What follows belongs to an exercise in optimizing a design on an open flow for small area; a production flow would make more cautious choices. RTL that was checked went through simulation tests only; none was proved equivalent to the original. The series may have gaps, and a smaller design here may also do less where the tests do not look. Function not checked in runs 1 to 3 and 9 to 11: the RTL went through the layout flow alone. Power and IR drop assume default switching activity.

==> design/flow/design.v <==
`timescale 1ns/1ps
module Delay #(
    parameter NUM_STAGES = 1,
    parameter DATA_WIDTH = 1
)(
    input  wire                  CLK,
    input  wire                  RESET_N,
    input  wire [DATA_WIDTH-1:0] DIN,
    output wire [DATA_WIDTH-1:0] DOUT
);
genvar i;
generate
if (NUM_STAGES == 0)
begin
    assign DOUT = DIN;
end
else if (NUM_STAGES > 0)
begin
    reg [NUM_STAGES*DATA_WIDTH-1:0] din_delay;
    always @(posedge CLK or negedge RESET_N)
    begin
        if(!RESET_N)
        begin
            din_delay[DATA_WIDTH-1:0] <= 0;
        end else
        begin
            din_delay[DATA_WIDTH-1:0] <= DIN;
        end
    end
    for (i=1; i<NUM_STAGES; i=i+1)
	 begin : REGISTER_STAGES
        always @(posedge CLK or negedge RESET_N )
        begin
            if(!RESET_N)
            begin
                din_delay[i*DATA_WIDTH+:DATA_WIDTH] <= 0;
            end else
            begin
                din_delay[i*DATA_WIDTH+:DATA_WIDTH] <= din_delay[(i-1)*DATA_WIDTH+:DATA_WIDTH];
            end
        end
    end
    assign DOUT = din_delay[(NUM_STAGES-1)*DATA_WIDTH+:DATA_WIDTH];
end
endgenerate
endmodule
module ADDF (
    input  a,
    input  b,
    input  c,
    output s,
    output co
);
assign {co, s} = a + b + c;
endmodule
module ADDH (
    input  a,
    input  b,
    output s,
    output co
);
assign {co, s} = a + b;
endmodule
module POPC32 (
    input  [31:0] x,
    output [4:0]  y
);
wire pc_1;
wire pc_2;
wire pc_3;
wire pc_4;
wire pc_5;
wire pc_6;
wire pc_7;
wire pc_8;
wire pc_9;
wire pc_10;
wire pc_11;
wire pc_12;
wire pc_13;
wire pc_14;
wire pc_15;
wire pc_16;
wire pc_17;
wire pc_18;
wire pc_19;
wire pc_20;
wire pc_21;
wire pc_22;
wire pc_23;
wire pc_24;
wire pc_25;
wire pc_26;
wire pc_27;
wire pc_28;
wire pc_29;
wire pc_30;
wire pc_31;
wire pc_32;
wire pc_33;
wire pc_34;
wire pc_35;
wire pc_36;
wire pc_37;
wire pc_38;
wire pc_39;
wire pc_40;
wire pc_41;
wire pc_42;
wire pc_43;
wire pc_44;
wire pc_45;
wire pc_46;
wire pc_47;
wire pc_48;
wire pc_49;
wire pc_50;
wire pc_51;
wire pc_52;
wire pc_53;
wire pc_54;
wire pc_55;
wire pc_56;
wire pc_57;
wire pc_58;
wire pc_59;
wire pc_60;
wire pc_61;
wire pc_62;
ADDF pc_f1 (.a(x[0]), .b(x[1]), .c(x[2]), .s(pc_1), .co(pc_2));
ADDF pc_f2 (.a(x[3]), .b(x[4]), .c(x[5]), .s(pc_3), .co(pc_4));
ADDF pc_f3 (.a(x[6]), .b(pc_1), .c(x[7]), .s(pc_5), .co(pc_6));
ADDF pc_f4 (.a(x[8]), .b(x[9]), .c(pc_3), .s(pc_7), .co(pc_8));
ADDF pc_f5 (.a(x[10]), .b(x[11]), .c(pc_5), .s(pc_9), .co(pc_10));
ADDF pc_f6 (.a(x[12]), .b(x[13]), .c(pc_7), .s(pc_11), .co(pc_12));
ADDF pc_f7 (.a(x[14]), .b(x[15]), .c(pc_9), .s(pc_13), .co(pc_14));
ADDF pc_f8 (.a(x[16]), .b(x[17]), .c(pc_11), .s(pc_15), .co(pc_16));
ADDF pc_f9 (.a(x[18]), .b(x[19]), .c(pc_13), .s(pc_17), .co(pc_18));
ADDF pc_f10 (.a(x[20]), .b(x[21]), .c(pc_15), .s(pc_19), .co(pc_20));
ADDF pc_f11 (.a(x[22]), .b(x[23]), .c(pc_17), .s(pc_21), .co(pc_22));
ADDF pc_f12 (.a(x[24]), .b(x[25]), .c(pc_19), .s(pc_23), .co(pc_24));
ADDF pc_f13 (.a(x[26]), .b(x[27]), .c(pc_21), .s(pc_25), .co(pc_26));
ADDF pc_f14 (.a(x[28]), .b(x[29]), .c(pc_23), .s(pc_27), .co(pc_28));
ADDF pc_f15 (.a(x[30]), .b(x[31]), .c(pc_25), .s(pc_29), .co(pc_30));
ADDH pc_h16 (.a(pc_27), .b(pc_29), .s(pc_31), .co(pc_32));
ADDF pc_f17 (.a(pc_2), .b(pc_4), .c(pc_6), .s(pc_33), .co(pc_34));
ADDF pc_f18 (.a(pc_8), .b(pc_10), .c(pc_33), .s(pc_35), .co(pc_36));
ADDF pc_f19 (.a(pc_12), .b(pc_14), .c(pc_35), .s(pc_37), .co(pc_38));
ADDF pc_f20 (.a(pc_16), .b(pc_18), .c(pc_37), .s(pc_39), .co(pc_40));
ADDF pc_f21 (.a(pc_20), .b(pc_22), .c(pc_39), .s(pc_41), .co(pc_42));
ADDF pc_f22 (.a(pc_24), .b(pc_26), .c(pc_41), .s(pc_43), .co(pc_44));
ADDF pc_f23 (.a(pc_28), .b(pc_30), .c(pc_43), .s(pc_45), .co(pc_46));
ADDH pc_h24 (.a(pc_32), .b(pc_45), .s(pc_47), .co(pc_48));
ADDF pc_f25 (.a(pc_34), .b(pc_36), .c(pc_38), .s(pc_49), .co(pc_50));
ADDF pc_f26 (.a(pc_40), .b(pc_49), .c(pc_42), .s(pc_51), .co(pc_52));
ADDF pc_f27 (.a(pc_44), .b(pc_51), .c(pc_46), .s(pc_53), .co(pc_54));
ADDH pc_h28 (.a(pc_48), .b(pc_53), .s(pc_55), .co(pc_56));
ADDF pc_f29 (.a(pc_50), .b(pc_52), .c(pc_54), .s(pc_57), .co(pc_58));
ADDH pc_h30 (.a(pc_56), .b(pc_57), .s(pc_59), .co(pc_60));
ADDH pc_h31 (.a(pc_58), .b(pc_60), .s(pc_61), .co(pc_62));
assign y = {pc_61, pc_59, pc_55, pc_47, pc_31};
endmodule
module MAC
    (
    input                                   clk     ,
    input                                   rst_n   ,
    output                                  MACMUX_Val,
    output reg [4    -1 : 0] MACMUX_Addr,
    output reg[ 32            -1 : 0] MACMUX_Psum,
    input                                   MUXMAC_Rdy,
    output                                  MACMUX_Empty,
    output                                  MACARB_ReqHelp,
    input                                   ARBMAC_Rst,
    input [ 2                       -1 : 0] PEBMAC_WeiCol,
    input [(
(8192*4*16*16/32) <= (1<<0) ? 0 : (8192*4*16*16/32) <= (1<<1) ? 1 :
(8192*4*16*16/32) <= (1<<2) ? 2 : (8192*4*16*16/32) <= (1<<3) ? 3 :
(8192*4*16*16/32) <= (1<<4) ? 4 : (8192*4*16*16/32) <= (1<<5) ? 5 :
(8192*4*16*16/32) <= (1<<6) ? 6 : (8192*4*16*16/32) <= (1<<7) ? 7 :
(8192*4*16*16/32) <= (1<<8) ? 8 : (8192*4*16*16/32) <= (1<<9) ? 9 :
(8192*4*16*16/32) <= (1<<10) ? 10 : (8192*4*16*16/32) <= (1<<11) ? 11 :
(8192*4*16*16/32) <= (1<<12) ? 12 : (8192*4*16*16/32) <= (1<<13) ? 13 :
(8192*4*16*16/32) <= (1<<14) ? 14 : (8192*4*16*16/32) <= (1<<15) ? 15 :
(8192*4*16*16/32) <= (1<<16) ? 16 : (8192*4*16*16/32) <= (1<<17) ? 17 :
(8192*4*16*16/32) <= (1<<18) ? 18 : (8192*4*16*16/32) <= (1<<19) ? 19 :
(8192*4*16*16/32) <= (1<<20) ? 20 : (8192*4*16*16/32) <= (1<<21) ? 21 :
(8192*4*16*16/32) <= (1<<22) ? 22 : (8192*4*16*16/32) <= (1<<23) ? 23 :
(8192*4*16*16/32) <= (1<<24) ? 24 : (8192*4*16*16/32) <= (1<<25) ? 25 :
(8192*4*16*16/32) <= (1<<26) ? 26 : (8192*4*16*16/32) <= (1<<27) ? 27 :
(8192*4*16*16/32) <= (1<<28) ? 28 : (8192*4*16*16/32) <= (1<<29) ? 29 :
(8192*4*16*16/32) <= (1<<30) ? 30 : (8192*4*16*16/32) <= (1<<31) ? 31 : 32)                        -1 : 0] AddrRowFlgAct,
    input [ (
(8192*4*16*16) <= (1<<0) ? 0 : (8192*4*16*16) <= (1<<1) ? 1 :
(8192*4*16*16) <= (1<<2) ? 2 : (8192*4*16*16) <= (1<<3) ? 3 :
(8192*4*16*16) <= (1<<4) ? 4 : (8192*4*16*16) <= (1<<5) ? 5 :
(8192*4*16*16) <= (1<<6) ? 6 : (8192*4*16*16) <= (1<<7) ? 7 :
(8192*4*16*16) <= (1<<8) ? 8 : (8192*4*16*16) <= (1<<9) ? 9 :
(8192*4*16*16) <= (1<<10) ? 10 : (8192*4*16*16) <= (1<<11) ? 11 :
(8192*4*16*16) <= (1<<12) ? 12 : (8192*4*16*16) <= (1<<13) ? 13 :
(8192*4*16*16) <= (1<<14) ? 14 : (8192*4*16*16) <= (1<<15) ? 15 :
(8192*4*16*16) <= (1<<16) ? 16 : (8192*4*16*16) <= (1<<17) ? 17 :
(8192*4*16*16) <= (1<<18) ? 18 : (8192*4*16*16) <= (1<<19) ? 19 :
(8192*4*16*16) <= (1<<20) ? 20 : (8192*4*16*16) <= (1<<21) ? 21 :
(8192*4*16*16) <= (1<<22) ? 22 : (8192*4*16*16) <= (1<<23) ? 23 :
(8192*4*16*16) <= (1<<24) ? 24 : (8192*4*16*16) <= (1<<25) ? 25 :
(8192*4*16*16) <= (1<<26) ? 26 : (8192*4*16*16) <= (1<<27) ? 27 :
(8192*4*16*16) <= (1<<28) ? 28 : (8192*4*16*16) <= (1<<29) ? 29 :
(8192*4*16*16) <= (1<<30) ? 30 : (8192*4*16*16) <= (1<<31) ? 31 : 32) + 6         -1 : 0] AddrRowAct,
    input [ (
(8192*4) <= (1<<0) ? 0 : (8192*4) <= (1<<1) ? 1 :
(8192*4) <= (1<<2) ? 2 : (8192*4) <= (1<<3) ? 3 :
(8192*4) <= (1<<4) ? 4 : (8192*4) <= (1<<5) ? 5 :
(8192*4) <= (1<<6) ? 6 : (8192*4) <= (1<<7) ? 7 :
(8192*4) <= (1<<8) ? 8 : (8192*4) <= (1<<9) ? 9 :
(8192*4) <= (1<<10) ? 10 : (8192*4) <= (1<<11) ? 11 :
(8192*4) <= (1<<12) ? 12 : (8192*4) <= (1<<13) ? 13 :
(8192*4) <= (1<<14) ? 14 : (8192*4) <= (1<<15) ? 15 :
(8192*4) <= (1<<16) ? 16 : (8192*4) <= (1<<17) ? 17 :
(8192*4) <= (1<<18) ? 18 : (8192*4) <= (1<<19) ? 19 :
(8192*4) <= (1<<20) ? 20 : (8192*4) <= (1<<21) ? 21 :
(8192*4) <= (1<<22) ? 22 : (8192*4) <= (1<<23) ? 23 :
(8192*4) <= (1<<24) ? 24 : (8192*4) <= (1<<25) ? 25 :
(8192*4) <= (1<<26) ? 26 : (8192*4) <= (1<<27) ? 27 :
(8192*4) <= (1<<28) ? 28 : (8192*4) <= (1<<29) ? 29 :
(8192*4) <= (1<<30) ? 30 : (8192*4) <= (1<<31) ? 31 : 32)                                    -1 : 0] AddrBlockWei,
    input [ 32            -1 : 0] MAC_FlgWei,
    input                                   MAC_FlgWei_Val,
    output                                  MAC_AddrFlgAct_Rdy,
    output reg [ (
(8192*4*16*16/32) <= (1<<0) ? 0 : (8192*4*16*16/32) <= (1<<1) ? 1 :
(8192*4*16*16/32) <= (1<<2) ? 2 : (8192*4*16*16/32) <= (1<<3) ? 3 :
(8192*4*16*16/32) <= (1<<4) ? 4 : (8192*4*16*16/32) <= (1<<5) ? 5 :
(8192*4*16*16/32) <= (1<<6) ? 6 : (8192*4*16*16/32) <= (1<<7) ? 7 :
(8192*4*16*16/32) <= (1<<8) ? 8 : (8192*4*16*16/32) <= (1<<9) ? 9 :
(8192*4*16*16/32) <= (1<<10) ? 10 : (8192*4*16*16/32) <= (1<<11) ? 11 :
(8192*4*16*16/32) <= (1<<12) ? 12 : (8192*4*16*16/32) <= (1<<13) ? 13 :
(8192*4*16*16/32) <= (1<<14) ? 14 : (8192*4*16*16/32) <= (1<<15) ? 15 :
(8192*4*16*16/32) <= (1<<16) ? 16 : (8192*4*16*16/32) <= (1<<17) ? 17 :
(8192*4*16*16/32) <= (1<<18) ? 18 : (8192*4*16*16/32) <= (1<<19) ? 19 :
(8192*4*16*16/32) <= (1<<20) ? 20 : (8192*4*16*16/32) <= (1<<21) ? 21 :
(8192*4*16*16/32) <= (1<<22) ? 22 : (8192*4*16*16/32) <= (1<<23) ? 23 :
(8192*4*16*16/32) <= (1<<24) ? 24 : (8192*4*16*16/32) <= (1<<25) ? 25 :
(8192*4*16*16/32) <= (1<<26) ? 26 : (8192*4*16*16/32) <= (1<<27) ? 27 :
(8192*4*16*16/32) <= (1<<28) ? 28 : (8192*4*16*16/32) <= (1<<29) ? 29 :
(8192*4*16*16/32) <= (1<<30) ? 30 : (8192*4*16*16/32) <= (1<<31) ? 31 : 32)-1:0] MAC_AddrFlgAct,
    input                                   MAC_FlgAct_Val,
    input [ 32            -1 : 0] MAC_FlgAct,
    output                                  MAC_AddrAct_Rdy,
    output reg[ (
(8192*4*16*16) <= (1<<0) ? 0 : (8192*4*16*16) <= (1<<1) ? 1 :
(8192*4*16*16) <= (1<<2) ? 2 : (8192*4*16*16) <= (1<<3) ? 3 :
(8192*4*16*16) <= (1<<4) ? 4 : (8192*4*16*16) <= (1<<5) ? 5 :
(8192*4*16*16) <= (1<<6) ? 6 : (8192*4*16*16) <= (1<<7) ? 7 :
(8192*4*16*16) <= (1<<8) ? 8 : (8192*4*16*16) <= (1<<9) ? 9 :
(8192*4*16*16) <= (1<<10) ? 10 : (8192*4*16*16) <= (1<<11) ? 11 :
(8192*4*16*16) <= (1<<12) ? 12 : (8192*4*16*16) <= (1<<13) ? 13 :
(8192*4*16*16) <= (1<<14) ? 14 : (8192*4*16*16) <= (1<<15) ? 15 :
(8192*4*16*16) <= (1<<16) ? 16 : (8192*4*16*16) <= (1<<17) ? 17 :
(8192*4*16*16) <= (1<<18) ? 18 : (8192*4*16*16) <= (1<<19) ? 19 :
(8192*4*16*16) <= (1<<20) ? 20 : (8192*4*16*16) <= (1<<21) ? 21 :
(8192*4*16*16) <= (1<<22) ? 22 : (8192*4*16*16) <= (1<<23) ? 23 :
(8192*4*16*16) <= (1<<24) ? 24 : (8192*4*16*16) <= (1<<25) ? 25 :
(8192*4*16*16) <= (1<<26) ? 26 : (8192*4*16*16) <= (1<<27) ? 27 :
(8192*4*16*16) <= (1<<28) ? 28 : (8192*4*16*16) <= (1<<29) ? 29 :
(8192*4*16*16) <= (1<<30) ? 30 : (8192*4*16*16) <= (1<<31) ? 31 : 32) + 6     -1 : 0] MAC_AddrAct,
    input                                   MAC_Act_Val,
    input [ 8             -1 : 0] MAC_Act,
    output                                  MAC_AddrWei_Rdy,
    output reg[ (
(8192*4) <= (1<<0) ? 0 : (8192*4) <= (1<<1) ? 1 :
(8192*4) <= (1<<2) ? 2 : (8192*4) <= (1<<3) ? 3 :
(8192*4) <= (1<<4) ? 4 : (8192*4) <= (1<<5) ? 5 :
(8192*4) <= (1<<6) ? 6 : (8192*4) <= (1<<7) ? 7 :
(8192*4) <= (1<<8) ? 8 : (8192*4) <= (1<<9) ? 9 :
(8192*4) <= (1<<10) ? 10 : (8192*4) <= (1<<11) ? 11 :
(8192*4) <= (1<<12) ? 12 : (8192*4) <= (1<<13) ? 13 :
(8192*4) <= (1<<14) ? 14 : (8192*4) <= (1<<15) ? 15 :
(8192*4) <= (1<<16) ? 16 : (8192*4) <= (1<<17) ? 17 :
(8192*4) <= (1<<18) ? 18 : (8192*4) <= (1<<19) ? 19 :
(8192*4) <= (1<<20) ? 20 : (8192*4) <= (1<<21) ? 21 :
(8192*4) <= (1<<22) ? 22 : (8192*4) <= (1<<23) ? 23 :
(8192*4) <= (1<<24) ? 24 : (8192*4) <= (1<<25) ? 25 :
(8192*4) <= (1<<26) ? 26 : (8192*4) <= (1<<27) ? 27 :
(8192*4) <= (1<<28) ? 28 : (8192*4) <= (1<<29) ? 29 :
(8192*4) <= (1<<30) ? 30 : (8192*4) <= (1<<31) ? 31 : 32)     -1 : 0] MAC_AddrWei,
    input                                   MAC_Wei_Val,
    input [ 8             -1 : 0] MAC_Wei
);
localparam IDLE    = 2'd0;
localparam WAITFLG = 2'd1;
localparam COMP    = 2'd2;
localparam WAITMUX = 2'd3;
reg  [1:0]  state;
reg  [1:0]  next_state;
reg         state_req;
reg         MAC_Empty;
reg  [1:0]  wei_col;         
reg         cnt_any;         
reg         MAC_Addr_val;
reg         fnh;             
reg         OffAct_nz;       
reg         OffWei_nz;
reg  [31:0] nActFlag, nWeiFlag;
wire [31:0] ActFlag = ~nActFlag;
wire [31:0] WeiFlag = ~nWeiFlag;
reg         MACAW_ValOffset;
reg         MAC_Fnh;
reg  [4:0]  MACAW_OffsetAct;
reg  [4:0]  MACAW_OffsetWei;
wire comp     = state == COMP;
wire data_val = MAC_Wei_Val & MAC_Act_Val;
wire en_mac   = MAC_Addr_val & data_val & ~fnh;
wire pipe     = comp & (~MAC_Addr_val | data_val);
wire MAC_FnhRow = (MACMUX_Addr == 4'd0 - {2'b00, wei_col}) & cnt_any & MAC_Fnh;
wire val_comp = cnt_any & (MACMUX_Addr != 4'd0) & (MACMUX_Addr != 4'd15);
wire done     = (~val_comp & en_mac) | ~MAC_Addr_val;
wire MAC_Sta  = (state == WAITFLG) & MAC_FlgWei_Val & MAC_FlgAct_Val;
always @(*) begin
    case (state)
        IDLE    : next_state = ARBMAC_Rst ? WAITFLG : IDLE;
        WAITFLG : next_state = (MAC_FlgWei_Val & MAC_FlgAct_Val) ? COMP : WAITFLG;
        COMP    : if (MAC_Fnh & done)
                      next_state = MAC_FnhRow ? IDLE : WAITFLG;
                  else if (MAC_Fnh & val_comp & en_mac)
                      next_state = WAITMUX;
                  else
                      next_state = COMP;
        default : next_state = MUXMAC_Rdy ? (MAC_FnhRow ? IDLE : WAITFLG) : WAITMUX;
    endcase
end
always @(posedge clk or negedge rst_n) begin
    if (!rst_n) state <= IDLE;
    else        state <= next_state;
end
assign MAC_AddrFlgAct_Rdy = state == WAITFLG;
assign MACMUX_Val   = (state == WAITMUX) & ~MUXMAC_Rdy;
assign MACMUX_Empty = state == IDLE;
wire next_state_req = state_req ? ~MAC_Empty : ARBMAC_Rst;
always @(posedge clk or negedge rst_n) begin
    if (!rst_n) state_req <= 1'b0;
    else        state_req <= next_state_req;
end
assign MACARB_ReqHelp = ~rst_n | ~next_state_req;
always @(posedge clk) begin
    MAC_Empty <= (next_state == IDLE) & (state != IDLE);
end
wire [17:0] flg_inc;
INCR #(.W(18)) u_inc_flg (.a(MAC_AddrFlgAct), .ci(MAC_Sta), .y(flg_inc));
always @(posedge clk or negedge rst_n) begin
    if (!rst_n)          MAC_AddrFlgAct <= 0;
    else if (ARBMAC_Rst) MAC_AddrFlgAct <= AddrRowFlgAct;
    else                 MAC_AddrFlgAct <= flg_inc;
end
always @(posedge clk) begin
    if (ARBMAC_Rst) begin
        wei_col <= PEBMAC_WeiCol;
        cnt_any <= 1'b0;
    end else if (MAC_Sta) begin
        cnt_any <= 1'b1;
    end
end
wire [3:0] addr_inc;
INCR #(.W(4)) u_inc_addr (.a(MACMUX_Addr), .ci(MAC_Sta), .y(addr_inc));
always @(posedge clk or negedge rst_n) begin
    if (!rst_n)          MACMUX_Addr <= 0;
    else if (ARBMAC_Rst) MACMUX_Addr <= 4'd0 - PEBMAC_WeiCol;
    else                 MACMUX_Addr <= addr_inc;
end
wire        ld_act = ARBMAC_Rst;
wire [28:0] act_sum;
ADDR5 #(.W(29)) u_add_act (
    .x  (ld_act ? AddrRowAct : MAC_AddrAct),
    .y  ({5{ld_act}} | ({5{pipe}} & MACAW_OffsetAct)),
    .yh (ld_act),
    .s  (act_sum)
);
always @(posedge clk or negedge rst_n) begin
    if (!rst_n) MAC_AddrAct <= 0;
    else        MAC_AddrAct <= act_sum;
end
wire        ld_wei = ARBMAC_Rst | MAC_Sta;
wire [14:0] wei_sum;
ADDR5 #(.W(15)) u_add_wei (
    .x  (ld_wei ? AddrBlockWei : MAC_AddrWei),
    .y  ({5{ld_wei}} | ({5{pipe}} & MACAW_OffsetWei)),
    .yh (ld_wei),
    .s  (wei_sum)
);
always @(posedge clk or negedge rst_n) begin
    if (!rst_n) MAC_AddrWei <= 0;
    else        MAC_AddrWei <= wei_sum;
end
always @(posedge clk or negedge rst_n) begin
    if (!rst_n)                     MAC_Addr_val <= 1'b0;
    else if (ARBMAC_Rst | MAC_Sta)  MAC_Addr_val <= 1'b0;
    else if (pipe)                  MAC_Addr_val <= MACAW_ValOffset;
end
always @(posedge clk) begin
    if (ARBMAC_Rst | MAC_Sta) fnh <= 1'b1;
    else if (pipe)            fnh <= MAC_Fnh;
end
always @(posedge clk) begin
    if (pipe) begin
        OffAct_nz <= |MACAW_OffsetAct;
        OffWei_nz <= |MACAW_OffsetWei;
    end
end
assign MAC_AddrAct_Rdy = MAC_Addr_val & OffAct_nz;
assign MAC_AddrWei_Rdy = MAC_Addr_val & OffWei_nz;
wire [32:0] S;
assign S[0] = 1'b0;
genvar i;
generate
    for (i = 0; i < 32; i = i + 1) begin : g_s
        assign S[i+1] = S[i] | (ActFlag[i] & WeiFlag[i]);
    end
endgenerate
wire        wf   = state == WAITFLG;
wire [31:0] keep = (S[31:0] | {32{~pipe}}) & {32{~wf}};
wire [4:0]  Offset_Act, Offset_Wei;
POPC32 u_pa (.x(ActFlag & ~S[31:0]), .y(Offset_Act));
POPC32 u_pw (.x(WeiFlag & ~S[31:0]), .y(Offset_Wei));
always @(posedge clk) begin
    nActFlag <= ~(({32{wf}} & MAC_FlgAct) | (keep & ActFlag));
    nWeiFlag <= ~(({32{wf}} & MAC_FlgWei) | (keep & WeiFlag));
end
always @(posedge clk) begin
    if (wf) begin
        MACAW_ValOffset <= 1'b0;
        MAC_Fnh         <= 1'b0;
    end else if (pipe) begin
        MACAW_ValOffset <= (|ActFlag) | (|WeiFlag);
        MAC_Fnh         <= ~S[32];
    end
end
always @(posedge clk or negedge rst_n) begin
    if (!rst_n) begin
        MACAW_OffsetAct <= 0;
        MACAW_OffsetWei <= 0;
    end else if (pipe) begin
        MACAW_OffsetAct <= Offset_Act;
        MACAW_OffsetWei <= Offset_Wei;
    end
end
wire [31:0] psum_sum;
MACC8 u_macc (
    .a (MAC_Act & {8{en_mac}}),
    .w (MAC_Wei),
    .p (MACMUX_Psum),
    .y (psum_sum)
);
always @(posedge clk or negedge rst_n) begin
    if (!rst_n) MACMUX_Psum <= 0;
    else        MACMUX_Psum <= psum_sum & {32{~MAC_Sta}};
end
endmodule
module INCR #(parameter W = 4) (
    input  [W-1:0] a,
    input          ci,
    output [W-1:0] y
);
wire [W:0] c;
assign c[0] = ci;
genvar k;
generate
    for (k = 0; k < W; k = k + 1) begin : g
        ADDH u (.a(a[k]), .b(c[k]), .s(y[k]), .co(c[k+1]));
    end
endgenerate
endmodule
module ADDR5 #(parameter W = 15) (
    input  [W-1:0] x,
    input  [4:0]   y,
    input          yh,
    output [W-1:0] s
);
wire [5:0] c;
assign c[0] = 1'b0;
genvar k;
generate
    for (k = 0; k < 5; k = k + 1) begin : g_lo
        if (k == 0)
            ADDH u (.a(x[k]), .b(y[k]), .s(s[k]), .co(c[k+1]));
        else
            ADDF u (.a(x[k]), .b(y[k]), .c(c[k]), .s(s[k]), .co(c[k+1]));
    end
endgenerate
wire [W:5] t;
assign t[5] = c[5] ^ yh;
generate
    for (k = 5; k < W; k = k + 1) begin : g_hi
        assign t[k+1] = t[k] & (x[k] ^ yh);
        assign s[k]   = x[k] ^ t[k];
    end
endgenerate
endmodule
module MACC8 (
    input  [7:0]  a,
    input  [7:0]  w,
    input  [31:0] p,
    output [31:0] y
);
wire mc_1;
wire mc_2;
wire mc_3;
wire mc_4;
wire mc_5;
wire mc_6;
wire mc_7;
wire mc_8;
wire mc_9;
wire mc_10;
wire mc_11;
wire mc_12;
wire mc_13;
wire mc_14;
wire mc_15;
wire mc_16;
wire mc_17;
wire mc_18;
wire mc_19;
wire mc_20;
wire mc_21;
wire mc_22;
wire mc_23;
wire mc_24;
wire mc_25;
wire mc_26;
wire mc_27;
wire mc_28;
wire mc_29;
wire mc_30;
wire mc_31;
wire mc_32;
wire mc_33;
wire mc_34;
wire mc_35;
wire mc_36;
wire mc_37;
wire mc_38;
wire mc_39;
wire mc_40;
wire mc_41;
wire mc_42;
wire mc_43;
wire mc_44;
wire mc_45;
wire mc_46;
wire mc_47;
wire mc_48;
wire mc_49;
wire mc_50;
wire mc_51;
wire mc_52;
wire mc_53;
wire mc_54;
wire mc_55;
wire mc_56;
wire mc_57;
wire mc_58;
wire mc_59;
wire mc_60;
wire mc_61;
wire mc_62;
wire mc_63;
wire mc_64;
wire mc_65;
wire mc_66;
wire mc_67;
wire mc_68;
wire mc_69;
wire mc_70;
wire mc_71;
wire mc_72;
wire mc_73;
wire mc_74;
wire mc_75;
wire mc_76;
wire mc_77;
wire mc_78;
wire mc_79;
wire mc_80;
wire mc_81;
wire mc_82;
wire mc_83;
wire mc_84;
wire mc_85;
wire mc_86;
wire mc_87;
wire mc_88;
wire mc_89;
wire mc_90;
wire mc_91;
wire mc_92;
wire mc_93;
wire mc_94;
wire mc_95;
wire mc_96;
wire mc_97;
wire mc_98;
wire mc_99;
wire mc_100;
wire mc_101;
wire mc_102;
wire mc_103;
wire mc_104;
wire mc_105;
wire mc_106;
wire mc_107;
wire mc_108;
wire mc_109;
wire mc_110;
wire mc_111;
wire mc_112;
wire mc_113;
wire mc_114;
wire mc_115;
wire mc_116;
wire mc_117;
wire mc_118;
wire mc_119;
wire mc_120;
wire mc_121;
wire mc_122;
wire mc_123;
wire mc_124;
wire mc_125;
wire mc_126;
wire mc_127;
wire mc_128;
wire mc_129;
wire mc_130;
wire mc_131;
wire mc_132;
wire mc_133;
wire mc_134;
wire mc_135;
wire mc_136;
wire mc_137;
wire mc_138;
wire mc_139;
wire mc_140;
wire mc_141;
wire mc_142;
wire mc_143;
wire mc_144;
wire mc_145;
wire mc_146;
wire mc_147;
wire mc_148;
wire mc_149;
wire mc_150;
wire mc_151;
wire mc_152;
wire mc_153;
wire mc_154;
wire mc_155;
wire mc_156;
wire mc_157;
wire mc_158;
wire mc_159;
wire mc_160;
wire mc_161;
wire mc_162;
wire mc_163;
wire mc_164;
wire mc_165;
wire mc_166;
wire mc_167;
wire mc_168;
wire mc_169;
wire mc_170;
wire mc_171;
wire mc_172;
wire mc_173;
wire mc_174;
wire mc_175;
wire mc_176;
wire mc_177;
wire mc_178;
wire mc_179;
wire mc_180;
wire mc_181;
wire mc_182;
wire mc_183;
wire mc_184;
wire mc_185;
wire mc_186;
wire mc_187;
wire mc_188;
wire mc_189;
wire mc_190;
wire mc_191;
wire mc_192;
wire mc_193;
wire mc_194;
wire mc_195;
wire mc_196;
wire mc_197;
wire mc_198;
wire mc_199;
wire mc_200;
wire mc_201;
wire mc_202;
wire mc_203;
wire mc_204;
wire mc_205;
wire mc_206;
wire mc_207;
wire mc_208;
wire mc_209;
wire mc_210;
wire mc_211;
wire mc_212;
wire mc_213;
wire mc_214;
wire mc_215;
wire mc_216;
wire mc_217;
wire mc_218;
wire mc_219;
wire mc_220;
wire mc_221;
wire mc_222;
assign mc_1 = a[0] & w[0];
assign mc_2 = a[0] & w[1];
assign mc_3 = a[0] & w[2];
assign mc_4 = a[0] & w[3];
assign mc_5 = a[0] & w[4];
assign mc_6 = a[0] & w[5];
assign mc_7 = a[0] & w[6];
assign mc_8 = ~(a[0] & w[7]);
assign mc_9 = a[1] & w[0];
assign mc_10 = a[1] & w[1];
assign mc_11 = a[1] & w[2];
assign mc_12 = a[1] & w[3];
assign mc_13 = a[1] & w[4];
assign mc_14 = a[1] & w[5];
assign mc_15 = a[1] & w[6];
assign mc_16 = ~(a[1] & w[7]);
assign mc_17 = a[2] & w[0];
assign mc_18 = a[2] & w[1];
assign mc_19 = a[2] & w[2];
assign mc_20 = a[2] & w[3];
assign mc_21 = a[2] & w[4];
assign mc_22 = a[2] & w[5];
assign mc_23 = a[2] & w[6];
assign mc_24 = ~(a[2] & w[7]);
assign mc_25 = a[3] & w[0];
assign mc_26 = a[3] & w[1];
assign mc_27 = a[3] & w[2];
assign mc_28 = a[3] & w[3];
assign mc_29 = a[3] & w[4];
assign mc_30 = a[3] & w[5];
assign mc_31 = a[3] & w[6];
assign mc_32 = ~(a[3] & w[7]);
assign mc_33 = a[4] & w[0];
assign mc_34 = a[4] & w[1];
assign mc_35 = a[4] & w[2];
assign mc_36 = a[4] & w[3];
assign mc_37 = a[4] & w[4];
assign mc_38 = a[4] & w[5];
assign mc_39 = a[4] & w[6];
assign mc_40 = ~(a[4] & w[7]);
assign mc_41 = a[5] & w[0];
assign mc_42 = a[5] & w[1];
assign mc_43 = a[5] & w[2];
assign mc_44 = a[5] & w[3];
assign mc_45 = a[5] & w[4];
assign mc_46 = a[5] & w[5];
assign mc_47 = a[5] & w[6];
assign mc_48 = ~(a[5] & w[7]);
assign mc_49 = a[6] & w[0];
assign mc_50 = a[6] & w[1];
assign mc_51 = a[6] & w[2];
assign mc_52 = a[6] & w[3];
assign mc_53 = a[6] & w[4];
assign mc_54 = a[6] & w[5];
assign mc_55 = a[6] & w[6];
assign mc_56 = ~(a[6] & w[7]);
assign mc_57 = ~(a[7] & w[0]);
assign mc_58 = ~(a[7] & w[1]);
assign mc_59 = ~(a[7] & w[2]);
assign mc_60 = ~(a[7] & w[3]);
assign mc_61 = ~(a[7] & w[4]);
assign mc_62 = ~(a[7] & w[5]);
assign mc_63 = ~(a[7] & w[6]);
assign mc_64 = a[7] & w[7];
ADDF mc_f1 (.a(p[1]), .b(mc_2), .c(mc_9), .s(mc_65), .co(mc_66));
ADDF mc_f2 (.a(p[2]), .b(mc_3), .c(mc_10), .s(mc_67), .co(mc_68));
ADDF mc_f3 (.a(mc_17), .b(mc_66), .c(mc_67), .s(mc_69), .co(mc_70));
ADDF mc_f4 (.a(p[3]), .b(mc_4), .c(mc_11), .s(mc_71), .co(mc_72));
ADDF mc_f5 (.a(mc_18), .b(mc_25), .c(mc_68), .s(mc_73), .co(mc_74));
ADDF mc_f6 (.a(mc_71), .b(mc_70), .c(mc_73), .s(mc_75), .co(mc_76));
ADDF mc_f7 (.a(p[4]), .b(mc_5), .c(mc_12), .s(mc_77), .co(mc_78));
ADDF mc_f8 (.a(mc_19), .b(mc_26), .c(mc_33), .s(mc_79), .co(mc_80));
ADDF mc_f9 (.a(mc_72), .b(mc_77), .c(mc_79), .s(mc_81), .co(mc_82));
ADDF mc_f10 (.a(mc_74), .b(mc_81), .c(mc_76), .s(mc_83), .co(mc_84));
ADDF mc_f11 (.a(p[5]), .b(mc_6), .c(mc_13), .s(mc_85), .co(mc_86));
ADDF mc_f12 (.a(mc_20), .b(mc_27), .c(mc_34), .s(mc_87), .co(mc_88));
ADDF mc_f13 (.a(mc_41), .b(mc_78), .c(mc_80), .s(mc_89), .co(mc_90));
ADDF mc_f14 (.a(mc_85), .b(mc_87), .c(mc_82), .s(mc_91), .co(mc_92));
ADDF mc_f15 (.a(mc_89), .b(mc_91), .c(mc_84), .s(mc_93), .co(mc_94));
ADDF mc_f16 (.a(p[6]), .b(mc_7), .c(mc_14), .s(mc_95), .co(mc_96));
ADDF mc_f17 (.a(mc_21), .b(mc_28), .c(mc_35), .s(mc_97), .co(mc_98));
ADDF mc_f18 (.a(mc_42), .b(mc_49), .c(mc_86), .s(mc_99), .co(mc_100));
ADDF mc_f19 (.a(mc_88), .b(mc_95), .c(mc_97), .s(mc_101), .co(mc_102));
ADDF mc_f20 (.a(mc_90), .b(mc_99), .c(mc_101), .s(mc_103), .co(mc_104));
ADDF mc_f21 (.a(mc_92), .b(mc_103), .c(mc_94), .s(mc_105), .co(mc_106));
ADDF mc_f22 (.a(p[7]), .b(mc_8), .c(mc_15), .s(mc_107), .co(mc_108));
ADDF mc_f23 (.a(mc_22), .b(mc_29), .c(mc_36), .s(mc_109), .co(mc_110));
ADDF mc_f24 (.a(mc_43), .b(mc_50), .c(mc_57), .s(mc_111), .co(mc_112));
ADDF mc_f25 (.a(mc_96), .b(mc_98), .c(mc_107), .s(mc_113), .co(mc_114));
ADDF mc_f26 (.a(mc_109), .b(mc_111), .c(mc_100), .s(mc_115), .co(mc_116));
ADDF mc_f27 (.a(mc_102), .b(mc_113), .c(mc_115), .s(mc_117), .co(mc_118));
ADDF mc_f28 (.a(mc_104), .b(mc_117), .c(mc_106), .s(mc_119), .co(mc_120));
assign mc_121 = ~(p[8] ^ mc_16);
assign mc_122 = p[8] | mc_16;
ADDF mc_f29 (.a(mc_23), .b(mc_30), .c(mc_37), .s(mc_123), .co(mc_124));
ADDF mc_f30 (.a(mc_44), .b(mc_51), .c(mc_58), .s(mc_125), .co(mc_126));
ADDF mc_f31 (.a(mc_108), .b(mc_110), .c(mc_112), .s(mc_127), .co(mc_128));
ADDF mc_f32 (.a(mc_121), .b(mc_123), .c(mc_125), .s(mc_129), .co(mc_130));
ADDF mc_f33 (.a(mc_114), .b(mc_127), .c(mc_129), .s(mc_131), .co(mc_132));
ADDF mc_f34 (.a(mc_116), .b(mc_131), .c(mc_118), .s(mc_133), .co(mc_134));
ADDF mc_f35 (.a(p[9]), .b(mc_24), .c(mc_31), .s(mc_135), .co(mc_136));
ADDF mc_f36 (.a(mc_38), .b(mc_45), .c(mc_52), .s(mc_137), .co(mc_138));
ADDF mc_f37 (.a(mc_59), .b(mc_122), .c(mc_124), .s(mc_139), .co(mc_140));
ADDF mc_f38 (.a(mc_126), .b(mc_135), .c(mc_137), .s(mc_141), .co(mc_142));
ADDF mc_f39 (.a(mc_128), .b(mc_130), .c(mc_139), .s(mc_143), .co(mc_144));
ADDF mc_f40 (.a(mc_141), .b(mc_132), .c(mc_143), .s(mc_145), .co(mc_146));
ADDF mc_f41 (.a(p[10]), .b(mc_32), .c(mc_39), .s(mc_147), .co(mc_148));
ADDF mc_f42 (.a(mc_46), .b(mc_53), .c(mc_60), .s(mc_149), .co(mc_150));
ADDF mc_f43 (.a(mc_136), .b(mc_138), .c(mc_147), .s(mc_151), .co(mc_152));
ADDF mc_f44 (.a(mc_149), .b(mc_140), .c(mc_142), .s(mc_153), .co(mc_154));
ADDF mc_f45 (.a(mc_151), .b(mc_144), .c(mc_153), .s(mc_155), .co(mc_156));
ADDF mc_f46 (.a(p[11]), .b(mc_40), .c(mc_47), .s(mc_157), .co(mc_158));
ADDF mc_f47 (.a(mc_54), .b(mc_61), .c(mc_148), .s(mc_159), .co(mc_160));
ADDF mc_f48 (.a(mc_150), .b(mc_157), .c(mc_152), .s(mc_161), .co(mc_162));
ADDF mc_f49 (.a(mc_159), .b(mc_154), .c(mc_161), .s(mc_163), .co(mc_164));
ADDF mc_f50 (.a(p[12]), .b(mc_48), .c(mc_55), .s(mc_165), .co(mc_166));
ADDF mc_f51 (.a(mc_62), .b(mc_158), .c(mc_165), .s(mc_167), .co(mc_168));
ADDF mc_f52 (.a(mc_160), .b(mc_167), .c(mc_162), .s(mc_169), .co(mc_170));
ADDF mc_f53 (.a(p[13]), .b(mc_56), .c(mc_63), .s(mc_171), .co(mc_172));
ADDF mc_f54 (.a(mc_166), .b(mc_171), .c(mc_168), .s(mc_173), .co(mc_174));
ADDF mc_f55 (.a(p[14]), .b(mc_64), .c(mc_172), .s(mc_175), .co(mc_176));
assign mc_177 = ~(p[15] ^ mc_176);
assign mc_178 = p[15] | mc_176;
ADDH mc_h56 (.a(mc_1), .b(p[0]), .s(mc_179), .co(mc_180));
ADDH mc_h57 (.a(mc_65), .b(mc_180), .s(mc_181), .co(mc_182));
ADDH mc_h58 (.a(mc_69), .b(mc_182), .s(mc_183), .co(mc_184));
ADDH mc_h59 (.a(mc_75), .b(mc_184), .s(mc_185), .co(mc_186));
ADDH mc_h60 (.a(mc_83), .b(mc_186), .s(mc_187), .co(mc_188));
ADDH mc_h61 (.a(mc_93), .b(mc_188), .s(mc_189), .co(mc_190));
ADDH mc_h62 (.a(mc_105), .b(mc_190), .s(mc_191), .co(mc_192));
ADDH mc_h63 (.a(mc_119), .b(mc_192), .s(mc_193), .co(mc_194));
ADDF mc_f64 (.a(mc_120), .b(mc_133), .c(mc_194), .s(mc_195), .co(mc_196));
ADDF mc_f65 (.a(mc_134), .b(mc_145), .c(mc_196), .s(mc_197), .co(mc_198));
ADDF mc_f66 (.a(mc_146), .b(mc_155), .c(mc_198), .s(mc_199), .co(mc_200));
ADDF mc_f67 (.a(mc_156), .b(mc_163), .c(mc_200), .s(mc_201), .co(mc_202));
ADDF mc_f68 (.a(mc_164), .b(mc_169), .c(mc_202), .s(mc_203), .co(mc_204));
ADDH mc_h69 (.a(mc_170), .b(mc_173), .s(mc_205), .co(mc_206));
ADDF mc_f70 (.a(mc_174), .b(mc_175), .c(mc_206), .s(mc_207), .co(mc_208));
ADDH mc_h71 (.a(mc_177), .b(mc_208), .s(mc_209), .co(mc_210));
assign mc_211 = ~(mc_170 ^ mc_173);
assign mc_212 = mc_170 | mc_173;
ADDF mc_f72 (.a(mc_174), .b(mc_175), .c(mc_212), .s(mc_213), .co(mc_214));
ADDH mc_h73 (.a(mc_177), .b(mc_214), .s(mc_215), .co(mc_216));
assign mc_217 = mc_204 ? mc_211 : mc_205;
assign mc_218 = mc_204 ? mc_213 : mc_207;
assign mc_219 = mc_204 ? mc_215 : mc_209;
assign mc_220 = mc_204 ? mc_216 : mc_210;
assign mc_221 = mc_178 & mc_220;
assign mc_222 = ~(mc_178 | mc_220);
wire [16:0] ones, zeros;
assign ones[0] = 1'b1;
assign zeros[0] = 1'b1;
genvar k;
generate for (k = 0; k < 16; k = k + 1) begin : g_hi
    assign ones[k+1]  = ones[k] & p[16+k];
    assign zeros[k+1] = zeros[k] & ~p[16+k];
    assign y[16+k] = p[16+k] ^ ((mc_221 & ones[k]) | (mc_222 & zeros[k]));
end endgenerate
assign y[15:0] = {mc_219, mc_218, mc_217, mc_203, mc_201, mc_199, mc_197, mc_195, mc_193, mc_191, mc_189, mc_187, mc_185, mc_183, mc_181, mc_179};
endmodule
==> design/flow/flow/run.sh <==
#!/bin/bash
# Layout flow: the standard flow (standard.sh), with two changes.
# 1. After the standard synthesis, the combinational logic of the netlist is
#    mapped again by ABC for area (amap, twice). Registers, full and half adders and
#    tie cells are kept as they are (same instances, names and cell types).
#    The new netlist is proven equivalent to the standard one with Yosys
#    (equiv_make / equiv_simple / equiv_induct); if that proof fails the
#    standard netlist is kept.
# 2. Port buffers are buf_1 cells; clock tree: clkbuf_8, no dummy loads;
#    after synthesis the buffers buf_4 and larger are not used (smaller
#    buffers instead), on top of the platform's own dont-use list.
# Each tool writes its full output to a log_*.log file in this folder.
set -euo pipefail
export BUFFER_PORTS_ARGS="-buffer_cell sky130_fd_sc_hd__buf_1"
export CTS_ARGS="-sink_clustering_enable -repair_clock_nets -buf_list sky130_fd_sc_hd__clkbuf_8 -dont_use_dummy_load"
YOSYS=$FLOW_HOME/../tools/install/yosys/bin/yosys
R=orfs/results/$FLOW_PLATFORM/MAC/base
LIB=$FLOW_HOME/platforms/$FLOW_PLATFORM/lib/sky130_fd_sc_hd__tt_025C_1v80.lib

bash standard.sh synth > log_1_standard_synth.log 2>&1
cp $R/1_2_yosys.v flow_standard.v

KEEP=$(grep -o 'sky130_fd_sc_hd__\(fa\|ha\|df\|edf\|sdf\|dl\|conb\)[a-z0-9_]*' flow_standard.v | sort -u | tr '\n' ' ')
DONT=$(grep -o 'cell *( *"\?sky130_fd_sc_hd__\(lpflow\|probe\)[a-z0-9_]*' $LIB | sed 's/.*(\s*"\?//' | sort -u | sed 's/^/-dont_use /' | tr '\n' ' ')
printf 'strash\ndch -f\namap\nstrash\ndch -f\namap\n' > remap.abc
cat > remap.ys <<EOF
read_liberty -ignore_miss_func $LIB
read_verilog flow_standard.v
hierarchy -top $FLOW_TOP
setattr -mod -set keep_hierarchy 1 $KEEP
flatten
opt_clean
abc -liberty $LIB -script remap.abc $DONT
opt_clean -purge
hilomap -singleton -hicell sky130_fd_sc_hd__conb_1 HI -locell sky130_fd_sc_hd__conb_1 LO
insbuf -buf sky130_fd_sc_hd__buf_1 A X
splitnets
opt_clean -purge
stat -liberty $LIB
write_verilog -noattr -noexpr -nohex -nodec -selected flow_remap_all.v
EOF
$YOSYS -l log_2_remap.log -q -s remap.ys > /dev/null 2>&1
awk -v top="$FLOW_TOP" '$1=="module" && $2 ~ "^"top"[ (]*" {on=1} on {print} on && /^endmodule/ {on=0}' flow_remap_all.v > flow_remap.v

cat > equiv.ys <<EOF
read_liberty -ignore_miss_func $LIB
read_verilog flow_standard.v
rename $FLOW_TOP gold
read_verilog flow_remap.v
rename $FLOW_TOP gate
flatten gold gate
async2sync
opt_clean
equiv_make gold gate equiv
equiv_simple -undef
equiv_induct -undef
equiv_status -assert
EOF
if $YOSYS -l log_3_equiv.log -q -s equiv.ys > /dev/null 2>&1; then
  echo "remapped netlist proven equivalent; using it"
  cp flow_remap.v $R/1_2_yosys.v
else
  echo "equivalence proof failed; keeping the standard netlist"
fi
touch $R/1_2_yosys.v
bash standard.sh synth > log_4_synth_odb.log 2>&1
PLAT_DONT=$(sed -n '/^export DONT_USE_CELLS/,/^#/p' $FLOW_HOME/platforms/$FLOW_PLATFORM/config.mk | grep -o 'sky130_fd_sc_hd__[a-z0-9_]*' | tr '\n' ' ')
MORE="sky130_fd_sc_hd__buf_4 sky130_fd_sc_hd__buf_6 sky130_fd_sc_hd__buf_8 sky130_fd_sc_hd__buf_12 sky130_fd_sc_hd__buf_16 sky130_fd_sc_hd__bufbuf_8 sky130_fd_sc_hd__bufbuf_16"
bash standard.sh "DONT_USE_CELLS=$PLAT_DONT $MORE" finish > log_5_finish.log 2>&1
==> design/flow/standard.sh <==
#!/bin/bash
# synth_recipe.tcl (not shown) runs the flow's synth.tcl, then flattens the netlist and writes it again
# the make line also repeats each setting of config.mk as NAME=value (left out here)
make -C /OpenROAD-flow-scripts/flow DESIGN_CONFIG=/design/flow/config.mk WORK_HOME=/design/flow/orfs CLKGATE_MAP_FILE= SYNTH_SCRIPT=/design/flow/synth_recipe.tcl "${@:-finish}"
==> design/flow/config.mk <==
export PLATFORM = sky130hd
export DESIGN_NAME = MAC
export DESIGN_NICKNAME = MAC
export VERILOG_FILES = /design/flow/design.v
export SDC_FILE = /design/flow/constraint.sdc
export NUM_CORES = 4
export LEC_CHECK = 0
export ABC_AREA = 1
export CAP_MARGIN = 20
export CORE_MARGIN = 2
export CORE_UTILIZATION = 40
export CTS_BUF_LIST = sky130_fd_sc_hd__clkbuf_8
export PLACE_DENSITY = 0.6
export SLEW_MARGIN = 20
export SYNTH_HIERARCHICAL = 1
export SYNTH_MINIMUM_KEEP_SIZE = 0
==> design/flow/constraint.sdc <==
create_clock -name core_clock -period 9.0 [get_ports {clk}]
set_input_delay 1.8000 -clock core_clock [delete_from_list [all_inputs] [get_ports {clk}]]
set_output_delay 1.8000 -clock core_clock [all_outputs]
set_load 0.01 [all_outputs]
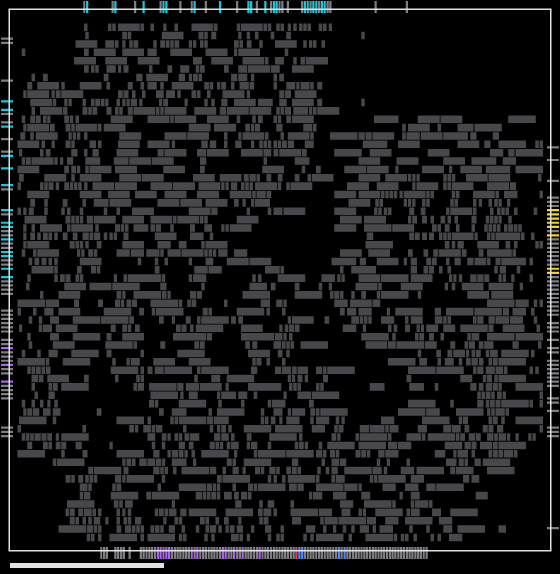
Figure 1: run 1, ports around the boundary.
The bar under the picture is 50 um long. Pins as bars across the die edge, other pins in gray.
port	color	pins	direction	edge
`MAC_FlgWei`	cyan	32	input	18 north, 14 west
`MACMUX_Val`	red	1	output	south
`MACMUX_Addr`	blue	4	output	south
`AddrBlockWei`	purple	15	input	12 south, 3 west
`MAC_Wei`	yellow	8	input	east
Die W: 176 um
vertical die dimension: 176 um
number of buffer cells added on primary ports: 255

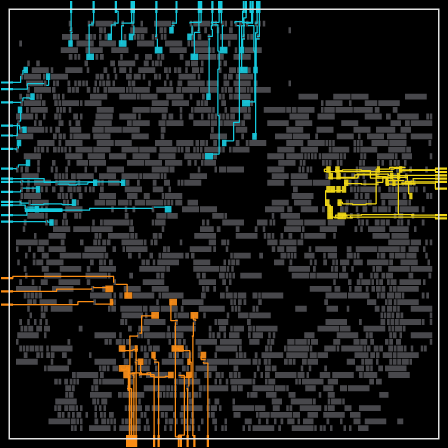
Figure 2: run 1, port wiring.
port	color	bits	direction	edge	end cells	buffers	wire
`AddrBlockWei`	orange	15	input	12 south, 3 west	19	15	649 um
`MAC_FlgWei`	cyan	32	input	18 north, 14 west	32	32	782 um
`MAC_Wei`	yellow	8	input	east	22	13	443 um
top-level port count: 256

==> out/metrics.json, run 1 <==
{
  "worst_setup_path": {
    "crit_start": "MAC_Act_Val",
    "cp_num_cells": 41,
    "timing.critical_path.to_type": "flop",
    "worstSetupEndpoint": "MACMUX_Psum[30]"
  },
  "layout": {
    "multi_input_combinational_area_share": 0.507,
    "layout_common_cells": "281 x sky130_fd_sc_hd__buf_1, 265 x sky130_fd_sc_hd__nor2_1, 112 x sky130_fd_sc_hd__dfrtp_1",
    "seq_share": 0.313,
    "final.signal_inverter_count": 99,
    "mostFrequentLayoutCell": "sky130_fd_sc_hd__buf_1"
  },
  "status": {
    "status": "finished with violations",
    "failed_layout_checks": "negative setup slack"
  },
  "placement": {
    "hpwlAfterDp_um": 25300
  },
  "power": {
    "p_int_w": 0.00257,
    "power.share.sequential": 0.297,
    "sw_frac_of_total": 0.461
  },
  "grt": {
    "wire_length_of_the_first_global_routing_pass_um": 51100
  },
  "timing": {
    "slew_violations": 0,
    "fin_worst_hold_slack_ps": 457,
    "period_share": 1.01,
    "setup_viol_count_final": 2,
    "postLayoutSetupSlackWorst_ps": -81.1
  },
  "route": {
    "drt_pass1_iterations": 5,
    "route.met3.wl_um": 1720,
    "highest_layer": "met5",
    "metal1_wirelength_um": 14000,
    "routed-wl-met2_um": 15200
  },
  "yosys": {
    "synth.net_count": 1612
  },
  "clock_network": {
    "cts_setup_buffers": 3,
    "clk_latency_ps": 460,
    "cts_tree": "built",
    "clk_pin_slew_worst_paths_ps": 80
  }
}
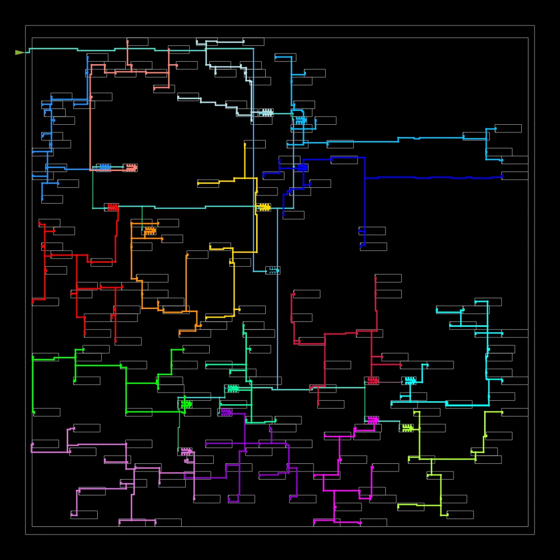
Figure 3: run 1, the clock tree on the layout.
Inserted Clock Buffers: 17
number of H-tree branching levels: 4
number of clock sinks: 185
buffer type at the clock tree root: sky130_fd_sc_hd__clkbuf_8
FFs & Latches: 185

Figure 4. Selected gate families (run 1).
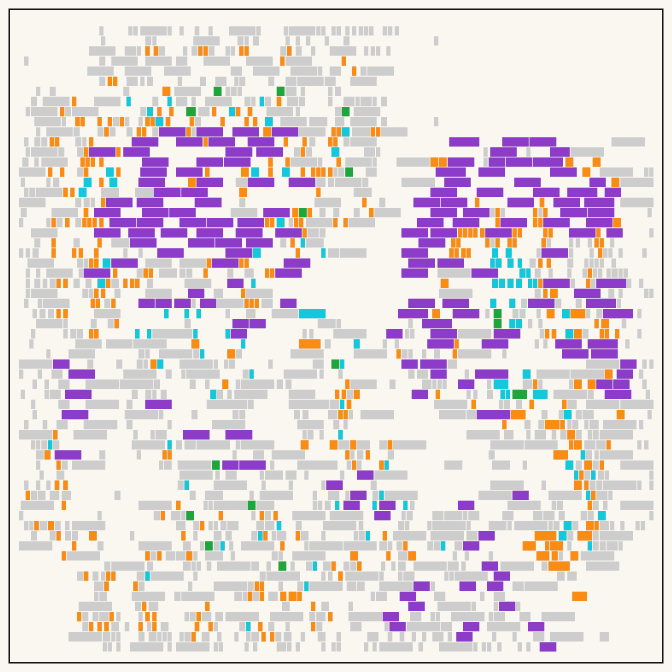

## Run 2: what changed since run 1
--- a/design/flow/design.v
+++ b/design/flow/design.v
@@ -724,2 +724,5 @@
 wire mc_222;
+wire mc_223;
+wire mc_224;
+wire mc_225;
 assign mc_1 = a[0] & w[0];
@@ -859,16 +862,18 @@
 ADDF mc_f67 (.a(mc_156), .b(mc_163), .c(mc_200), .s(mc_201), .co(mc_202));
-ADDF mc_f68 (.a(mc_164), .b(mc_169), .c(mc_202), .s(mc_203), .co(mc_204));
-ADDH mc_h69 (.a(mc_170), .b(mc_173), .s(mc_205), .co(mc_206));
+ADDH mc_h68 (.a(mc_164), .b(mc_169), .s(mc_203), .co(mc_204));
+ADDF mc_f69 (.a(mc_170), .b(mc_173), .c(mc_204), .s(mc_205), .co(mc_206));
 ADDF mc_f70 (.a(mc_174), .b(mc_175), .c(mc_206), .s(mc_207), .co(mc_208));
 ADDH mc_h71 (.a(mc_177), .b(mc_208), .s(mc_209), .co(mc_210));
-assign mc_211 = ~(mc_170 ^ mc_173);
-assign mc_212 = mc_170 | mc_173;
-ADDF mc_f72 (.a(mc_174), .b(mc_175), .c(mc_212), .s(mc_213), .co(mc_214));
-ADDH mc_h73 (.a(mc_177), .b(mc_214), .s(mc_215), .co(mc_216));
-assign mc_217 = mc_204 ? mc_211 : mc_205;
-assign mc_218 = mc_204 ? mc_213 : mc_207;
-assign mc_219 = mc_204 ? mc_215 : mc_209;
-assign mc_220 = mc_204 ? mc_216 : mc_210;
-assign mc_221 = mc_178 & mc_220;
-assign mc_222 = ~(mc_178 | mc_220);
+assign mc_211 = ~(mc_164 ^ mc_169);
+assign mc_212 = mc_164 | mc_169;
+ADDF mc_f72 (.a(mc_170), .b(mc_173), .c(mc_212), .s(mc_213), .co(mc_214));
+ADDF mc_f73 (.a(mc_174), .b(mc_175), .c(mc_214), .s(mc_215), .co(mc_216));
+ADDH mc_h74 (.a(mc_177), .b(mc_216), .s(mc_217), .co(mc_218));
+assign mc_219 = mc_202 ? mc_211 : mc_203;
+assign mc_220 = mc_202 ? mc_213 : mc_205;
+assign mc_221 = mc_202 ? mc_215 : mc_207;
+assign mc_222 = mc_202 ? mc_217 : mc_209;
+assign mc_223 = mc_202 ? mc_218 : mc_210;
+assign mc_224 = mc_178 & mc_223;
+assign mc_225 = ~(mc_178 | mc_223);
 wire [16:0] ones, zeros;
@@ -880,5 +885,5 @@
     assign zeros[k+1] = zeros[k] & ~p[16+k];
-    assign y[16+k] = p[16+k] ^ ((mc_221 & ones[k]) | (mc_222 & zeros[k]));
+    assign y[16+k] = p[16+k] ^ ((mc_224 & ones[k]) | (mc_225 & zeros[k]));
 end endgenerate
-assign y[15:0] = {mc_219, mc_218, mc_217, mc_203, mc_201, mc_199, mc_197, mc_195, mc_193, mc_191, mc_189, mc_187, mc_185, mc_183, mc_181, mc_179};
+assign y[15:0] = {mc_222, mc_221, mc_220, mc_219, mc_201, mc_199, mc_197, mc_195, mc_193, mc_191, mc_189, mc_187, mc_185, mc_183, mc_181, mc_179};
 endmodule
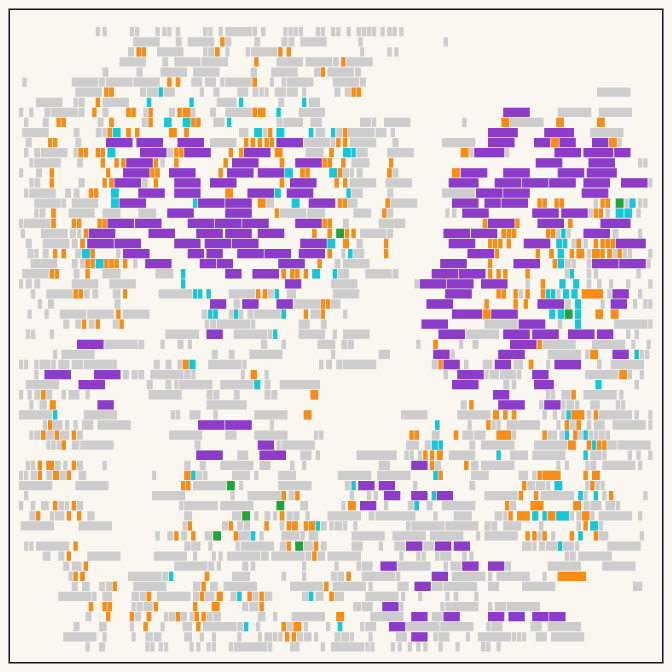
Figure 5: run 2, selected gate families.
family	color	cells	most used
fa/ha/maj cells	purple	175	fa_1
and/or cells	green	8	and3_1
nor cells	orange	334	nor2_1
nand cells	cyan	97	nand2_1
multi-input combinational area share: 0.514
number of standard cells in the final layout excluding fillers: 1,901
most frequent standard cell in the layout excluding fill and tap cells: sky130_fd_sc_hd__buf_1

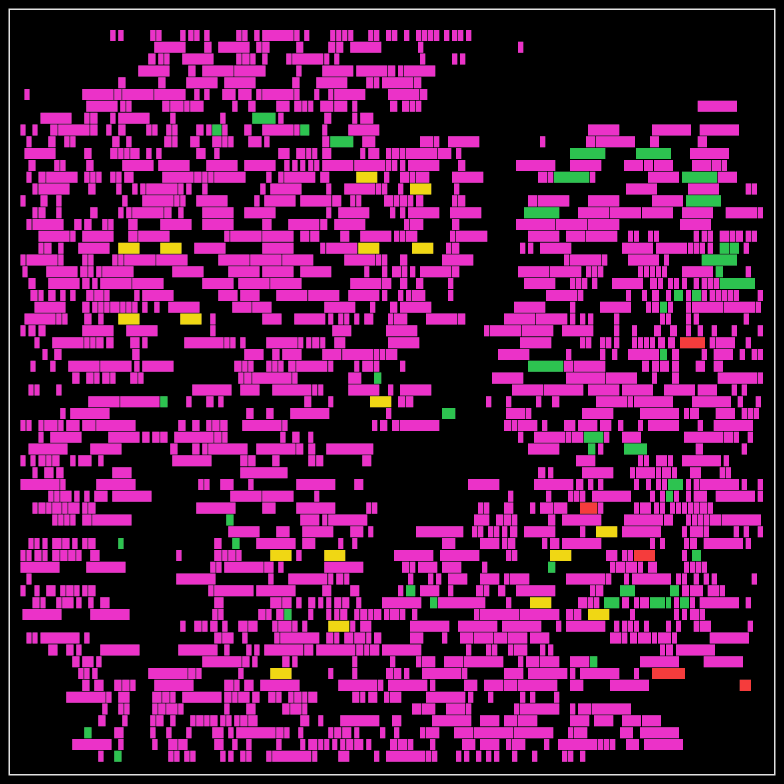
Figure 6: run 2, cell sizes after repair.
size	color	cells	share
x6 and larger	yellow	17	1.1%
x3 and x4	red	5	0.33%
x2	green	45	3.0%
x1 and smaller	magenta	1,449	96%
final setup slack of the worst path: 417 ps
area growth from synthesis to layout: 13.9%
fin area: 0.0135 mm2

==> out/metrics.json, run 2 <==
{
  "layout": {
    "layout.filler_cells": 2880,
    "layout_common_cells": "289 x sky130_fd_sc_hd__buf_1, 284 x sky130_fd_sc_hd__nor2_1, 114 x sky130_fd_sc_hd__fa_1",
    "multi_input_area_mm2": 0.00692,
    "final.signal_inverter_count": {"value": 95, "change": "-4.0%"},
    "flops_and_latches": {"value": 185, "change": "unchanged"},
    "seq_share": {"value": 0.320, "change": "+0.00718"}
  },
  "yosys": {
    "syn-cell-area_mm2": 0.0118,
    "synth.net_count": {"value": 1620, "change": "+0.50%"}
  },
  "power": {
    "power.share.sequential": {"value": 0.308, "change": "+0.011"},
    "combinational_power_share": 0.597,
    "netSwitchingPower_w": 0.00213,
    "sw_frac_of_total": {"value": 0.462, "change": "+0.00123"},
    "power.density_mw_per_mm2": 342,
    "p_int": {"value": 0.00247, "unit": "W", "change": "-3.7%"}
  },
  "clock_network": {
    "cts_setup_buffers": {"value": 0, "change": "-3"},
    "cts_buffers": {"value": 17, "change": "unchanged"},
    "buffer_type_at_the_clock_tree_root": "sky130_fd_sc_hd__clkbuf_8",
    "clk_pin_slew_worst_paths": {"value": 80, "unit": "ps", "change": "about the same"},
    "h-tree-depth": {"value": 4, "change": "unchanged"},
    "clock_sink_count": {"value": 185, "change": "unchanged"}
  },
  "route": {
    "metal1_wirelength": {"value": 13900, "unit": "um", "change": "-0.34%"},
    "post_drt_via_cell_ratio": 5.15,
    "routed-wl-met2": {"value": 14800, "unit": "um", "change": "-2.8%"},
    "route.met3.wl": {"value": 1850, "unit": "um", "change": "+7.5%"},
    "highest_layer": "met5"
  },
  "timing": {
    "setup_viol_count_final": {"value": 0, "change": "-2"},
    "period_share": {"value": 0.954, "change": "-0.0554"},
    "fmax_mhz": 117,
    "slew_violations": {"value": 0, "change": "unchanged"},
    "finalCriticalPeriod_ps": 8580
  },
  "worst_setup_path": {
    "worstSetupEndpoint": "MACMUX_Psum[27]",
    "cp_num_cells": {"value": 34, "change": "-17%"},
    "reg2reg_slack_ps": 860,
    "timing.critical_path.to_type": "flop",
    "largest_incremental_delay_on_the_critical_path_ps": 450,
    "crit_start": "MAC_Act_Val"
  },
  "placement": {
    "placement.io_buffers": {"value": 255, "change": "unchanged"},
    "dp_slack_ps": -147,
    "detailed_place.area_mm2": 0.0132,
    "hpwlAfterDp": {"value": 25300, "unit": "um", "change": "-0.10%"}
  },
  "status": {
    "status": "timing/DRC/antenna clean"
  },
  "floorplan": {
    "floorplan.die.height": {"value": 176, "unit": "um", "change": "+0.15%"},
    "floorplan.io_pins": {"value": 256, "change": "unchanged"},
    "die_w": {"value": 176, "unit": "um", "change": "+0.15%"}
  },
  "grt": {
    "gr-usage-met2": 0.340,
    "largest_net_degree_at_the_start_of_global_routing": 43,
    "wire_length_of_the_first_global_routing_pass": {"value": 50500, "unit": "um", "change": "-1.2%"}
  }
}
Figure 7. Ports around the boundary (run 2).
The bar under the picture is 50 um long. Pins as bars across the die edge, other pins in gray.
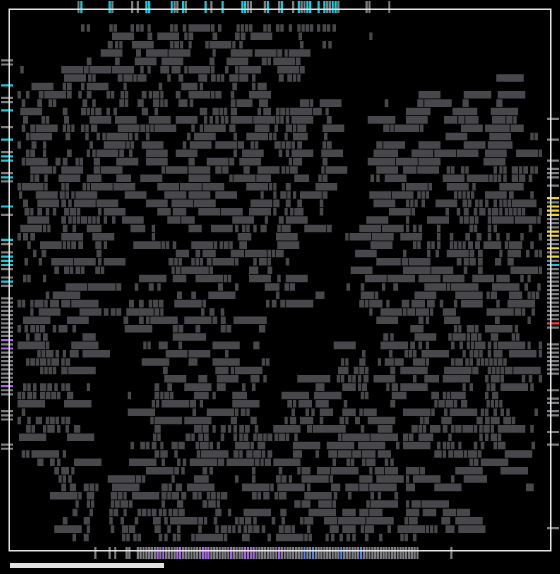

## Run 3: what changed since run 2
--- a/design/flow/design.v
+++ b/design/flow/design.v
@@ -727,2 +727,8 @@
 wire mc_225;
+wire mc_226;
+wire mc_227;
+wire mc_228;
+wire mc_229;
+wire mc_230;
+wire mc_231;
 assign mc_1 = a[0] & w[0];
@@ -860,5 +866,5 @@
 ADDF mc_f65 (.a(mc_134), .b(mc_145), .c(mc_196), .s(mc_197), .co(mc_198));
-ADDF mc_f66 (.a(mc_146), .b(mc_155), .c(mc_198), .s(mc_199), .co(mc_200));
+ADDH mc_h66 (.a(mc_146), .b(mc_155), .s(mc_199), .co(mc_200));
 ADDF mc_f67 (.a(mc_156), .b(mc_163), .c(mc_200), .s(mc_201), .co(mc_202));
-ADDH mc_h68 (.a(mc_164), .b(mc_169), .s(mc_203), .co(mc_204));
+ADDF mc_f68 (.a(mc_164), .b(mc_169), .c(mc_202), .s(mc_203), .co(mc_204));
 ADDF mc_f69 (.a(mc_170), .b(mc_173), .c(mc_204), .s(mc_205), .co(mc_206));
@@ -866,14 +872,18 @@
 ADDH mc_h71 (.a(mc_177), .b(mc_208), .s(mc_209), .co(mc_210));
-assign mc_211 = ~(mc_164 ^ mc_169);
-assign mc_212 = mc_164 | mc_169;
-ADDF mc_f72 (.a(mc_170), .b(mc_173), .c(mc_212), .s(mc_213), .co(mc_214));
-ADDF mc_f73 (.a(mc_174), .b(mc_175), .c(mc_214), .s(mc_215), .co(mc_216));
-ADDH mc_h74 (.a(mc_177), .b(mc_216), .s(mc_217), .co(mc_218));
-assign mc_219 = mc_202 ? mc_211 : mc_203;
-assign mc_220 = mc_202 ? mc_213 : mc_205;
-assign mc_221 = mc_202 ? mc_215 : mc_207;
-assign mc_222 = mc_202 ? mc_217 : mc_209;
-assign mc_223 = mc_202 ? mc_218 : mc_210;
-assign mc_224 = mc_178 & mc_223;
-assign mc_225 = ~(mc_178 | mc_223);
+assign mc_211 = ~(mc_146 ^ mc_155);
+assign mc_212 = mc_146 | mc_155;
+ADDF mc_f72 (.a(mc_156), .b(mc_163), .c(mc_212), .s(mc_213), .co(mc_214));
+ADDF mc_f73 (.a(mc_164), .b(mc_169), .c(mc_214), .s(mc_215), .co(mc_216));
+ADDF mc_f74 (.a(mc_170), .b(mc_173), .c(mc_216), .s(mc_217), .co(mc_218));
+ADDF mc_f75 (.a(mc_174), .b(mc_175), .c(mc_218), .s(mc_219), .co(mc_220));
+ADDH mc_h76 (.a(mc_177), .b(mc_220), .s(mc_221), .co(mc_222));
+assign mc_223 = mc_198 ? mc_211 : mc_199;
+assign mc_224 = mc_198 ? mc_213 : mc_201;
+assign mc_225 = mc_198 ? mc_215 : mc_203;
+assign mc_226 = mc_198 ? mc_217 : mc_205;
+assign mc_227 = mc_198 ? mc_219 : mc_207;
+assign mc_228 = mc_198 ? mc_221 : mc_209;
+assign mc_229 = mc_198 ? mc_222 : mc_210;
+assign mc_230 = mc_178 & mc_229;
+assign mc_231 = ~(mc_178 | mc_229);
 wire [16:0] ones, zeros;
@@ -885,5 +895,5 @@
     assign zeros[k+1] = zeros[k] & ~p[16+k];
-    assign y[16+k] = p[16+k] ^ ((mc_224 & ones[k]) | (mc_225 & zeros[k]));
+    assign y[16+k] = p[16+k] ^ ((mc_230 & ones[k]) | (mc_231 & zeros[k]));
 end endgenerate
-assign y[15:0] = {mc_222, mc_221, mc_220, mc_219, mc_201, mc_199, mc_197, mc_195, mc_193, mc_191, mc_189, mc_187, mc_185, mc_183, mc_181, mc_179};
+assign y[15:0] = {mc_228, mc_227, mc_226, mc_225, mc_224, mc_223, mc_197, mc_195, mc_193, mc_191, mc_189, mc_187, mc_185, mc_183, mc_181, mc_179};
 endmodule
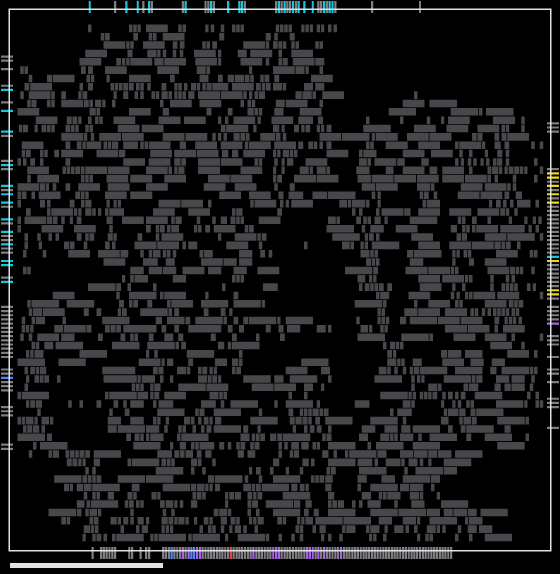
Figure 8: run 3, ports around the boundary.
The bar under the picture is 50 um long. Pins as bars across the die edge, other pins in gray.
port	color	pins	direction	edge
`MACMUX_Addr`	blue	4	output	3 south, 1 west
`AddrBlockWei`	purple	15	input	14 south, 1 east
`MACMUX_Val`	red	1	output	south
`MAC_FlgWei`	cyan	32	input	18 north, 13 west, 1 east
`MAC_Wei`	yellow	8	input	east
vertical die dimension: 176 um
Die W: 176 um

==> out/metrics.json, run 3 <==
{
  "route": {
    "routed-wl-met2": {"value": 15000, "unit": "um", "change": "+1.3%"},
    "highest_layer": "met4",
    "total_wire_length_after_detailed_routing_um": 31300,
    "metal1_wirelength": {"value": 14200, "unit": "um", "change": "+1.6%"},
    "post_drt_via_cell_ratio": {"value": 5.18, "change": "+0.56%"}
  },
  "timing": {
    "setup_viol_count_final": {"value": 0, "change": "unchanged"},
    "fmax": {"value": 117, "unit": "MHz", "change": "+0.25%"},
    "slew_violations": {"value": 0, "change": "unchanged"},
    "finalCriticalPeriod": {"value": 8560, "unit": "ps", "change": "-21.2 ps"}
  },
  "layout": {
    "seq_share": {"value": 0.321, "change": "+0.000865"},
    "final.signal_inverter_count": {"value": 100, "change": "+5.3%"},
    "mostFrequentLayoutCell": "sky130_fd_sc_hd__nor2_1",
    "layout.filler_cells": {"value": 2893, "change": "+0.45%"},
    "flops_and_latches": {"value": 185, "change": "unchanged"},
    "multi_input_combinational_area_share": {"value": 0.510, "change": "-0.00374"},
    "layout_common_cells": "285 x sky130_fd_sc_hd__nor2_1, 275 x sky130_fd_sc_hd__buf_1, 124 x sky130_fd_sc_hd__fa_1",
    "multi_input_area": {"value": 0.00685, "unit": "mm2", "change": "-0.99%"},
    "area.growth.synth_to_final_pct": 13.5
  },
  "power": {
    "combinational_power_share": {"value": 0.601, "change": "+0.004"},
    "power.density": {"value": 343, "unit": "mW/mm2", "change": "+0.30%"},
    "power.share.sequential": {"value": 0.303, "change": "-0.005"},
    "p_int": {"value": 0.00247, "unit": "W", "change": "about the same"},
    "netSwitchingPower": {"value": 0.00213, "unit": "W", "change": "about the same"}
  },
  "floorplan": {
    "floorplan.io_pins": {"value": 256, "change": "unchanged"}
  },
  "worst_setup_path": {
    "crit_start": "MAC_Act_Val",
    "worstSetupEndpoint": "MACMUX_Psum[30]",
    "timing.critical_path.to_type": "flop",
    "reg2reg_slack": {"value": 850, "unit": "ps", "change": "about the same"},
    "largest_incremental_delay_on_the_critical_path": {"value": 470, "unit": "ps", "change": "+20 ps"}
  },
  "status": {
    "status": "timing/DRC/antenna clean"
  },
  "yosys": {
    "synth.net_count": {"value": 1620, "change": "unchanged"}
  },
  "clock_network": {
    "h-tree-depth": {"value": 4, "change": "unchanged"},
    "buffer_type_at_the_clock_tree_root": "sky130_fd_sc_hd__clkbuf_8",
    "clk_pin_slew_worst_paths": {"value": 100, "unit": "ps", "change": "+20 ps"}
  },
  "placement": {
    "hpwlAfterDp": {"value": 24800, "unit": "um", "change": "-1.7%"},
    "dp_slack": {"value": -226, "unit": "ps", "change": "-79.4 ps"},
    "detailed_place.area": {"value": 0.0131, "unit": "mm2", "change": "-0.30%"},
    "placement.io_buffers": {"value": 255, "change": "unchanged"}
  },
  "grt": {
    "gr-usage-met2": {"value": 0.334, "change": "-0.00509"},
    "largest_net_degree_at_the_start_of_global_routing": {"value": 47, "change": "+9.3%"}
  }
}
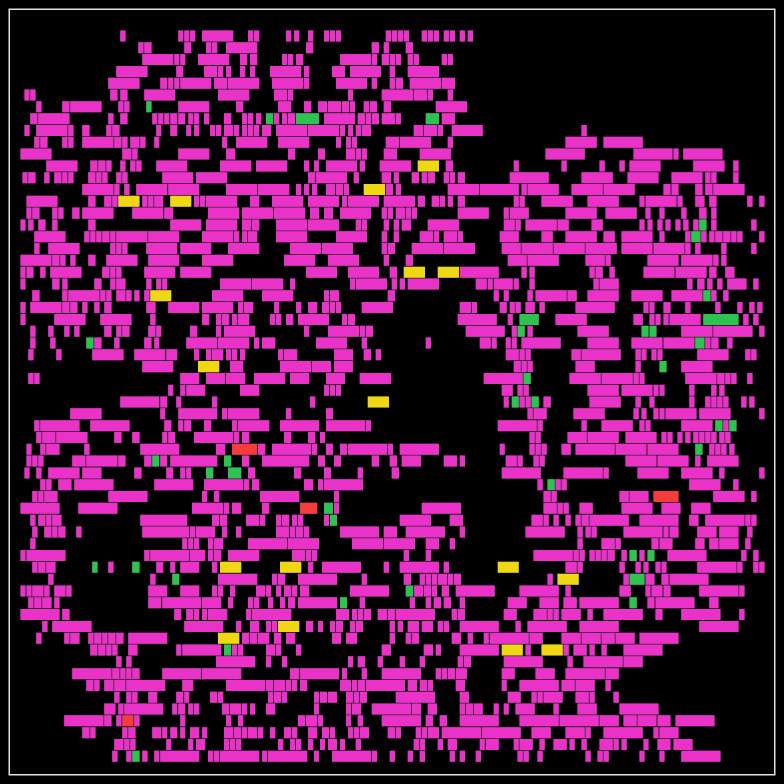
Figure 9: run 3, cell sizes after repair.
size	color	cells	share
x3 and x4	red	4	0.26%
x1 and smaller	magenta	1,454	96%
x2	green	39	2.6%
x6 and larger	yellow	17	1.1%
Non-CTS buffers: 304
final setup slack of the worst path: 439 ps
fin area: 0.0134 mm2

Figure 10. The clock tree on the layout (run 3).
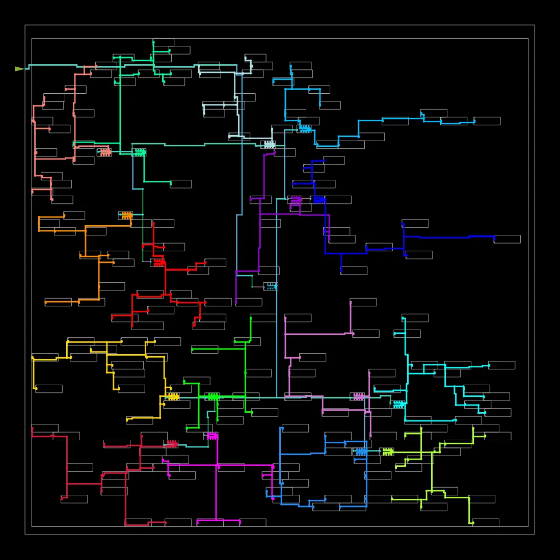

## Run 4: what changed since run 3
--- a/design/flow/design.v
+++ b/design/flow/design.v
@@ -730,5 +730,2 @@
 wire mc_228;
-wire mc_229;
-wire mc_230;
-wire mc_231;
 assign mc_1 = a[0] & w[0];
@@ -866,4 +863,4 @@
 ADDF mc_f65 (.a(mc_134), .b(mc_145), .c(mc_196), .s(mc_197), .co(mc_198));
-ADDH mc_h66 (.a(mc_146), .b(mc_155), .s(mc_199), .co(mc_200));
-ADDF mc_f67 (.a(mc_156), .b(mc_163), .c(mc_200), .s(mc_201), .co(mc_202));
+ADDF mc_f66 (.a(mc_146), .b(mc_155), .c(mc_198), .s(mc_199), .co(mc_200));
+ADDH mc_h67 (.a(mc_156), .b(mc_163), .s(mc_201), .co(mc_202));
 ADDF mc_f68 (.a(mc_164), .b(mc_169), .c(mc_202), .s(mc_203), .co(mc_204));
@@ -872,18 +869,16 @@
 ADDH mc_h71 (.a(mc_177), .b(mc_208), .s(mc_209), .co(mc_210));
-assign mc_211 = ~(mc_146 ^ mc_155);
-assign mc_212 = mc_146 | mc_155;
-ADDF mc_f72 (.a(mc_156), .b(mc_163), .c(mc_212), .s(mc_213), .co(mc_214));
-ADDF mc_f73 (.a(mc_164), .b(mc_169), .c(mc_214), .s(mc_215), .co(mc_216));
-ADDF mc_f74 (.a(mc_170), .b(mc_173), .c(mc_216), .s(mc_217), .co(mc_218));
-ADDF mc_f75 (.a(mc_174), .b(mc_175), .c(mc_218), .s(mc_219), .co(mc_220));
-ADDH mc_h76 (.a(mc_177), .b(mc_220), .s(mc_221), .co(mc_222));
-assign mc_223 = mc_198 ? mc_211 : mc_199;
-assign mc_224 = mc_198 ? mc_213 : mc_201;
-assign mc_225 = mc_198 ? mc_215 : mc_203;
-assign mc_226 = mc_198 ? mc_217 : mc_205;
-assign mc_227 = mc_198 ? mc_219 : mc_207;
-assign mc_228 = mc_198 ? mc_221 : mc_209;
-assign mc_229 = mc_198 ? mc_222 : mc_210;
-assign mc_230 = mc_178 & mc_229;
-assign mc_231 = ~(mc_178 | mc_229);
+assign mc_211 = ~(mc_156 ^ mc_163);
+assign mc_212 = mc_156 | mc_163;
+ADDF mc_f72 (.a(mc_164), .b(mc_169), .c(mc_212), .s(mc_213), .co(mc_214));
+ADDF mc_f73 (.a(mc_170), .b(mc_173), .c(mc_214), .s(mc_215), .co(mc_216));
+ADDF mc_f74 (.a(mc_174), .b(mc_175), .c(mc_216), .s(mc_217), .co(mc_218));
+ADDH mc_h75 (.a(mc_177), .b(mc_218), .s(mc_219), .co(mc_220));
+assign mc_221 = mc_200 ? mc_211 : mc_201;
+assign mc_222 = mc_200 ? mc_213 : mc_203;
+assign mc_223 = mc_200 ? mc_215 : mc_205;
+assign mc_224 = mc_200 ? mc_217 : mc_207;
+assign mc_225 = mc_200 ? mc_219 : mc_209;
+assign mc_226 = mc_200 ? mc_220 : mc_210;
+assign mc_227 = mc_178 & mc_226;
+assign mc_228 = ~(mc_178 | mc_226);
 wire [16:0] ones, zeros;
@@ -895,5 +890,5 @@
     assign zeros[k+1] = zeros[k] & ~p[16+k];
-    assign y[16+k] = p[16+k] ^ ((mc_230 & ones[k]) | (mc_231 & zeros[k]));
+    assign y[16+k] = p[16+k] ^ ((mc_227 & ones[k]) | (mc_228 & zeros[k]));
 end endgenerate
-assign y[15:0] = {mc_228, mc_227, mc_226, mc_225, mc_224, mc_223, mc_197, mc_195, mc_193, mc_191, mc_189, mc_187, mc_185, mc_183, mc_181, mc_179};
+assign y[15:0] = {mc_225, mc_224, mc_223, mc_222, mc_221, mc_199, mc_197, mc_195, mc_193, mc_191, mc_189, mc_187, mc_185, mc_183, mc_181, mc_179};
 endmodule
--- a/design/flow/config.mk
+++ b/design/flow/config.mk
@@ -12,3 +12,3 @@
 export CTS_BUF_LIST = sky130_fd_sc_hd__clkbuf_8
-export PLACE_DENSITY = 0.6
+export PLACE_DENSITY = 0.5
 export SLEW_MARGIN = 20
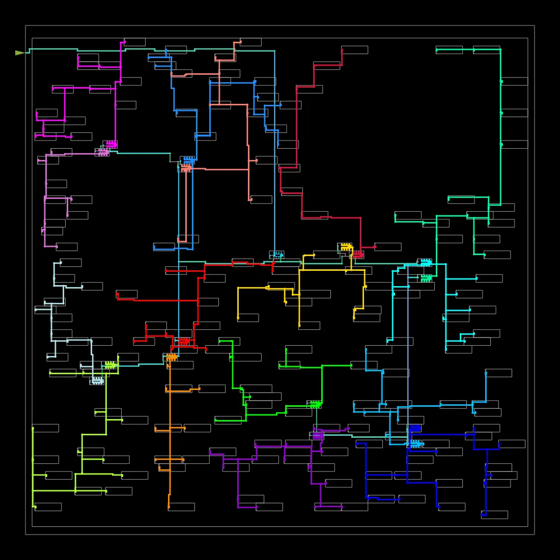
Figure 11: run 4, the clock tree on the layout.

==> out/metrics.json, run 4 <==
{
  "placement": {
    "placement.io_buffers": {"value": 255, "change": "unchanged"},
    "detailed_place.area": {"value": 0.0132, "unit": "mm2", "change": "+0.24%"},
    "hpwlAfterDp": {"value": 25000, "unit": "um", "change": "+0.82%"},
    "dp_slack": {"value": -121, "unit": "ps", "change": "+105 ps"}
  },
  "worst_setup_path": {
    "worstSetupEndpoint": "MACMUX_Psum[30]",
    "timing.critical_path.to_type": "flop",
    "reg2reg_slack": {"value": 850, "unit": "ps", "change": "about the same"},
    "crit_start": "MAC_Act_Val"
  },
  "timing": {
    "slew_violations": {"value": 0, "change": "unchanged"},
    "setup_viol_count_final": {"value": 0, "change": "unchanged"}
  },
  "layout": {
    "layout_common_cells": "278 x sky130_fd_sc_hd__buf_1, 274 x sky130_fd_sc_hd__nor2_1, 119 x sky130_fd_sc_hd__fa_1",
    "final.signal_inverter_count": {"value": 90, "change": "-10%"},
    "seq_share": {"value": 0.320, "change": "-0.000417"},
    "area.growth.synth_to_final_pct": 14.0,
    "multi_input_combinational_area_share": {"value": 0.512, "change": "+0.00213"}
  },
  "power": {
    "power.share.sequential": {"value": 0.303, "change": "about the same"},
    "combinational_power_share": {"value": 0.604, "change": "+0.003"},
    "p_int": {"value": 0.00254, "unit": "W", "change": "+2.6%"}
  },
  "status": {
    "status": "timing/DRC/antenna clean"
  },
  "clock_network": {
    "buffer_type_at_the_clock_tree_root": "sky130_fd_sc_hd__clkbuf_8",
    "h-tree-depth": {"value": 4, "change": "unchanged"},
    "clk_pin_slew_worst_paths": {"value": 100, "unit": "ps", "change": "about the same"}
  },
  "floorplan": {
    "floorplan.io_pins": {"value": 256, "change": "unchanged"}
  },
  "route": {
    "post_drt_via_cell_ratio": {"value": 5.11, "change": "-1.3%"}
  },
  "grt": {
    "gr-usage-met2": {"value": 0.354, "change": "+0.0197"},
    "largest_net_degree_at_the_start_of_global_routing": {"value": 53, "change": "+13%"}
  }
}
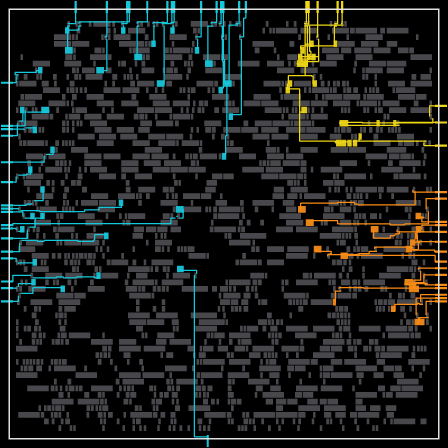
Figure 12: run 4, port wiring.
port	color	bits	direction	edge	end cells	buffers	wire
`MAC_Wei`	yellow	8	input	5 north, 3 east	22	8	359 um
`AddrBlockWei`	orange	15	input	east	18	15	467 um
`MAC_FlgWei`	cyan	32	input	17 west, 14 north, 1 south	32	32	874 um

Figure 13. Ports around the boundary (run 4).
The bar under the picture is 50 um long. Pins as bars across the die edge, other pins in gray.
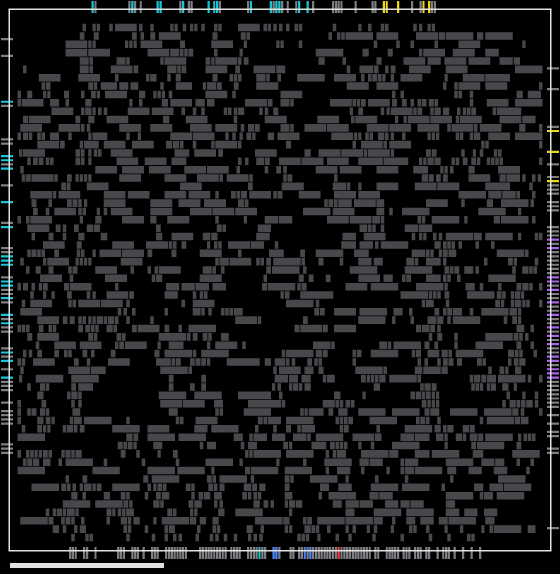

## Run 5: what changed since run 4
--- a/design/flow/config.mk
+++ b/design/flow/config.mk
@@ -12,3 +12,3 @@
 export CTS_BUF_LIST = sky130_fd_sc_hd__clkbuf_8
-export PLACE_DENSITY = 0.5
+export PLACE_DENSITY = 0.8
 export SLEW_MARGIN = 20
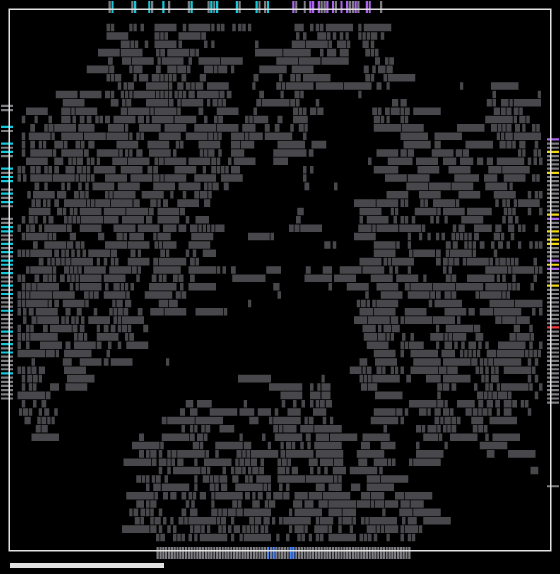
Figure 14: run 5, ports around the boundary.
The bar under the picture is 50 um long. Pins as bars across the die edge, other pins in gray.
port	color	pins	direction	edge
`MACMUX_Val`	red	1	output	east
`MACMUX_Addr`	blue	4	output	south
`MAC_Wei`	yellow	8	input	east
`MAC_FlgWei`	cyan	32	input	22 west, 10 north
`AddrBlockWei`	purple	15	input	11 north, 4 east
all pins by edge	90 south, 65 east, 61 west, 40 north
vertical die dimension: 176 um
Die W: 176 um

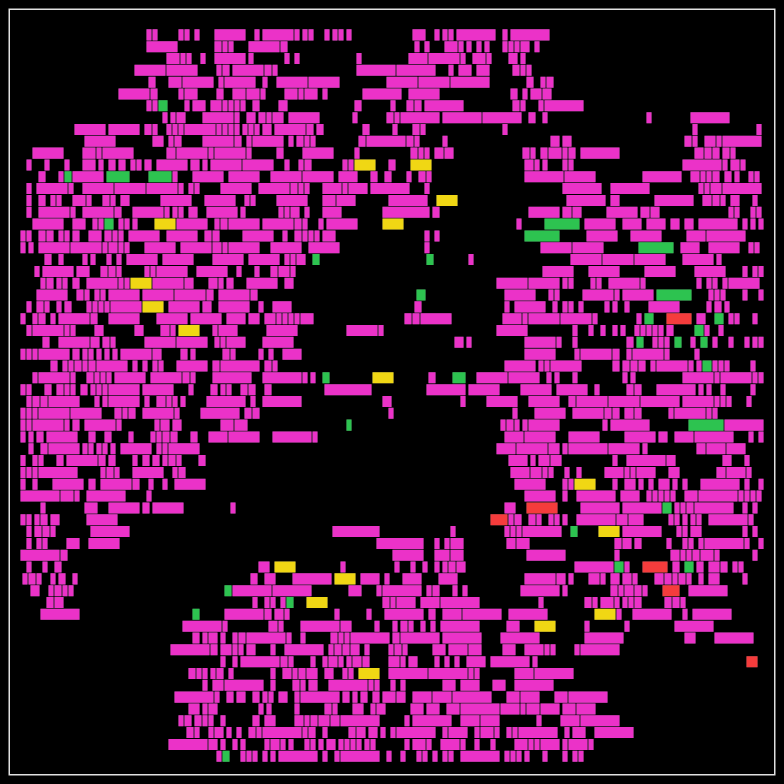
Figure 15: run 5, cell sizes after repair.
size	color	cells	share
x2	green	31	2.1%
x1 and smaller	magenta	1,434	96%
x3 and x4	red	6	0.40%
x6 and larger	yellow	17	1.1%
Non-CTS buffers: 287
area growth from synthesis to layout: 13.1%
fin area: 0.0133 mm2

==> out/metrics.json, run 5 <==
{
  "worst_setup_path": {
    "largest_incremental_delay_on_the_critical_path_ps": 440,
    "crit_start": "MAC_Act_Val",
    "reg2reg_slack": {"value": 730, "unit": "ps", "change": "-120 ps"},
    "slowest_cp_cell": "sky130_fd_sc_hd__fa_1",
    "worstPathRequired_ps": 9360,
    "timing.critical_path.to_type": "flop",
    "worstSetupEndpoint": "MACMUX_Psum[30]"
  },
  "clock_network": {
    "buffer_type_at_the_clock_tree_root": "sky130_fd_sc_hd__clkbuf_8",
    "post_cts_sizing_count": 0,
    "h-tree-depth": {"value": 4, "change": "unchanged"},
    "clk_pin_slew_worst_paths": {"value": 80, "unit": "ps", "change": "-20 ps"},
    "cts_buffers": 17,
    "clock_sink_count": 185
  },
  "grt": {
    "largest_net_degree_at_the_start_of_global_routing": {"value": 57, "change": "+7.5%"},
    "gr-usage-met2": {"value": 0.360, "change": "+0.00607"},
    "gr-max-usage-layer": "met2",
    "grt-ovfl-total": 0
  },
  "status": {
    "status": "timing/DRC/antenna clean"
  },
  "placement": {
    "hpwlAfterDp": {"value": 25700, "unit": "um", "change": "+2.7%"},
    "detailed_place.area": {"value": 0.0131, "unit": "mm2", "change": "-0.65%"},
    "placement.io_buffers": {"value": 255, "change": "unchanged"},
    "dp.cells": 1855,
    "gp_congestion": 0.960,
    "dp_slack": {"value": -63.6, "unit": "ps", "change": "+57.5 ps"}
  },
  "hold_path": {
    "min_delay_path_depth": 1,
    "min_to": "state_req",
    "hp-class": "flop to flop"
  },
  "timing": {
    "worst_slew_pin_slew_ps": 948,
    "postLayoutSetupSlackWorst_ps": 427,
    "setup_viol_count_final": {"value": 0, "change": "unchanged"},
    "slew_violations": {"value": 0, "change": "unchanged"}
  },
  "power": {
    "clock_net_power_w": 0.000438,
    "p_int": {"value": 0.00253, "unit": "W", "change": "-0.20%"},
    "powerSeq_w": 0.00144,
    "netSwitchingPower_w": 0.00222,
    "combinational_power_share": {"value": 0.603, "change": "about the same"},
    "power.share.sequential": {"value": 0.304, "change": "about the same"}
  },
  "layout": {
    "layout.filler_cells": 2788,
    "final.signal_inverter_count": {"value": 90, "change": "unchanged"},
    "multi_input_combinational_area_share": {"value": 0.516, "change": "+0.00389"},
    "layout_common_cells": "274 x sky130_fd_sc_hd__nor2_1, 274 x sky130_fd_sc_hd__buf_1, 119 x sky130_fd_sc_hd__fa_1",
    "largestRegisters": "MACMUX_Psum (32), nActFlag (32), nWeiFlag (32)",
    "seq_share": {"value": 0.323, "change": "+0.00243"},
    "final_layout_size_suffix_gt1_frac": 0.0363,
    "multi_input_cells": 909
  },
  "floorplan": {
    "initial_utilization": 0.409,
    "floorplan.io_pins": {"value": 256, "change": "unchanged"},
    "well_tap_count": 384
  },
  "route": {
    "route.met3.wl_um": 2370,
    "total_wire_length_after_detailed_routing_um": 32100,
    "post_drt_via_cell_ratio": {"value": 5.34, "change": "+4.5%"},
    "detail_route.iter0.violations": 651
  }
}
Figure 16. The clock tree on the layout (run 5).
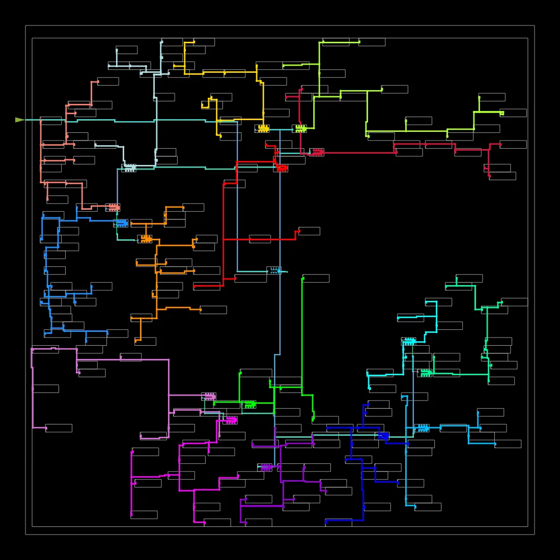

## Run 6: what changed since run 5
--- a/design/flow/config.mk
+++ b/design/flow/config.mk
@@ -12,3 +12,3 @@
 export CTS_BUF_LIST = sky130_fd_sc_hd__clkbuf_8
-export PLACE_DENSITY = 0.8
+export PLACE_DENSITY = 0.75
 export SLEW_MARGIN = 20
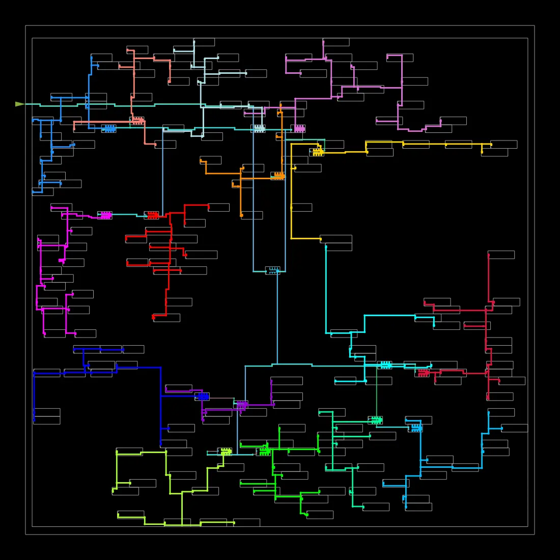
Figure 17: run 6, the clock tree on the layout.

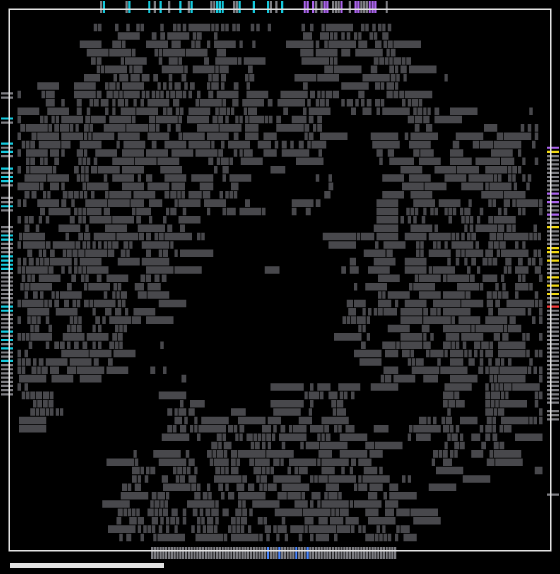
Figure 18: run 6, ports around the boundary.
The bar under the picture is 50 um long. Pins as bars across the die edge, other pins in gray.
port	color	pins	direction	edge
`AddrBlockWei`	purple	15	input	11 north, 4 east
`MACMUX_Addr`	blue	4	output	south
`MACMUX_Val`	red	1	output	east
`MAC_Wei`	yellow	8	input	east
`MAC_FlgWei`	cyan	32	input	19 west, 13 north

==> out/metrics.json, run 6 <==
{
  "power": {
    "netSwitchingPower": {"value": 0.00220, "unit": "W", "change": "-0.80%"},
    "powerSeq": {"value": 0.00144, "unit": "W", "change": "about the same"},
    "combinational_power_share": {"value": 0.601, "change": "-0.002"},
    "power.share.sequential": {"value": 0.306, "change": "+0.002"},
    "power.density_mw_per_mm2": 353,
    "clock_net_power": {"value": 0.000438, "unit": "W", "change": "about the same"},
    "p_int": {"value": 0.00252, "unit": "W", "change": "-0.36%"}
  },
  "floorplan": {
    "floorplan.io_pins": {"value": 256, "change": "unchanged"},
    "well_tap_count": {"value": 384, "change": "unchanged"},
    "floorplan.die.height": {"value": 176, "unit": "um", "change": "unchanged"},
    "die_w": {"value": 176, "unit": "um", "change": "unchanged"},
    "initial_utilization": {"value": 0.409, "change": "unchanged"}
  },
  "layout": {
    "area.growth.synth_to_final_pct": 13.3,
    "largestRegisters": "MACMUX_Psum (32), nActFlag (32), nWeiFlag (32)",
    "seq_share": {"value": 0.322, "change": "-0.000483"},
    "multi_input_combinational_area_share": {"value": 0.517, "change": "about the same"},
    "final_cell_area": {"value": 0.0134, "unit": "mm2", "change": "+0.15%"},
    "layout_common_cells": "273 x sky130_fd_sc_hd__nor2_1, 269 x sky130_fd_sc_hd__buf_1, 119 x sky130_fd_sc_hd__fa_1",
    "multi_input_cells": {"value": 909, "change": "unchanged"},
    "mostFrequentLayoutCell": "sky130_fd_sc_hd__nor2_1",
    "final_layout_size_suffix_gt1_frac": {"value": 0.0411, "change": "+0.00479"}
  },
  "timing": {
    "setup_viol_count_final": {"value": 0, "change": "unchanged"},
    "finalHoldViolations": 0,
    "worst_slew_pin_slew": {"value": 1080, "unit": "ps", "change": "+128 ps"},
    "slew_violations": {"value": 0, "change": "unchanged"}
  },
  "worst_setup_path": {
    "slowest_cp_cell": "sky130_fd_sc_hd__fa_1",
    "reg2reg_slack": {"value": 830, "unit": "ps", "change": "+100 ps"},
    "worstPathRequired": {"value": 9390, "unit": "ps", "change": "+30 ps"},
    "worstSetupEndpoint": "MACMUX_Psum[30]",
    "crit_start": "MAC_Act_Val",
    "timing.critical_path.to_type": "flop",
    "cp_num_cells": 33
  },
  "clock_network": {
    "clk_pin_slew_worst_paths": {"value": 90, "unit": "ps", "change": "about the same"},
    "cts_buffers": {"value": 17, "change": "unchanged"},
    "post_cts_sizing_count": {"value": 0, "change": "unchanged"},
    "buffer_type_at_the_clock_tree_root": "sky130_fd_sc_hd__clkbuf_8",
    "clock_sink_count": {"value": 185, "change": "unchanged"},
    "h-tree-depth": {"value": 4, "change": "unchanged"}
  },
  "placement": {
    "placement.io_buffers": {"value": 255, "change": "unchanged"},
    "detailed_place.area": {"value": 0.0131, "unit": "mm2", "change": "about the same"},
    "hpwlAfterDp": {"value": 25000, "unit": "um", "change": "-2.6%"},
    "gp_congestion": {"value": 0.956, "change": "-0.47%"},
    "dp.cells": {"value": 1851, "change": "-0.22%"}
  },
  "route": {
    "post_drt_via_cell_ratio": {"value": 5.28, "change": "-1.1%"},
    "total_wire_length_after_detailed_routing": {"value": 31800, "unit": "um", "change": "-0.97%"},
    "detail_route.iter0.violations": {"value": 629, "change": "-3.4%"},
    "residual_drc": 0,
    "metal1_wirelength_um": 13500,
    "route.met3.wl": {"value": 2280, "unit": "um", "change": "-3.9%"}
  },
  "grt": {
    "gr-max-usage-layer": "met2",
    "track_usage": 0.210,
    "first_global_vias": 10100,
    "gr-usage-met2": {"value": 0.350, "change": "-0.0105"},
    "largest_net_degree_at_the_start_of_global_routing": {"value": 40, "change": "-30%"},
    "met3_usage": 0.0502
  },
  "hold_path": {
    "min_to": "state_req",
    "hp-class": "flop to flop"
  },
  "status": {
    "status": "timing/DRC/antenna clean"
  }
}
Figure 19. Cell sizes after repair (run 6).
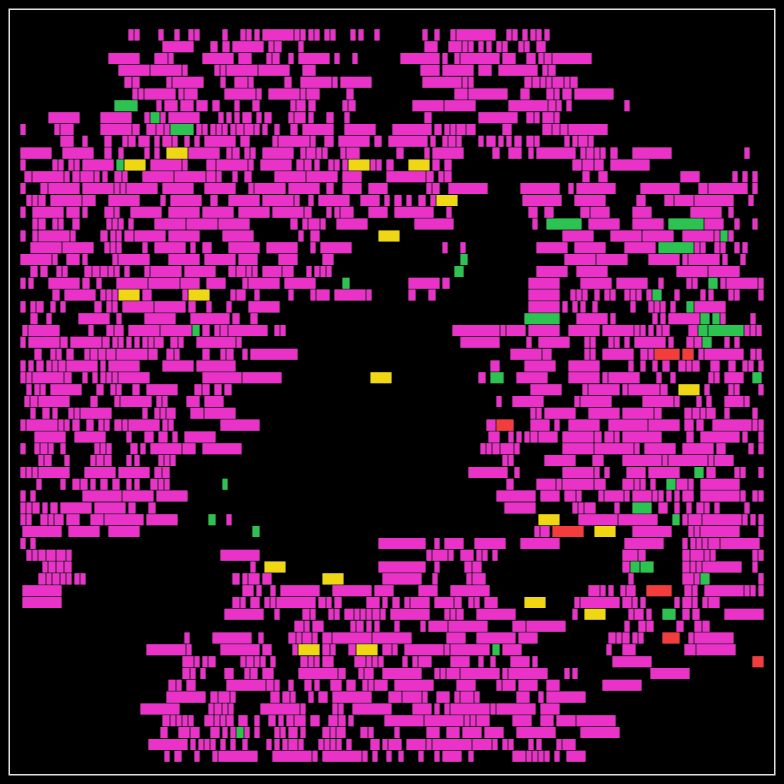

## Run 7: what changed since run 6
--- a/design/flow/config.mk
+++ b/design/flow/config.mk
@@ -12,3 +12,3 @@
 export CTS_BUF_LIST = sky130_fd_sc_hd__clkbuf_8
-export PLACE_DENSITY = 0.75
+export PLACE_DENSITY = 0.6
 export SLEW_MARGIN = 20
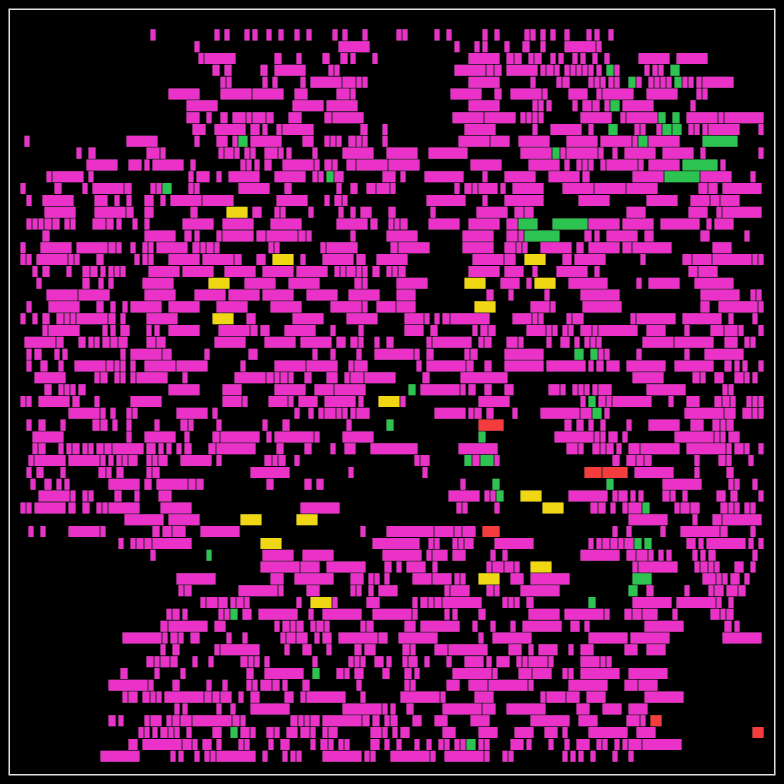
Figure 20: run 7, cell sizes after repair.
size	color	cells	share
x1 and smaller	magenta	1,428	96%
x3 and x4	red	6	0.40%
x6 and larger	yellow	17	1.1%
x2	green	44	2.9%
area growth from synthesis to layout: 13.4%
Non-CTS buffers: 294
fin area: 0.0134 mm2
final setup slack of the worst path: 449 ps

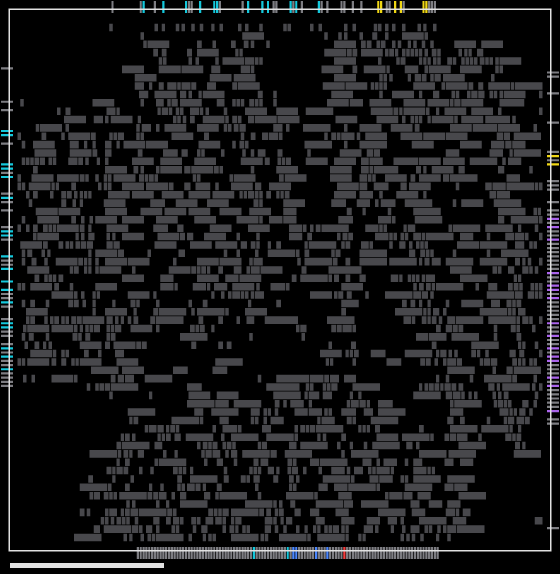
Figure 21: run 7, ports around the boundary.
The bar under the picture is 50 um long. Pins as bars across the die edge, other pins in gray.
port	color	pins	direction	edge
`MAC_Wei`	yellow	8	input	6 north, 2 east
`MACMUX_Val`	red	1	output	south
`AddrBlockWei`	purple	15	input	east
`MAC_FlgWei`	cyan	32	input	18 west, 12 north, 2 south
`MACMUX_Addr`	blue	4	output	south
all pins by edge	107 south, 64 east, 44 west, 41 north

==> out/metrics.json, run 7 <==
{
  "layout": {
    "seq_share": {"value": 0.322, "change": "-0.000453"},
    "final_layout_size_suffix_gt1_frac": {"value": 0.0448, "change": "+0.00374"},
    "layout_common_cells": "273 x sky130_fd_sc_hd__nor2_1, 269 x sky130_fd_sc_hd__buf_1, 119 x sky130_fd_sc_hd__fa_1",
    "largestRegisters": "MACMUX_Psum (32), nActFlag (32), nWeiFlag (32)",
    "mostFrequentLayoutCell": "sky130_fd_sc_hd__nor2_1",
    "multi_input_combinational_area_share": {"value": 0.514, "change": "-0.00260"}
  },
  "power": {
    "power.share.sequential": {"value": 0.306, "change": "about the same"},
    "power.density": {"value": 348, "unit": "mW/mm2", "change": "-1.5%"},
    "clock_net_power": {"value": 0.000442, "unit": "W", "change": "+0.9%"},
    "combinational_power_share": {"value": 0.599, "change": "-0.002"}
  },
  "timing": {
    "finalHoldViolations": {"value": 0, "change": "unchanged"},
    "slew_violations": {"value": 0, "change": "unchanged"}
  },
  "floorplan": {
    "floorplan.io_pins": {"value": 256, "change": "unchanged"},
    "initial_utilization": {"value": 0.409, "change": "unchanged"}
  },
  "status": {
    "status": "timing/DRC/antenna clean"
  },
  "grt": {
    "gr-max-usage-layer": "met2",
    "gr-usage-met2": {"value": 0.347, "change": "-0.00295"},
    "first_global_vias": {"value": 9773, "change": "-3.1%"}
  },
  "clock_network": {
    "h-tree-depth": {"value": 4, "change": "unchanged"},
    "buffer_type_at_the_clock_tree_root": "sky130_fd_sc_hd__clkbuf_8",
    "clock_sink_count": {"value": 185, "change": "unchanged"},
    "cts_buffers": {"value": 17, "change": "unchanged"},
    "post_cts_sizing_count": {"value": 0, "change": "unchanged"},
    "clk_pin_slew_worst_paths": {"value": 120, "unit": "ps", "change": "+30 ps"}
  },
  "worst_setup_path": {
    "cp_num_cells": {"value": 33, "change": "unchanged"},
    "reg2reg_slack": {"value": 810, "unit": "ps", "change": "-20 ps"},
    "timing.critical_path.to_type": "flop"
  },
  "route": {
    "metal1_wirelength": {"value": 13900, "unit": "um", "change": "+3.0%"},
    "route.met3.wl": {"value": 1260, "unit": "um", "change": "-45%"},
    "detail_route.iter0.violations": {"value": 491, "change": "-22%"},
    "total_wire_length_after_detailed_routing": {"value": 31400, "unit": "um", "change": "-1.4%"}
  },
  "placement": {
    "dp.cells": {"value": 1860, "change": "+0.49%"},
    "hpwlAfterDp": {"value": 25100, "unit": "um", "change": "+0.30%"},
    "gp_congestion": {"value": 0.857, "change": "-10%"}
  }
}
Figure 22. Port wiring (run 7).
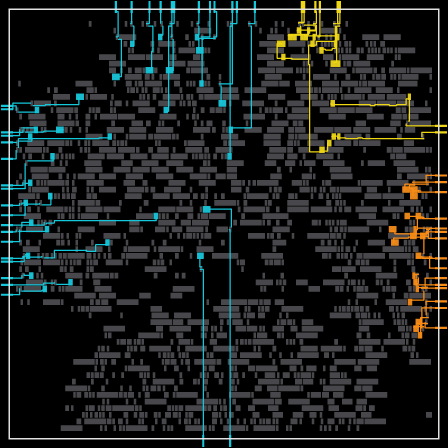

## Run 8: what changed since run 7
--- a/design/flow/config.mk
+++ b/design/flow/config.mk
@@ -12,3 +12,3 @@
 export CTS_BUF_LIST = sky130_fd_sc_hd__clkbuf_8
-export PLACE_DENSITY = 0.6
+export PLACE_DENSITY = 0.7
 export SLEW_MARGIN = 20
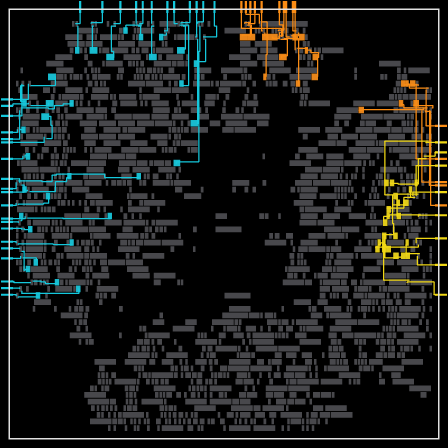
Figure 23: run 8, port wiring.
port	color	bits	direction	edge	end cells	buffers	wire
`AddrBlockWei`	orange	15	input	10 north, 5 east	18	15	472 um
`MAC_Wei`	yellow	8	input	east	22	8	322 um
`MAC_FlgWei`	cyan	32	input	20 west, 12 north	32	32	763 um

==> out/metrics.json, run 8 <==
{
  "status": {
    "status": "timing/DRC/antenna clean"
  },
  "layout": {
    "multi_input_combinational_area_share": {"value": 0.516, "change": "+0.00159"},
    "layout.filler_cells": 2821,
    "final.signal_inverter_count": 90,
    "flops_and_latches": 185,
    "multi_input_area_mm2": 0.00688,
    "area.growth.synth_to_final_pct": 13.1,
    "mostFrequentLayoutCell": "sky130_fd_sc_hd__nor2_1",
    "seq_share": {"value": 0.323, "change": "+0.000996"},
    "layout_common_cells": "276 x sky130_fd_sc_hd__nor2_1, 270 x sky130_fd_sc_hd__buf_1, 119 x sky130_fd_sc_hd__fa_1",
    "final_layout_size_suffix_gt1_frac": {"value": 0.0383, "change": "-0.00651"},
    "largestRegisters": "MACMUX_Psum (32), nActFlag (32), nWeiFlag (32)",
    "clk_share": 0.0175,
    "multi_input_cells": 909
  },
  "clock_network": {
    "h-tree-depth": {"value": 4, "change": "unchanged"},
    "post_cts_sizing_count": {"value": 0, "change": "unchanged"},
    "clock_sink_count": {"value": 185, "change": "unchanged"},
    "cts_buffers": {"value": 17, "change": "unchanged"},
    "clk_pin_slew_worst_paths": {"value": 90, "unit": "ps", "change": "-30 ps"},
    "buffer_type_at_the_clock_tree_root": "sky130_fd_sc_hd__clkbuf_8"
  },
  "worst_setup_path": {
    "worstPathArrival_ps": 8940,
    "worstPathRequired_ps": 9360,
    "reg2reg_slack": {"value": 860, "unit": "ps", "change": "+50 ps"},
    "timing.critical_path.to_type": "flop",
    "cp_num_cells": {"value": 33, "change": "unchanged"}
  },
  "power": {
    "post_layout_power_w": 0.00471,
    "netSwitchingPower_w": 0.00219,
    "combinational_power_share": {"value": 0.602, "change": "+0.003"},
    "clock_net_power": {"value": 0.000435, "unit": "W", "change": "-2%"},
    "power.density": {"value": 353, "unit": "mW/mm2", "change": "+1.4%"},
    "power_frac_clock": 0.092,
    "power.share.sequential": {"value": 0.306, "change": "about the same"}
  },
  "grt": {
    "gr-usage-met2": {"value": 0.350, "change": "+0.00295"},
    "gr-max-usage-layer": "met2",
    "grt-ovfl-total": 0,
    "track_usage": 0.211
  },
  "route": {
    "highest_layer": "met5",
    "total_wire_length_after_detailed_routing": {"value": 31900, "unit": "um", "change": "+1.8%"},
    "route.met3.wl": {"value": 1700, "unit": "um", "change": "+35%"},
    "detail_route.iter0.violations": {"value": 592, "change": "+21%"},
    "metal1_wirelength": {"value": 14100, "unit": "um", "change": "+1.6%"}
  },
  "floorplan": {
    "initial_utilization": {"value": 0.409, "change": "unchanged"},
    "floorplan.die.height_um": 176,
    "placeable_core_area_mm2": 0.0289,
    "floorplan.io_pins": {"value": 256, "change": "unchanged"}
  },
  "job": {
    "max-cap-violations": 0
  },
  "timing": {
    "slew_violations": {"value": 0, "change": "unchanged"},
    "setup-tns-final_ps": 0,
    "finalHoldViolations": {"value": 0, "change": "unchanged"},
    "fmax_mhz": 117
  },
  "placement": {
    "hpwlAfterDp": {"value": 25500, "unit": "um", "change": "+1.7%"},
    "gp_congestion": {"value": 0.921, "change": "+7.4%"},
    "detailed_place.area_mm2": 0.0131,
    "dp.cells": {"value": 1855, "change": "-0.27%"}
  },
  "hold_path": {
    "min-delay-start": "MAC_Empty",
    "hp-class": "flop to flop"
  },
  "yosys": {
    "ys.warnings.count": 7
  }
}
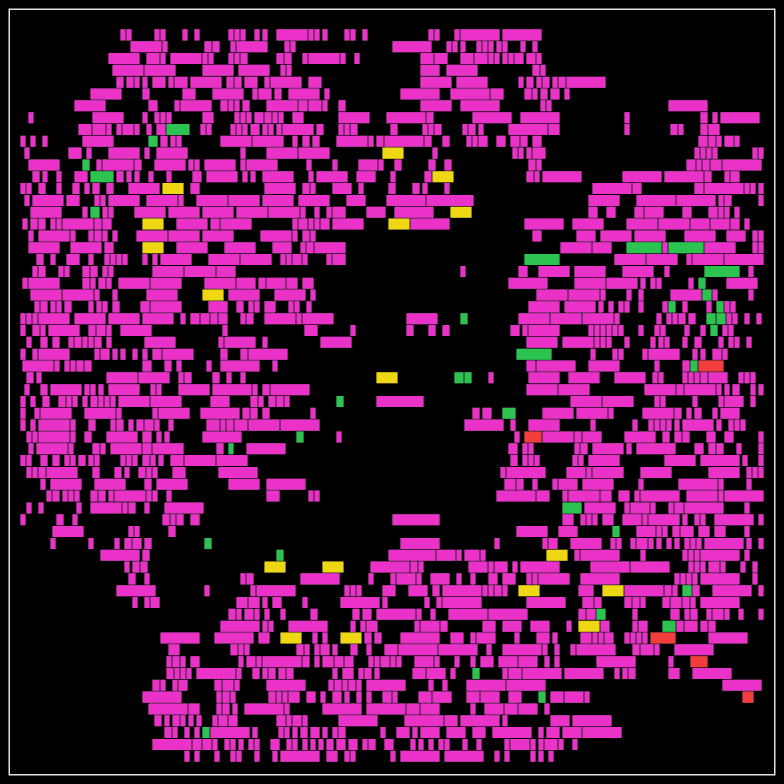
Figure 24: run 8, cell sizes after repair.
size	color	cells	share
x2	green	35	2.4%
x6 and larger	yellow	17	1.1%
x3 and x4	red	5	0.34%
x1 and smaller	magenta	1,431	96%
fin area: 0.0133 mm2
Non-CTS buffers: 287
final setup slack of the worst path: 421 ps

Figure 25. The clock tree on the layout (run 8).
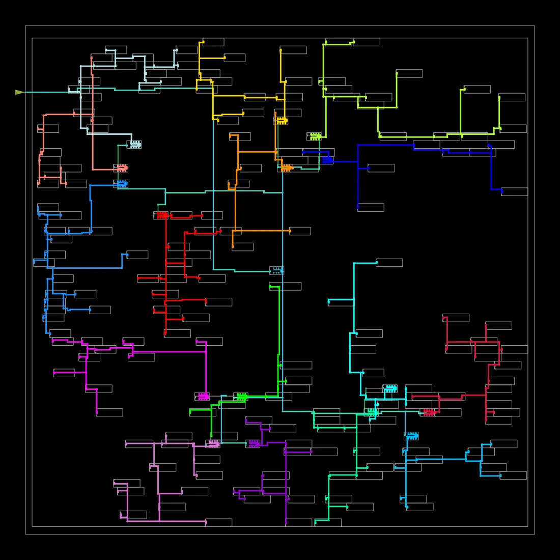

==> run 9: a larger rewrite; changed files in full <==
removed: design/flow/flow/run.sh
removed: design/flow/standard.sh
==> design/flow/design.v <==
`timescale 1ns/1ps
module Delay #(
    parameter NUM_STAGES = 1,
    parameter DATA_WIDTH = 1
)(
    input  wire                  CLK,
    input  wire                  RESET_N,
    input  wire [DATA_WIDTH-1:0] DIN,
    output wire [DATA_WIDTH-1:0] DOUT
);
genvar i;
generate
if (NUM_STAGES == 0)
begin
    assign DOUT = DIN;
end
else if (NUM_STAGES > 0)
begin
    reg [NUM_STAGES*DATA_WIDTH-1:0] din_delay;
    always @(posedge CLK or negedge RESET_N)
    begin
        if(!RESET_N)
        begin
            din_delay[DATA_WIDTH-1:0] <= 0;
        end else
        begin
            din_delay[DATA_WIDTH-1:0] <= DIN;
        end
    end
    for (i=1; i<NUM_STAGES; i=i+1)
	 begin : REGISTER_STAGES
        always @(posedge CLK or negedge RESET_N )
        begin
            if(!RESET_N)
            begin
                din_delay[i*DATA_WIDTH+:DATA_WIDTH] <= 0;
            end else
            begin
                din_delay[i*DATA_WIDTH+:DATA_WIDTH] <= din_delay[(i-1)*DATA_WIDTH+:DATA_WIDTH];
            end
        end
    end
    assign DOUT = din_delay[(NUM_STAGES-1)*DATA_WIDTH+:DATA_WIDTH];
end
endgenerate
endmodule
module ADDF (
    input  a,
    input  b,
    input  c,
    output s,
    output co
);
assign {co, s} = a + b + c;
endmodule
module ADDH (
    input  a,
    input  b,
    output s,
    output co
);
assign {co, s} = a + b;
endmodule
module POPC32 (
    input  [31:0] x,
    output [4:0]  y
);
wire pc_1;
wire pc_2;
wire pc_3;
wire pc_4;
wire pc_5;
wire pc_6;
wire pc_7;
wire pc_8;
wire pc_9;
wire pc_10;
wire pc_11;
wire pc_12;
wire pc_13;
wire pc_14;
wire pc_15;
wire pc_16;
wire pc_17;
wire pc_18;
wire pc_19;
wire pc_20;
wire pc_21;
wire pc_22;
wire pc_23;
wire pc_24;
wire pc_25;
wire pc_26;
wire pc_27;
wire pc_28;
wire pc_29;
wire pc_30;
wire pc_31;
wire pc_32;
wire pc_33;
wire pc_34;
wire pc_35;
wire pc_36;
wire pc_37;
wire pc_38;
wire pc_39;
wire pc_40;
wire pc_41;
wire pc_42;
wire pc_43;
wire pc_44;
wire pc_45;
wire pc_46;
wire pc_47;
wire pc_48;
wire pc_49;
wire pc_50;
wire pc_51;
wire pc_52;
wire pc_53;
wire pc_54;
wire pc_55;
wire pc_56;
wire pc_57;
wire pc_58;
wire pc_59;
wire pc_60;
wire pc_61;
wire pc_62;
ADDF pc_f1 (.a(x[0]), .b(x[1]), .c(x[2]), .s(pc_1), .co(pc_2));
ADDF pc_f2 (.a(x[3]), .b(x[4]), .c(x[5]), .s(pc_3), .co(pc_4));
ADDF pc_f3 (.a(x[6]), .b(x[7]), .c(x[8]), .s(pc_5), .co(pc_6));
ADDF pc_f4 (.a(x[9]), .b(x[10]), .c(x[11]), .s(pc_7), .co(pc_8));
ADDF pc_f5 (.a(x[12]), .b(x[13]), .c(x[14]), .s(pc_9), .co(pc_10));
ADDF pc_f6 (.a(x[15]), .b(x[16]), .c(x[17]), .s(pc_11), .co(pc_12));
ADDF pc_f7 (.a(x[18]), .b(x[19]), .c(x[20]), .s(pc_13), .co(pc_14));
ADDF pc_f8 (.a(x[21]), .b(x[22]), .c(x[23]), .s(pc_15), .co(pc_16));
ADDF pc_f9 (.a(x[24]), .b(x[25]), .c(x[26]), .s(pc_17), .co(pc_18));
ADDF pc_f10 (.a(x[27]), .b(x[28]), .c(x[29]), .s(pc_19), .co(pc_20));
ADDF pc_f11 (.a(x[30]), .b(x[31]), .c(pc_1), .s(pc_21), .co(pc_22));
ADDF pc_f12 (.a(pc_3), .b(pc_5), .c(pc_7), .s(pc_23), .co(pc_24));
ADDF pc_f13 (.a(pc_9), .b(pc_11), .c(pc_13), .s(pc_25), .co(pc_26));
ADDF pc_f14 (.a(pc_15), .b(pc_17), .c(pc_19), .s(pc_27), .co(pc_28));
ADDF pc_f15 (.a(pc_21), .b(pc_23), .c(pc_25), .s(pc_29), .co(pc_30));
ADDH pc_h16 (.a(pc_27), .b(pc_29), .s(pc_31), .co(pc_32));
ADDF pc_f17 (.a(pc_2), .b(pc_4), .c(pc_6), .s(pc_33), .co(pc_34));
ADDF pc_f18 (.a(pc_8), .b(pc_10), .c(pc_12), .s(pc_35), .co(pc_36));
ADDF pc_f19 (.a(pc_14), .b(pc_16), .c(pc_18), .s(pc_37), .co(pc_38));
ADDF pc_f20 (.a(pc_20), .b(pc_22), .c(pc_24), .s(pc_39), .co(pc_40));
ADDF pc_f21 (.a(pc_26), .b(pc_28), .c(pc_33), .s(pc_41), .co(pc_42));
ADDF pc_f22 (.a(pc_35), .b(pc_37), .c(pc_30), .s(pc_43), .co(pc_44));
ADDF pc_f23 (.a(pc_39), .b(pc_41), .c(pc_32), .s(pc_45), .co(pc_46));
ADDH pc_h24 (.a(pc_43), .b(pc_45), .s(pc_47), .co(pc_48));
ADDF pc_f25 (.a(pc_34), .b(pc_36), .c(pc_38), .s(pc_49), .co(pc_50));
ADDF pc_f26 (.a(pc_40), .b(pc_42), .c(pc_49), .s(pc_51), .co(pc_52));
ADDF pc_f27 (.a(pc_44), .b(pc_51), .c(pc_46), .s(pc_53), .co(pc_54));
ADDH pc_h28 (.a(pc_48), .b(pc_53), .s(pc_55), .co(pc_56));
ADDF pc_f29 (.a(pc_50), .b(pc_52), .c(pc_54), .s(pc_57), .co(pc_58));
ADDH pc_h30 (.a(pc_56), .b(pc_57), .s(pc_59), .co(pc_60));
ADDH pc_h31 (.a(pc_58), .b(pc_60), .s(pc_61), .co(pc_62));
assign y = {pc_61, pc_59, pc_55, pc_47, pc_31};
endmodule
module MAC
    (
    input                                   clk     ,
    input                                   rst_n   ,
    output                                  MACMUX_Val,
    output reg [4    -1 : 0] MACMUX_Addr,
    output reg[ 32            -1 : 0] MACMUX_Psum,
    input                                   MUXMAC_Rdy,
    output                                  MACMUX_Empty,
    output                                  MACARB_ReqHelp,
    input                                   ARBMAC_Rst,
    input [ 2                       -1 : 0] PEBMAC_WeiCol,
    input [(
(8192*4*16*16/32) <= (1<<0) ? 0 : (8192*4*16*16/32) <= (1<<1) ? 1 :
(8192*4*16*16/32) <= (1<<2) ? 2 : (8192*4*16*16/32) <= (1<<3) ? 3 :
(8192*4*16*16/32) <= (1<<4) ? 4 : (8192*4*16*16/32) <= (1<<5) ? 5 :
(8192*4*16*16/32) <= (1<<6) ? 6 : (8192*4*16*16/32) <= (1<<7) ? 7 :
(8192*4*16*16/32) <= (1<<8) ? 8 : (8192*4*16*16/32) <= (1<<9) ? 9 :
(8192*4*16*16/32) <= (1<<10) ? 10 : (8192*4*16*16/32) <= (1<<11) ? 11 :
(8192*4*16*16/32) <= (1<<12) ? 12 : (8192*4*16*16/32) <= (1<<13) ? 13 :
(8192*4*16*16/32) <= (1<<14) ? 14 : (8192*4*16*16/32) <= (1<<15) ? 15 :
(8192*4*16*16/32) <= (1<<16) ? 16 : (8192*4*16*16/32) <= (1<<17) ? 17 :
(8192*4*16*16/32) <= (1<<18) ? 18 : (8192*4*16*16/32) <= (1<<19) ? 19 :
(8192*4*16*16/32) <= (1<<20) ? 20 : (8192*4*16*16/32) <= (1<<21) ? 21 :
(8192*4*16*16/32) <= (1<<22) ? 22 : (8192*4*16*16/32) <= (1<<23) ? 23 :
(8192*4*16*16/32) <= (1<<24) ? 24 : (8192*4*16*16/32) <= (1<<25) ? 25 :
(8192*4*16*16/32) <= (1<<26) ? 26 : (8192*4*16*16/32) <= (1<<27) ? 27 :
(8192*4*16*16/32) <= (1<<28) ? 28 : (8192*4*16*16/32) <= (1<<29) ? 29 :
(8192*4*16*16/32) <= (1<<30) ? 30 : (8192*4*16*16/32) <= (1<<31) ? 31 : 32)                        -1 : 0] AddrRowFlgAct,
    input [ (
(8192*4*16*16) <= (1<<0) ? 0 : (8192*4*16*16) <= (1<<1) ? 1 :
(8192*4*16*16) <= (1<<2) ? 2 : (8192*4*16*16) <= (1<<3) ? 3 :
(8192*4*16*16) <= (1<<4) ? 4 : (8192*4*16*16) <= (1<<5) ? 5 :
(8192*4*16*16) <= (1<<6) ? 6 : (8192*4*16*16) <= (1<<7) ? 7 :
(8192*4*16*16) <= (1<<8) ? 8 : (8192*4*16*16) <= (1<<9) ? 9 :
(8192*4*16*16) <= (1<<10) ? 10 : (8192*4*16*16) <= (1<<11) ? 11 :
(8192*4*16*16) <= (1<<12) ? 12 : (8192*4*16*16) <= (1<<13) ? 13 :
(8192*4*16*16) <= (1<<14) ? 14 : (8192*4*16*16) <= (1<<15) ? 15 :
(8192*4*16*16) <= (1<<16) ? 16 : (8192*4*16*16) <= (1<<17) ? 17 :
(8192*4*16*16) <= (1<<18) ? 18 : (8192*4*16*16) <= (1<<19) ? 19 :
(8192*4*16*16) <= (1<<20) ? 20 : (8192*4*16*16) <= (1<<21) ? 21 :
(8192*4*16*16) <= (1<<22) ? 22 : (8192*4*16*16) <= (1<<23) ? 23 :
(8192*4*16*16) <= (1<<24) ? 24 : (8192*4*16*16) <= (1<<25) ? 25 :
(8192*4*16*16) <= (1<<26) ? 26 : (8192*4*16*16) <= (1<<27) ? 27 :
(8192*4*16*16) <= (1<<28) ? 28 : (8192*4*16*16) <= (1<<29) ? 29 :
(8192*4*16*16) <= (1<<30) ? 30 : (8192*4*16*16) <= (1<<31) ? 31 : 32) + 6         -1 : 0] AddrRowAct,
    input [ (
(8192*4) <= (1<<0) ? 0 : (8192*4) <= (1<<1) ? 1 :
(8192*4) <= (1<<2) ? 2 : (8192*4) <= (1<<3) ? 3 :
(8192*4) <= (1<<4) ? 4 : (8192*4) <= (1<<5) ? 5 :
(8192*4) <= (1<<6) ? 6 : (8192*4) <= (1<<7) ? 7 :
(8192*4) <= (1<<8) ? 8 : (8192*4) <= (1<<9) ? 9 :
(8192*4) <= (1<<10) ? 10 : (8192*4) <= (1<<11) ? 11 :
(8192*4) <= (1<<12) ? 12 : (8192*4) <= (1<<13) ? 13 :
(8192*4) <= (1<<14) ? 14 : (8192*4) <= (1<<15) ? 15 :
(8192*4) <= (1<<16) ? 16 : (8192*4) <= (1<<17) ? 17 :
(8192*4) <= (1<<18) ? 18 : (8192*4) <= (1<<19) ? 19 :
(8192*4) <= (1<<20) ? 20 : (8192*4) <= (1<<21) ? 21 :
(8192*4) <= (1<<22) ? 22 : (8192*4) <= (1<<23) ? 23 :
(8192*4) <= (1<<24) ? 24 : (8192*4) <= (1<<25) ? 25 :
(8192*4) <= (1<<26) ? 26 : (8192*4) <= (1<<27) ? 27 :
(8192*4) <= (1<<28) ? 28 : (8192*4) <= (1<<29) ? 29 :
(8192*4) <= (1<<30) ? 30 : (8192*4) <= (1<<31) ? 31 : 32)                                    -1 : 0] AddrBlockWei,
    input [ 32            -1 : 0] MAC_FlgWei,
    input                                   MAC_FlgWei_Val,
    output                                  MAC_AddrFlgAct_Rdy,
    output reg [ (
(8192*4*16*16/32) <= (1<<0) ? 0 : (8192*4*16*16/32) <= (1<<1) ? 1 :
(8192*4*16*16/32) <= (1<<2) ? 2 : (8192*4*16*16/32) <= (1<<3) ? 3 :
(8192*4*16*16/32) <= (1<<4) ? 4 : (8192*4*16*16/32) <= (1<<5) ? 5 :
(8192*4*16*16/32) <= (1<<6) ? 6 : (8192*4*16*16/32) <= (1<<7) ? 7 :
(8192*4*16*16/32) <= (1<<8) ? 8 : (8192*4*16*16/32) <= (1<<9) ? 9 :
(8192*4*16*16/32) <= (1<<10) ? 10 : (8192*4*16*16/32) <= (1<<11) ? 11 :
(8192*4*16*16/32) <= (1<<12) ? 12 : (8192*4*16*16/32) <= (1<<13) ? 13 :
(8192*4*16*16/32) <= (1<<14) ? 14 : (8192*4*16*16/32) <= (1<<15) ? 15 :
(8192*4*16*16/32) <= (1<<16) ? 16 : (8192*4*16*16/32) <= (1<<17) ? 17 :
(8192*4*16*16/32) <= (1<<18) ? 18 : (8192*4*16*16/32) <= (1<<19) ? 19 :
(8192*4*16*16/32) <= (1<<20) ? 20 : (8192*4*16*16/32) <= (1<<21) ? 21 :
(8192*4*16*16/32) <= (1<<22) ? 22 : (8192*4*16*16/32) <= (1<<23) ? 23 :
(8192*4*16*16/32) <= (1<<24) ? 24 : (8192*4*16*16/32) <= (1<<25) ? 25 :
(8192*4*16*16/32) <= (1<<26) ? 26 : (8192*4*16*16/32) <= (1<<27) ? 27 :
(8192*4*16*16/32) <= (1<<28) ? 28 : (8192*4*16*16/32) <= (1<<29) ? 29 :
(8192*4*16*16/32) <= (1<<30) ? 30 : (8192*4*16*16/32) <= (1<<31) ? 31 : 32)-1:0] MAC_AddrFlgAct,
    input                                   MAC_FlgAct_Val,
    input [ 32            -1 : 0] MAC_FlgAct,
    output                                  MAC_AddrAct_Rdy,
    output reg[ (
(8192*4*16*16) <= (1<<0) ? 0 : (8192*4*16*16) <= (1<<1) ? 1 :
(8192*4*16*16) <= (1<<2) ? 2 : (8192*4*16*16) <= (1<<3) ? 3 :
(8192*4*16*16) <= (1<<4) ? 4 : (8192*4*16*16) <= (1<<5) ? 5 :
(8192*4*16*16) <= (1<<6) ? 6 : (8192*4*16*16) <= (1<<7) ? 7 :
(8192*4*16*16) <= (1<<8) ? 8 : (8192*4*16*16) <= (1<<9) ? 9 :
(8192*4*16*16) <= (1<<10) ? 10 : (8192*4*16*16) <= (1<<11) ? 11 :
(8192*4*16*16) <= (1<<12) ? 12 : (8192*4*16*16) <= (1<<13) ? 13 :
(8192*4*16*16) <= (1<<14) ? 14 : (8192*4*16*16) <= (1<<15) ? 15 :
(8192*4*16*16) <= (1<<16) ? 16 : (8192*4*16*16) <= (1<<17) ? 17 :
(8192*4*16*16) <= (1<<18) ? 18 : (8192*4*16*16) <= (1<<19) ? 19 :
(8192*4*16*16) <= (1<<20) ? 20 : (8192*4*16*16) <= (1<<21) ? 21 :
(8192*4*16*16) <= (1<<22) ? 22 : (8192*4*16*16) <= (1<<23) ? 23 :
(8192*4*16*16) <= (1<<24) ? 24 : (8192*4*16*16) <= (1<<25) ? 25 :
(8192*4*16*16) <= (1<<26) ? 26 : (8192*4*16*16) <= (1<<27) ? 27 :
(8192*4*16*16) <= (1<<28) ? 28 : (8192*4*16*16) <= (1<<29) ? 29 :
(8192*4*16*16) <= (1<<30) ? 30 : (8192*4*16*16) <= (1<<31) ? 31 : 32) + 6     -1 : 0] MAC_AddrAct,
    input                                   MAC_Act_Val,
    input [ 8             -1 : 0] MAC_Act,
    output                                  MAC_AddrWei_Rdy,
    output reg[ (
(8192*4) <= (1<<0) ? 0 : (8192*4) <= (1<<1) ? 1 :
(8192*4) <= (1<<2) ? 2 : (8192*4) <= (1<<3) ? 3 :
(8192*4) <= (1<<4) ? 4 : (8192*4) <= (1<<5) ? 5 :
(8192*4) <= (1<<6) ? 6 : (8192*4) <= (1<<7) ? 7 :
(8192*4) <= (1<<8) ? 8 : (8192*4) <= (1<<9) ? 9 :
(8192*4) <= (1<<10) ? 10 : (8192*4) <= (1<<11) ? 11 :
(8192*4) <= (1<<12) ? 12 : (8192*4) <= (1<<13) ? 13 :
(8192*4) <= (1<<14) ? 14 : (8192*4) <= (1<<15) ? 15 :
(8192*4) <= (1<<16) ? 16 : (8192*4) <= (1<<17) ? 17 :
(8192*4) <= (1<<18) ? 18 : (8192*4) <= (1<<19) ? 19 :
(8192*4) <= (1<<20) ? 20 : (8192*4) <= (1<<21) ? 21 :
(8192*4) <= (1<<22) ? 22 : (8192*4) <= (1<<23) ? 23 :
(8192*4) <= (1<<24) ? 24 : (8192*4) <= (1<<25) ? 25 :
(8192*4) <= (1<<26) ? 26 : (8192*4) <= (1<<27) ? 27 :
(8192*4) <= (1<<28) ? 28 : (8192*4) <= (1<<29) ? 29 :
(8192*4) <= (1<<30) ? 30 : (8192*4) <= (1<<31) ? 31 : 32)     -1 : 0] MAC_AddrWei,
    input                                   MAC_Wei_Val,
    input [ 8             -1 : 0] MAC_Wei
);
localparam IDLE    = 2'd0;
localparam WAITFLG = 2'd1;
localparam COMP    = 2'd2;
localparam WAITMUX = 2'd3;
reg  [1:0]  state;
reg  [1:0]  next_state;
reg         state_req;
reg         MAC_Empty;
reg  [4:0]  Cnt_Comp;        
reg         val_comp;        
reg         MAC_Addr_val;
reg         fnh;             
reg         OffAct_nz;       
reg         OffWei_nz;
reg  [31:0] ActFlag, WeiFlag;
reg         MACAW_ValOffset;
reg         MAC_Fnh;
reg  [4:0]  MACAW_OffsetAct;
reg  [4:0]  MACAW_OffsetWei;
wire comp     = state == COMP;
wire data_val = MAC_Wei_Val & MAC_Act_Val;
wire en_mac   = MAC_Addr_val & data_val & ~fnh;
wire pipe     = comp & (~MAC_Addr_val | data_val);
wire MAC_FnhRow = (Cnt_Comp == 5'd16) & MAC_Fnh;
wire done     = (~val_comp & en_mac) | ~MAC_Addr_val;
wire MAC_Sta  = (state == WAITFLG) & MAC_FlgWei_Val & MAC_FlgAct_Val;
always @(*) begin
    case (state)
        IDLE    : next_state = ARBMAC_Rst ? WAITFLG : IDLE;
        WAITFLG : next_state = (MAC_FlgWei_Val & MAC_FlgAct_Val) ? COMP : WAITFLG;
        COMP    : if (MAC_Fnh & done)
                      next_state = MAC_FnhRow ? IDLE : WAITFLG;
                  else if (MAC_Fnh & val_comp & en_mac)
                      next_state = WAITMUX;
                  else
                      next_state = COMP;
        default : next_state = MUXMAC_Rdy ? (MAC_FnhRow ? IDLE : WAITFLG) : WAITMUX;
    endcase
end
always @(posedge clk or negedge rst_n) begin
    if (!rst_n) state <= IDLE;
    else        state <= next_state;
end
assign MAC_AddrFlgAct_Rdy = state == WAITFLG;
assign MACMUX_Val   = (state == WAITMUX) & ~MUXMAC_Rdy;
assign MACMUX_Empty = state == IDLE;
wire next_state_req = state_req ? ~MAC_Empty : ARBMAC_Rst;
always @(posedge clk or negedge rst_n) begin
    if (!rst_n) state_req <= 1'b0;
    else        state_req <= next_state_req;
end
assign MACARB_ReqHelp = ~rst_n | ~next_state_req;
always @(posedge clk or negedge rst_n) begin
    if (!rst_n) MAC_Empty <= 1'b0;
    else        MAC_Empty <= (next_state == IDLE) & (state != IDLE);
end
wire [17:0] flg_inc;
INCR #(.W(18)) u_inc_flg (.a(MAC_AddrFlgAct), .ci(MAC_Sta), .y(flg_inc));
always @(posedge clk or negedge rst_n) begin
    if (!rst_n)          MAC_AddrFlgAct <= 0;
    else if (ARBMAC_Rst) MAC_AddrFlgAct <= AddrRowFlgAct;
    else                 MAC_AddrFlgAct <= flg_inc;
end
wire [4:0] cnt_inc;
INCR #(.W(5)) u_inc_cnt (.a(Cnt_Comp), .ci(MAC_Sta), .y(cnt_inc));
always @(posedge clk) begin
    if (ARBMAC_Rst) Cnt_Comp <= 0;
    else            Cnt_Comp <= cnt_inc;
end
wire [3:0] addr_inc;
INCR #(.W(4)) u_inc_addr (.a(MACMUX_Addr), .ci(MAC_Sta), .y(addr_inc));
always @(posedge clk or negedge rst_n) begin
    if (!rst_n)          MACMUX_Addr <= 0;
    else if (ARBMAC_Rst) MACMUX_Addr <= 4'd0 - PEBMAC_WeiCol;
    else                 MACMUX_Addr <= addr_inc;
end
always @(posedge clk) begin
    if (ARBMAC_Rst)   val_comp <= 1'b0;
    else if (MAC_Sta) val_comp <= ~(MACMUX_Addr[3] & MACMUX_Addr[2] & MACMUX_Addr[1]);
end
wire        ld_act = ARBMAC_Rst;
wire [28:0] act_sum;
ADDR5 #(.W(29)) u_add_act (
    .x  (ld_act ? AddrRowAct : MAC_AddrAct),
    .y  ({5{ld_act}} | ({5{pipe}} & MACAW_OffsetAct)),
    .yh (ld_act),
    .s  (act_sum)
);
always @(posedge clk or negedge rst_n) begin
    if (!rst_n) MAC_AddrAct <= 0;
    else        MAC_AddrAct <= act_sum;
end
wire        ld_wei = ARBMAC_Rst | MAC_Sta;
wire [14:0] wei_sum;
ADDR5 #(.W(15)) u_add_wei (
    .x  (ld_wei ? AddrBlockWei : MAC_AddrWei),
    .y  ({5{ld_wei}} | ({5{pipe}} & MACAW_OffsetWei)),
    .yh (ld_wei),
    .s  (wei_sum)
);
always @(posedge clk or negedge rst_n) begin
    if (!rst_n) MAC_AddrWei <= 0;
    else        MAC_AddrWei <= wei_sum;
end
always @(posedge clk or negedge rst_n) begin
    if (!rst_n)                     MAC_Addr_val <= 1'b0;
    else if (ARBMAC_Rst | MAC_Sta)  MAC_Addr_val <= 1'b0;
    else if (pipe)                  MAC_Addr_val <= MACAW_ValOffset;
end
always @(posedge clk) begin
    if (ARBMAC_Rst | MAC_Sta) fnh <= 1'b1;
    else if (pipe)            fnh <= MAC_Fnh;
end
always @(posedge clk) begin
    if (pipe) begin
        OffAct_nz <= |MACAW_OffsetAct;
        OffWei_nz <= |MACAW_OffsetWei;
    end
end
assign MAC_AddrAct_Rdy = MAC_Addr_val & OffAct_nz;
assign MAC_AddrWei_Rdy = MAC_Addr_val & OffWei_nz;
wire [32:0] T;
assign T[0] = ~pipe;
genvar i;
generate
    for (i = 0; i < 32; i = i + 1) begin : g_t
        assign T[i+1] = T[i] | (ActFlag[i] & WeiFlag[i]);
    end
endgenerate
wire [31:0] keep = T[31:0] & {32{~MAC_Sta}};
wire [4:0]  Offset_Act, Offset_Wei;
POPC32 u_pa (.x(ActFlag & ~T[31:0]), .y(Offset_Act));
POPC32 u_pw (.x(WeiFlag & ~T[31:0]), .y(Offset_Wei));
always @(posedge clk) begin
    ActFlag <= ({32{MAC_Sta}} & MAC_FlgAct) | (keep & ActFlag);
    WeiFlag <= ({32{MAC_Sta}} & MAC_FlgWei) | (keep & WeiFlag);
end
always @(posedge clk) begin
    if (MAC_Sta) begin
        MACAW_ValOffset <= 1'b0;
        MAC_Fnh         <= 1'b0;
    end else if (pipe) begin
        MACAW_ValOffset <= (|ActFlag) | (|WeiFlag);
        MAC_Fnh         <= ~T[32];
    end
end
always @(posedge clk or negedge rst_n) begin
    if (!rst_n) begin
        MACAW_OffsetAct <= 0;
        MACAW_OffsetWei <= 0;
    end else if (pipe) begin
        MACAW_OffsetAct <= Offset_Act;
        MACAW_OffsetWei <= Offset_Wei;
    end
end
wire [31:0] psum_sum;
MACC8 u_macc (
    .a (MAC_Act & {8{en_mac}}),
    .w (MAC_Wei),
    .p (MACMUX_Psum),
    .y (psum_sum)
);
always @(posedge clk or negedge rst_n) begin
    if (!rst_n) MACMUX_Psum <= 0;
    else        MACMUX_Psum <= psum_sum & {32{~MAC_Sta}};
end
endmodule
module INCR #(parameter W = 4) (
    input  [W-1:0] a,
    input          ci,
    output [W-1:0] y
);
wire [W:0] c;
assign c[0] = ci;
genvar k;
generate
    for (k = 0; k < W; k = k + 1) begin : g
        ADDH u (.a(a[k]), .b(c[k]), .s(y[k]), .co(c[k+1]));
    end
endgenerate
endmodule
module ADDR5 #(parameter W = 15) (
    input  [W-1:0] x,
    input  [4:0]   y,
    input          yh,
    output [W-1:0] s
);
wire [W:0] c;
assign c[0] = 1'b0;
genvar k;
generate
    for (k = 0; k < W; k = k + 1) begin : g
        if (k == 0)
            ADDH u (.a(x[k]), .b(y[k]), .s(s[k]), .co(c[k+1]));
        else if (k < 5)
            ADDF u (.a(x[k]), .b(y[k]), .c(c[k]), .s(s[k]), .co(c[k+1]));
        else
            ADDF u (.a(x[k]), .b(yh), .c(c[k]), .s(s[k]), .co(c[k+1]));
    end
endgenerate
endmodule
module MACC8 (
    input  [7:0]  a,
    input  [7:0]  w,
    input  [31:0] p,
    output [31:0] y
);
wire mc_1;
wire mc_2;
wire mc_3;
wire mc_4;
wire mc_5;
wire mc_6;
wire mc_7;
wire mc_8;
wire mc_9;
wire mc_10;
wire mc_11;
wire mc_12;
wire mc_13;
wire mc_14;
wire mc_15;
wire mc_16;
wire mc_17;
wire mc_18;
wire mc_19;
wire mc_20;
wire mc_21;
wire mc_22;
wire mc_23;
wire mc_24;
wire mc_25;
wire mc_26;
wire mc_27;
wire mc_28;
wire mc_29;
wire mc_30;
wire mc_31;
wire mc_32;
wire mc_33;
wire mc_34;
wire mc_35;
wire mc_36;
wire mc_37;
wire mc_38;
wire mc_39;
wire mc_40;
wire mc_41;
wire mc_42;
wire mc_43;
wire mc_44;
wire mc_45;
wire mc_46;
wire mc_47;
wire mc_48;
wire mc_49;
wire mc_50;
wire mc_51;
wire mc_52;
wire mc_53;
wire mc_54;
wire mc_55;
wire mc_56;
wire mc_57;
wire mc_58;
wire mc_59;
wire mc_60;
wire mc_61;
wire mc_62;
wire mc_63;
wire mc_64;
wire mc_65;
wire mc_66;
wire mc_67;
wire mc_68;
wire mc_69;
wire mc_70;
wire mc_71;
wire mc_72;
wire mc_73;
wire mc_74;
wire mc_75;
wire mc_76;
wire mc_77;
wire mc_78;
wire mc_79;
wire mc_80;
wire mc_81;
wire mc_82;
wire mc_83;
wire mc_84;
wire mc_85;
wire mc_86;
wire mc_87;
wire mc_88;
wire mc_89;
wire mc_90;
wire mc_91;
wire mc_92;
wire mc_93;
wire mc_94;
wire mc_95;
wire mc_96;
wire mc_97;
wire mc_98;
wire mc_99;
wire mc_100;
wire mc_101;
wire mc_102;
wire mc_103;
wire mc_104;
wire mc_105;
wire mc_106;
wire mc_107;
wire mc_108;
wire mc_109;
wire mc_110;
wire mc_111;
wire mc_112;
wire mc_113;
wire mc_114;
wire mc_115;
wire mc_116;
wire mc_117;
wire mc_118;
wire mc_119;
wire mc_120;
wire mc_121;
wire mc_122;
wire mc_123;
wire mc_124;
wire mc_125;
wire mc_126;
wire mc_127;
wire mc_128;
wire mc_129;
wire mc_130;
wire mc_131;
wire mc_132;
wire mc_133;
wire mc_134;
wire mc_135;
wire mc_136;
wire mc_137;
wire mc_138;
wire mc_139;
wire mc_140;
wire mc_141;
wire mc_142;
wire mc_143;
wire mc_144;
wire mc_145;
wire mc_146;
wire mc_147;
wire mc_148;
wire mc_149;
wire mc_150;
wire mc_151;
wire mc_152;
wire mc_153;
wire mc_154;
wire mc_155;
wire mc_156;
wire mc_157;
wire mc_158;
wire mc_159;
wire mc_160;
wire mc_161;
wire mc_162;
wire mc_163;
wire mc_164;
wire mc_165;
wire mc_166;
wire mc_167;
wire mc_168;
wire mc_169;
wire mc_170;
wire mc_171;
wire mc_172;
wire mc_173;
wire mc_174;
wire mc_175;
wire mc_176;
wire mc_177;
wire mc_178;
wire mc_179;
wire mc_180;
wire mc_181;
wire mc_182;
wire mc_183;
wire mc_184;
wire mc_185;
wire mc_186;
wire mc_187;
wire mc_188;
wire mc_189;
wire mc_190;
wire mc_191;
wire mc_192;
wire mc_193;
wire mc_194;
wire mc_195;
wire mc_196;
wire mc_197;
wire mc_198;
wire mc_199;
wire mc_200;
wire mc_201;
wire mc_202;
wire mc_203;
wire mc_204;
wire mc_205;
wire mc_206;
wire mc_207;
wire mc_208;
wire mc_209;
wire mc_210;
wire mc_211;
wire mc_212;
wire mc_213;
wire mc_214;
wire mc_215;
wire mc_216;
wire mc_217;
wire mc_218;
wire mc_219;
wire mc_220;
wire mc_221;
wire mc_222;
wire mc_223;
wire mc_224;
wire mc_225;
wire mc_226;
wire mc_227;
wire mc_228;
wire mc_229;
wire mc_230;
wire mc_231;
wire mc_232;
wire mc_233;
wire mc_234;
wire mc_235;
wire mc_236;
wire mc_237;
wire mc_238;
wire mc_239;
wire mc_240;
wire mc_241;
wire mc_242;
wire mc_243;
wire mc_244;
wire mc_245;
wire mc_246;
wire mc_247;
wire mc_248;
wire mc_249;
wire mc_250;
wire mc_251;
wire mc_252;
wire mc_253;
wire mc_254;
wire mc_255;
wire mc_256;
wire mc_257;
wire mc_258;
wire mc_259;
wire mc_260;
wire mc_261;
wire mc_262;
wire mc_263;
wire mc_264;
wire mc_265;
wire mc_266;
wire mc_267;
wire mc_268;
wire mc_269;
wire mc_270;
wire mc_271;
wire mc_272;
wire mc_273;
wire mc_274;
assign mc_1 = a[0] & w[0];
assign mc_2 = a[0] & w[1];
assign mc_3 = a[0] & w[2];
assign mc_4 = a[0] & w[3];
assign mc_5 = a[0] & w[4];
assign mc_6 = a[0] & w[5];
assign mc_7 = a[0] & w[6];
assign mc_8 = ~(a[0] & w[7]);
assign mc_9 = a[1] & w[0];
assign mc_10 = a[1] & w[1];
assign mc_11 = a[1] & w[2];
assign mc_12 = a[1] & w[3];
assign mc_13 = a[1] & w[4];
assign mc_14 = a[1] & w[5];
assign mc_15 = a[1] & w[6];
assign mc_16 = ~(a[1] & w[7]);
assign mc_17 = a[2] & w[0];
assign mc_18 = a[2] & w[1];
assign mc_19 = a[2] & w[2];
assign mc_20 = a[2] & w[3];
assign mc_21 = a[2] & w[4];
assign mc_22 = a[2] & w[5];
assign mc_23 = a[2] & w[6];
assign mc_24 = ~(a[2] & w[7]);
assign mc_25 = a[3] & w[0];
assign mc_26 = a[3] & w[1];
assign mc_27 = a[3] & w[2];
assign mc_28 = a[3] & w[3];
assign mc_29 = a[3] & w[4];
assign mc_30 = a[3] & w[5];
assign mc_31 = a[3] & w[6];
assign mc_32 = ~(a[3] & w[7]);
assign mc_33 = a[4] & w[0];
assign mc_34 = a[4] & w[1];
assign mc_35 = a[4] & w[2];
assign mc_36 = a[4] & w[3];
assign mc_37 = a[4] & w[4];
assign mc_38 = a[4] & w[5];
assign mc_39 = a[4] & w[6];
assign mc_40 = ~(a[4] & w[7]);
assign mc_41 = a[5] & w[0];
assign mc_42 = a[5] & w[1];
assign mc_43 = a[5] & w[2];
assign mc_44 = a[5] & w[3];
assign mc_45 = a[5] & w[4];
assign mc_46 = a[5] & w[5];
assign mc_47 = a[5] & w[6];
assign mc_48 = ~(a[5] & w[7]);
assign mc_49 = a[6] & w[0];
assign mc_50 = a[6] & w[1];
assign mc_51 = a[6] & w[2];
assign mc_52 = a[6] & w[3];
assign mc_53 = a[6] & w[4];
assign mc_54 = a[6] & w[5];
assign mc_55 = a[6] & w[6];
assign mc_56 = ~(a[6] & w[7]);
assign mc_57 = ~(a[7] & w[0]);
assign mc_58 = ~(a[7] & w[1]);
assign mc_59 = ~(a[7] & w[2]);
assign mc_60 = ~(a[7] & w[3]);
assign mc_61 = ~(a[7] & w[4]);
assign mc_62 = ~(a[7] & w[5]);
assign mc_63 = ~(a[7] & w[6]);
assign mc_64 = a[7] & w[7];
ADDH mc_h1 (.a(p[0]), .b(mc_1), .s(mc_65), .co(mc_66));
ADDF mc_f2 (.a(p[1]), .b(mc_2), .c(mc_9), .s(mc_67), .co(mc_68));
ADDH mc_h3 (.a(mc_66), .b(mc_67), .s(mc_69), .co(mc_70));
ADDF mc_f4 (.a(p[2]), .b(mc_3), .c(mc_10), .s(mc_71), .co(mc_72));
ADDF mc_f5 (.a(mc_17), .b(mc_68), .c(mc_71), .s(mc_73), .co(mc_74));
ADDH mc_h6 (.a(mc_70), .b(mc_73), .s(mc_75), .co(mc_76));
ADDF mc_f7 (.a(p[3]), .b(mc_4), .c(mc_11), .s(mc_77), .co(mc_78));
ADDF mc_f8 (.a(mc_18), .b(mc_25), .c(mc_72), .s(mc_79), .co(mc_80));
ADDF mc_f9 (.a(mc_77), .b(mc_74), .c(mc_79), .s(mc_81), .co(mc_82));
ADDH mc_h10 (.a(mc_76), .b(mc_81), .s(mc_83), .co(mc_84));
ADDF mc_f11 (.a(p[4]), .b(mc_5), .c(mc_12), .s(mc_85), .co(mc_86));
ADDF mc_f12 (.a(mc_19), .b(mc_26), .c(mc_33), .s(mc_87), .co(mc_88));
ADDF mc_f13 (.a(mc_78), .b(mc_85), .c(mc_87), .s(mc_89), .co(mc_90));
ADDF mc_f14 (.a(mc_80), .b(mc_89), .c(mc_82), .s(mc_91), .co(mc_92));
ADDH mc_h15 (.a(mc_84), .b(mc_91), .s(mc_93), .co(mc_94));
ADDF mc_f16 (.a(p[5]), .b(mc_6), .c(mc_13), .s(mc_95), .co(mc_96));
ADDF mc_f17 (.a(mc_20), .b(mc_27), .c(mc_34), .s(mc_97), .co(mc_98));
ADDF mc_f18 (.a(mc_41), .b(mc_86), .c(mc_88), .s(mc_99), .co(mc_100));
ADDF mc_f19 (.a(mc_95), .b(mc_97), .c(mc_90), .s(mc_101), .co(mc_102));
ADDF mc_f20 (.a(mc_99), .b(mc_101), .c(mc_92), .s(mc_103), .co(mc_104));
ADDH mc_h21 (.a(mc_94), .b(mc_103), .s(mc_105), .co(mc_106));
ADDF mc_f22 (.a(p[6]), .b(mc_7), .c(mc_14), .s(mc_107), .co(mc_108));
ADDF mc_f23 (.a(mc_21), .b(mc_28), .c(mc_35), .s(mc_109), .co(mc_110));
ADDF mc_f24 (.a(mc_42), .b(mc_49), .c(mc_96), .s(mc_111), .co(mc_112));
ADDF mc_f25 (.a(mc_98), .b(mc_107), .c(mc_109), .s(mc_113), .co(mc_114));
ADDF mc_f26 (.a(mc_100), .b(mc_111), .c(mc_113), .s(mc_115), .co(mc_116));
ADDF mc_f27 (.a(mc_102), .b(mc_115), .c(mc_104), .s(mc_117), .co(mc_118));
ADDH mc_h28 (.a(mc_106), .b(mc_117), .s(mc_119), .co(mc_120));
ADDF mc_f29 (.a(p[7]), .b(mc_8), .c(mc_15), .s(mc_121), .co(mc_122));
ADDF mc_f30 (.a(mc_22), .b(mc_29), .c(mc_36), .s(mc_123), .co(mc_124));
ADDF mc_f31 (.a(mc_43), .b(mc_50), .c(mc_57), .s(mc_125), .co(mc_126));
ADDF mc_f32 (.a(mc_108), .b(mc_110), .c(mc_121), .s(mc_127), .co(mc_128));
ADDF mc_f33 (.a(mc_123), .b(mc_125), .c(mc_112), .s(mc_129), .co(mc_130));
ADDF mc_f34 (.a(mc_114), .b(mc_127), .c(mc_116), .s(mc_131), .co(mc_132));
ADDF mc_f35 (.a(mc_129), .b(mc_131), .c(mc_118), .s(mc_133), .co(mc_134));
ADDH mc_h36 (.a(mc_120), .b(mc_133), .s(mc_135), .co(mc_136));
assign mc_137 = ~(p[8] ^ mc_16);
assign mc_138 = p[8] | mc_16;
ADDF mc_f37 (.a(mc_23), .b(mc_30), .c(mc_37), .s(mc_139), .co(mc_140));
ADDF mc_f38 (.a(mc_44), .b(mc_51), .c(mc_58), .s(mc_141), .co(mc_142));
ADDF mc_f39 (.a(mc_122), .b(mc_124), .c(mc_126), .s(mc_143), .co(mc_144));
ADDF mc_f40 (.a(mc_137), .b(mc_139), .c(mc_141), .s(mc_145), .co(mc_146));
ADDF mc_f41 (.a(mc_128), .b(mc_143), .c(mc_145), .s(mc_147), .co(mc_148));
ADDF mc_f42 (.a(mc_130), .b(mc_147), .c(mc_132), .s(mc_149), .co(mc_150));
ADDF mc_f43 (.a(mc_149), .b(mc_134), .c(mc_136), .s(mc_151), .co(mc_152));
ADDF mc_f44 (.a(p[9]), .b(mc_24), .c(mc_31), .s(mc_153), .co(mc_154));
ADDF mc_f45 (.a(mc_38), .b(mc_45), .c(mc_52), .s(mc_155), .co(mc_156));
ADDF mc_f46 (.a(mc_59), .b(mc_138), .c(mc_140), .s(mc_157), .co(mc_158));
ADDF mc_f47 (.a(mc_142), .b(mc_153), .c(mc_155), .s(mc_159), .co(mc_160));
ADDF mc_f48 (.a(mc_144), .b(mc_146), .c(mc_157), .s(mc_161), .co(mc_162));
ADDF mc_f49 (.a(mc_159), .b(mc_148), .c(mc_161), .s(mc_163), .co(mc_164));
ADDF mc_f50 (.a(mc_163), .b(mc_150), .c(mc_152), .s(mc_165), .co(mc_166));
ADDF mc_f51 (.a(p[10]), .b(mc_32), .c(mc_39), .s(mc_167), .co(mc_168));
ADDF mc_f52 (.a(mc_46), .b(mc_53), .c(mc_60), .s(mc_169), .co(mc_170));
ADDF mc_f53 (.a(mc_154), .b(mc_156), .c(mc_167), .s(mc_171), .co(mc_172));
ADDF mc_f54 (.a(mc_169), .b(mc_158), .c(mc_160), .s(mc_173), .co(mc_174));
ADDF mc_f55 (.a(mc_171), .b(mc_162), .c(mc_173), .s(mc_175), .co(mc_176));
ADDF mc_f56 (.a(mc_164), .b(mc_175), .c(mc_166), .s(mc_177), .co(mc_178));
ADDF mc_f57 (.a(p[11]), .b(mc_40), .c(mc_47), .s(mc_179), .co(mc_180));
ADDF mc_f58 (.a(mc_54), .b(mc_61), .c(mc_168), .s(mc_181), .co(mc_182));
ADDF mc_f59 (.a(mc_170), .b(mc_179), .c(mc_172), .s(mc_183), .co(mc_184));
ADDF mc_f60 (.a(mc_181), .b(mc_174), .c(mc_183), .s(mc_185), .co(mc_186));
ADDF mc_f61 (.a(mc_176), .b(mc_185), .c(mc_178), .s(mc_187), .co(mc_188));
ADDF mc_f62 (.a(p[12]), .b(mc_48), .c(mc_55), .s(mc_189), .co(mc_190));
ADDF mc_f63 (.a(mc_62), .b(mc_180), .c(mc_189), .s(mc_191), .co(mc_192));
ADDF mc_f64 (.a(mc_182), .b(mc_191), .c(mc_184), .s(mc_193), .co(mc_194));
ADDF mc_f65 (.a(mc_186), .b(mc_193), .c(mc_188), .s(mc_195), .co(mc_196));
ADDF mc_f66 (.a(p[13]), .b(mc_56), .c(mc_63), .s(mc_197), .co(mc_198));
ADDF mc_f67 (.a(mc_190), .b(mc_197), .c(mc_192), .s(mc_199), .co(mc_200));
ADDF mc_f68 (.a(mc_199), .b(mc_194), .c(mc_196), .s(mc_201), .co(mc_202));
ADDF mc_f69 (.a(p[14]), .b(mc_64), .c(mc_198), .s(mc_203), .co(mc_204));
ADDF mc_f70 (.a(mc_203), .b(mc_200), .c(mc_202), .s(mc_205), .co(mc_206));
assign mc_207 = ~(p[15] ^ mc_204);
assign mc_208 = p[15] | mc_204;
ADDH mc_h71 (.a(mc_207), .b(mc_206), .s(mc_209), .co(mc_210));
assign mc_211 = ~(p[16] ^ mc_208);
assign mc_212 = p[16] | mc_208;
ADDH mc_h72 (.a(mc_211), .b(mc_210), .s(mc_213), .co(mc_214));
assign mc_215 = ~(p[17] ^ mc_212);
assign mc_216 = p[17] | mc_212;
ADDH mc_h73 (.a(mc_215), .b(mc_214), .s(mc_217), .co(mc_218));
assign mc_219 = ~(p[18] ^ mc_216);
assign mc_220 = p[18] | mc_216;
ADDH mc_h74 (.a(mc_219), .b(mc_218), .s(mc_221), .co(mc_222));
assign mc_223 = ~(p[19] ^ mc_220);
assign mc_224 = p[19] | mc_220;
ADDH mc_h75 (.a(mc_223), .b(mc_222), .s(mc_225), .co(mc_226));
assign mc_227 = ~(p[20] ^ mc_224);
assign mc_228 = p[20] | mc_224;
ADDH mc_h76 (.a(mc_227), .b(mc_226), .s(mc_229), .co(mc_230));
assign mc_231 = ~(p[21] ^ mc_228);
assign mc_232 = p[21] | mc_228;
ADDH mc_h77 (.a(mc_231), .b(mc_230), .s(mc_233), .co(mc_234));
assign mc_235 = ~(p[22] ^ mc_232);
assign mc_236 = p[22] | mc_232;
ADDH mc_h78 (.a(mc_235), .b(mc_234), .s(mc_237), .co(mc_238));
assign mc_239 = ~(p[23] ^ mc_236);
assign mc_240 = p[23] | mc_236;
ADDH mc_h79 (.a(mc_239), .b(mc_238), .s(mc_241), .co(mc_242));
assign mc_243 = ~(p[24] ^ mc_240);
assign mc_244 = p[24] | mc_240;
ADDH mc_h80 (.a(mc_243), .b(mc_242), .s(mc_245), .co(mc_246));
assign mc_247 = ~(p[25] ^ mc_244);
assign mc_248 = p[25] | mc_244;
ADDH mc_h81 (.a(mc_247), .b(mc_246), .s(mc_249), .co(mc_250));
assign mc_251 = ~(p[26] ^ mc_248);
assign mc_252 = p[26] | mc_248;
ADDH mc_h82 (.a(mc_251), .b(mc_250), .s(mc_253), .co(mc_254));
assign mc_255 = ~(p[27] ^ mc_252);
assign mc_256 = p[27] | mc_252;
ADDH mc_h83 (.a(mc_255), .b(mc_254), .s(mc_257), .co(mc_258));
assign mc_259 = ~(p[28] ^ mc_256);
assign mc_260 = p[28] | mc_256;
ADDH mc_h84 (.a(mc_259), .b(mc_258), .s(mc_261), .co(mc_262));
assign mc_263 = ~(p[29] ^ mc_260);
assign mc_264 = p[29] | mc_260;
ADDH mc_h85 (.a(mc_263), .b(mc_262), .s(mc_265), .co(mc_266));
assign mc_267 = ~(p[30] ^ mc_264);
assign mc_268 = p[30] | mc_264;
ADDH mc_h86 (.a(mc_267), .b(mc_266), .s(mc_269), .co(mc_270));
assign mc_271 = ~(p[31] ^ mc_268);
assign mc_272 = p[31] | mc_268;
ADDH mc_h87 (.a(mc_271), .b(mc_270), .s(mc_273), .co(mc_274));
assign y = {mc_273, mc_269, mc_265, mc_261, mc_257, mc_253, mc_249, mc_245, mc_241, mc_237, mc_233, mc_229, mc_225, mc_221, mc_217, mc_213, mc_209, mc_205, mc_201, mc_195, mc_187, mc_177, mc_165, mc_151, mc_135, mc_119, mc_105, mc_93, mc_83, mc_75, mc_69, mc_65};
endmodule
==> design/flow/run.sh <==
#!/bin/bash
# synth_recipe.tcl (not shown) runs the flow's synth.tcl, then flattens the netlist and writes it again
# the make line also repeats each setting of config.mk as NAME=value (left out here)
make -C /OpenROAD-flow-scripts/flow DESIGN_CONFIG=/design/flow/config.mk WORK_HOME=/design/flow/orfs CLKGATE_MAP_FILE= SYNTH_SCRIPT=/design/flow/synth_recipe.tcl finish
==> design/flow/config.mk <==
export PLATFORM = sky130hd
export DESIGN_NAME = MAC
export DESIGN_NICKNAME = MAC
export VERILOG_FILES = /design/flow/design.v
export SDC_FILE = /design/flow/constraint.sdc
export NUM_CORES = 4
export LEC_CHECK = 0
export ABC_AREA = 1
export CAP_MARGIN = 20
export CORE_MARGIN = 2
export CORE_UTILIZATION = 40
export PLACE_DENSITY = 0.6
export SLEW_MARGIN = 20
export SYNTH_HIERARCHICAL = 1
export SYNTH_MINIMUM_KEEP_SIZE = 0
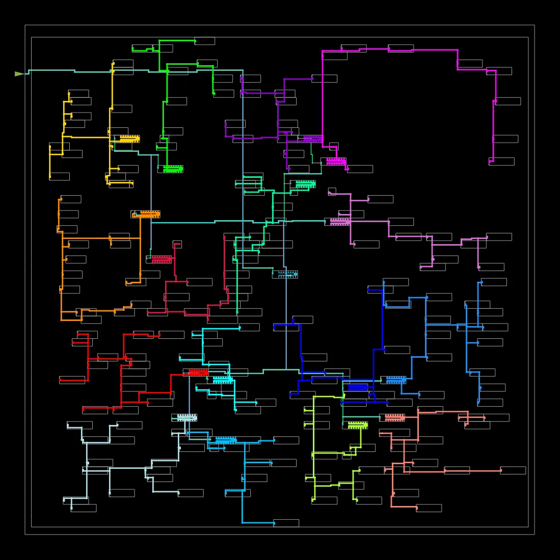
Figure 26: run 9, the clock tree on the layout.
number of clock sinks: 188
FFs & Latches: 188

==> out/metrics.json, run 9 <==
{
  "yosys": {
    "post_synth_num_cell_types": 31,
    "ys.warnings.count": {"value": 7, "change": "unchanged"}
  },
  "power": {
    "clock_net_power": {"value": 0.000737, "unit": "W", "change": "+69%"},
    "netSwitchingPower": {"value": 0.00158, "unit": "W", "change": "-28%"},
    "combinational_power_share": {"value": 0.481, "change": "-0.121"},
    "power_frac_clock": {"value": 0.179, "change": "+0.087"},
    "post_layout_power": {"value": 0.00411, "unit": "W", "change": "-13%"}
  },
  "floorplan": {
    "placeable_core_area": {"value": 0.0317, "unit": "mm2", "change": "+9.9%"},
    "floorplan.die.height": {"value": 184, "unit": "um", "change": "+4.7%"},
    "initial_utilization": {"value": 0.408, "change": "-0.000448"},
    "floorplan.io_pins": {"value": 256, "change": "unchanged"}
  },
  "route": {
    "highest_layer": "met4",
    "detail_route.iter0.violations": {"value": 419, "change": "-29%"},
    "metal1_wirelength": {"value": 13600, "unit": "um", "change": "-3.3%"},
    "route.met3.wl": {"value": 1230, "unit": "um", "change": "-28%"},
    "total_wire_length_after_detailed_routing": {"value": 30700, "unit": "um", "change": "-3.8%"}
  },
  "layout": {
    "seq_share": {"value": 0.258, "change": "-0.0651"},
    "multi_input_cells": {"value": 937, "change": "+3.1%"},
    "clk_share": {"value": 0.0333, "change": "+0.0158"},
    "mostFrequentLayoutCell": "sky130_fd_sc_hd__nand2_1",
    "largestRegisters": "ActFlag (32), MACMUX_Psum (32), WeiFlag (32)",
    "multi_input_area": {"value": 0.00757, "unit": "mm2", "change": "+10%"},
    "layout_common_cells": "432 x sky130_fd_sc_hd__nand2_1, 249 x sky130_fd_sc_hd__clkdlybuf4s50_1, 218 x sky130_fd_sc_hd__inv_1",
    "area.growth.synth_to_final_pct": 30.4,
    "final_cell_area": {"value": 0.0169, "unit": "mm2", "change": "+27%"},
    "layout.filler_cells": {"value": 2870, "change": "+1.7%"},
    "final.signal_inverter_count": {"value": 236, "change": "+160%"},
    "final_layout_size_suffix_gt1_frac": {"value": 0.117, "change": "+0.0789"}
  },
  "grt": {
    "gr-usage-met2": {"value": 0.331, "change": "-0.0192"},
    "gr-max-usage-layer": "met2",
    "track_usage": {"value": 0.191, "change": "-0.0203"},
    "grt-ovfl-total": {"value": 0, "change": "unchanged"},
    "met3_usage": 0.0325
  },
  "clock_network": {
    "post_cts_hold_buffer_count": 0,
    "cts_buffers": {"value": 17, "change": "unchanged"},
    "clk_pin_slew_worst_paths": {"value": 70, "unit": "ps", "change": "-20 ps"},
    "h-tree-depth": {"value": 4, "change": "unchanged"},
    "post_cts_sizing_count": {"value": 19, "change": "+19"},
    "buffer_type_at_the_clock_tree_root": "sky130_fd_sc_hd__clkbuf_16"
  },
  "placement": {
    "gp_congestion": {"value": 0.849, "change": "-7.8%"},
    "hpwlAfterDp": {"value": 24500, "unit": "um", "change": "-4.0%"},
    "detailed_place.area": {"value": 0.0162, "unit": "mm2", "change": "+24%"},
    "dp.cells": {"value": 2072, "change": "+12%"}
  },
  "worst_setup_path": {
    "cp_num_cells": {"value": 34, "change": "+3.0%"},
    "worstPathRequired": {"value": 9310, "unit": "ps", "change": "-50 ps"},
    "crit_start": "MAC_Wei_Val",
    "reg2reg_slack": {"value": -1820, "unit": "ps", "change": "-2680 ps"}
  },
  "timing": {
    "slew_violations": {"value": 0, "change": "unchanged"},
    "setup_viol_count_final": 23,
    "fmax": {"value": 83.9, "unit": "MHz", "change": "-28%"},
    "finalHoldViolations": {"value": 0, "change": "unchanged"},
    "setup-tns-final": {"value": -28760, "unit": "ps", "change": "-28,760 ps"},
    "postLayoutSetupSlackWorst": {"value": -2910, "unit": "ps", "change": "-3340 ps"}
  },
  "job": {
    "max-cap-violations": {"value": 0, "change": "unchanged"}
  },
  "status": {
    "status": "finished with violations",
    "failed_layout_checks": "negative setup slack"
  },
  "hold_path": {
    "hp-class": "flop to flop"
  }
}
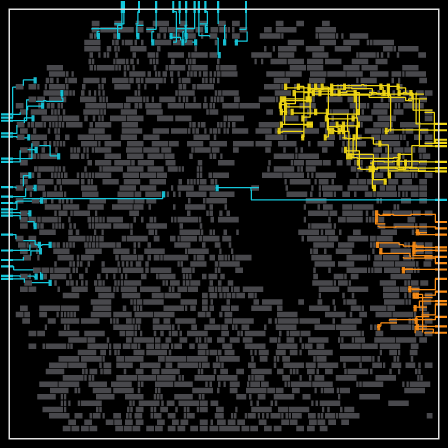
Figure 27: run 9, port wiring.
port	color	bits	direction	edge	end cells	buffers	wire
`AddrBlockWei`	orange	15	input	east	15	15	349 um
`MAC_Wei`	yellow	8	input	east	64	17	956 um
`MAC_FlgWei`	cyan	32	input	19 west, 12 north, 1 east	32	32	629 um

Figure 28. Ports around the boundary (run 9).
The bar under the picture is 50 um long. Pins as bars across the die edge, other pins in gray.
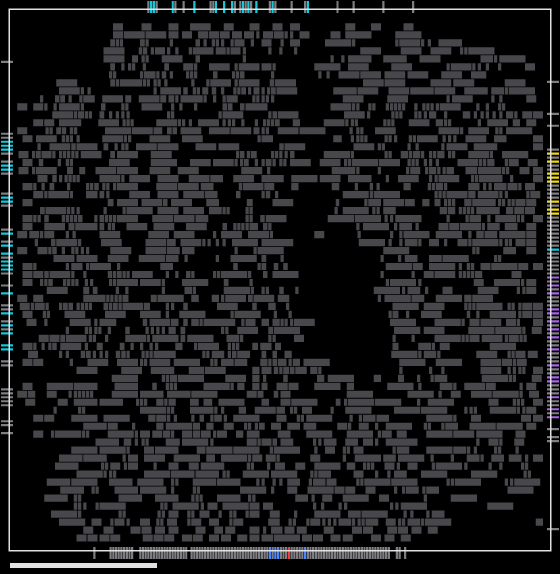

## Run 10: what changed since run 9
==> design/flow/flow/run.sh (new file) <==
#!/bin/bash
# Standard layout, with plain buf_1 cells as the port buffers.
set -euo pipefail
export BUFFER_PORTS_ARGS="-buffer_cell sky130_fd_sc_hd__buf_1"
bash standard.sh finish > standard_flow.log 2>&1
==> design/flow/standard.sh (new file) <==
#!/bin/bash
# synth_recipe.tcl (not shown) runs the flow's synth.tcl, then flattens the netlist and writes it again
# the make line also repeats each setting of config.mk as NAME=value (left out here)
make -C /OpenROAD-flow-scripts/flow DESIGN_CONFIG=/design/flow/config.mk WORK_HOME=/design/flow/orfs CLKGATE_MAP_FILE= SYNTH_SCRIPT=/design/flow/synth_recipe.tcl "${@:-finish}"
removed: design/flow/run.sh
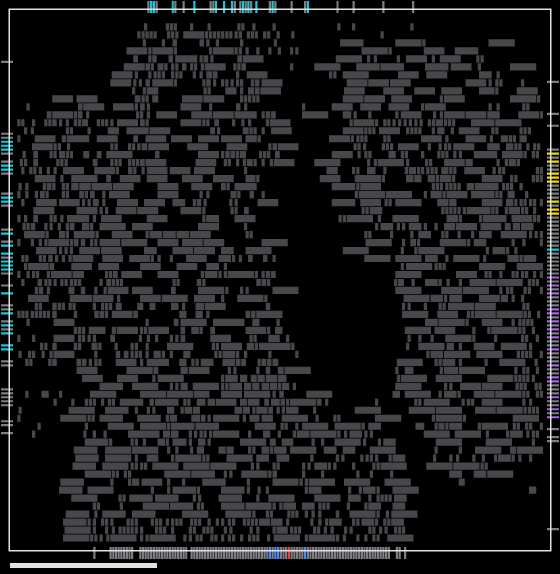
Figure 29: run 10, ports around the boundary.
The bar under the picture is 50 um long. Pins as bars across the die edge, other pins in gray.
port	color	pins	direction	edge
`MACMUX_Addr`	blue	4	output	south
`MAC_Wei`	yellow	8	input	east
`MAC_FlgWei`	cyan	32	input	19 west, 12 north, 1 east
`AddrBlockWei`	purple	15	input	east
`MACMUX_Val`	red	1	output	south
all pins by edge	105 south, 75 east, 46 west, 30 north
vertical die dimension: 184 um
Die W: 184 um

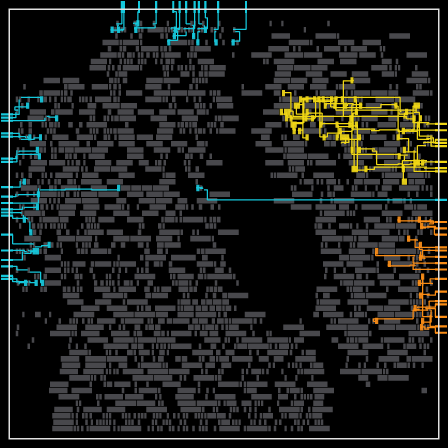
Figure 30: run 10, port wiring.
port	color	bits	direction	edge	end cells	buffers	wire
`MAC_Wei`	yellow	8	input	east	64	16	834 um
`MAC_FlgWei`	cyan	32	input	19 west, 12 north, 1 east	32	32	582 um
`AddrBlockWei`	orange	15	input	east	15	15	279 um

==> out/metrics.json, run 10 <==
{
  "layout": {
    "layout_common_cells": "431 x sky130_fd_sc_hd__nand2_1, 251 x sky130_fd_sc_hd__buf_1, 215 x sky130_fd_sc_hd__inv_1",
    "largestRegisters": "ActFlag (32), MACMUX_Psum (32), WeiFlag (32)",
    "final_cell_area": {"value": 0.0154, "unit": "mm2", "change": "-9.0%"},
    "mostFrequentLayoutCell": "sky130_fd_sc_hd__nand2_1",
    "layout.filler_cells": {"value": 3046, "change": "+6.1%"},
    "final_layout_size_suffix_gt1_frac": {"value": 0.123, "change": "+0.00579"},
    "flops_and_latches": {"value": 188, "change": "unchanged"}
  },
  "timing": {
    "finalHoldViolations": {"value": 0, "change": "unchanged"},
    "postLayoutSetupSlackWorst": {"value": -2820, "unit": "ps", "change": "+91.4 ps"},
    "slew_violations": {"value": 0, "change": "unchanged"},
    "setup_viol_count_final": {"value": 21, "change": "-8.7%"}
  },
  "grt": {
    "gr-max-usage-layer": "met2",
    "grt-ovfl-total": {"value": 0, "change": "unchanged"},
    "track_usage": {"value": 0.189, "change": "-0.00238"}
  },
  "clock_network": {
    "clk_pin_slew_worst_paths": {"value": 80, "unit": "ps", "change": "about the same"},
    "post_cts_sizing_count": {"value": 21, "change": "+2"},
    "clock_sink_count": {"value": 188, "change": "unchanged"},
    "post_cts_hold_buffer_count": {"value": 0, "change": "unchanged"},
    "h-tree-depth": {"value": 4, "change": "unchanged"}
  },
  "worst_setup_path": {
    "cp_num_cells": {"value": 34, "change": "unchanged"},
    "crit_start": "MAC_Wei_Val",
    "worstPathRequired": {"value": 9310, "unit": "ps", "change": "about the same"}
  },
  "power": {
    "clock_net_power": {"value": 0.000755, "unit": "W", "change": "+2%"},
    "post_layout_power": {"value": 0.00388, "unit": "W", "change": "-5.7%"},
    "netSwitchingPower": {"value": 0.00159, "unit": "W", "change": "+0.62%"}
  },
  "floorplan": {
    "initial_utilization": {"value": 0.408, "change": "unchanged"}
  },
  "route": {
    "metal1_wirelength": {"value": 13400, "unit": "um", "change": "-1.5%"},
    "total_wire_length_after_detailed_routing": {"value": 30100, "unit": "um", "change": "-2.1%"}
  },
  "hold_path": {
    "hp-class": "flop to flop"
  },
  "status": {
    "failed_layout_checks": "negative setup slack",
    "status": "finished with violations"
  }
}
Figure 31. Selected gate families (run 10).
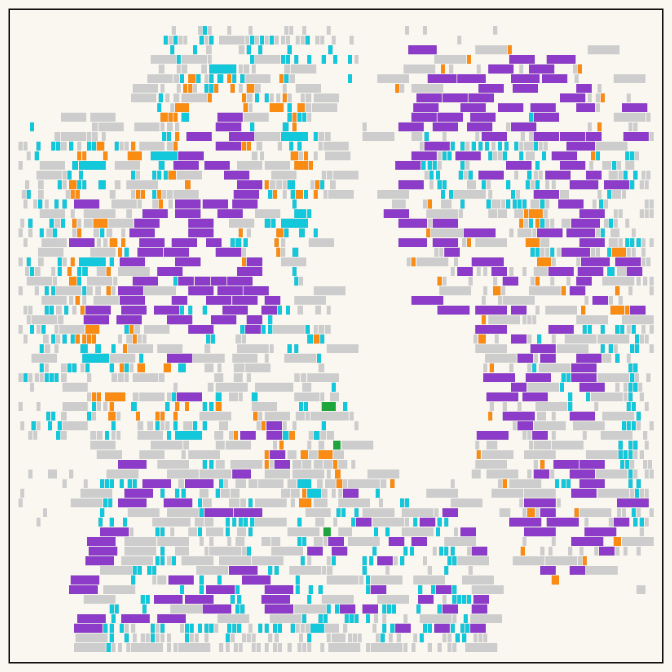

==> run 11: a larger rewrite; changed files in full <==
removed: design/flow/flow/run.sh
removed: design/flow/standard.sh
==> design/flow/design.v <==
`timescale 1ns/1ps
module Delay #(
    parameter NUM_STAGES = 1,
    parameter DATA_WIDTH = 1
)(
    input  wire                  CLK,
    input  wire                  RESET_N,
    input  wire [DATA_WIDTH-1:0] DIN,
    output wire [DATA_WIDTH-1:0] DOUT
);
genvar i;
generate
if (NUM_STAGES == 0)
begin
    assign DOUT = DIN;
end
else if (NUM_STAGES > 0)
begin
    reg [NUM_STAGES*DATA_WIDTH-1:0] din_delay;
    always @(posedge CLK or negedge RESET_N)
    begin
        if(!RESET_N)
        begin
            din_delay[DATA_WIDTH-1:0] <= 0;
        end else
        begin
            din_delay[DATA_WIDTH-1:0] <= DIN;
        end
    end
    for (i=1; i<NUM_STAGES; i=i+1)
	 begin : REGISTER_STAGES
        always @(posedge CLK or negedge RESET_N )
        begin
            if(!RESET_N)
            begin
                din_delay[i*DATA_WIDTH+:DATA_WIDTH] <= 0;
            end else
            begin
                din_delay[i*DATA_WIDTH+:DATA_WIDTH] <= din_delay[(i-1)*DATA_WIDTH+:DATA_WIDTH];
            end
        end
    end
    assign DOUT = din_delay[(NUM_STAGES-1)*DATA_WIDTH+:DATA_WIDTH];
end
endgenerate
endmodule
module FLGOFFSET # (
	parameter DATA_WIDTH = 32)
	(
	input 										clk,
	input  										rst_n,
	input 										I_Sta,  
	input 										I_Pipe, 
	input [ DATA_WIDTH					-1 : 0] I_ActFlag, 
	input [ DATA_WIDTH  				-1 : 0] I_WeiFlag, 
	output reg									O_Offset_val,  
	output reg 									O_OffsetAct_val,
	output reg 									O_OffsetWei_val,
	output reg									O_fnh,  
	output reg[ (
(DATA_WIDTH) <= (1<<0) ? 0 : (DATA_WIDTH) <= (1<<1) ? 1 :
(DATA_WIDTH) <= (1<<2) ? 2 : (DATA_WIDTH) <= (1<<3) ? 3 :
(DATA_WIDTH) <= (1<<4) ? 4 : (DATA_WIDTH) <= (1<<5) ? 5 :
(DATA_WIDTH) <= (1<<6) ? 6 : (DATA_WIDTH) <= (1<<7) ? 7 :
(DATA_WIDTH) <= (1<<8) ? 8 : (DATA_WIDTH) <= (1<<9) ? 9 :
(DATA_WIDTH) <= (1<<10) ? 10 : (DATA_WIDTH) <= (1<<11) ? 11 :
(DATA_WIDTH) <= (1<<12) ? 12 : (DATA_WIDTH) <= (1<<13) ? 13 :
(DATA_WIDTH) <= (1<<14) ? 14 : (DATA_WIDTH) <= (1<<15) ? 15 :
(DATA_WIDTH) <= (1<<16) ? 16 : (DATA_WIDTH) <= (1<<17) ? 17 :
(DATA_WIDTH) <= (1<<18) ? 18 : (DATA_WIDTH) <= (1<<19) ? 19 :
(DATA_WIDTH) <= (1<<20) ? 20 : (DATA_WIDTH) <= (1<<21) ? 21 :
(DATA_WIDTH) <= (1<<22) ? 22 : (DATA_WIDTH) <= (1<<23) ? 23 :
(DATA_WIDTH) <= (1<<24) ? 24 : (DATA_WIDTH) <= (1<<25) ? 25 :
(DATA_WIDTH) <= (1<<26) ? 26 : (DATA_WIDTH) <= (1<<27) ? 27 :
(DATA_WIDTH) <= (1<<28) ? 28 : (DATA_WIDTH) <= (1<<29) ? 29 :
(DATA_WIDTH) <= (1<<30) ? 30 : (DATA_WIDTH) <= (1<<31) ? 31 : 32) 	-1 : 0] O_Offset_Act,  
	output reg[ (
(DATA_WIDTH) <= (1<<0) ? 0 : (DATA_WIDTH) <= (1<<1) ? 1 :
(DATA_WIDTH) <= (1<<2) ? 2 : (DATA_WIDTH) <= (1<<3) ? 3 :
(DATA_WIDTH) <= (1<<4) ? 4 : (DATA_WIDTH) <= (1<<5) ? 5 :
(DATA_WIDTH) <= (1<<6) ? 6 : (DATA_WIDTH) <= (1<<7) ? 7 :
(DATA_WIDTH) <= (1<<8) ? 8 : (DATA_WIDTH) <= (1<<9) ? 9 :
(DATA_WIDTH) <= (1<<10) ? 10 : (DATA_WIDTH) <= (1<<11) ? 11 :
(DATA_WIDTH) <= (1<<12) ? 12 : (DATA_WIDTH) <= (1<<13) ? 13 :
(DATA_WIDTH) <= (1<<14) ? 14 : (DATA_WIDTH) <= (1<<15) ? 15 :
(DATA_WIDTH) <= (1<<16) ? 16 : (DATA_WIDTH) <= (1<<17) ? 17 :
(DATA_WIDTH) <= (1<<18) ? 18 : (DATA_WIDTH) <= (1<<19) ? 19 :
(DATA_WIDTH) <= (1<<20) ? 20 : (DATA_WIDTH) <= (1<<21) ? 21 :
(DATA_WIDTH) <= (1<<22) ? 22 : (DATA_WIDTH) <= (1<<23) ? 23 :
(DATA_WIDTH) <= (1<<24) ? 24 : (DATA_WIDTH) <= (1<<25) ? 25 :
(DATA_WIDTH) <= (1<<26) ? 26 : (DATA_WIDTH) <= (1<<27) ? 27 :
(DATA_WIDTH) <= (1<<28) ? 28 : (DATA_WIDTH) <= (1<<29) ? 29 :
(DATA_WIDTH) <= (1<<30) ? 30 : (DATA_WIDTH) <= (1<<31) ? 31 : 32) 	-1 : 0] O_Offset_Wei
	);
wire 							ValFlag_d;
wire [ DATA_WIDTH	- 1 : 0 ] ActFlag; 
wire [ DATA_WIDTH	- 1 : 0 ] WeiFlag;
wire [ DATA_WIDTH	- 1 : 0 ] AndFlag;
wire [ DATA_WIDTH	- 1 : 0 ] SetFlag;
wire [ DATA_WIDTH	- 1 : 0 ] ActCntFlag;
wire [ DATA_WIDTH	- 1 : 0 ] WeiCntFlag;
wire [ DATA_WIDTH	- 1 : 0 ] wire_ActCntFlag;
wire [ DATA_WIDTH	- 1 : 0 ] wire_WeiCntFlag;
wire [ (
(DATA_WIDTH) <= (1<<0) ? 0 : (DATA_WIDTH) <= (1<<1) ? 1 :
(DATA_WIDTH) <= (1<<2) ? 2 : (DATA_WIDTH) <= (1<<3) ? 3 :
(DATA_WIDTH) <= (1<<4) ? 4 : (DATA_WIDTH) <= (1<<5) ? 5 :
(DATA_WIDTH) <= (1<<6) ? 6 : (DATA_WIDTH) <= (1<<7) ? 7 :
(DATA_WIDTH) <= (1<<8) ? 8 : (DATA_WIDTH) <= (1<<9) ? 9 :
(DATA_WIDTH) <= (1<<10) ? 10 : (DATA_WIDTH) <= (1<<11) ? 11 :
(DATA_WIDTH) <= (1<<12) ? 12 : (DATA_WIDTH) <= (1<<13) ? 13 :
(DATA_WIDTH) <= (1<<14) ? 14 : (DATA_WIDTH) <= (1<<15) ? 15 :
(DATA_WIDTH) <= (1<<16) ? 16 : (DATA_WIDTH) <= (1<<17) ? 17 :
(DATA_WIDTH) <= (1<<18) ? 18 : (DATA_WIDTH) <= (1<<19) ? 19 :
(DATA_WIDTH) <= (1<<20) ? 20 : (DATA_WIDTH) <= (1<<21) ? 21 :
(DATA_WIDTH) <= (1<<22) ? 22 : (DATA_WIDTH) <= (1<<23) ? 23 :
(DATA_WIDTH) <= (1<<24) ? 24 : (DATA_WIDTH) <= (1<<25) ? 25 :
(DATA_WIDTH) <= (1<<26) ? 26 : (DATA_WIDTH) <= (1<<27) ? 27 :
(DATA_WIDTH) <= (1<<28) ? 28 : (DATA_WIDTH) <= (1<<29) ? 29 :
(DATA_WIDTH) <= (1<<30) ? 30 : (DATA_WIDTH) <= (1<<31) ? 31 : 32) -1 : 0 ] Offset_Act;
wire [ (
(DATA_WIDTH) <= (1<<0) ? 0 : (DATA_WIDTH) <= (1<<1) ? 1 :
(DATA_WIDTH) <= (1<<2) ? 2 : (DATA_WIDTH) <= (1<<3) ? 3 :
(DATA_WIDTH) <= (1<<4) ? 4 : (DATA_WIDTH) <= (1<<5) ? 5 :
(DATA_WIDTH) <= (1<<6) ? 6 : (DATA_WIDTH) <= (1<<7) ? 7 :
(DATA_WIDTH) <= (1<<8) ? 8 : (DATA_WIDTH) <= (1<<9) ? 9 :
(DATA_WIDTH) <= (1<<10) ? 10 : (DATA_WIDTH) <= (1<<11) ? 11 :
(DATA_WIDTH) <= (1<<12) ? 12 : (DATA_WIDTH) <= (1<<13) ? 13 :
(DATA_WIDTH) <= (1<<14) ? 14 : (DATA_WIDTH) <= (1<<15) ? 15 :
(DATA_WIDTH) <= (1<<16) ? 16 : (DATA_WIDTH) <= (1<<17) ? 17 :
(DATA_WIDTH) <= (1<<18) ? 18 : (DATA_WIDTH) <= (1<<19) ? 19 :
(DATA_WIDTH) <= (1<<20) ? 20 : (DATA_WIDTH) <= (1<<21) ? 21 :
(DATA_WIDTH) <= (1<<22) ? 22 : (DATA_WIDTH) <= (1<<23) ? 23 :
(DATA_WIDTH) <= (1<<24) ? 24 : (DATA_WIDTH) <= (1<<25) ? 25 :
(DATA_WIDTH) <= (1<<26) ? 26 : (DATA_WIDTH) <= (1<<27) ? 27 :
(DATA_WIDTH) <= (1<<28) ? 28 : (DATA_WIDTH) <= (1<<29) ? 29 :
(DATA_WIDTH) <= (1<<30) ? 30 : (DATA_WIDTH) <= (1<<31) ? 31 : 32) -1 : 0 ] Offset_Wei;
reg [ DATA_WIDTH	- 1 : 0 ] ActFlag_temp;
reg [ DATA_WIDTH	- 1 : 0 ] WeiFlag_temp;
reg [ DATA_WIDTH	- 1 : 0 ] ActCntFlag_temp;
reg [ DATA_WIDTH	- 1 : 0 ] WeiCntFlag_temp;
wire 						ValFlag;
reg 						last_offset;
assign ActFlag = ActFlag_temp; 
assign WeiFlag = WeiFlag_temp;
assign AndFlag = ActFlag & WeiFlag;
generate
	genvar i;
	for(i=1;i<DATA_WIDTH;i=i+1)
		assign SetFlag[i] = AndFlag[i-1] | SetFlag[i-1];
endgenerate
assign SetFlag[0] = 0;
assign ActCntFlag = last_offset ? ActFlag : (~SetFlag & ActFlag); 
assign WeiCntFlag = last_offset ? WeiFlag : (~SetFlag & WeiFlag); 
assign ValFlag = SetFlag[DATA_WIDTH-1];
always @ ( posedge clk or negedge rst_n ) begin
    if ( !rst_n ) begin
		ActFlag_temp    <= 0;
		WeiFlag_temp    <= 0;
		ActCntFlag_temp <= 0;
		WeiCntFlag_temp <= 0;
		O_Offset_Act    <= 0;
		O_Offset_Wei    <= 0;
		O_Offset_val    <= 0;
		O_fnh           <= 1;
		last_offset     <= 0;
		O_OffsetAct_val   <= 0;
		O_OffsetWei_val   <= 0;
	end else if ( I_Sta ) begin
		ActFlag_temp    <= I_ActFlag;
		WeiFlag_temp    <= I_WeiFlag;
		O_Offset_val 	<= 0;
		O_fnh 			<= 0;
		last_offset     <= 0;
		O_OffsetAct_val   <= 0;
		O_OffsetWei_val   <= 0;
    end else if( I_Pipe) begin  
		ActFlag_temp    <= SetFlag  & ActFlag;
		WeiFlag_temp    <= SetFlag  & WeiFlag;
		O_Offset_Act      <= Offset_Act;
		O_Offset_Wei      <= Offset_Wei;
		O_fnh 			  <= ~ValFlag && ~AndFlag[DATA_WIDTH-1];
		O_Offset_val 	  <= ActFlag || WeiFlag;
		O_OffsetAct_val   <= |Offset_Act;
		O_OffsetWei_val   <= |Offset_Wei;
    end
end
assign 	Offset_Act = 
		ActCntFlag[0] +
		ActCntFlag[1] +
		ActCntFlag[2] +
		ActCntFlag[3] +
		ActCntFlag[4] +
		ActCntFlag[5] +
		ActCntFlag[6] +
		ActCntFlag[7] +
		ActCntFlag[8] +
		ActCntFlag[9] +
		ActCntFlag[10] +
		ActCntFlag[11] +
		ActCntFlag[12] +
		ActCntFlag[13] +
		ActCntFlag[14] +
		ActCntFlag[15] +
		ActCntFlag[16] +
		ActCntFlag[17] +
		ActCntFlag[18] +
		ActCntFlag[19] +
		ActCntFlag[20] +
		ActCntFlag[21] +
		ActCntFlag[22] +
		ActCntFlag[23] +
		ActCntFlag[24] +
		ActCntFlag[25] +
		ActCntFlag[26] +
		ActCntFlag[27] +
		ActCntFlag[28] +
		ActCntFlag[29] +
		ActCntFlag[30] +
		ActCntFlag[31] ;
assign Offset_Wei = 
		WeiCntFlag[0] +
		WeiCntFlag[1] +
		WeiCntFlag[2] +
		WeiCntFlag[3] +
		WeiCntFlag[4] +
		WeiCntFlag[5] +
		WeiCntFlag[6] +
		WeiCntFlag[7] +
		WeiCntFlag[8] +
		WeiCntFlag[9] +
		WeiCntFlag[10] +
		WeiCntFlag[11] +
		WeiCntFlag[12] +
		WeiCntFlag[13] +
		WeiCntFlag[14] +
		WeiCntFlag[15] +
		WeiCntFlag[16] +
		WeiCntFlag[17] +
		WeiCntFlag[18] +
		WeiCntFlag[19] +
		WeiCntFlag[20] +
		WeiCntFlag[21] +
		WeiCntFlag[22] +
		WeiCntFlag[23] +
		WeiCntFlag[24] +
		WeiCntFlag[25] +
		WeiCntFlag[26] +
		WeiCntFlag[27] +
		WeiCntFlag[28] +
		WeiCntFlag[29] +
		WeiCntFlag[30] +
		WeiCntFlag[31] ;
endmodule
module MAC
    (
    input                                   clk     ,
    input                                   rst_n   ,
    output                                  MACMUX_Val,
    output reg [4    -1 : 0] MACMUX_Addr,       
    output reg[ 32            -1 : 0] MACMUX_Psum,  
    input                                   MUXMAC_Rdy,
    output                                  MACMUX_Empty,
    output                                  MACARB_ReqHelp,  
    input                                   ARBMAC_Rst,
    input [ 2                       -1 : 0] PEBMAC_WeiCol,  
    input [(
(8192*4*16*16/32) <= (1<<0) ? 0 : (8192*4*16*16/32) <= (1<<1) ? 1 :
(8192*4*16*16/32) <= (1<<2) ? 2 : (8192*4*16*16/32) <= (1<<3) ? 3 :
(8192*4*16*16/32) <= (1<<4) ? 4 : (8192*4*16*16/32) <= (1<<5) ? 5 :
(8192*4*16*16/32) <= (1<<6) ? 6 : (8192*4*16*16/32) <= (1<<7) ? 7 :
(8192*4*16*16/32) <= (1<<8) ? 8 : (8192*4*16*16/32) <= (1<<9) ? 9 :
(8192*4*16*16/32) <= (1<<10) ? 10 : (8192*4*16*16/32) <= (1<<11) ? 11 :
(8192*4*16*16/32) <= (1<<12) ? 12 : (8192*4*16*16/32) <= (1<<13) ? 13 :
(8192*4*16*16/32) <= (1<<14) ? 14 : (8192*4*16*16/32) <= (1<<15) ? 15 :
(8192*4*16*16/32) <= (1<<16) ? 16 : (8192*4*16*16/32) <= (1<<17) ? 17 :
(8192*4*16*16/32) <= (1<<18) ? 18 : (8192*4*16*16/32) <= (1<<19) ? 19 :
(8192*4*16*16/32) <= (1<<20) ? 20 : (8192*4*16*16/32) <= (1<<21) ? 21 :
(8192*4*16*16/32) <= (1<<22) ? 22 : (8192*4*16*16/32) <= (1<<23) ? 23 :
(8192*4*16*16/32) <= (1<<24) ? 24 : (8192*4*16*16/32) <= (1<<25) ? 25 :
(8192*4*16*16/32) <= (1<<26) ? 26 : (8192*4*16*16/32) <= (1<<27) ? 27 :
(8192*4*16*16/32) <= (1<<28) ? 28 : (8192*4*16*16/32) <= (1<<29) ? 29 :
(8192*4*16*16/32) <= (1<<30) ? 30 : (8192*4*16*16/32) <= (1<<31) ? 31 : 32)                        -1 : 0] AddrRowFlgAct,
    input [ (
(8192*4*16*16) <= (1<<0) ? 0 : (8192*4*16*16) <= (1<<1) ? 1 :
(8192*4*16*16) <= (1<<2) ? 2 : (8192*4*16*16) <= (1<<3) ? 3 :
(8192*4*16*16) <= (1<<4) ? 4 : (8192*4*16*16) <= (1<<5) ? 5 :
(8192*4*16*16) <= (1<<6) ? 6 : (8192*4*16*16) <= (1<<7) ? 7 :
(8192*4*16*16) <= (1<<8) ? 8 : (8192*4*16*16) <= (1<<9) ? 9 :
(8192*4*16*16) <= (1<<10) ? 10 : (8192*4*16*16) <= (1<<11) ? 11 :
(8192*4*16*16) <= (1<<12) ? 12 : (8192*4*16*16) <= (1<<13) ? 13 :
(8192*4*16*16) <= (1<<14) ? 14 : (8192*4*16*16) <= (1<<15) ? 15 :
(8192*4*16*16) <= (1<<16) ? 16 : (8192*4*16*16) <= (1<<17) ? 17 :
(8192*4*16*16) <= (1<<18) ? 18 : (8192*4*16*16) <= (1<<19) ? 19 :
(8192*4*16*16) <= (1<<20) ? 20 : (8192*4*16*16) <= (1<<21) ? 21 :
(8192*4*16*16) <= (1<<22) ? 22 : (8192*4*16*16) <= (1<<23) ? 23 :
(8192*4*16*16) <= (1<<24) ? 24 : (8192*4*16*16) <= (1<<25) ? 25 :
(8192*4*16*16) <= (1<<26) ? 26 : (8192*4*16*16) <= (1<<27) ? 27 :
(8192*4*16*16) <= (1<<28) ? 28 : (8192*4*16*16) <= (1<<29) ? 29 :
(8192*4*16*16) <= (1<<30) ? 30 : (8192*4*16*16) <= (1<<31) ? 31 : 32) + 6         -1 : 0] AddrRowAct,
    input [ (
(8192*4) <= (1<<0) ? 0 : (8192*4) <= (1<<1) ? 1 :
(8192*4) <= (1<<2) ? 2 : (8192*4) <= (1<<3) ? 3 :
(8192*4) <= (1<<4) ? 4 : (8192*4) <= (1<<5) ? 5 :
(8192*4) <= (1<<6) ? 6 : (8192*4) <= (1<<7) ? 7 :
(8192*4) <= (1<<8) ? 8 : (8192*4) <= (1<<9) ? 9 :
(8192*4) <= (1<<10) ? 10 : (8192*4) <= (1<<11) ? 11 :
(8192*4) <= (1<<12) ? 12 : (8192*4) <= (1<<13) ? 13 :
(8192*4) <= (1<<14) ? 14 : (8192*4) <= (1<<15) ? 15 :
(8192*4) <= (1<<16) ? 16 : (8192*4) <= (1<<17) ? 17 :
(8192*4) <= (1<<18) ? 18 : (8192*4) <= (1<<19) ? 19 :
(8192*4) <= (1<<20) ? 20 : (8192*4) <= (1<<21) ? 21 :
(8192*4) <= (1<<22) ? 22 : (8192*4) <= (1<<23) ? 23 :
(8192*4) <= (1<<24) ? 24 : (8192*4) <= (1<<25) ? 25 :
(8192*4) <= (1<<26) ? 26 : (8192*4) <= (1<<27) ? 27 :
(8192*4) <= (1<<28) ? 28 : (8192*4) <= (1<<29) ? 29 :
(8192*4) <= (1<<30) ? 30 : (8192*4) <= (1<<31) ? 31 : 32)                                    -1 : 0] AddrBlockWei,
    input [ 32            -1 : 0] MAC_FlgWei,
    input                                   MAC_FlgWei_Val,
    output                                  MAC_AddrFlgAct_Rdy,
    output reg [ (
(8192*4*16*16/32) <= (1<<0) ? 0 : (8192*4*16*16/32) <= (1<<1) ? 1 :
(8192*4*16*16/32) <= (1<<2) ? 2 : (8192*4*16*16/32) <= (1<<3) ? 3 :
(8192*4*16*16/32) <= (1<<4) ? 4 : (8192*4*16*16/32) <= (1<<5) ? 5 :
(8192*4*16*16/32) <= (1<<6) ? 6 : (8192*4*16*16/32) <= (1<<7) ? 7 :
(8192*4*16*16/32) <= (1<<8) ? 8 : (8192*4*16*16/32) <= (1<<9) ? 9 :
(8192*4*16*16/32) <= (1<<10) ? 10 : (8192*4*16*16/32) <= (1<<11) ? 11 :
(8192*4*16*16/32) <= (1<<12) ? 12 : (8192*4*16*16/32) <= (1<<13) ? 13 :
(8192*4*16*16/32) <= (1<<14) ? 14 : (8192*4*16*16/32) <= (1<<15) ? 15 :
(8192*4*16*16/32) <= (1<<16) ? 16 : (8192*4*16*16/32) <= (1<<17) ? 17 :
(8192*4*16*16/32) <= (1<<18) ? 18 : (8192*4*16*16/32) <= (1<<19) ? 19 :
(8192*4*16*16/32) <= (1<<20) ? 20 : (8192*4*16*16/32) <= (1<<21) ? 21 :
(8192*4*16*16/32) <= (1<<22) ? 22 : (8192*4*16*16/32) <= (1<<23) ? 23 :
(8192*4*16*16/32) <= (1<<24) ? 24 : (8192*4*16*16/32) <= (1<<25) ? 25 :
(8192*4*16*16/32) <= (1<<26) ? 26 : (8192*4*16*16/32) <= (1<<27) ? 27 :
(8192*4*16*16/32) <= (1<<28) ? 28 : (8192*4*16*16/32) <= (1<<29) ? 29 :
(8192*4*16*16/32) <= (1<<30) ? 30 : (8192*4*16*16/32) <= (1<<31) ? 31 : 32)-1:0] MAC_AddrFlgAct,
    input                                   MAC_FlgAct_Val,
    input [ 32            -1 : 0] MAC_FlgAct,
    output                                  MAC_AddrAct_Rdy,
    output reg[ (
(8192*4*16*16) <= (1<<0) ? 0 : (8192*4*16*16) <= (1<<1) ? 1 :
(8192*4*16*16) <= (1<<2) ? 2 : (8192*4*16*16) <= (1<<3) ? 3 :
(8192*4*16*16) <= (1<<4) ? 4 : (8192*4*16*16) <= (1<<5) ? 5 :
(8192*4*16*16) <= (1<<6) ? 6 : (8192*4*16*16) <= (1<<7) ? 7 :
(8192*4*16*16) <= (1<<8) ? 8 : (8192*4*16*16) <= (1<<9) ? 9 :
(8192*4*16*16) <= (1<<10) ? 10 : (8192*4*16*16) <= (1<<11) ? 11 :
(8192*4*16*16) <= (1<<12) ? 12 : (8192*4*16*16) <= (1<<13) ? 13 :
(8192*4*16*16) <= (1<<14) ? 14 : (8192*4*16*16) <= (1<<15) ? 15 :
(8192*4*16*16) <= (1<<16) ? 16 : (8192*4*16*16) <= (1<<17) ? 17 :
(8192*4*16*16) <= (1<<18) ? 18 : (8192*4*16*16) <= (1<<19) ? 19 :
(8192*4*16*16) <= (1<<20) ? 20 : (8192*4*16*16) <= (1<<21) ? 21 :
(8192*4*16*16) <= (1<<22) ? 22 : (8192*4*16*16) <= (1<<23) ? 23 :
(8192*4*16*16) <= (1<<24) ? 24 : (8192*4*16*16) <= (1<<25) ? 25 :
(8192*4*16*16) <= (1<<26) ? 26 : (8192*4*16*16) <= (1<<27) ? 27 :
(8192*4*16*16) <= (1<<28) ? 28 : (8192*4*16*16) <= (1<<29) ? 29 :
(8192*4*16*16) <= (1<<30) ? 30 : (8192*4*16*16) <= (1<<31) ? 31 : 32) + 6     -1 : 0] MAC_AddrAct,
    input                                   MAC_Act_Val,
    input [ 8             -1 : 0] MAC_Act,
    output                                  MAC_AddrWei_Rdy,
    output reg[ (
(8192*4) <= (1<<0) ? 0 : (8192*4) <= (1<<1) ? 1 :
(8192*4) <= (1<<2) ? 2 : (8192*4) <= (1<<3) ? 3 :
(8192*4) <= (1<<4) ? 4 : (8192*4) <= (1<<5) ? 5 :
(8192*4) <= (1<<6) ? 6 : (8192*4) <= (1<<7) ? 7 :
(8192*4) <= (1<<8) ? 8 : (8192*4) <= (1<<9) ? 9 :
(8192*4) <= (1<<10) ? 10 : (8192*4) <= (1<<11) ? 11 :
(8192*4) <= (1<<12) ? 12 : (8192*4) <= (1<<13) ? 13 :
(8192*4) <= (1<<14) ? 14 : (8192*4) <= (1<<15) ? 15 :
(8192*4) <= (1<<16) ? 16 : (8192*4) <= (1<<17) ? 17 :
(8192*4) <= (1<<18) ? 18 : (8192*4) <= (1<<19) ? 19 :
(8192*4) <= (1<<20) ? 20 : (8192*4) <= (1<<21) ? 21 :
(8192*4) <= (1<<22) ? 22 : (8192*4) <= (1<<23) ? 23 :
(8192*4) <= (1<<24) ? 24 : (8192*4) <= (1<<25) ? 25 :
(8192*4) <= (1<<26) ? 26 : (8192*4) <= (1<<27) ? 27 :
(8192*4) <= (1<<28) ? 28 : (8192*4) <= (1<<29) ? 29 :
(8192*4) <= (1<<30) ? 30 : (8192*4) <= (1<<31) ? 31 : 32)     -1 : 0] MAC_AddrWei,
    input                                   MAC_Wei_Val,
    input [ 8             -1 : 0] MAC_Wei  
);
wire                                    MAC_Fnh;
wire                                    MAC_Sta;
wire[(
(32) <= (1<<0) ? 0 : (32) <= (1<<1) ? 1 :
(32) <= (1<<2) ? 2 : (32) <= (1<<3) ? 3 :
(32) <= (1<<4) ? 4 : (32) <= (1<<5) ? 5 :
(32) <= (1<<6) ? 6 : (32) <= (1<<7) ? 7 :
(32) <= (1<<8) ? 8 : (32) <= (1<<9) ? 9 :
(32) <= (1<<10) ? 10 : (32) <= (1<<11) ? 11 :
(32) <= (1<<12) ? 12 : (32) <= (1<<13) ? 13 :
(32) <= (1<<14) ? 14 : (32) <= (1<<15) ? 15 :
(32) <= (1<<16) ? 16 : (32) <= (1<<17) ? 17 :
(32) <= (1<<18) ? 18 : (32) <= (1<<19) ? 19 :
(32) <= (1<<20) ? 20 : (32) <= (1<<21) ? 21 :
(32) <= (1<<22) ? 22 : (32) <= (1<<23) ? 23 :
(32) <= (1<<24) ? 24 : (32) <= (1<<25) ? 25 :
(32) <= (1<<26) ? 26 : (32) <= (1<<27) ? 27 :
(32) <= (1<<28) ? 28 : (32) <= (1<<29) ? 29 :
(32) <= (1<<30) ? 30 : (32) <= (1<<31) ? 31 : 32)     -1 : 0] MACAW_OffsetAct;
wire[(
(32) <= (1<<0) ? 0 : (32) <= (1<<1) ? 1 :
(32) <= (1<<2) ? 2 : (32) <= (1<<3) ? 3 :
(32) <= (1<<4) ? 4 : (32) <= (1<<5) ? 5 :
(32) <= (1<<6) ? 6 : (32) <= (1<<7) ? 7 :
(32) <= (1<<8) ? 8 : (32) <= (1<<9) ? 9 :
(32) <= (1<<10) ? 10 : (32) <= (1<<11) ? 11 :
(32) <= (1<<12) ? 12 : (32) <= (1<<13) ? 13 :
(32) <= (1<<14) ? 14 : (32) <= (1<<15) ? 15 :
(32) <= (1<<16) ? 16 : (32) <= (1<<17) ? 17 :
(32) <= (1<<18) ? 18 : (32) <= (1<<19) ? 19 :
(32) <= (1<<20) ? 20 : (32) <= (1<<21) ? 21 :
(32) <= (1<<22) ? 22 : (32) <= (1<<23) ? 23 :
(32) <= (1<<24) ? 24 : (32) <= (1<<25) ? 25 :
(32) <= (1<<26) ? 26 : (32) <= (1<<27) ? 27 :
(32) <= (1<<28) ? 28 : (32) <= (1<<29) ? 29 :
(32) <= (1<<30) ? 30 : (32) <= (1<<31) ? 31 : 32)     -1 : 0] MACAW_OffsetWei;
wire                                    MACAW_ValOffset;
wire                                    MAC_FnhRow;
wire                                    ActWei_Val;
wire                                    pipe;
reg                                     MAC_Addr_val, fnh;
wire                                    MAC_Empty;
reg [4 + 1      -1 : 0]  Cnt_Comp;
reg                                     val_comp; 
wire                                    en_mac;
wire                                    O_OffsetAct_val; reg O_OffsetAct_val_d;
wire                                    O_OffsetWei_val; reg O_OffsetWei_val_d;
localparam IDLE    = 0;
localparam WAITFLG = 1;
localparam COMP    = 2;
localparam WAITMUX = 3;
reg [2 -1 : 0           ] state;
reg [2 -1 : 0           ] next_state;
always @(*) begin
  if(!rst_n) begin
    next_state <= IDLE;
  end else begin
    case (state)
        IDLE  : if ( ARBMAC_Rst )
                    next_state <= WAITFLG;
                else 
                    next_state <= IDLE;
        WAITFLG:   if (MAC_FlgWei_Val&&MAC_FlgAct_Val  )
                    next_state <= COMP;  
                else 
                    next_state <= WAITFLG;
        COMP:   if ( MAC_FnhRow && ( (~val_comp&&en_mac) || ~MAC_Addr_val) )  
                    next_state <= IDLE;
                else if ( MAC_Fnh && ( (~val_comp&&en_mac) || ~MAC_Addr_val))
                    next_state <= WAITFLG;
                else if ( MAC_Fnh && val_comp && en_mac)  
                    next_state <= WAITMUX;
                else 
                    next_state <= COMP;
        WAITMUX:if(MUXMAC_Rdy)
                    if(MAC_FnhRow)
                        next_state <= IDLE;
                    else
                        next_state <= WAITFLG;
                else 
                    next_state <= WAITMUX;
      default: next_state <= IDLE;
    endcase
  end
end
always @ ( posedge clk or negedge rst_n ) begin
    if ( !rst_n ) begin
        state <= IDLE;
    end else begin
        state <= next_state;
    end
end
assign MAC_Sta = state==WAITFLG && next_state==COMP;  
assign MAC_AddrFlgAct_Rdy = state == WAITFLG;
always @ ( posedge clk or negedge rst_n ) begin
    if ( !rst_n ) begin
        MAC_AddrFlgAct <= 0;
    end else if ( ARBMAC_Rst ) begin
        MAC_AddrFlgAct <= AddrRowFlgAct;  
    end else if ( MAC_Sta ) begin
        MAC_AddrFlgAct <= MAC_AddrFlgAct + 1;
    end
end
assign MAC_FnhRow = Cnt_Comp == 16 && MAC_Fnh;  
localparam IDLE_REQ = 0;
localparam CMP_REQ = 1;
reg [1 -1 : 0           ] state_req;
reg [1 -1 : 0           ] next_state_req;
always @(*) begin
    if(!rst_n) begin
        next_state_req <= IDLE_REQ;
    end else begin
        case(state_req)
            IDLE_REQ : if (ARBMAC_Rst)
                            next_state_req <= CMP_REQ;
                        else 
                            next_state_req <= IDLE_REQ;
            CMP_REQ :   if ( MAC_Empty )  
                            next_state_req <= IDLE_REQ;
                        else 
                            next_state_req <= CMP_REQ;
            default :   next_state_req <= IDLE_REQ;
        endcase
    end 
end
always @ ( posedge clk or negedge rst_n ) begin
    if ( !rst_n ) begin
        state_req <= IDLE_REQ;
    end else begin
        state_req <= next_state_req;
    end
end
assign MACARB_ReqHelp = next_state_req == IDLE_REQ; 
always @ ( posedge clk or negedge rst_n ) begin
    if ( !rst_n ) begin
        Cnt_Comp <= 0;
    end else if ( ARBMAC_Rst ) begin
        Cnt_Comp <= 0;
    end else if (MAC_Sta ) begin
        Cnt_Comp <= Cnt_Comp + 1;
    end
end
assign pipe = (~MAC_Addr_val || ActWei_Val) && state ==COMP ; 
always @ ( posedge clk or negedge rst_n ) begin
    if ( !rst_n ) begin
        {MAC_AddrAct, MAC_Addr_val, fnh} <= 0; 
        O_OffsetAct_val_d <= 0;
        O_OffsetWei_val_d <= 0;
    end else if (ARBMAC_Rst) begin
        {MAC_AddrAct, MAC_Addr_val, fnh} <= {AddrRowAct-1,1'b0, 1'b1}; 
        O_OffsetAct_val_d <= 0;
        O_OffsetWei_val_d <= 0;
    end else if ( MAC_Sta) begin
        O_OffsetAct_val_d <= 0;
        O_OffsetWei_val_d <= 0;
        {MAC_AddrAct, MAC_Addr_val, fnh} <= {MAC_AddrAct,1'b0, 1'b1}; 
    end else if ( pipe ) begin  
        {MAC_AddrAct, MAC_Addr_val, fnh} <= {MAC_AddrAct + MACAW_OffsetAct, MACAW_ValOffset,MAC_Fnh};
        O_OffsetAct_val_d <= O_OffsetAct_val;
        O_OffsetWei_val_d <= O_OffsetWei_val;
    end
end
assign MAC_AddrAct_Rdy = MAC_Addr_val && O_OffsetAct_val_d;  
assign MAC_AddrWei_Rdy = MAC_Addr_val && O_OffsetWei_val_d;
always @ ( posedge clk or negedge rst_n ) begin
    if ( !rst_n ) begin
        MAC_AddrWei <= 0;
    end else if (ARBMAC_Rst) begin
        MAC_AddrWei <= AddrBlockWei -1;
    end else if (MAC_Sta) begin
        MAC_AddrWei <= AddrBlockWei -1;
    end else if (pipe  ) begin
        MAC_AddrWei <= MAC_AddrWei + MACAW_OffsetWei;
    end
end
assign ActWei_Val = (MAC_Wei_Val&&MAC_Act_Val) && MAC_Addr_val;
FLGOFFSET #(
        .DATA_WIDTH(32)
    ) inst_FLGOFFSET (
        .clk        (clk),
        .rst_n      (rst_n),
        .I_Sta      (MAC_Sta),
        .I_Pipe (pipe ), 
        .I_ActFlag  (MAC_FlgAct),
        .I_WeiFlag  (MAC_FlgWei),
        .O_Offset_val  (MACAW_ValOffset), 
        .O_OffsetAct_val(O_OffsetAct_val),
        .O_OffsetWei_val(O_OffsetWei_val),
        .O_fnh     (MAC_Fnh),
        .O_Offset_Act (MACAW_OffsetAct),
        .O_Offset_Wei (MACAW_OffsetWei)
    );
assign en_mac = ActWei_Val && MAC_Addr_val && ~fnh;
always @ ( posedge clk or negedge rst_n ) begin
    if ( ~rst_n ) begin
        MACMUX_Psum <= 0;
    end else if ( MAC_Sta ) begin
        MACMUX_Psum <= 0;
    end else if ( en_mac ) begin
        MACMUX_Psum <= $signed(MACMUX_Psum) + $signed(MAC_Act) * $signed(MAC_Wei);
    end
end
always @ ( posedge clk or negedge rst_n ) begin
    if ( !rst_n ) begin
        MACMUX_Addr <= 0;
        val_comp    <= 0;
    end else if (ARBMAC_Rst  ) begin
        MACMUX_Addr <= (0 - PEBMAC_WeiCol); 
        val_comp    <= 0;
    end else if ( MAC_Sta  ) begin 
        MACMUX_Addr <= MACMUX_Addr + 1;  
        val_comp    <=  1 <= (MACMUX_Addr + 1) && (MACMUX_Addr + 1) <= 14;
    end
end
assign MACMUX_Val = state == WAITMUX && ~MUXMAC_Rdy;  
assign MACMUX_Empty = state == IDLE;
Delay #(
    .NUM_STAGES(1),
    .DATA_WIDTH(1)
    )Delay_MAC_FnhRow_d(
    .CLK(clk),
    .RESET_N(rst_n),
    .DIN(next_state==IDLE && state != IDLE),  
    .DOUT(MAC_Empty)
    );
endmodule
==> design/flow/run.sh <==
#!/bin/bash
# synth_recipe.tcl (not shown) runs the flow's synth.tcl, then flattens the netlist and writes it again
# the make line also repeats each setting of config.mk as NAME=value (left out here)
make -C /OpenROAD-flow-scripts/flow DESIGN_CONFIG=/design/flow/config.mk WORK_HOME=/design/flow/orfs CLKGATE_MAP_FILE= SYNTH_SCRIPT=/design/flow/synth_recipe.tcl finish
==> design/flow/config.mk <==
export PLATFORM = sky130hd
export DESIGN_NAME = MAC
export DESIGN_NICKNAME = MAC
export VERILOG_FILES = /design/flow/design.v
export SDC_FILE = /design/flow/constraint.sdc
export NUM_CORES = 4
export LEC_CHECK = 0
export CAP_MARGIN = 20
export CORE_MARGIN = 2
export CORE_UTILIZATION = 40
export PLACE_DENSITY = 0.6
export SLEW_MARGIN = 20
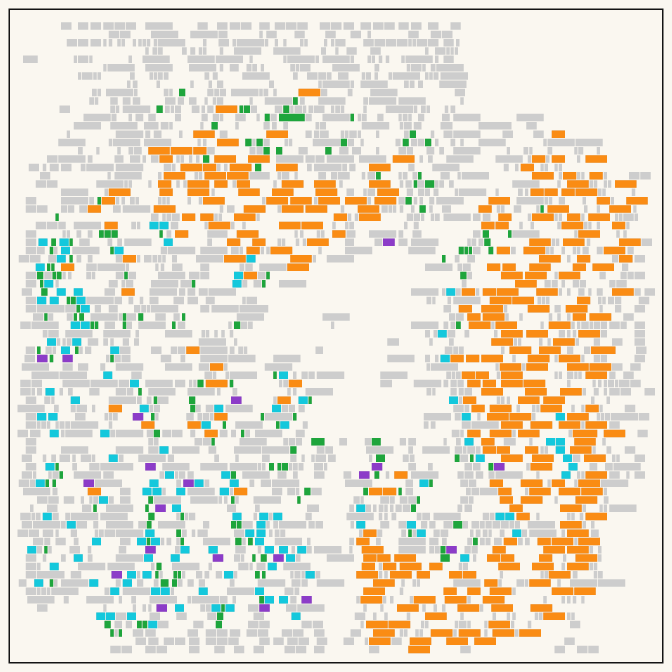
Figure 32: run 11, selected gate families.
family	color	cells	most used
xor and xnor cells	cyan	125	xnor2_1
mux cells	purple	20	mux2i_1
fa/ha/maj cells	orange	289	fa_1
nor cells	green	157	nor2_1
multi-input combinational area share: 0.544
number of standard cells in the final layout excluding fillers: 2,772
most frequent standard cell in the layout excluding fill and tap cells: sky130_fd_sc_hd__nand2_1

==> out/metrics.json, run 11 <==
{
  "yosys": {
    "synth_top_cells_by_count": "322 x sky130_fd_sc_hd__nand2_1, 253 x sky130_fd_sc_hd__inv_1, 189 x sky130_fd_sc_hd__dfrtp_1",
    "synth_compound_area_frac": 0.107,
    "synth.net_count": 2381
  },
  "grt": {
    "gr-max-usage-layer": "met2",
    "grtUsageMet1": 0.298,
    "grt-ovfl-total": {"value": 0, "change": "unchanged"},
    "track_usage": {"value": 0.224, "change": "+0.0354"}
  },
  "layout": {
    "layout_common_cells": "322 x sky130_fd_sc_hd__nand2_1, 253 x sky130_fd_sc_hd__inv_1, 253 x sky130_fd_sc_hd__clkdlybuf4s50_1",
    "final_layout_size_suffix_gt1_frac": {"value": 0.0375, "change": "-0.0855"},
    "largestRegisters": "MACMUX_Psum (32), inst_FLGOFFSET.ActFlag_temp (32), inst_FLGOFFSET.WeiFlag_temp (32)",
    "layout.filler_cells": {"value": 4156, "change": "+36%"},
    "largestClassByArea": "multi-input gates",
    "flops_and_latches": {"value": 190, "change": "+1.1%"}
  },
  "clock_network": {
    "h-tree-depth": {"value": 4, "change": "unchanged"},
    "cts_setup_buffers": 0,
    "post_cts_hold_buffer_count": {"value": 0, "change": "unchanged"},
    "clk_pin_slew_worst_paths": {"value": 70, "unit": "ps", "change": "about the same"},
    "ctsLongestPathBuffers": 2,
    "post_cts_sizing_count": {"value": 0, "change": "-100%"}
  },
  "floorplan": {
    "floorplan.die.height": {"value": 213, "unit": "um", "change": "+16%"},
    "initial_utilization": {"value": 0.406, "change": "-0.00224"},
    "die_w": {"value": 213, "unit": "um", "change": "+16%"},
    "well_tap_count": 585
  },
  "timing": {
    "finalCriticalPeriod_ps": 7560,
    "setup_viol_count_final": {"value": 0, "change": "-100%"},
    "slew_violations": {"value": 0, "change": "unchanged"},
    "finalHoldViolations": {"value": 0, "change": "unchanged"}
  },
  "hold_path": {
    "hp-class": "flop to flop"
  },
  "worst_setup_path": {
    "crit_start": "inst_FLGOFFSET.ActFlag_temp[15]",
    "cp_num_cells": {"value": 20, "change": "-41%"},
    "worstPathRequired": {"value": 9310, "unit": "ps", "change": "about the same"},
    "critical_path.startpoint_type": "flop"
  },
  "route": {
    "total_wire_length_after_detailed_routing": {"value": 47900, "unit": "um", "change": "+59%"},
    "metal1_wirelength": {"value": 20700, "unit": "um", "change": "+54%"}
  },
  "power": {
    "clock_net_power": {"value": 0.000819, "unit": "W", "change": "+8.5%"},
    "netSwitchingPower": {"value": 0.00346, "unit": "W", "change": "+120%"},
    "post_layout_power": {"value": 0.00712, "unit": "W", "change": "+84%"}
  },
  "status": {
    "status": "timing/DRC/antenna clean"
  }
}
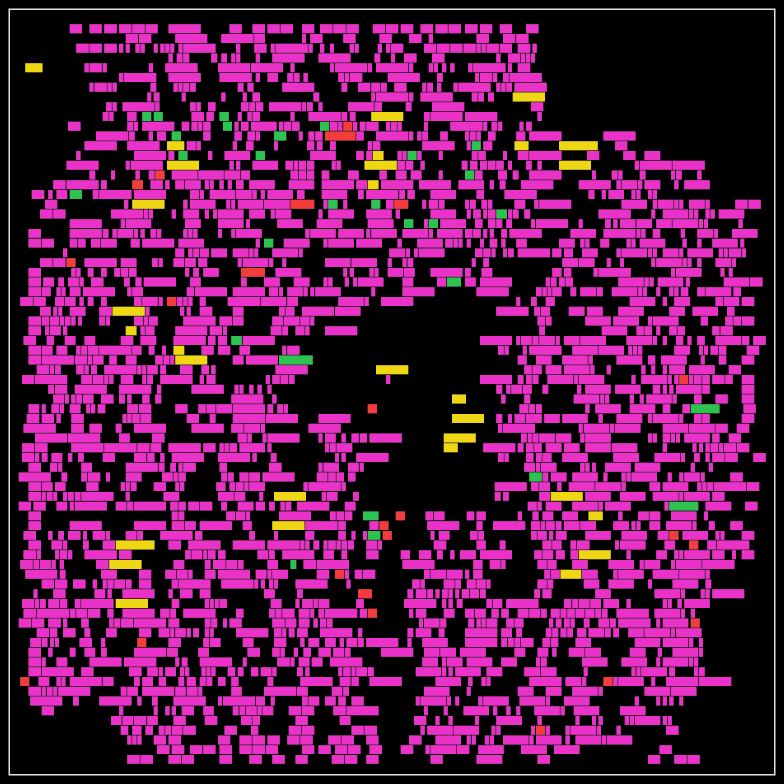
Figure 33: run 11, cell sizes after repair.
size	color	cells	share
x2	green	28	1.3%
x3 and x4	red	24	1.1%
x1 and smaller	magenta	2,104	96%
x6 and larger	yellow	30	1.4%
fin area: 0.0213 mm2
Non-CTS buffers: 272
area growth from synthesis to layout: 21.7%
final setup slack of the worst path: 1440 ps


==> gallery <==
Port wiring.
shot_01.png
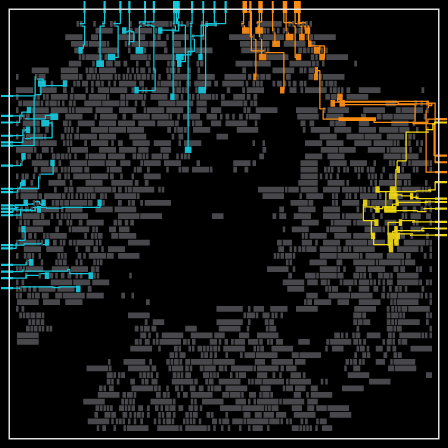
shot_02.png
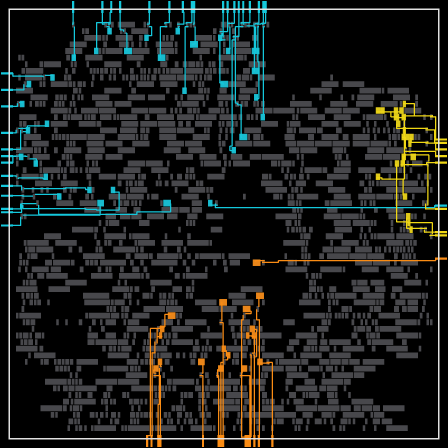
shot_03.png
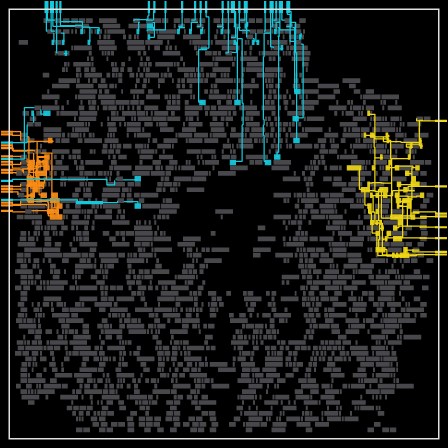
- most cells: shot_03.png
- shot_03.png = run 11
- shot_01.png = run 6
- shot_02.png = run 3

Key to shot_02.png:
port	color	bits	direction	edge	end cells	buffers	wire
`MAC_Wei`	yellow	8	input	east	22	8	280 um
`MAC_FlgWei`	cyan	32	input	18 north, 13 west, 1 east	32	32	909 um
`AddrBlockWei`	orange	15	input	14 south, 1 east	18	15	685 um


==> layout pictures side by side <==
Cell sizes after repair.
Plate I
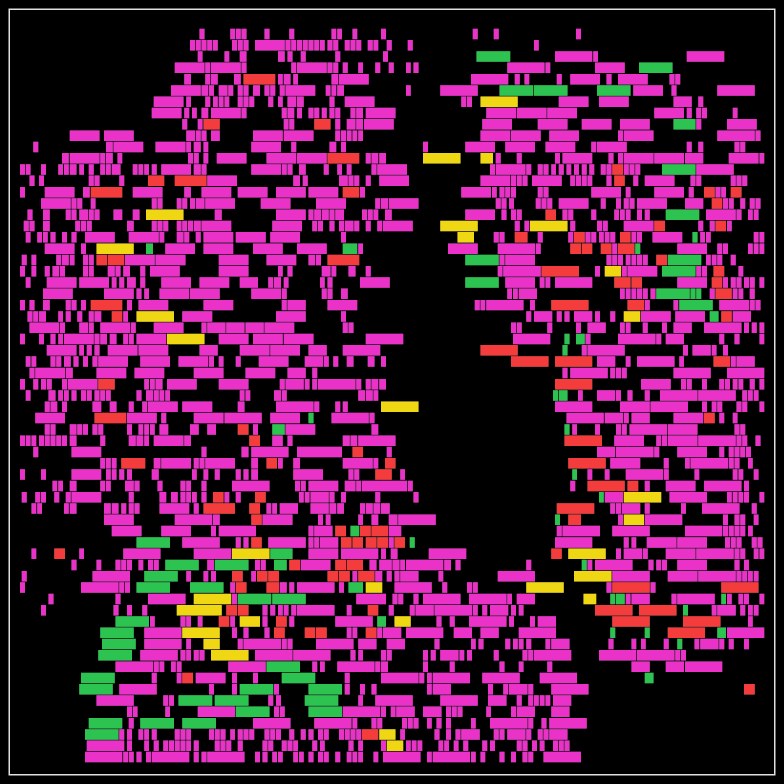
Plate II
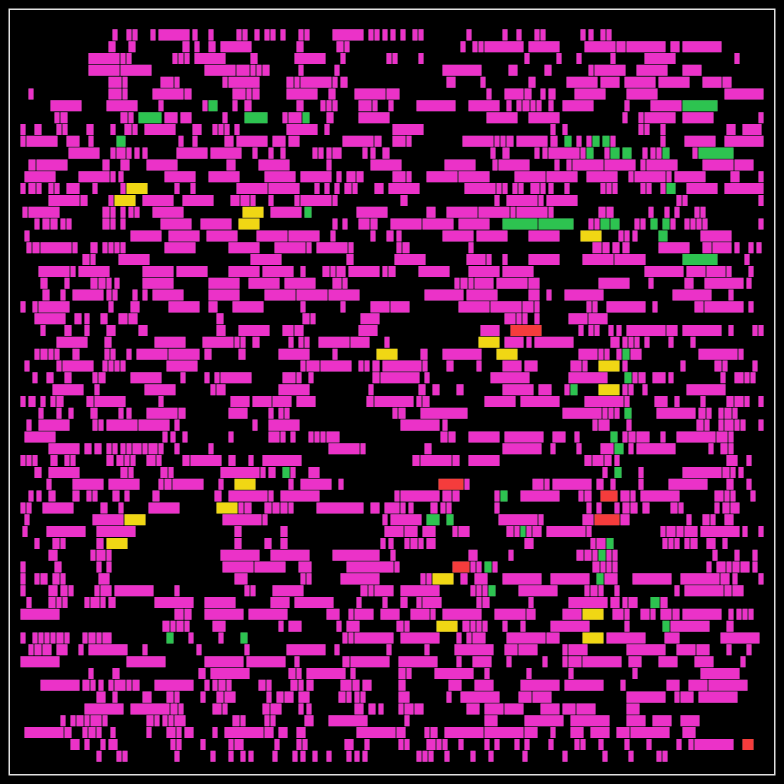
Plate III
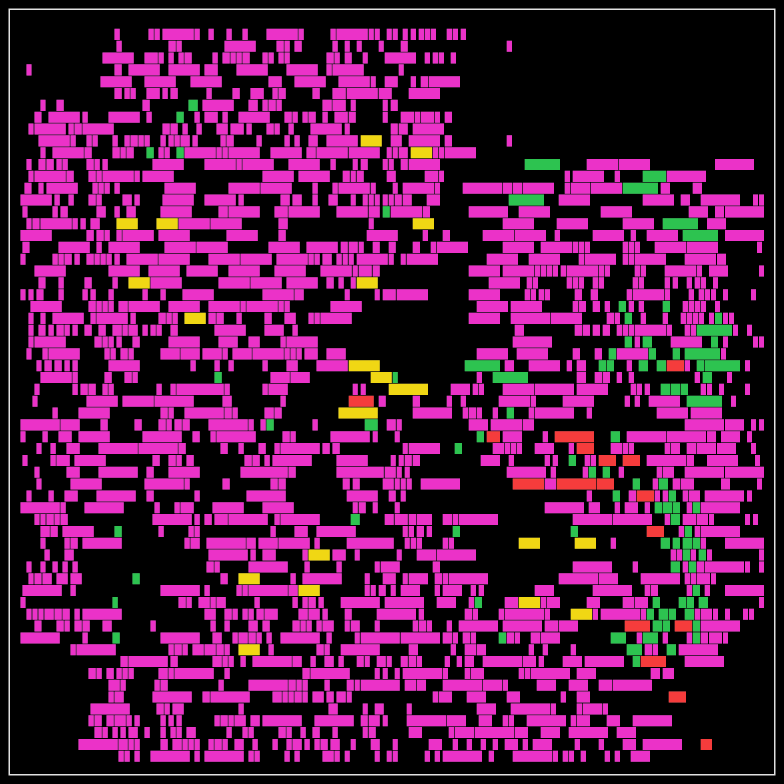
Run 4 is Plate II.
Run 10 is Plate I.
Run 1 is Plate III.

[what the ideal ports hide]
Ports are ideal in the flow. The routed layouts listed here were re-timed in OpenROAD. Step 1 (the two cells are an assumption about what drives the block):
set clk [get_ports {clk}]
set_driving_cell -lib_cell sky130_fd_sc_hd__clkbuf_16 $clk
set_driving_cell -lib_cell sky130_fd_sc_hd__buf_2 [delete_from_list [all_inputs] $clk]
Step 2 adds t to the input delays and takes it off the output delays; t is the mean of the earliest and latest rising clock arrival at the registers after step 1. Input paths then give back, and output paths get back, about the clock's delay inside the block. Slacks: ideal / step 1 / step 2; pairs: ideal / step 1.
run	t, ns	setup slack, ns	hold WS [ns]	clock arrival spread, ns
run 1	0.493	-0.081 / -0.142 / -0.636	0.457 / 0.457 / 0.457	0.034 / 0.033
run 2	0.502	0.417 / 0.437 / -0.065	0.441 / 0.441 / 0.441	0.039 / 0.039
run 3	0.504	0.439 / 0.462 / -0.042	0.457 / 0.457 / 0.457	0.024 / 0.024
run 4	0.498	0.390 / 0.413 / -0.085	0.453 / 0.453 / 0.453	0.034 / 0.034
run 5	0.503	0.427 / 0.444 / -0.059	0.438 / 0.438 / 0.438	0.045 / 0.046
run 6	0.506	0.419 / 0.438 / -0.067	0.472 / 0.472 / 0.472	0.043 / 0.043
run 7	0.494	0.449 / 0.469 / -0.025	0.406 / 0.406 / 0.406	0.040 / 0.040
run 8	0.498	0.421 / 0.439 / -0.060	0.464 / 0.464 / 0.464	0.044 / 0.045
run 9	0.481	-2.915 / -2.896 / -3.378	0.436 / 0.436 / 0.436	0.011 / 0.011
run 10	0.485	-2.823 / -2.808 / -3.293	0.430 / 0.430 / 0.430	0.014 / 0.015
run 11	0.518	1.435 / 1.435 / 0.971	0.497 / 0.497 / 0.497	0.015 / 0.015
Met with ideal ports but missed after step 2: setup timing in 7 of these runs. For run 1, which loses most, drivers alone change the setup slack by -0.061 ns; drivers and shift together by -0.555 ns.
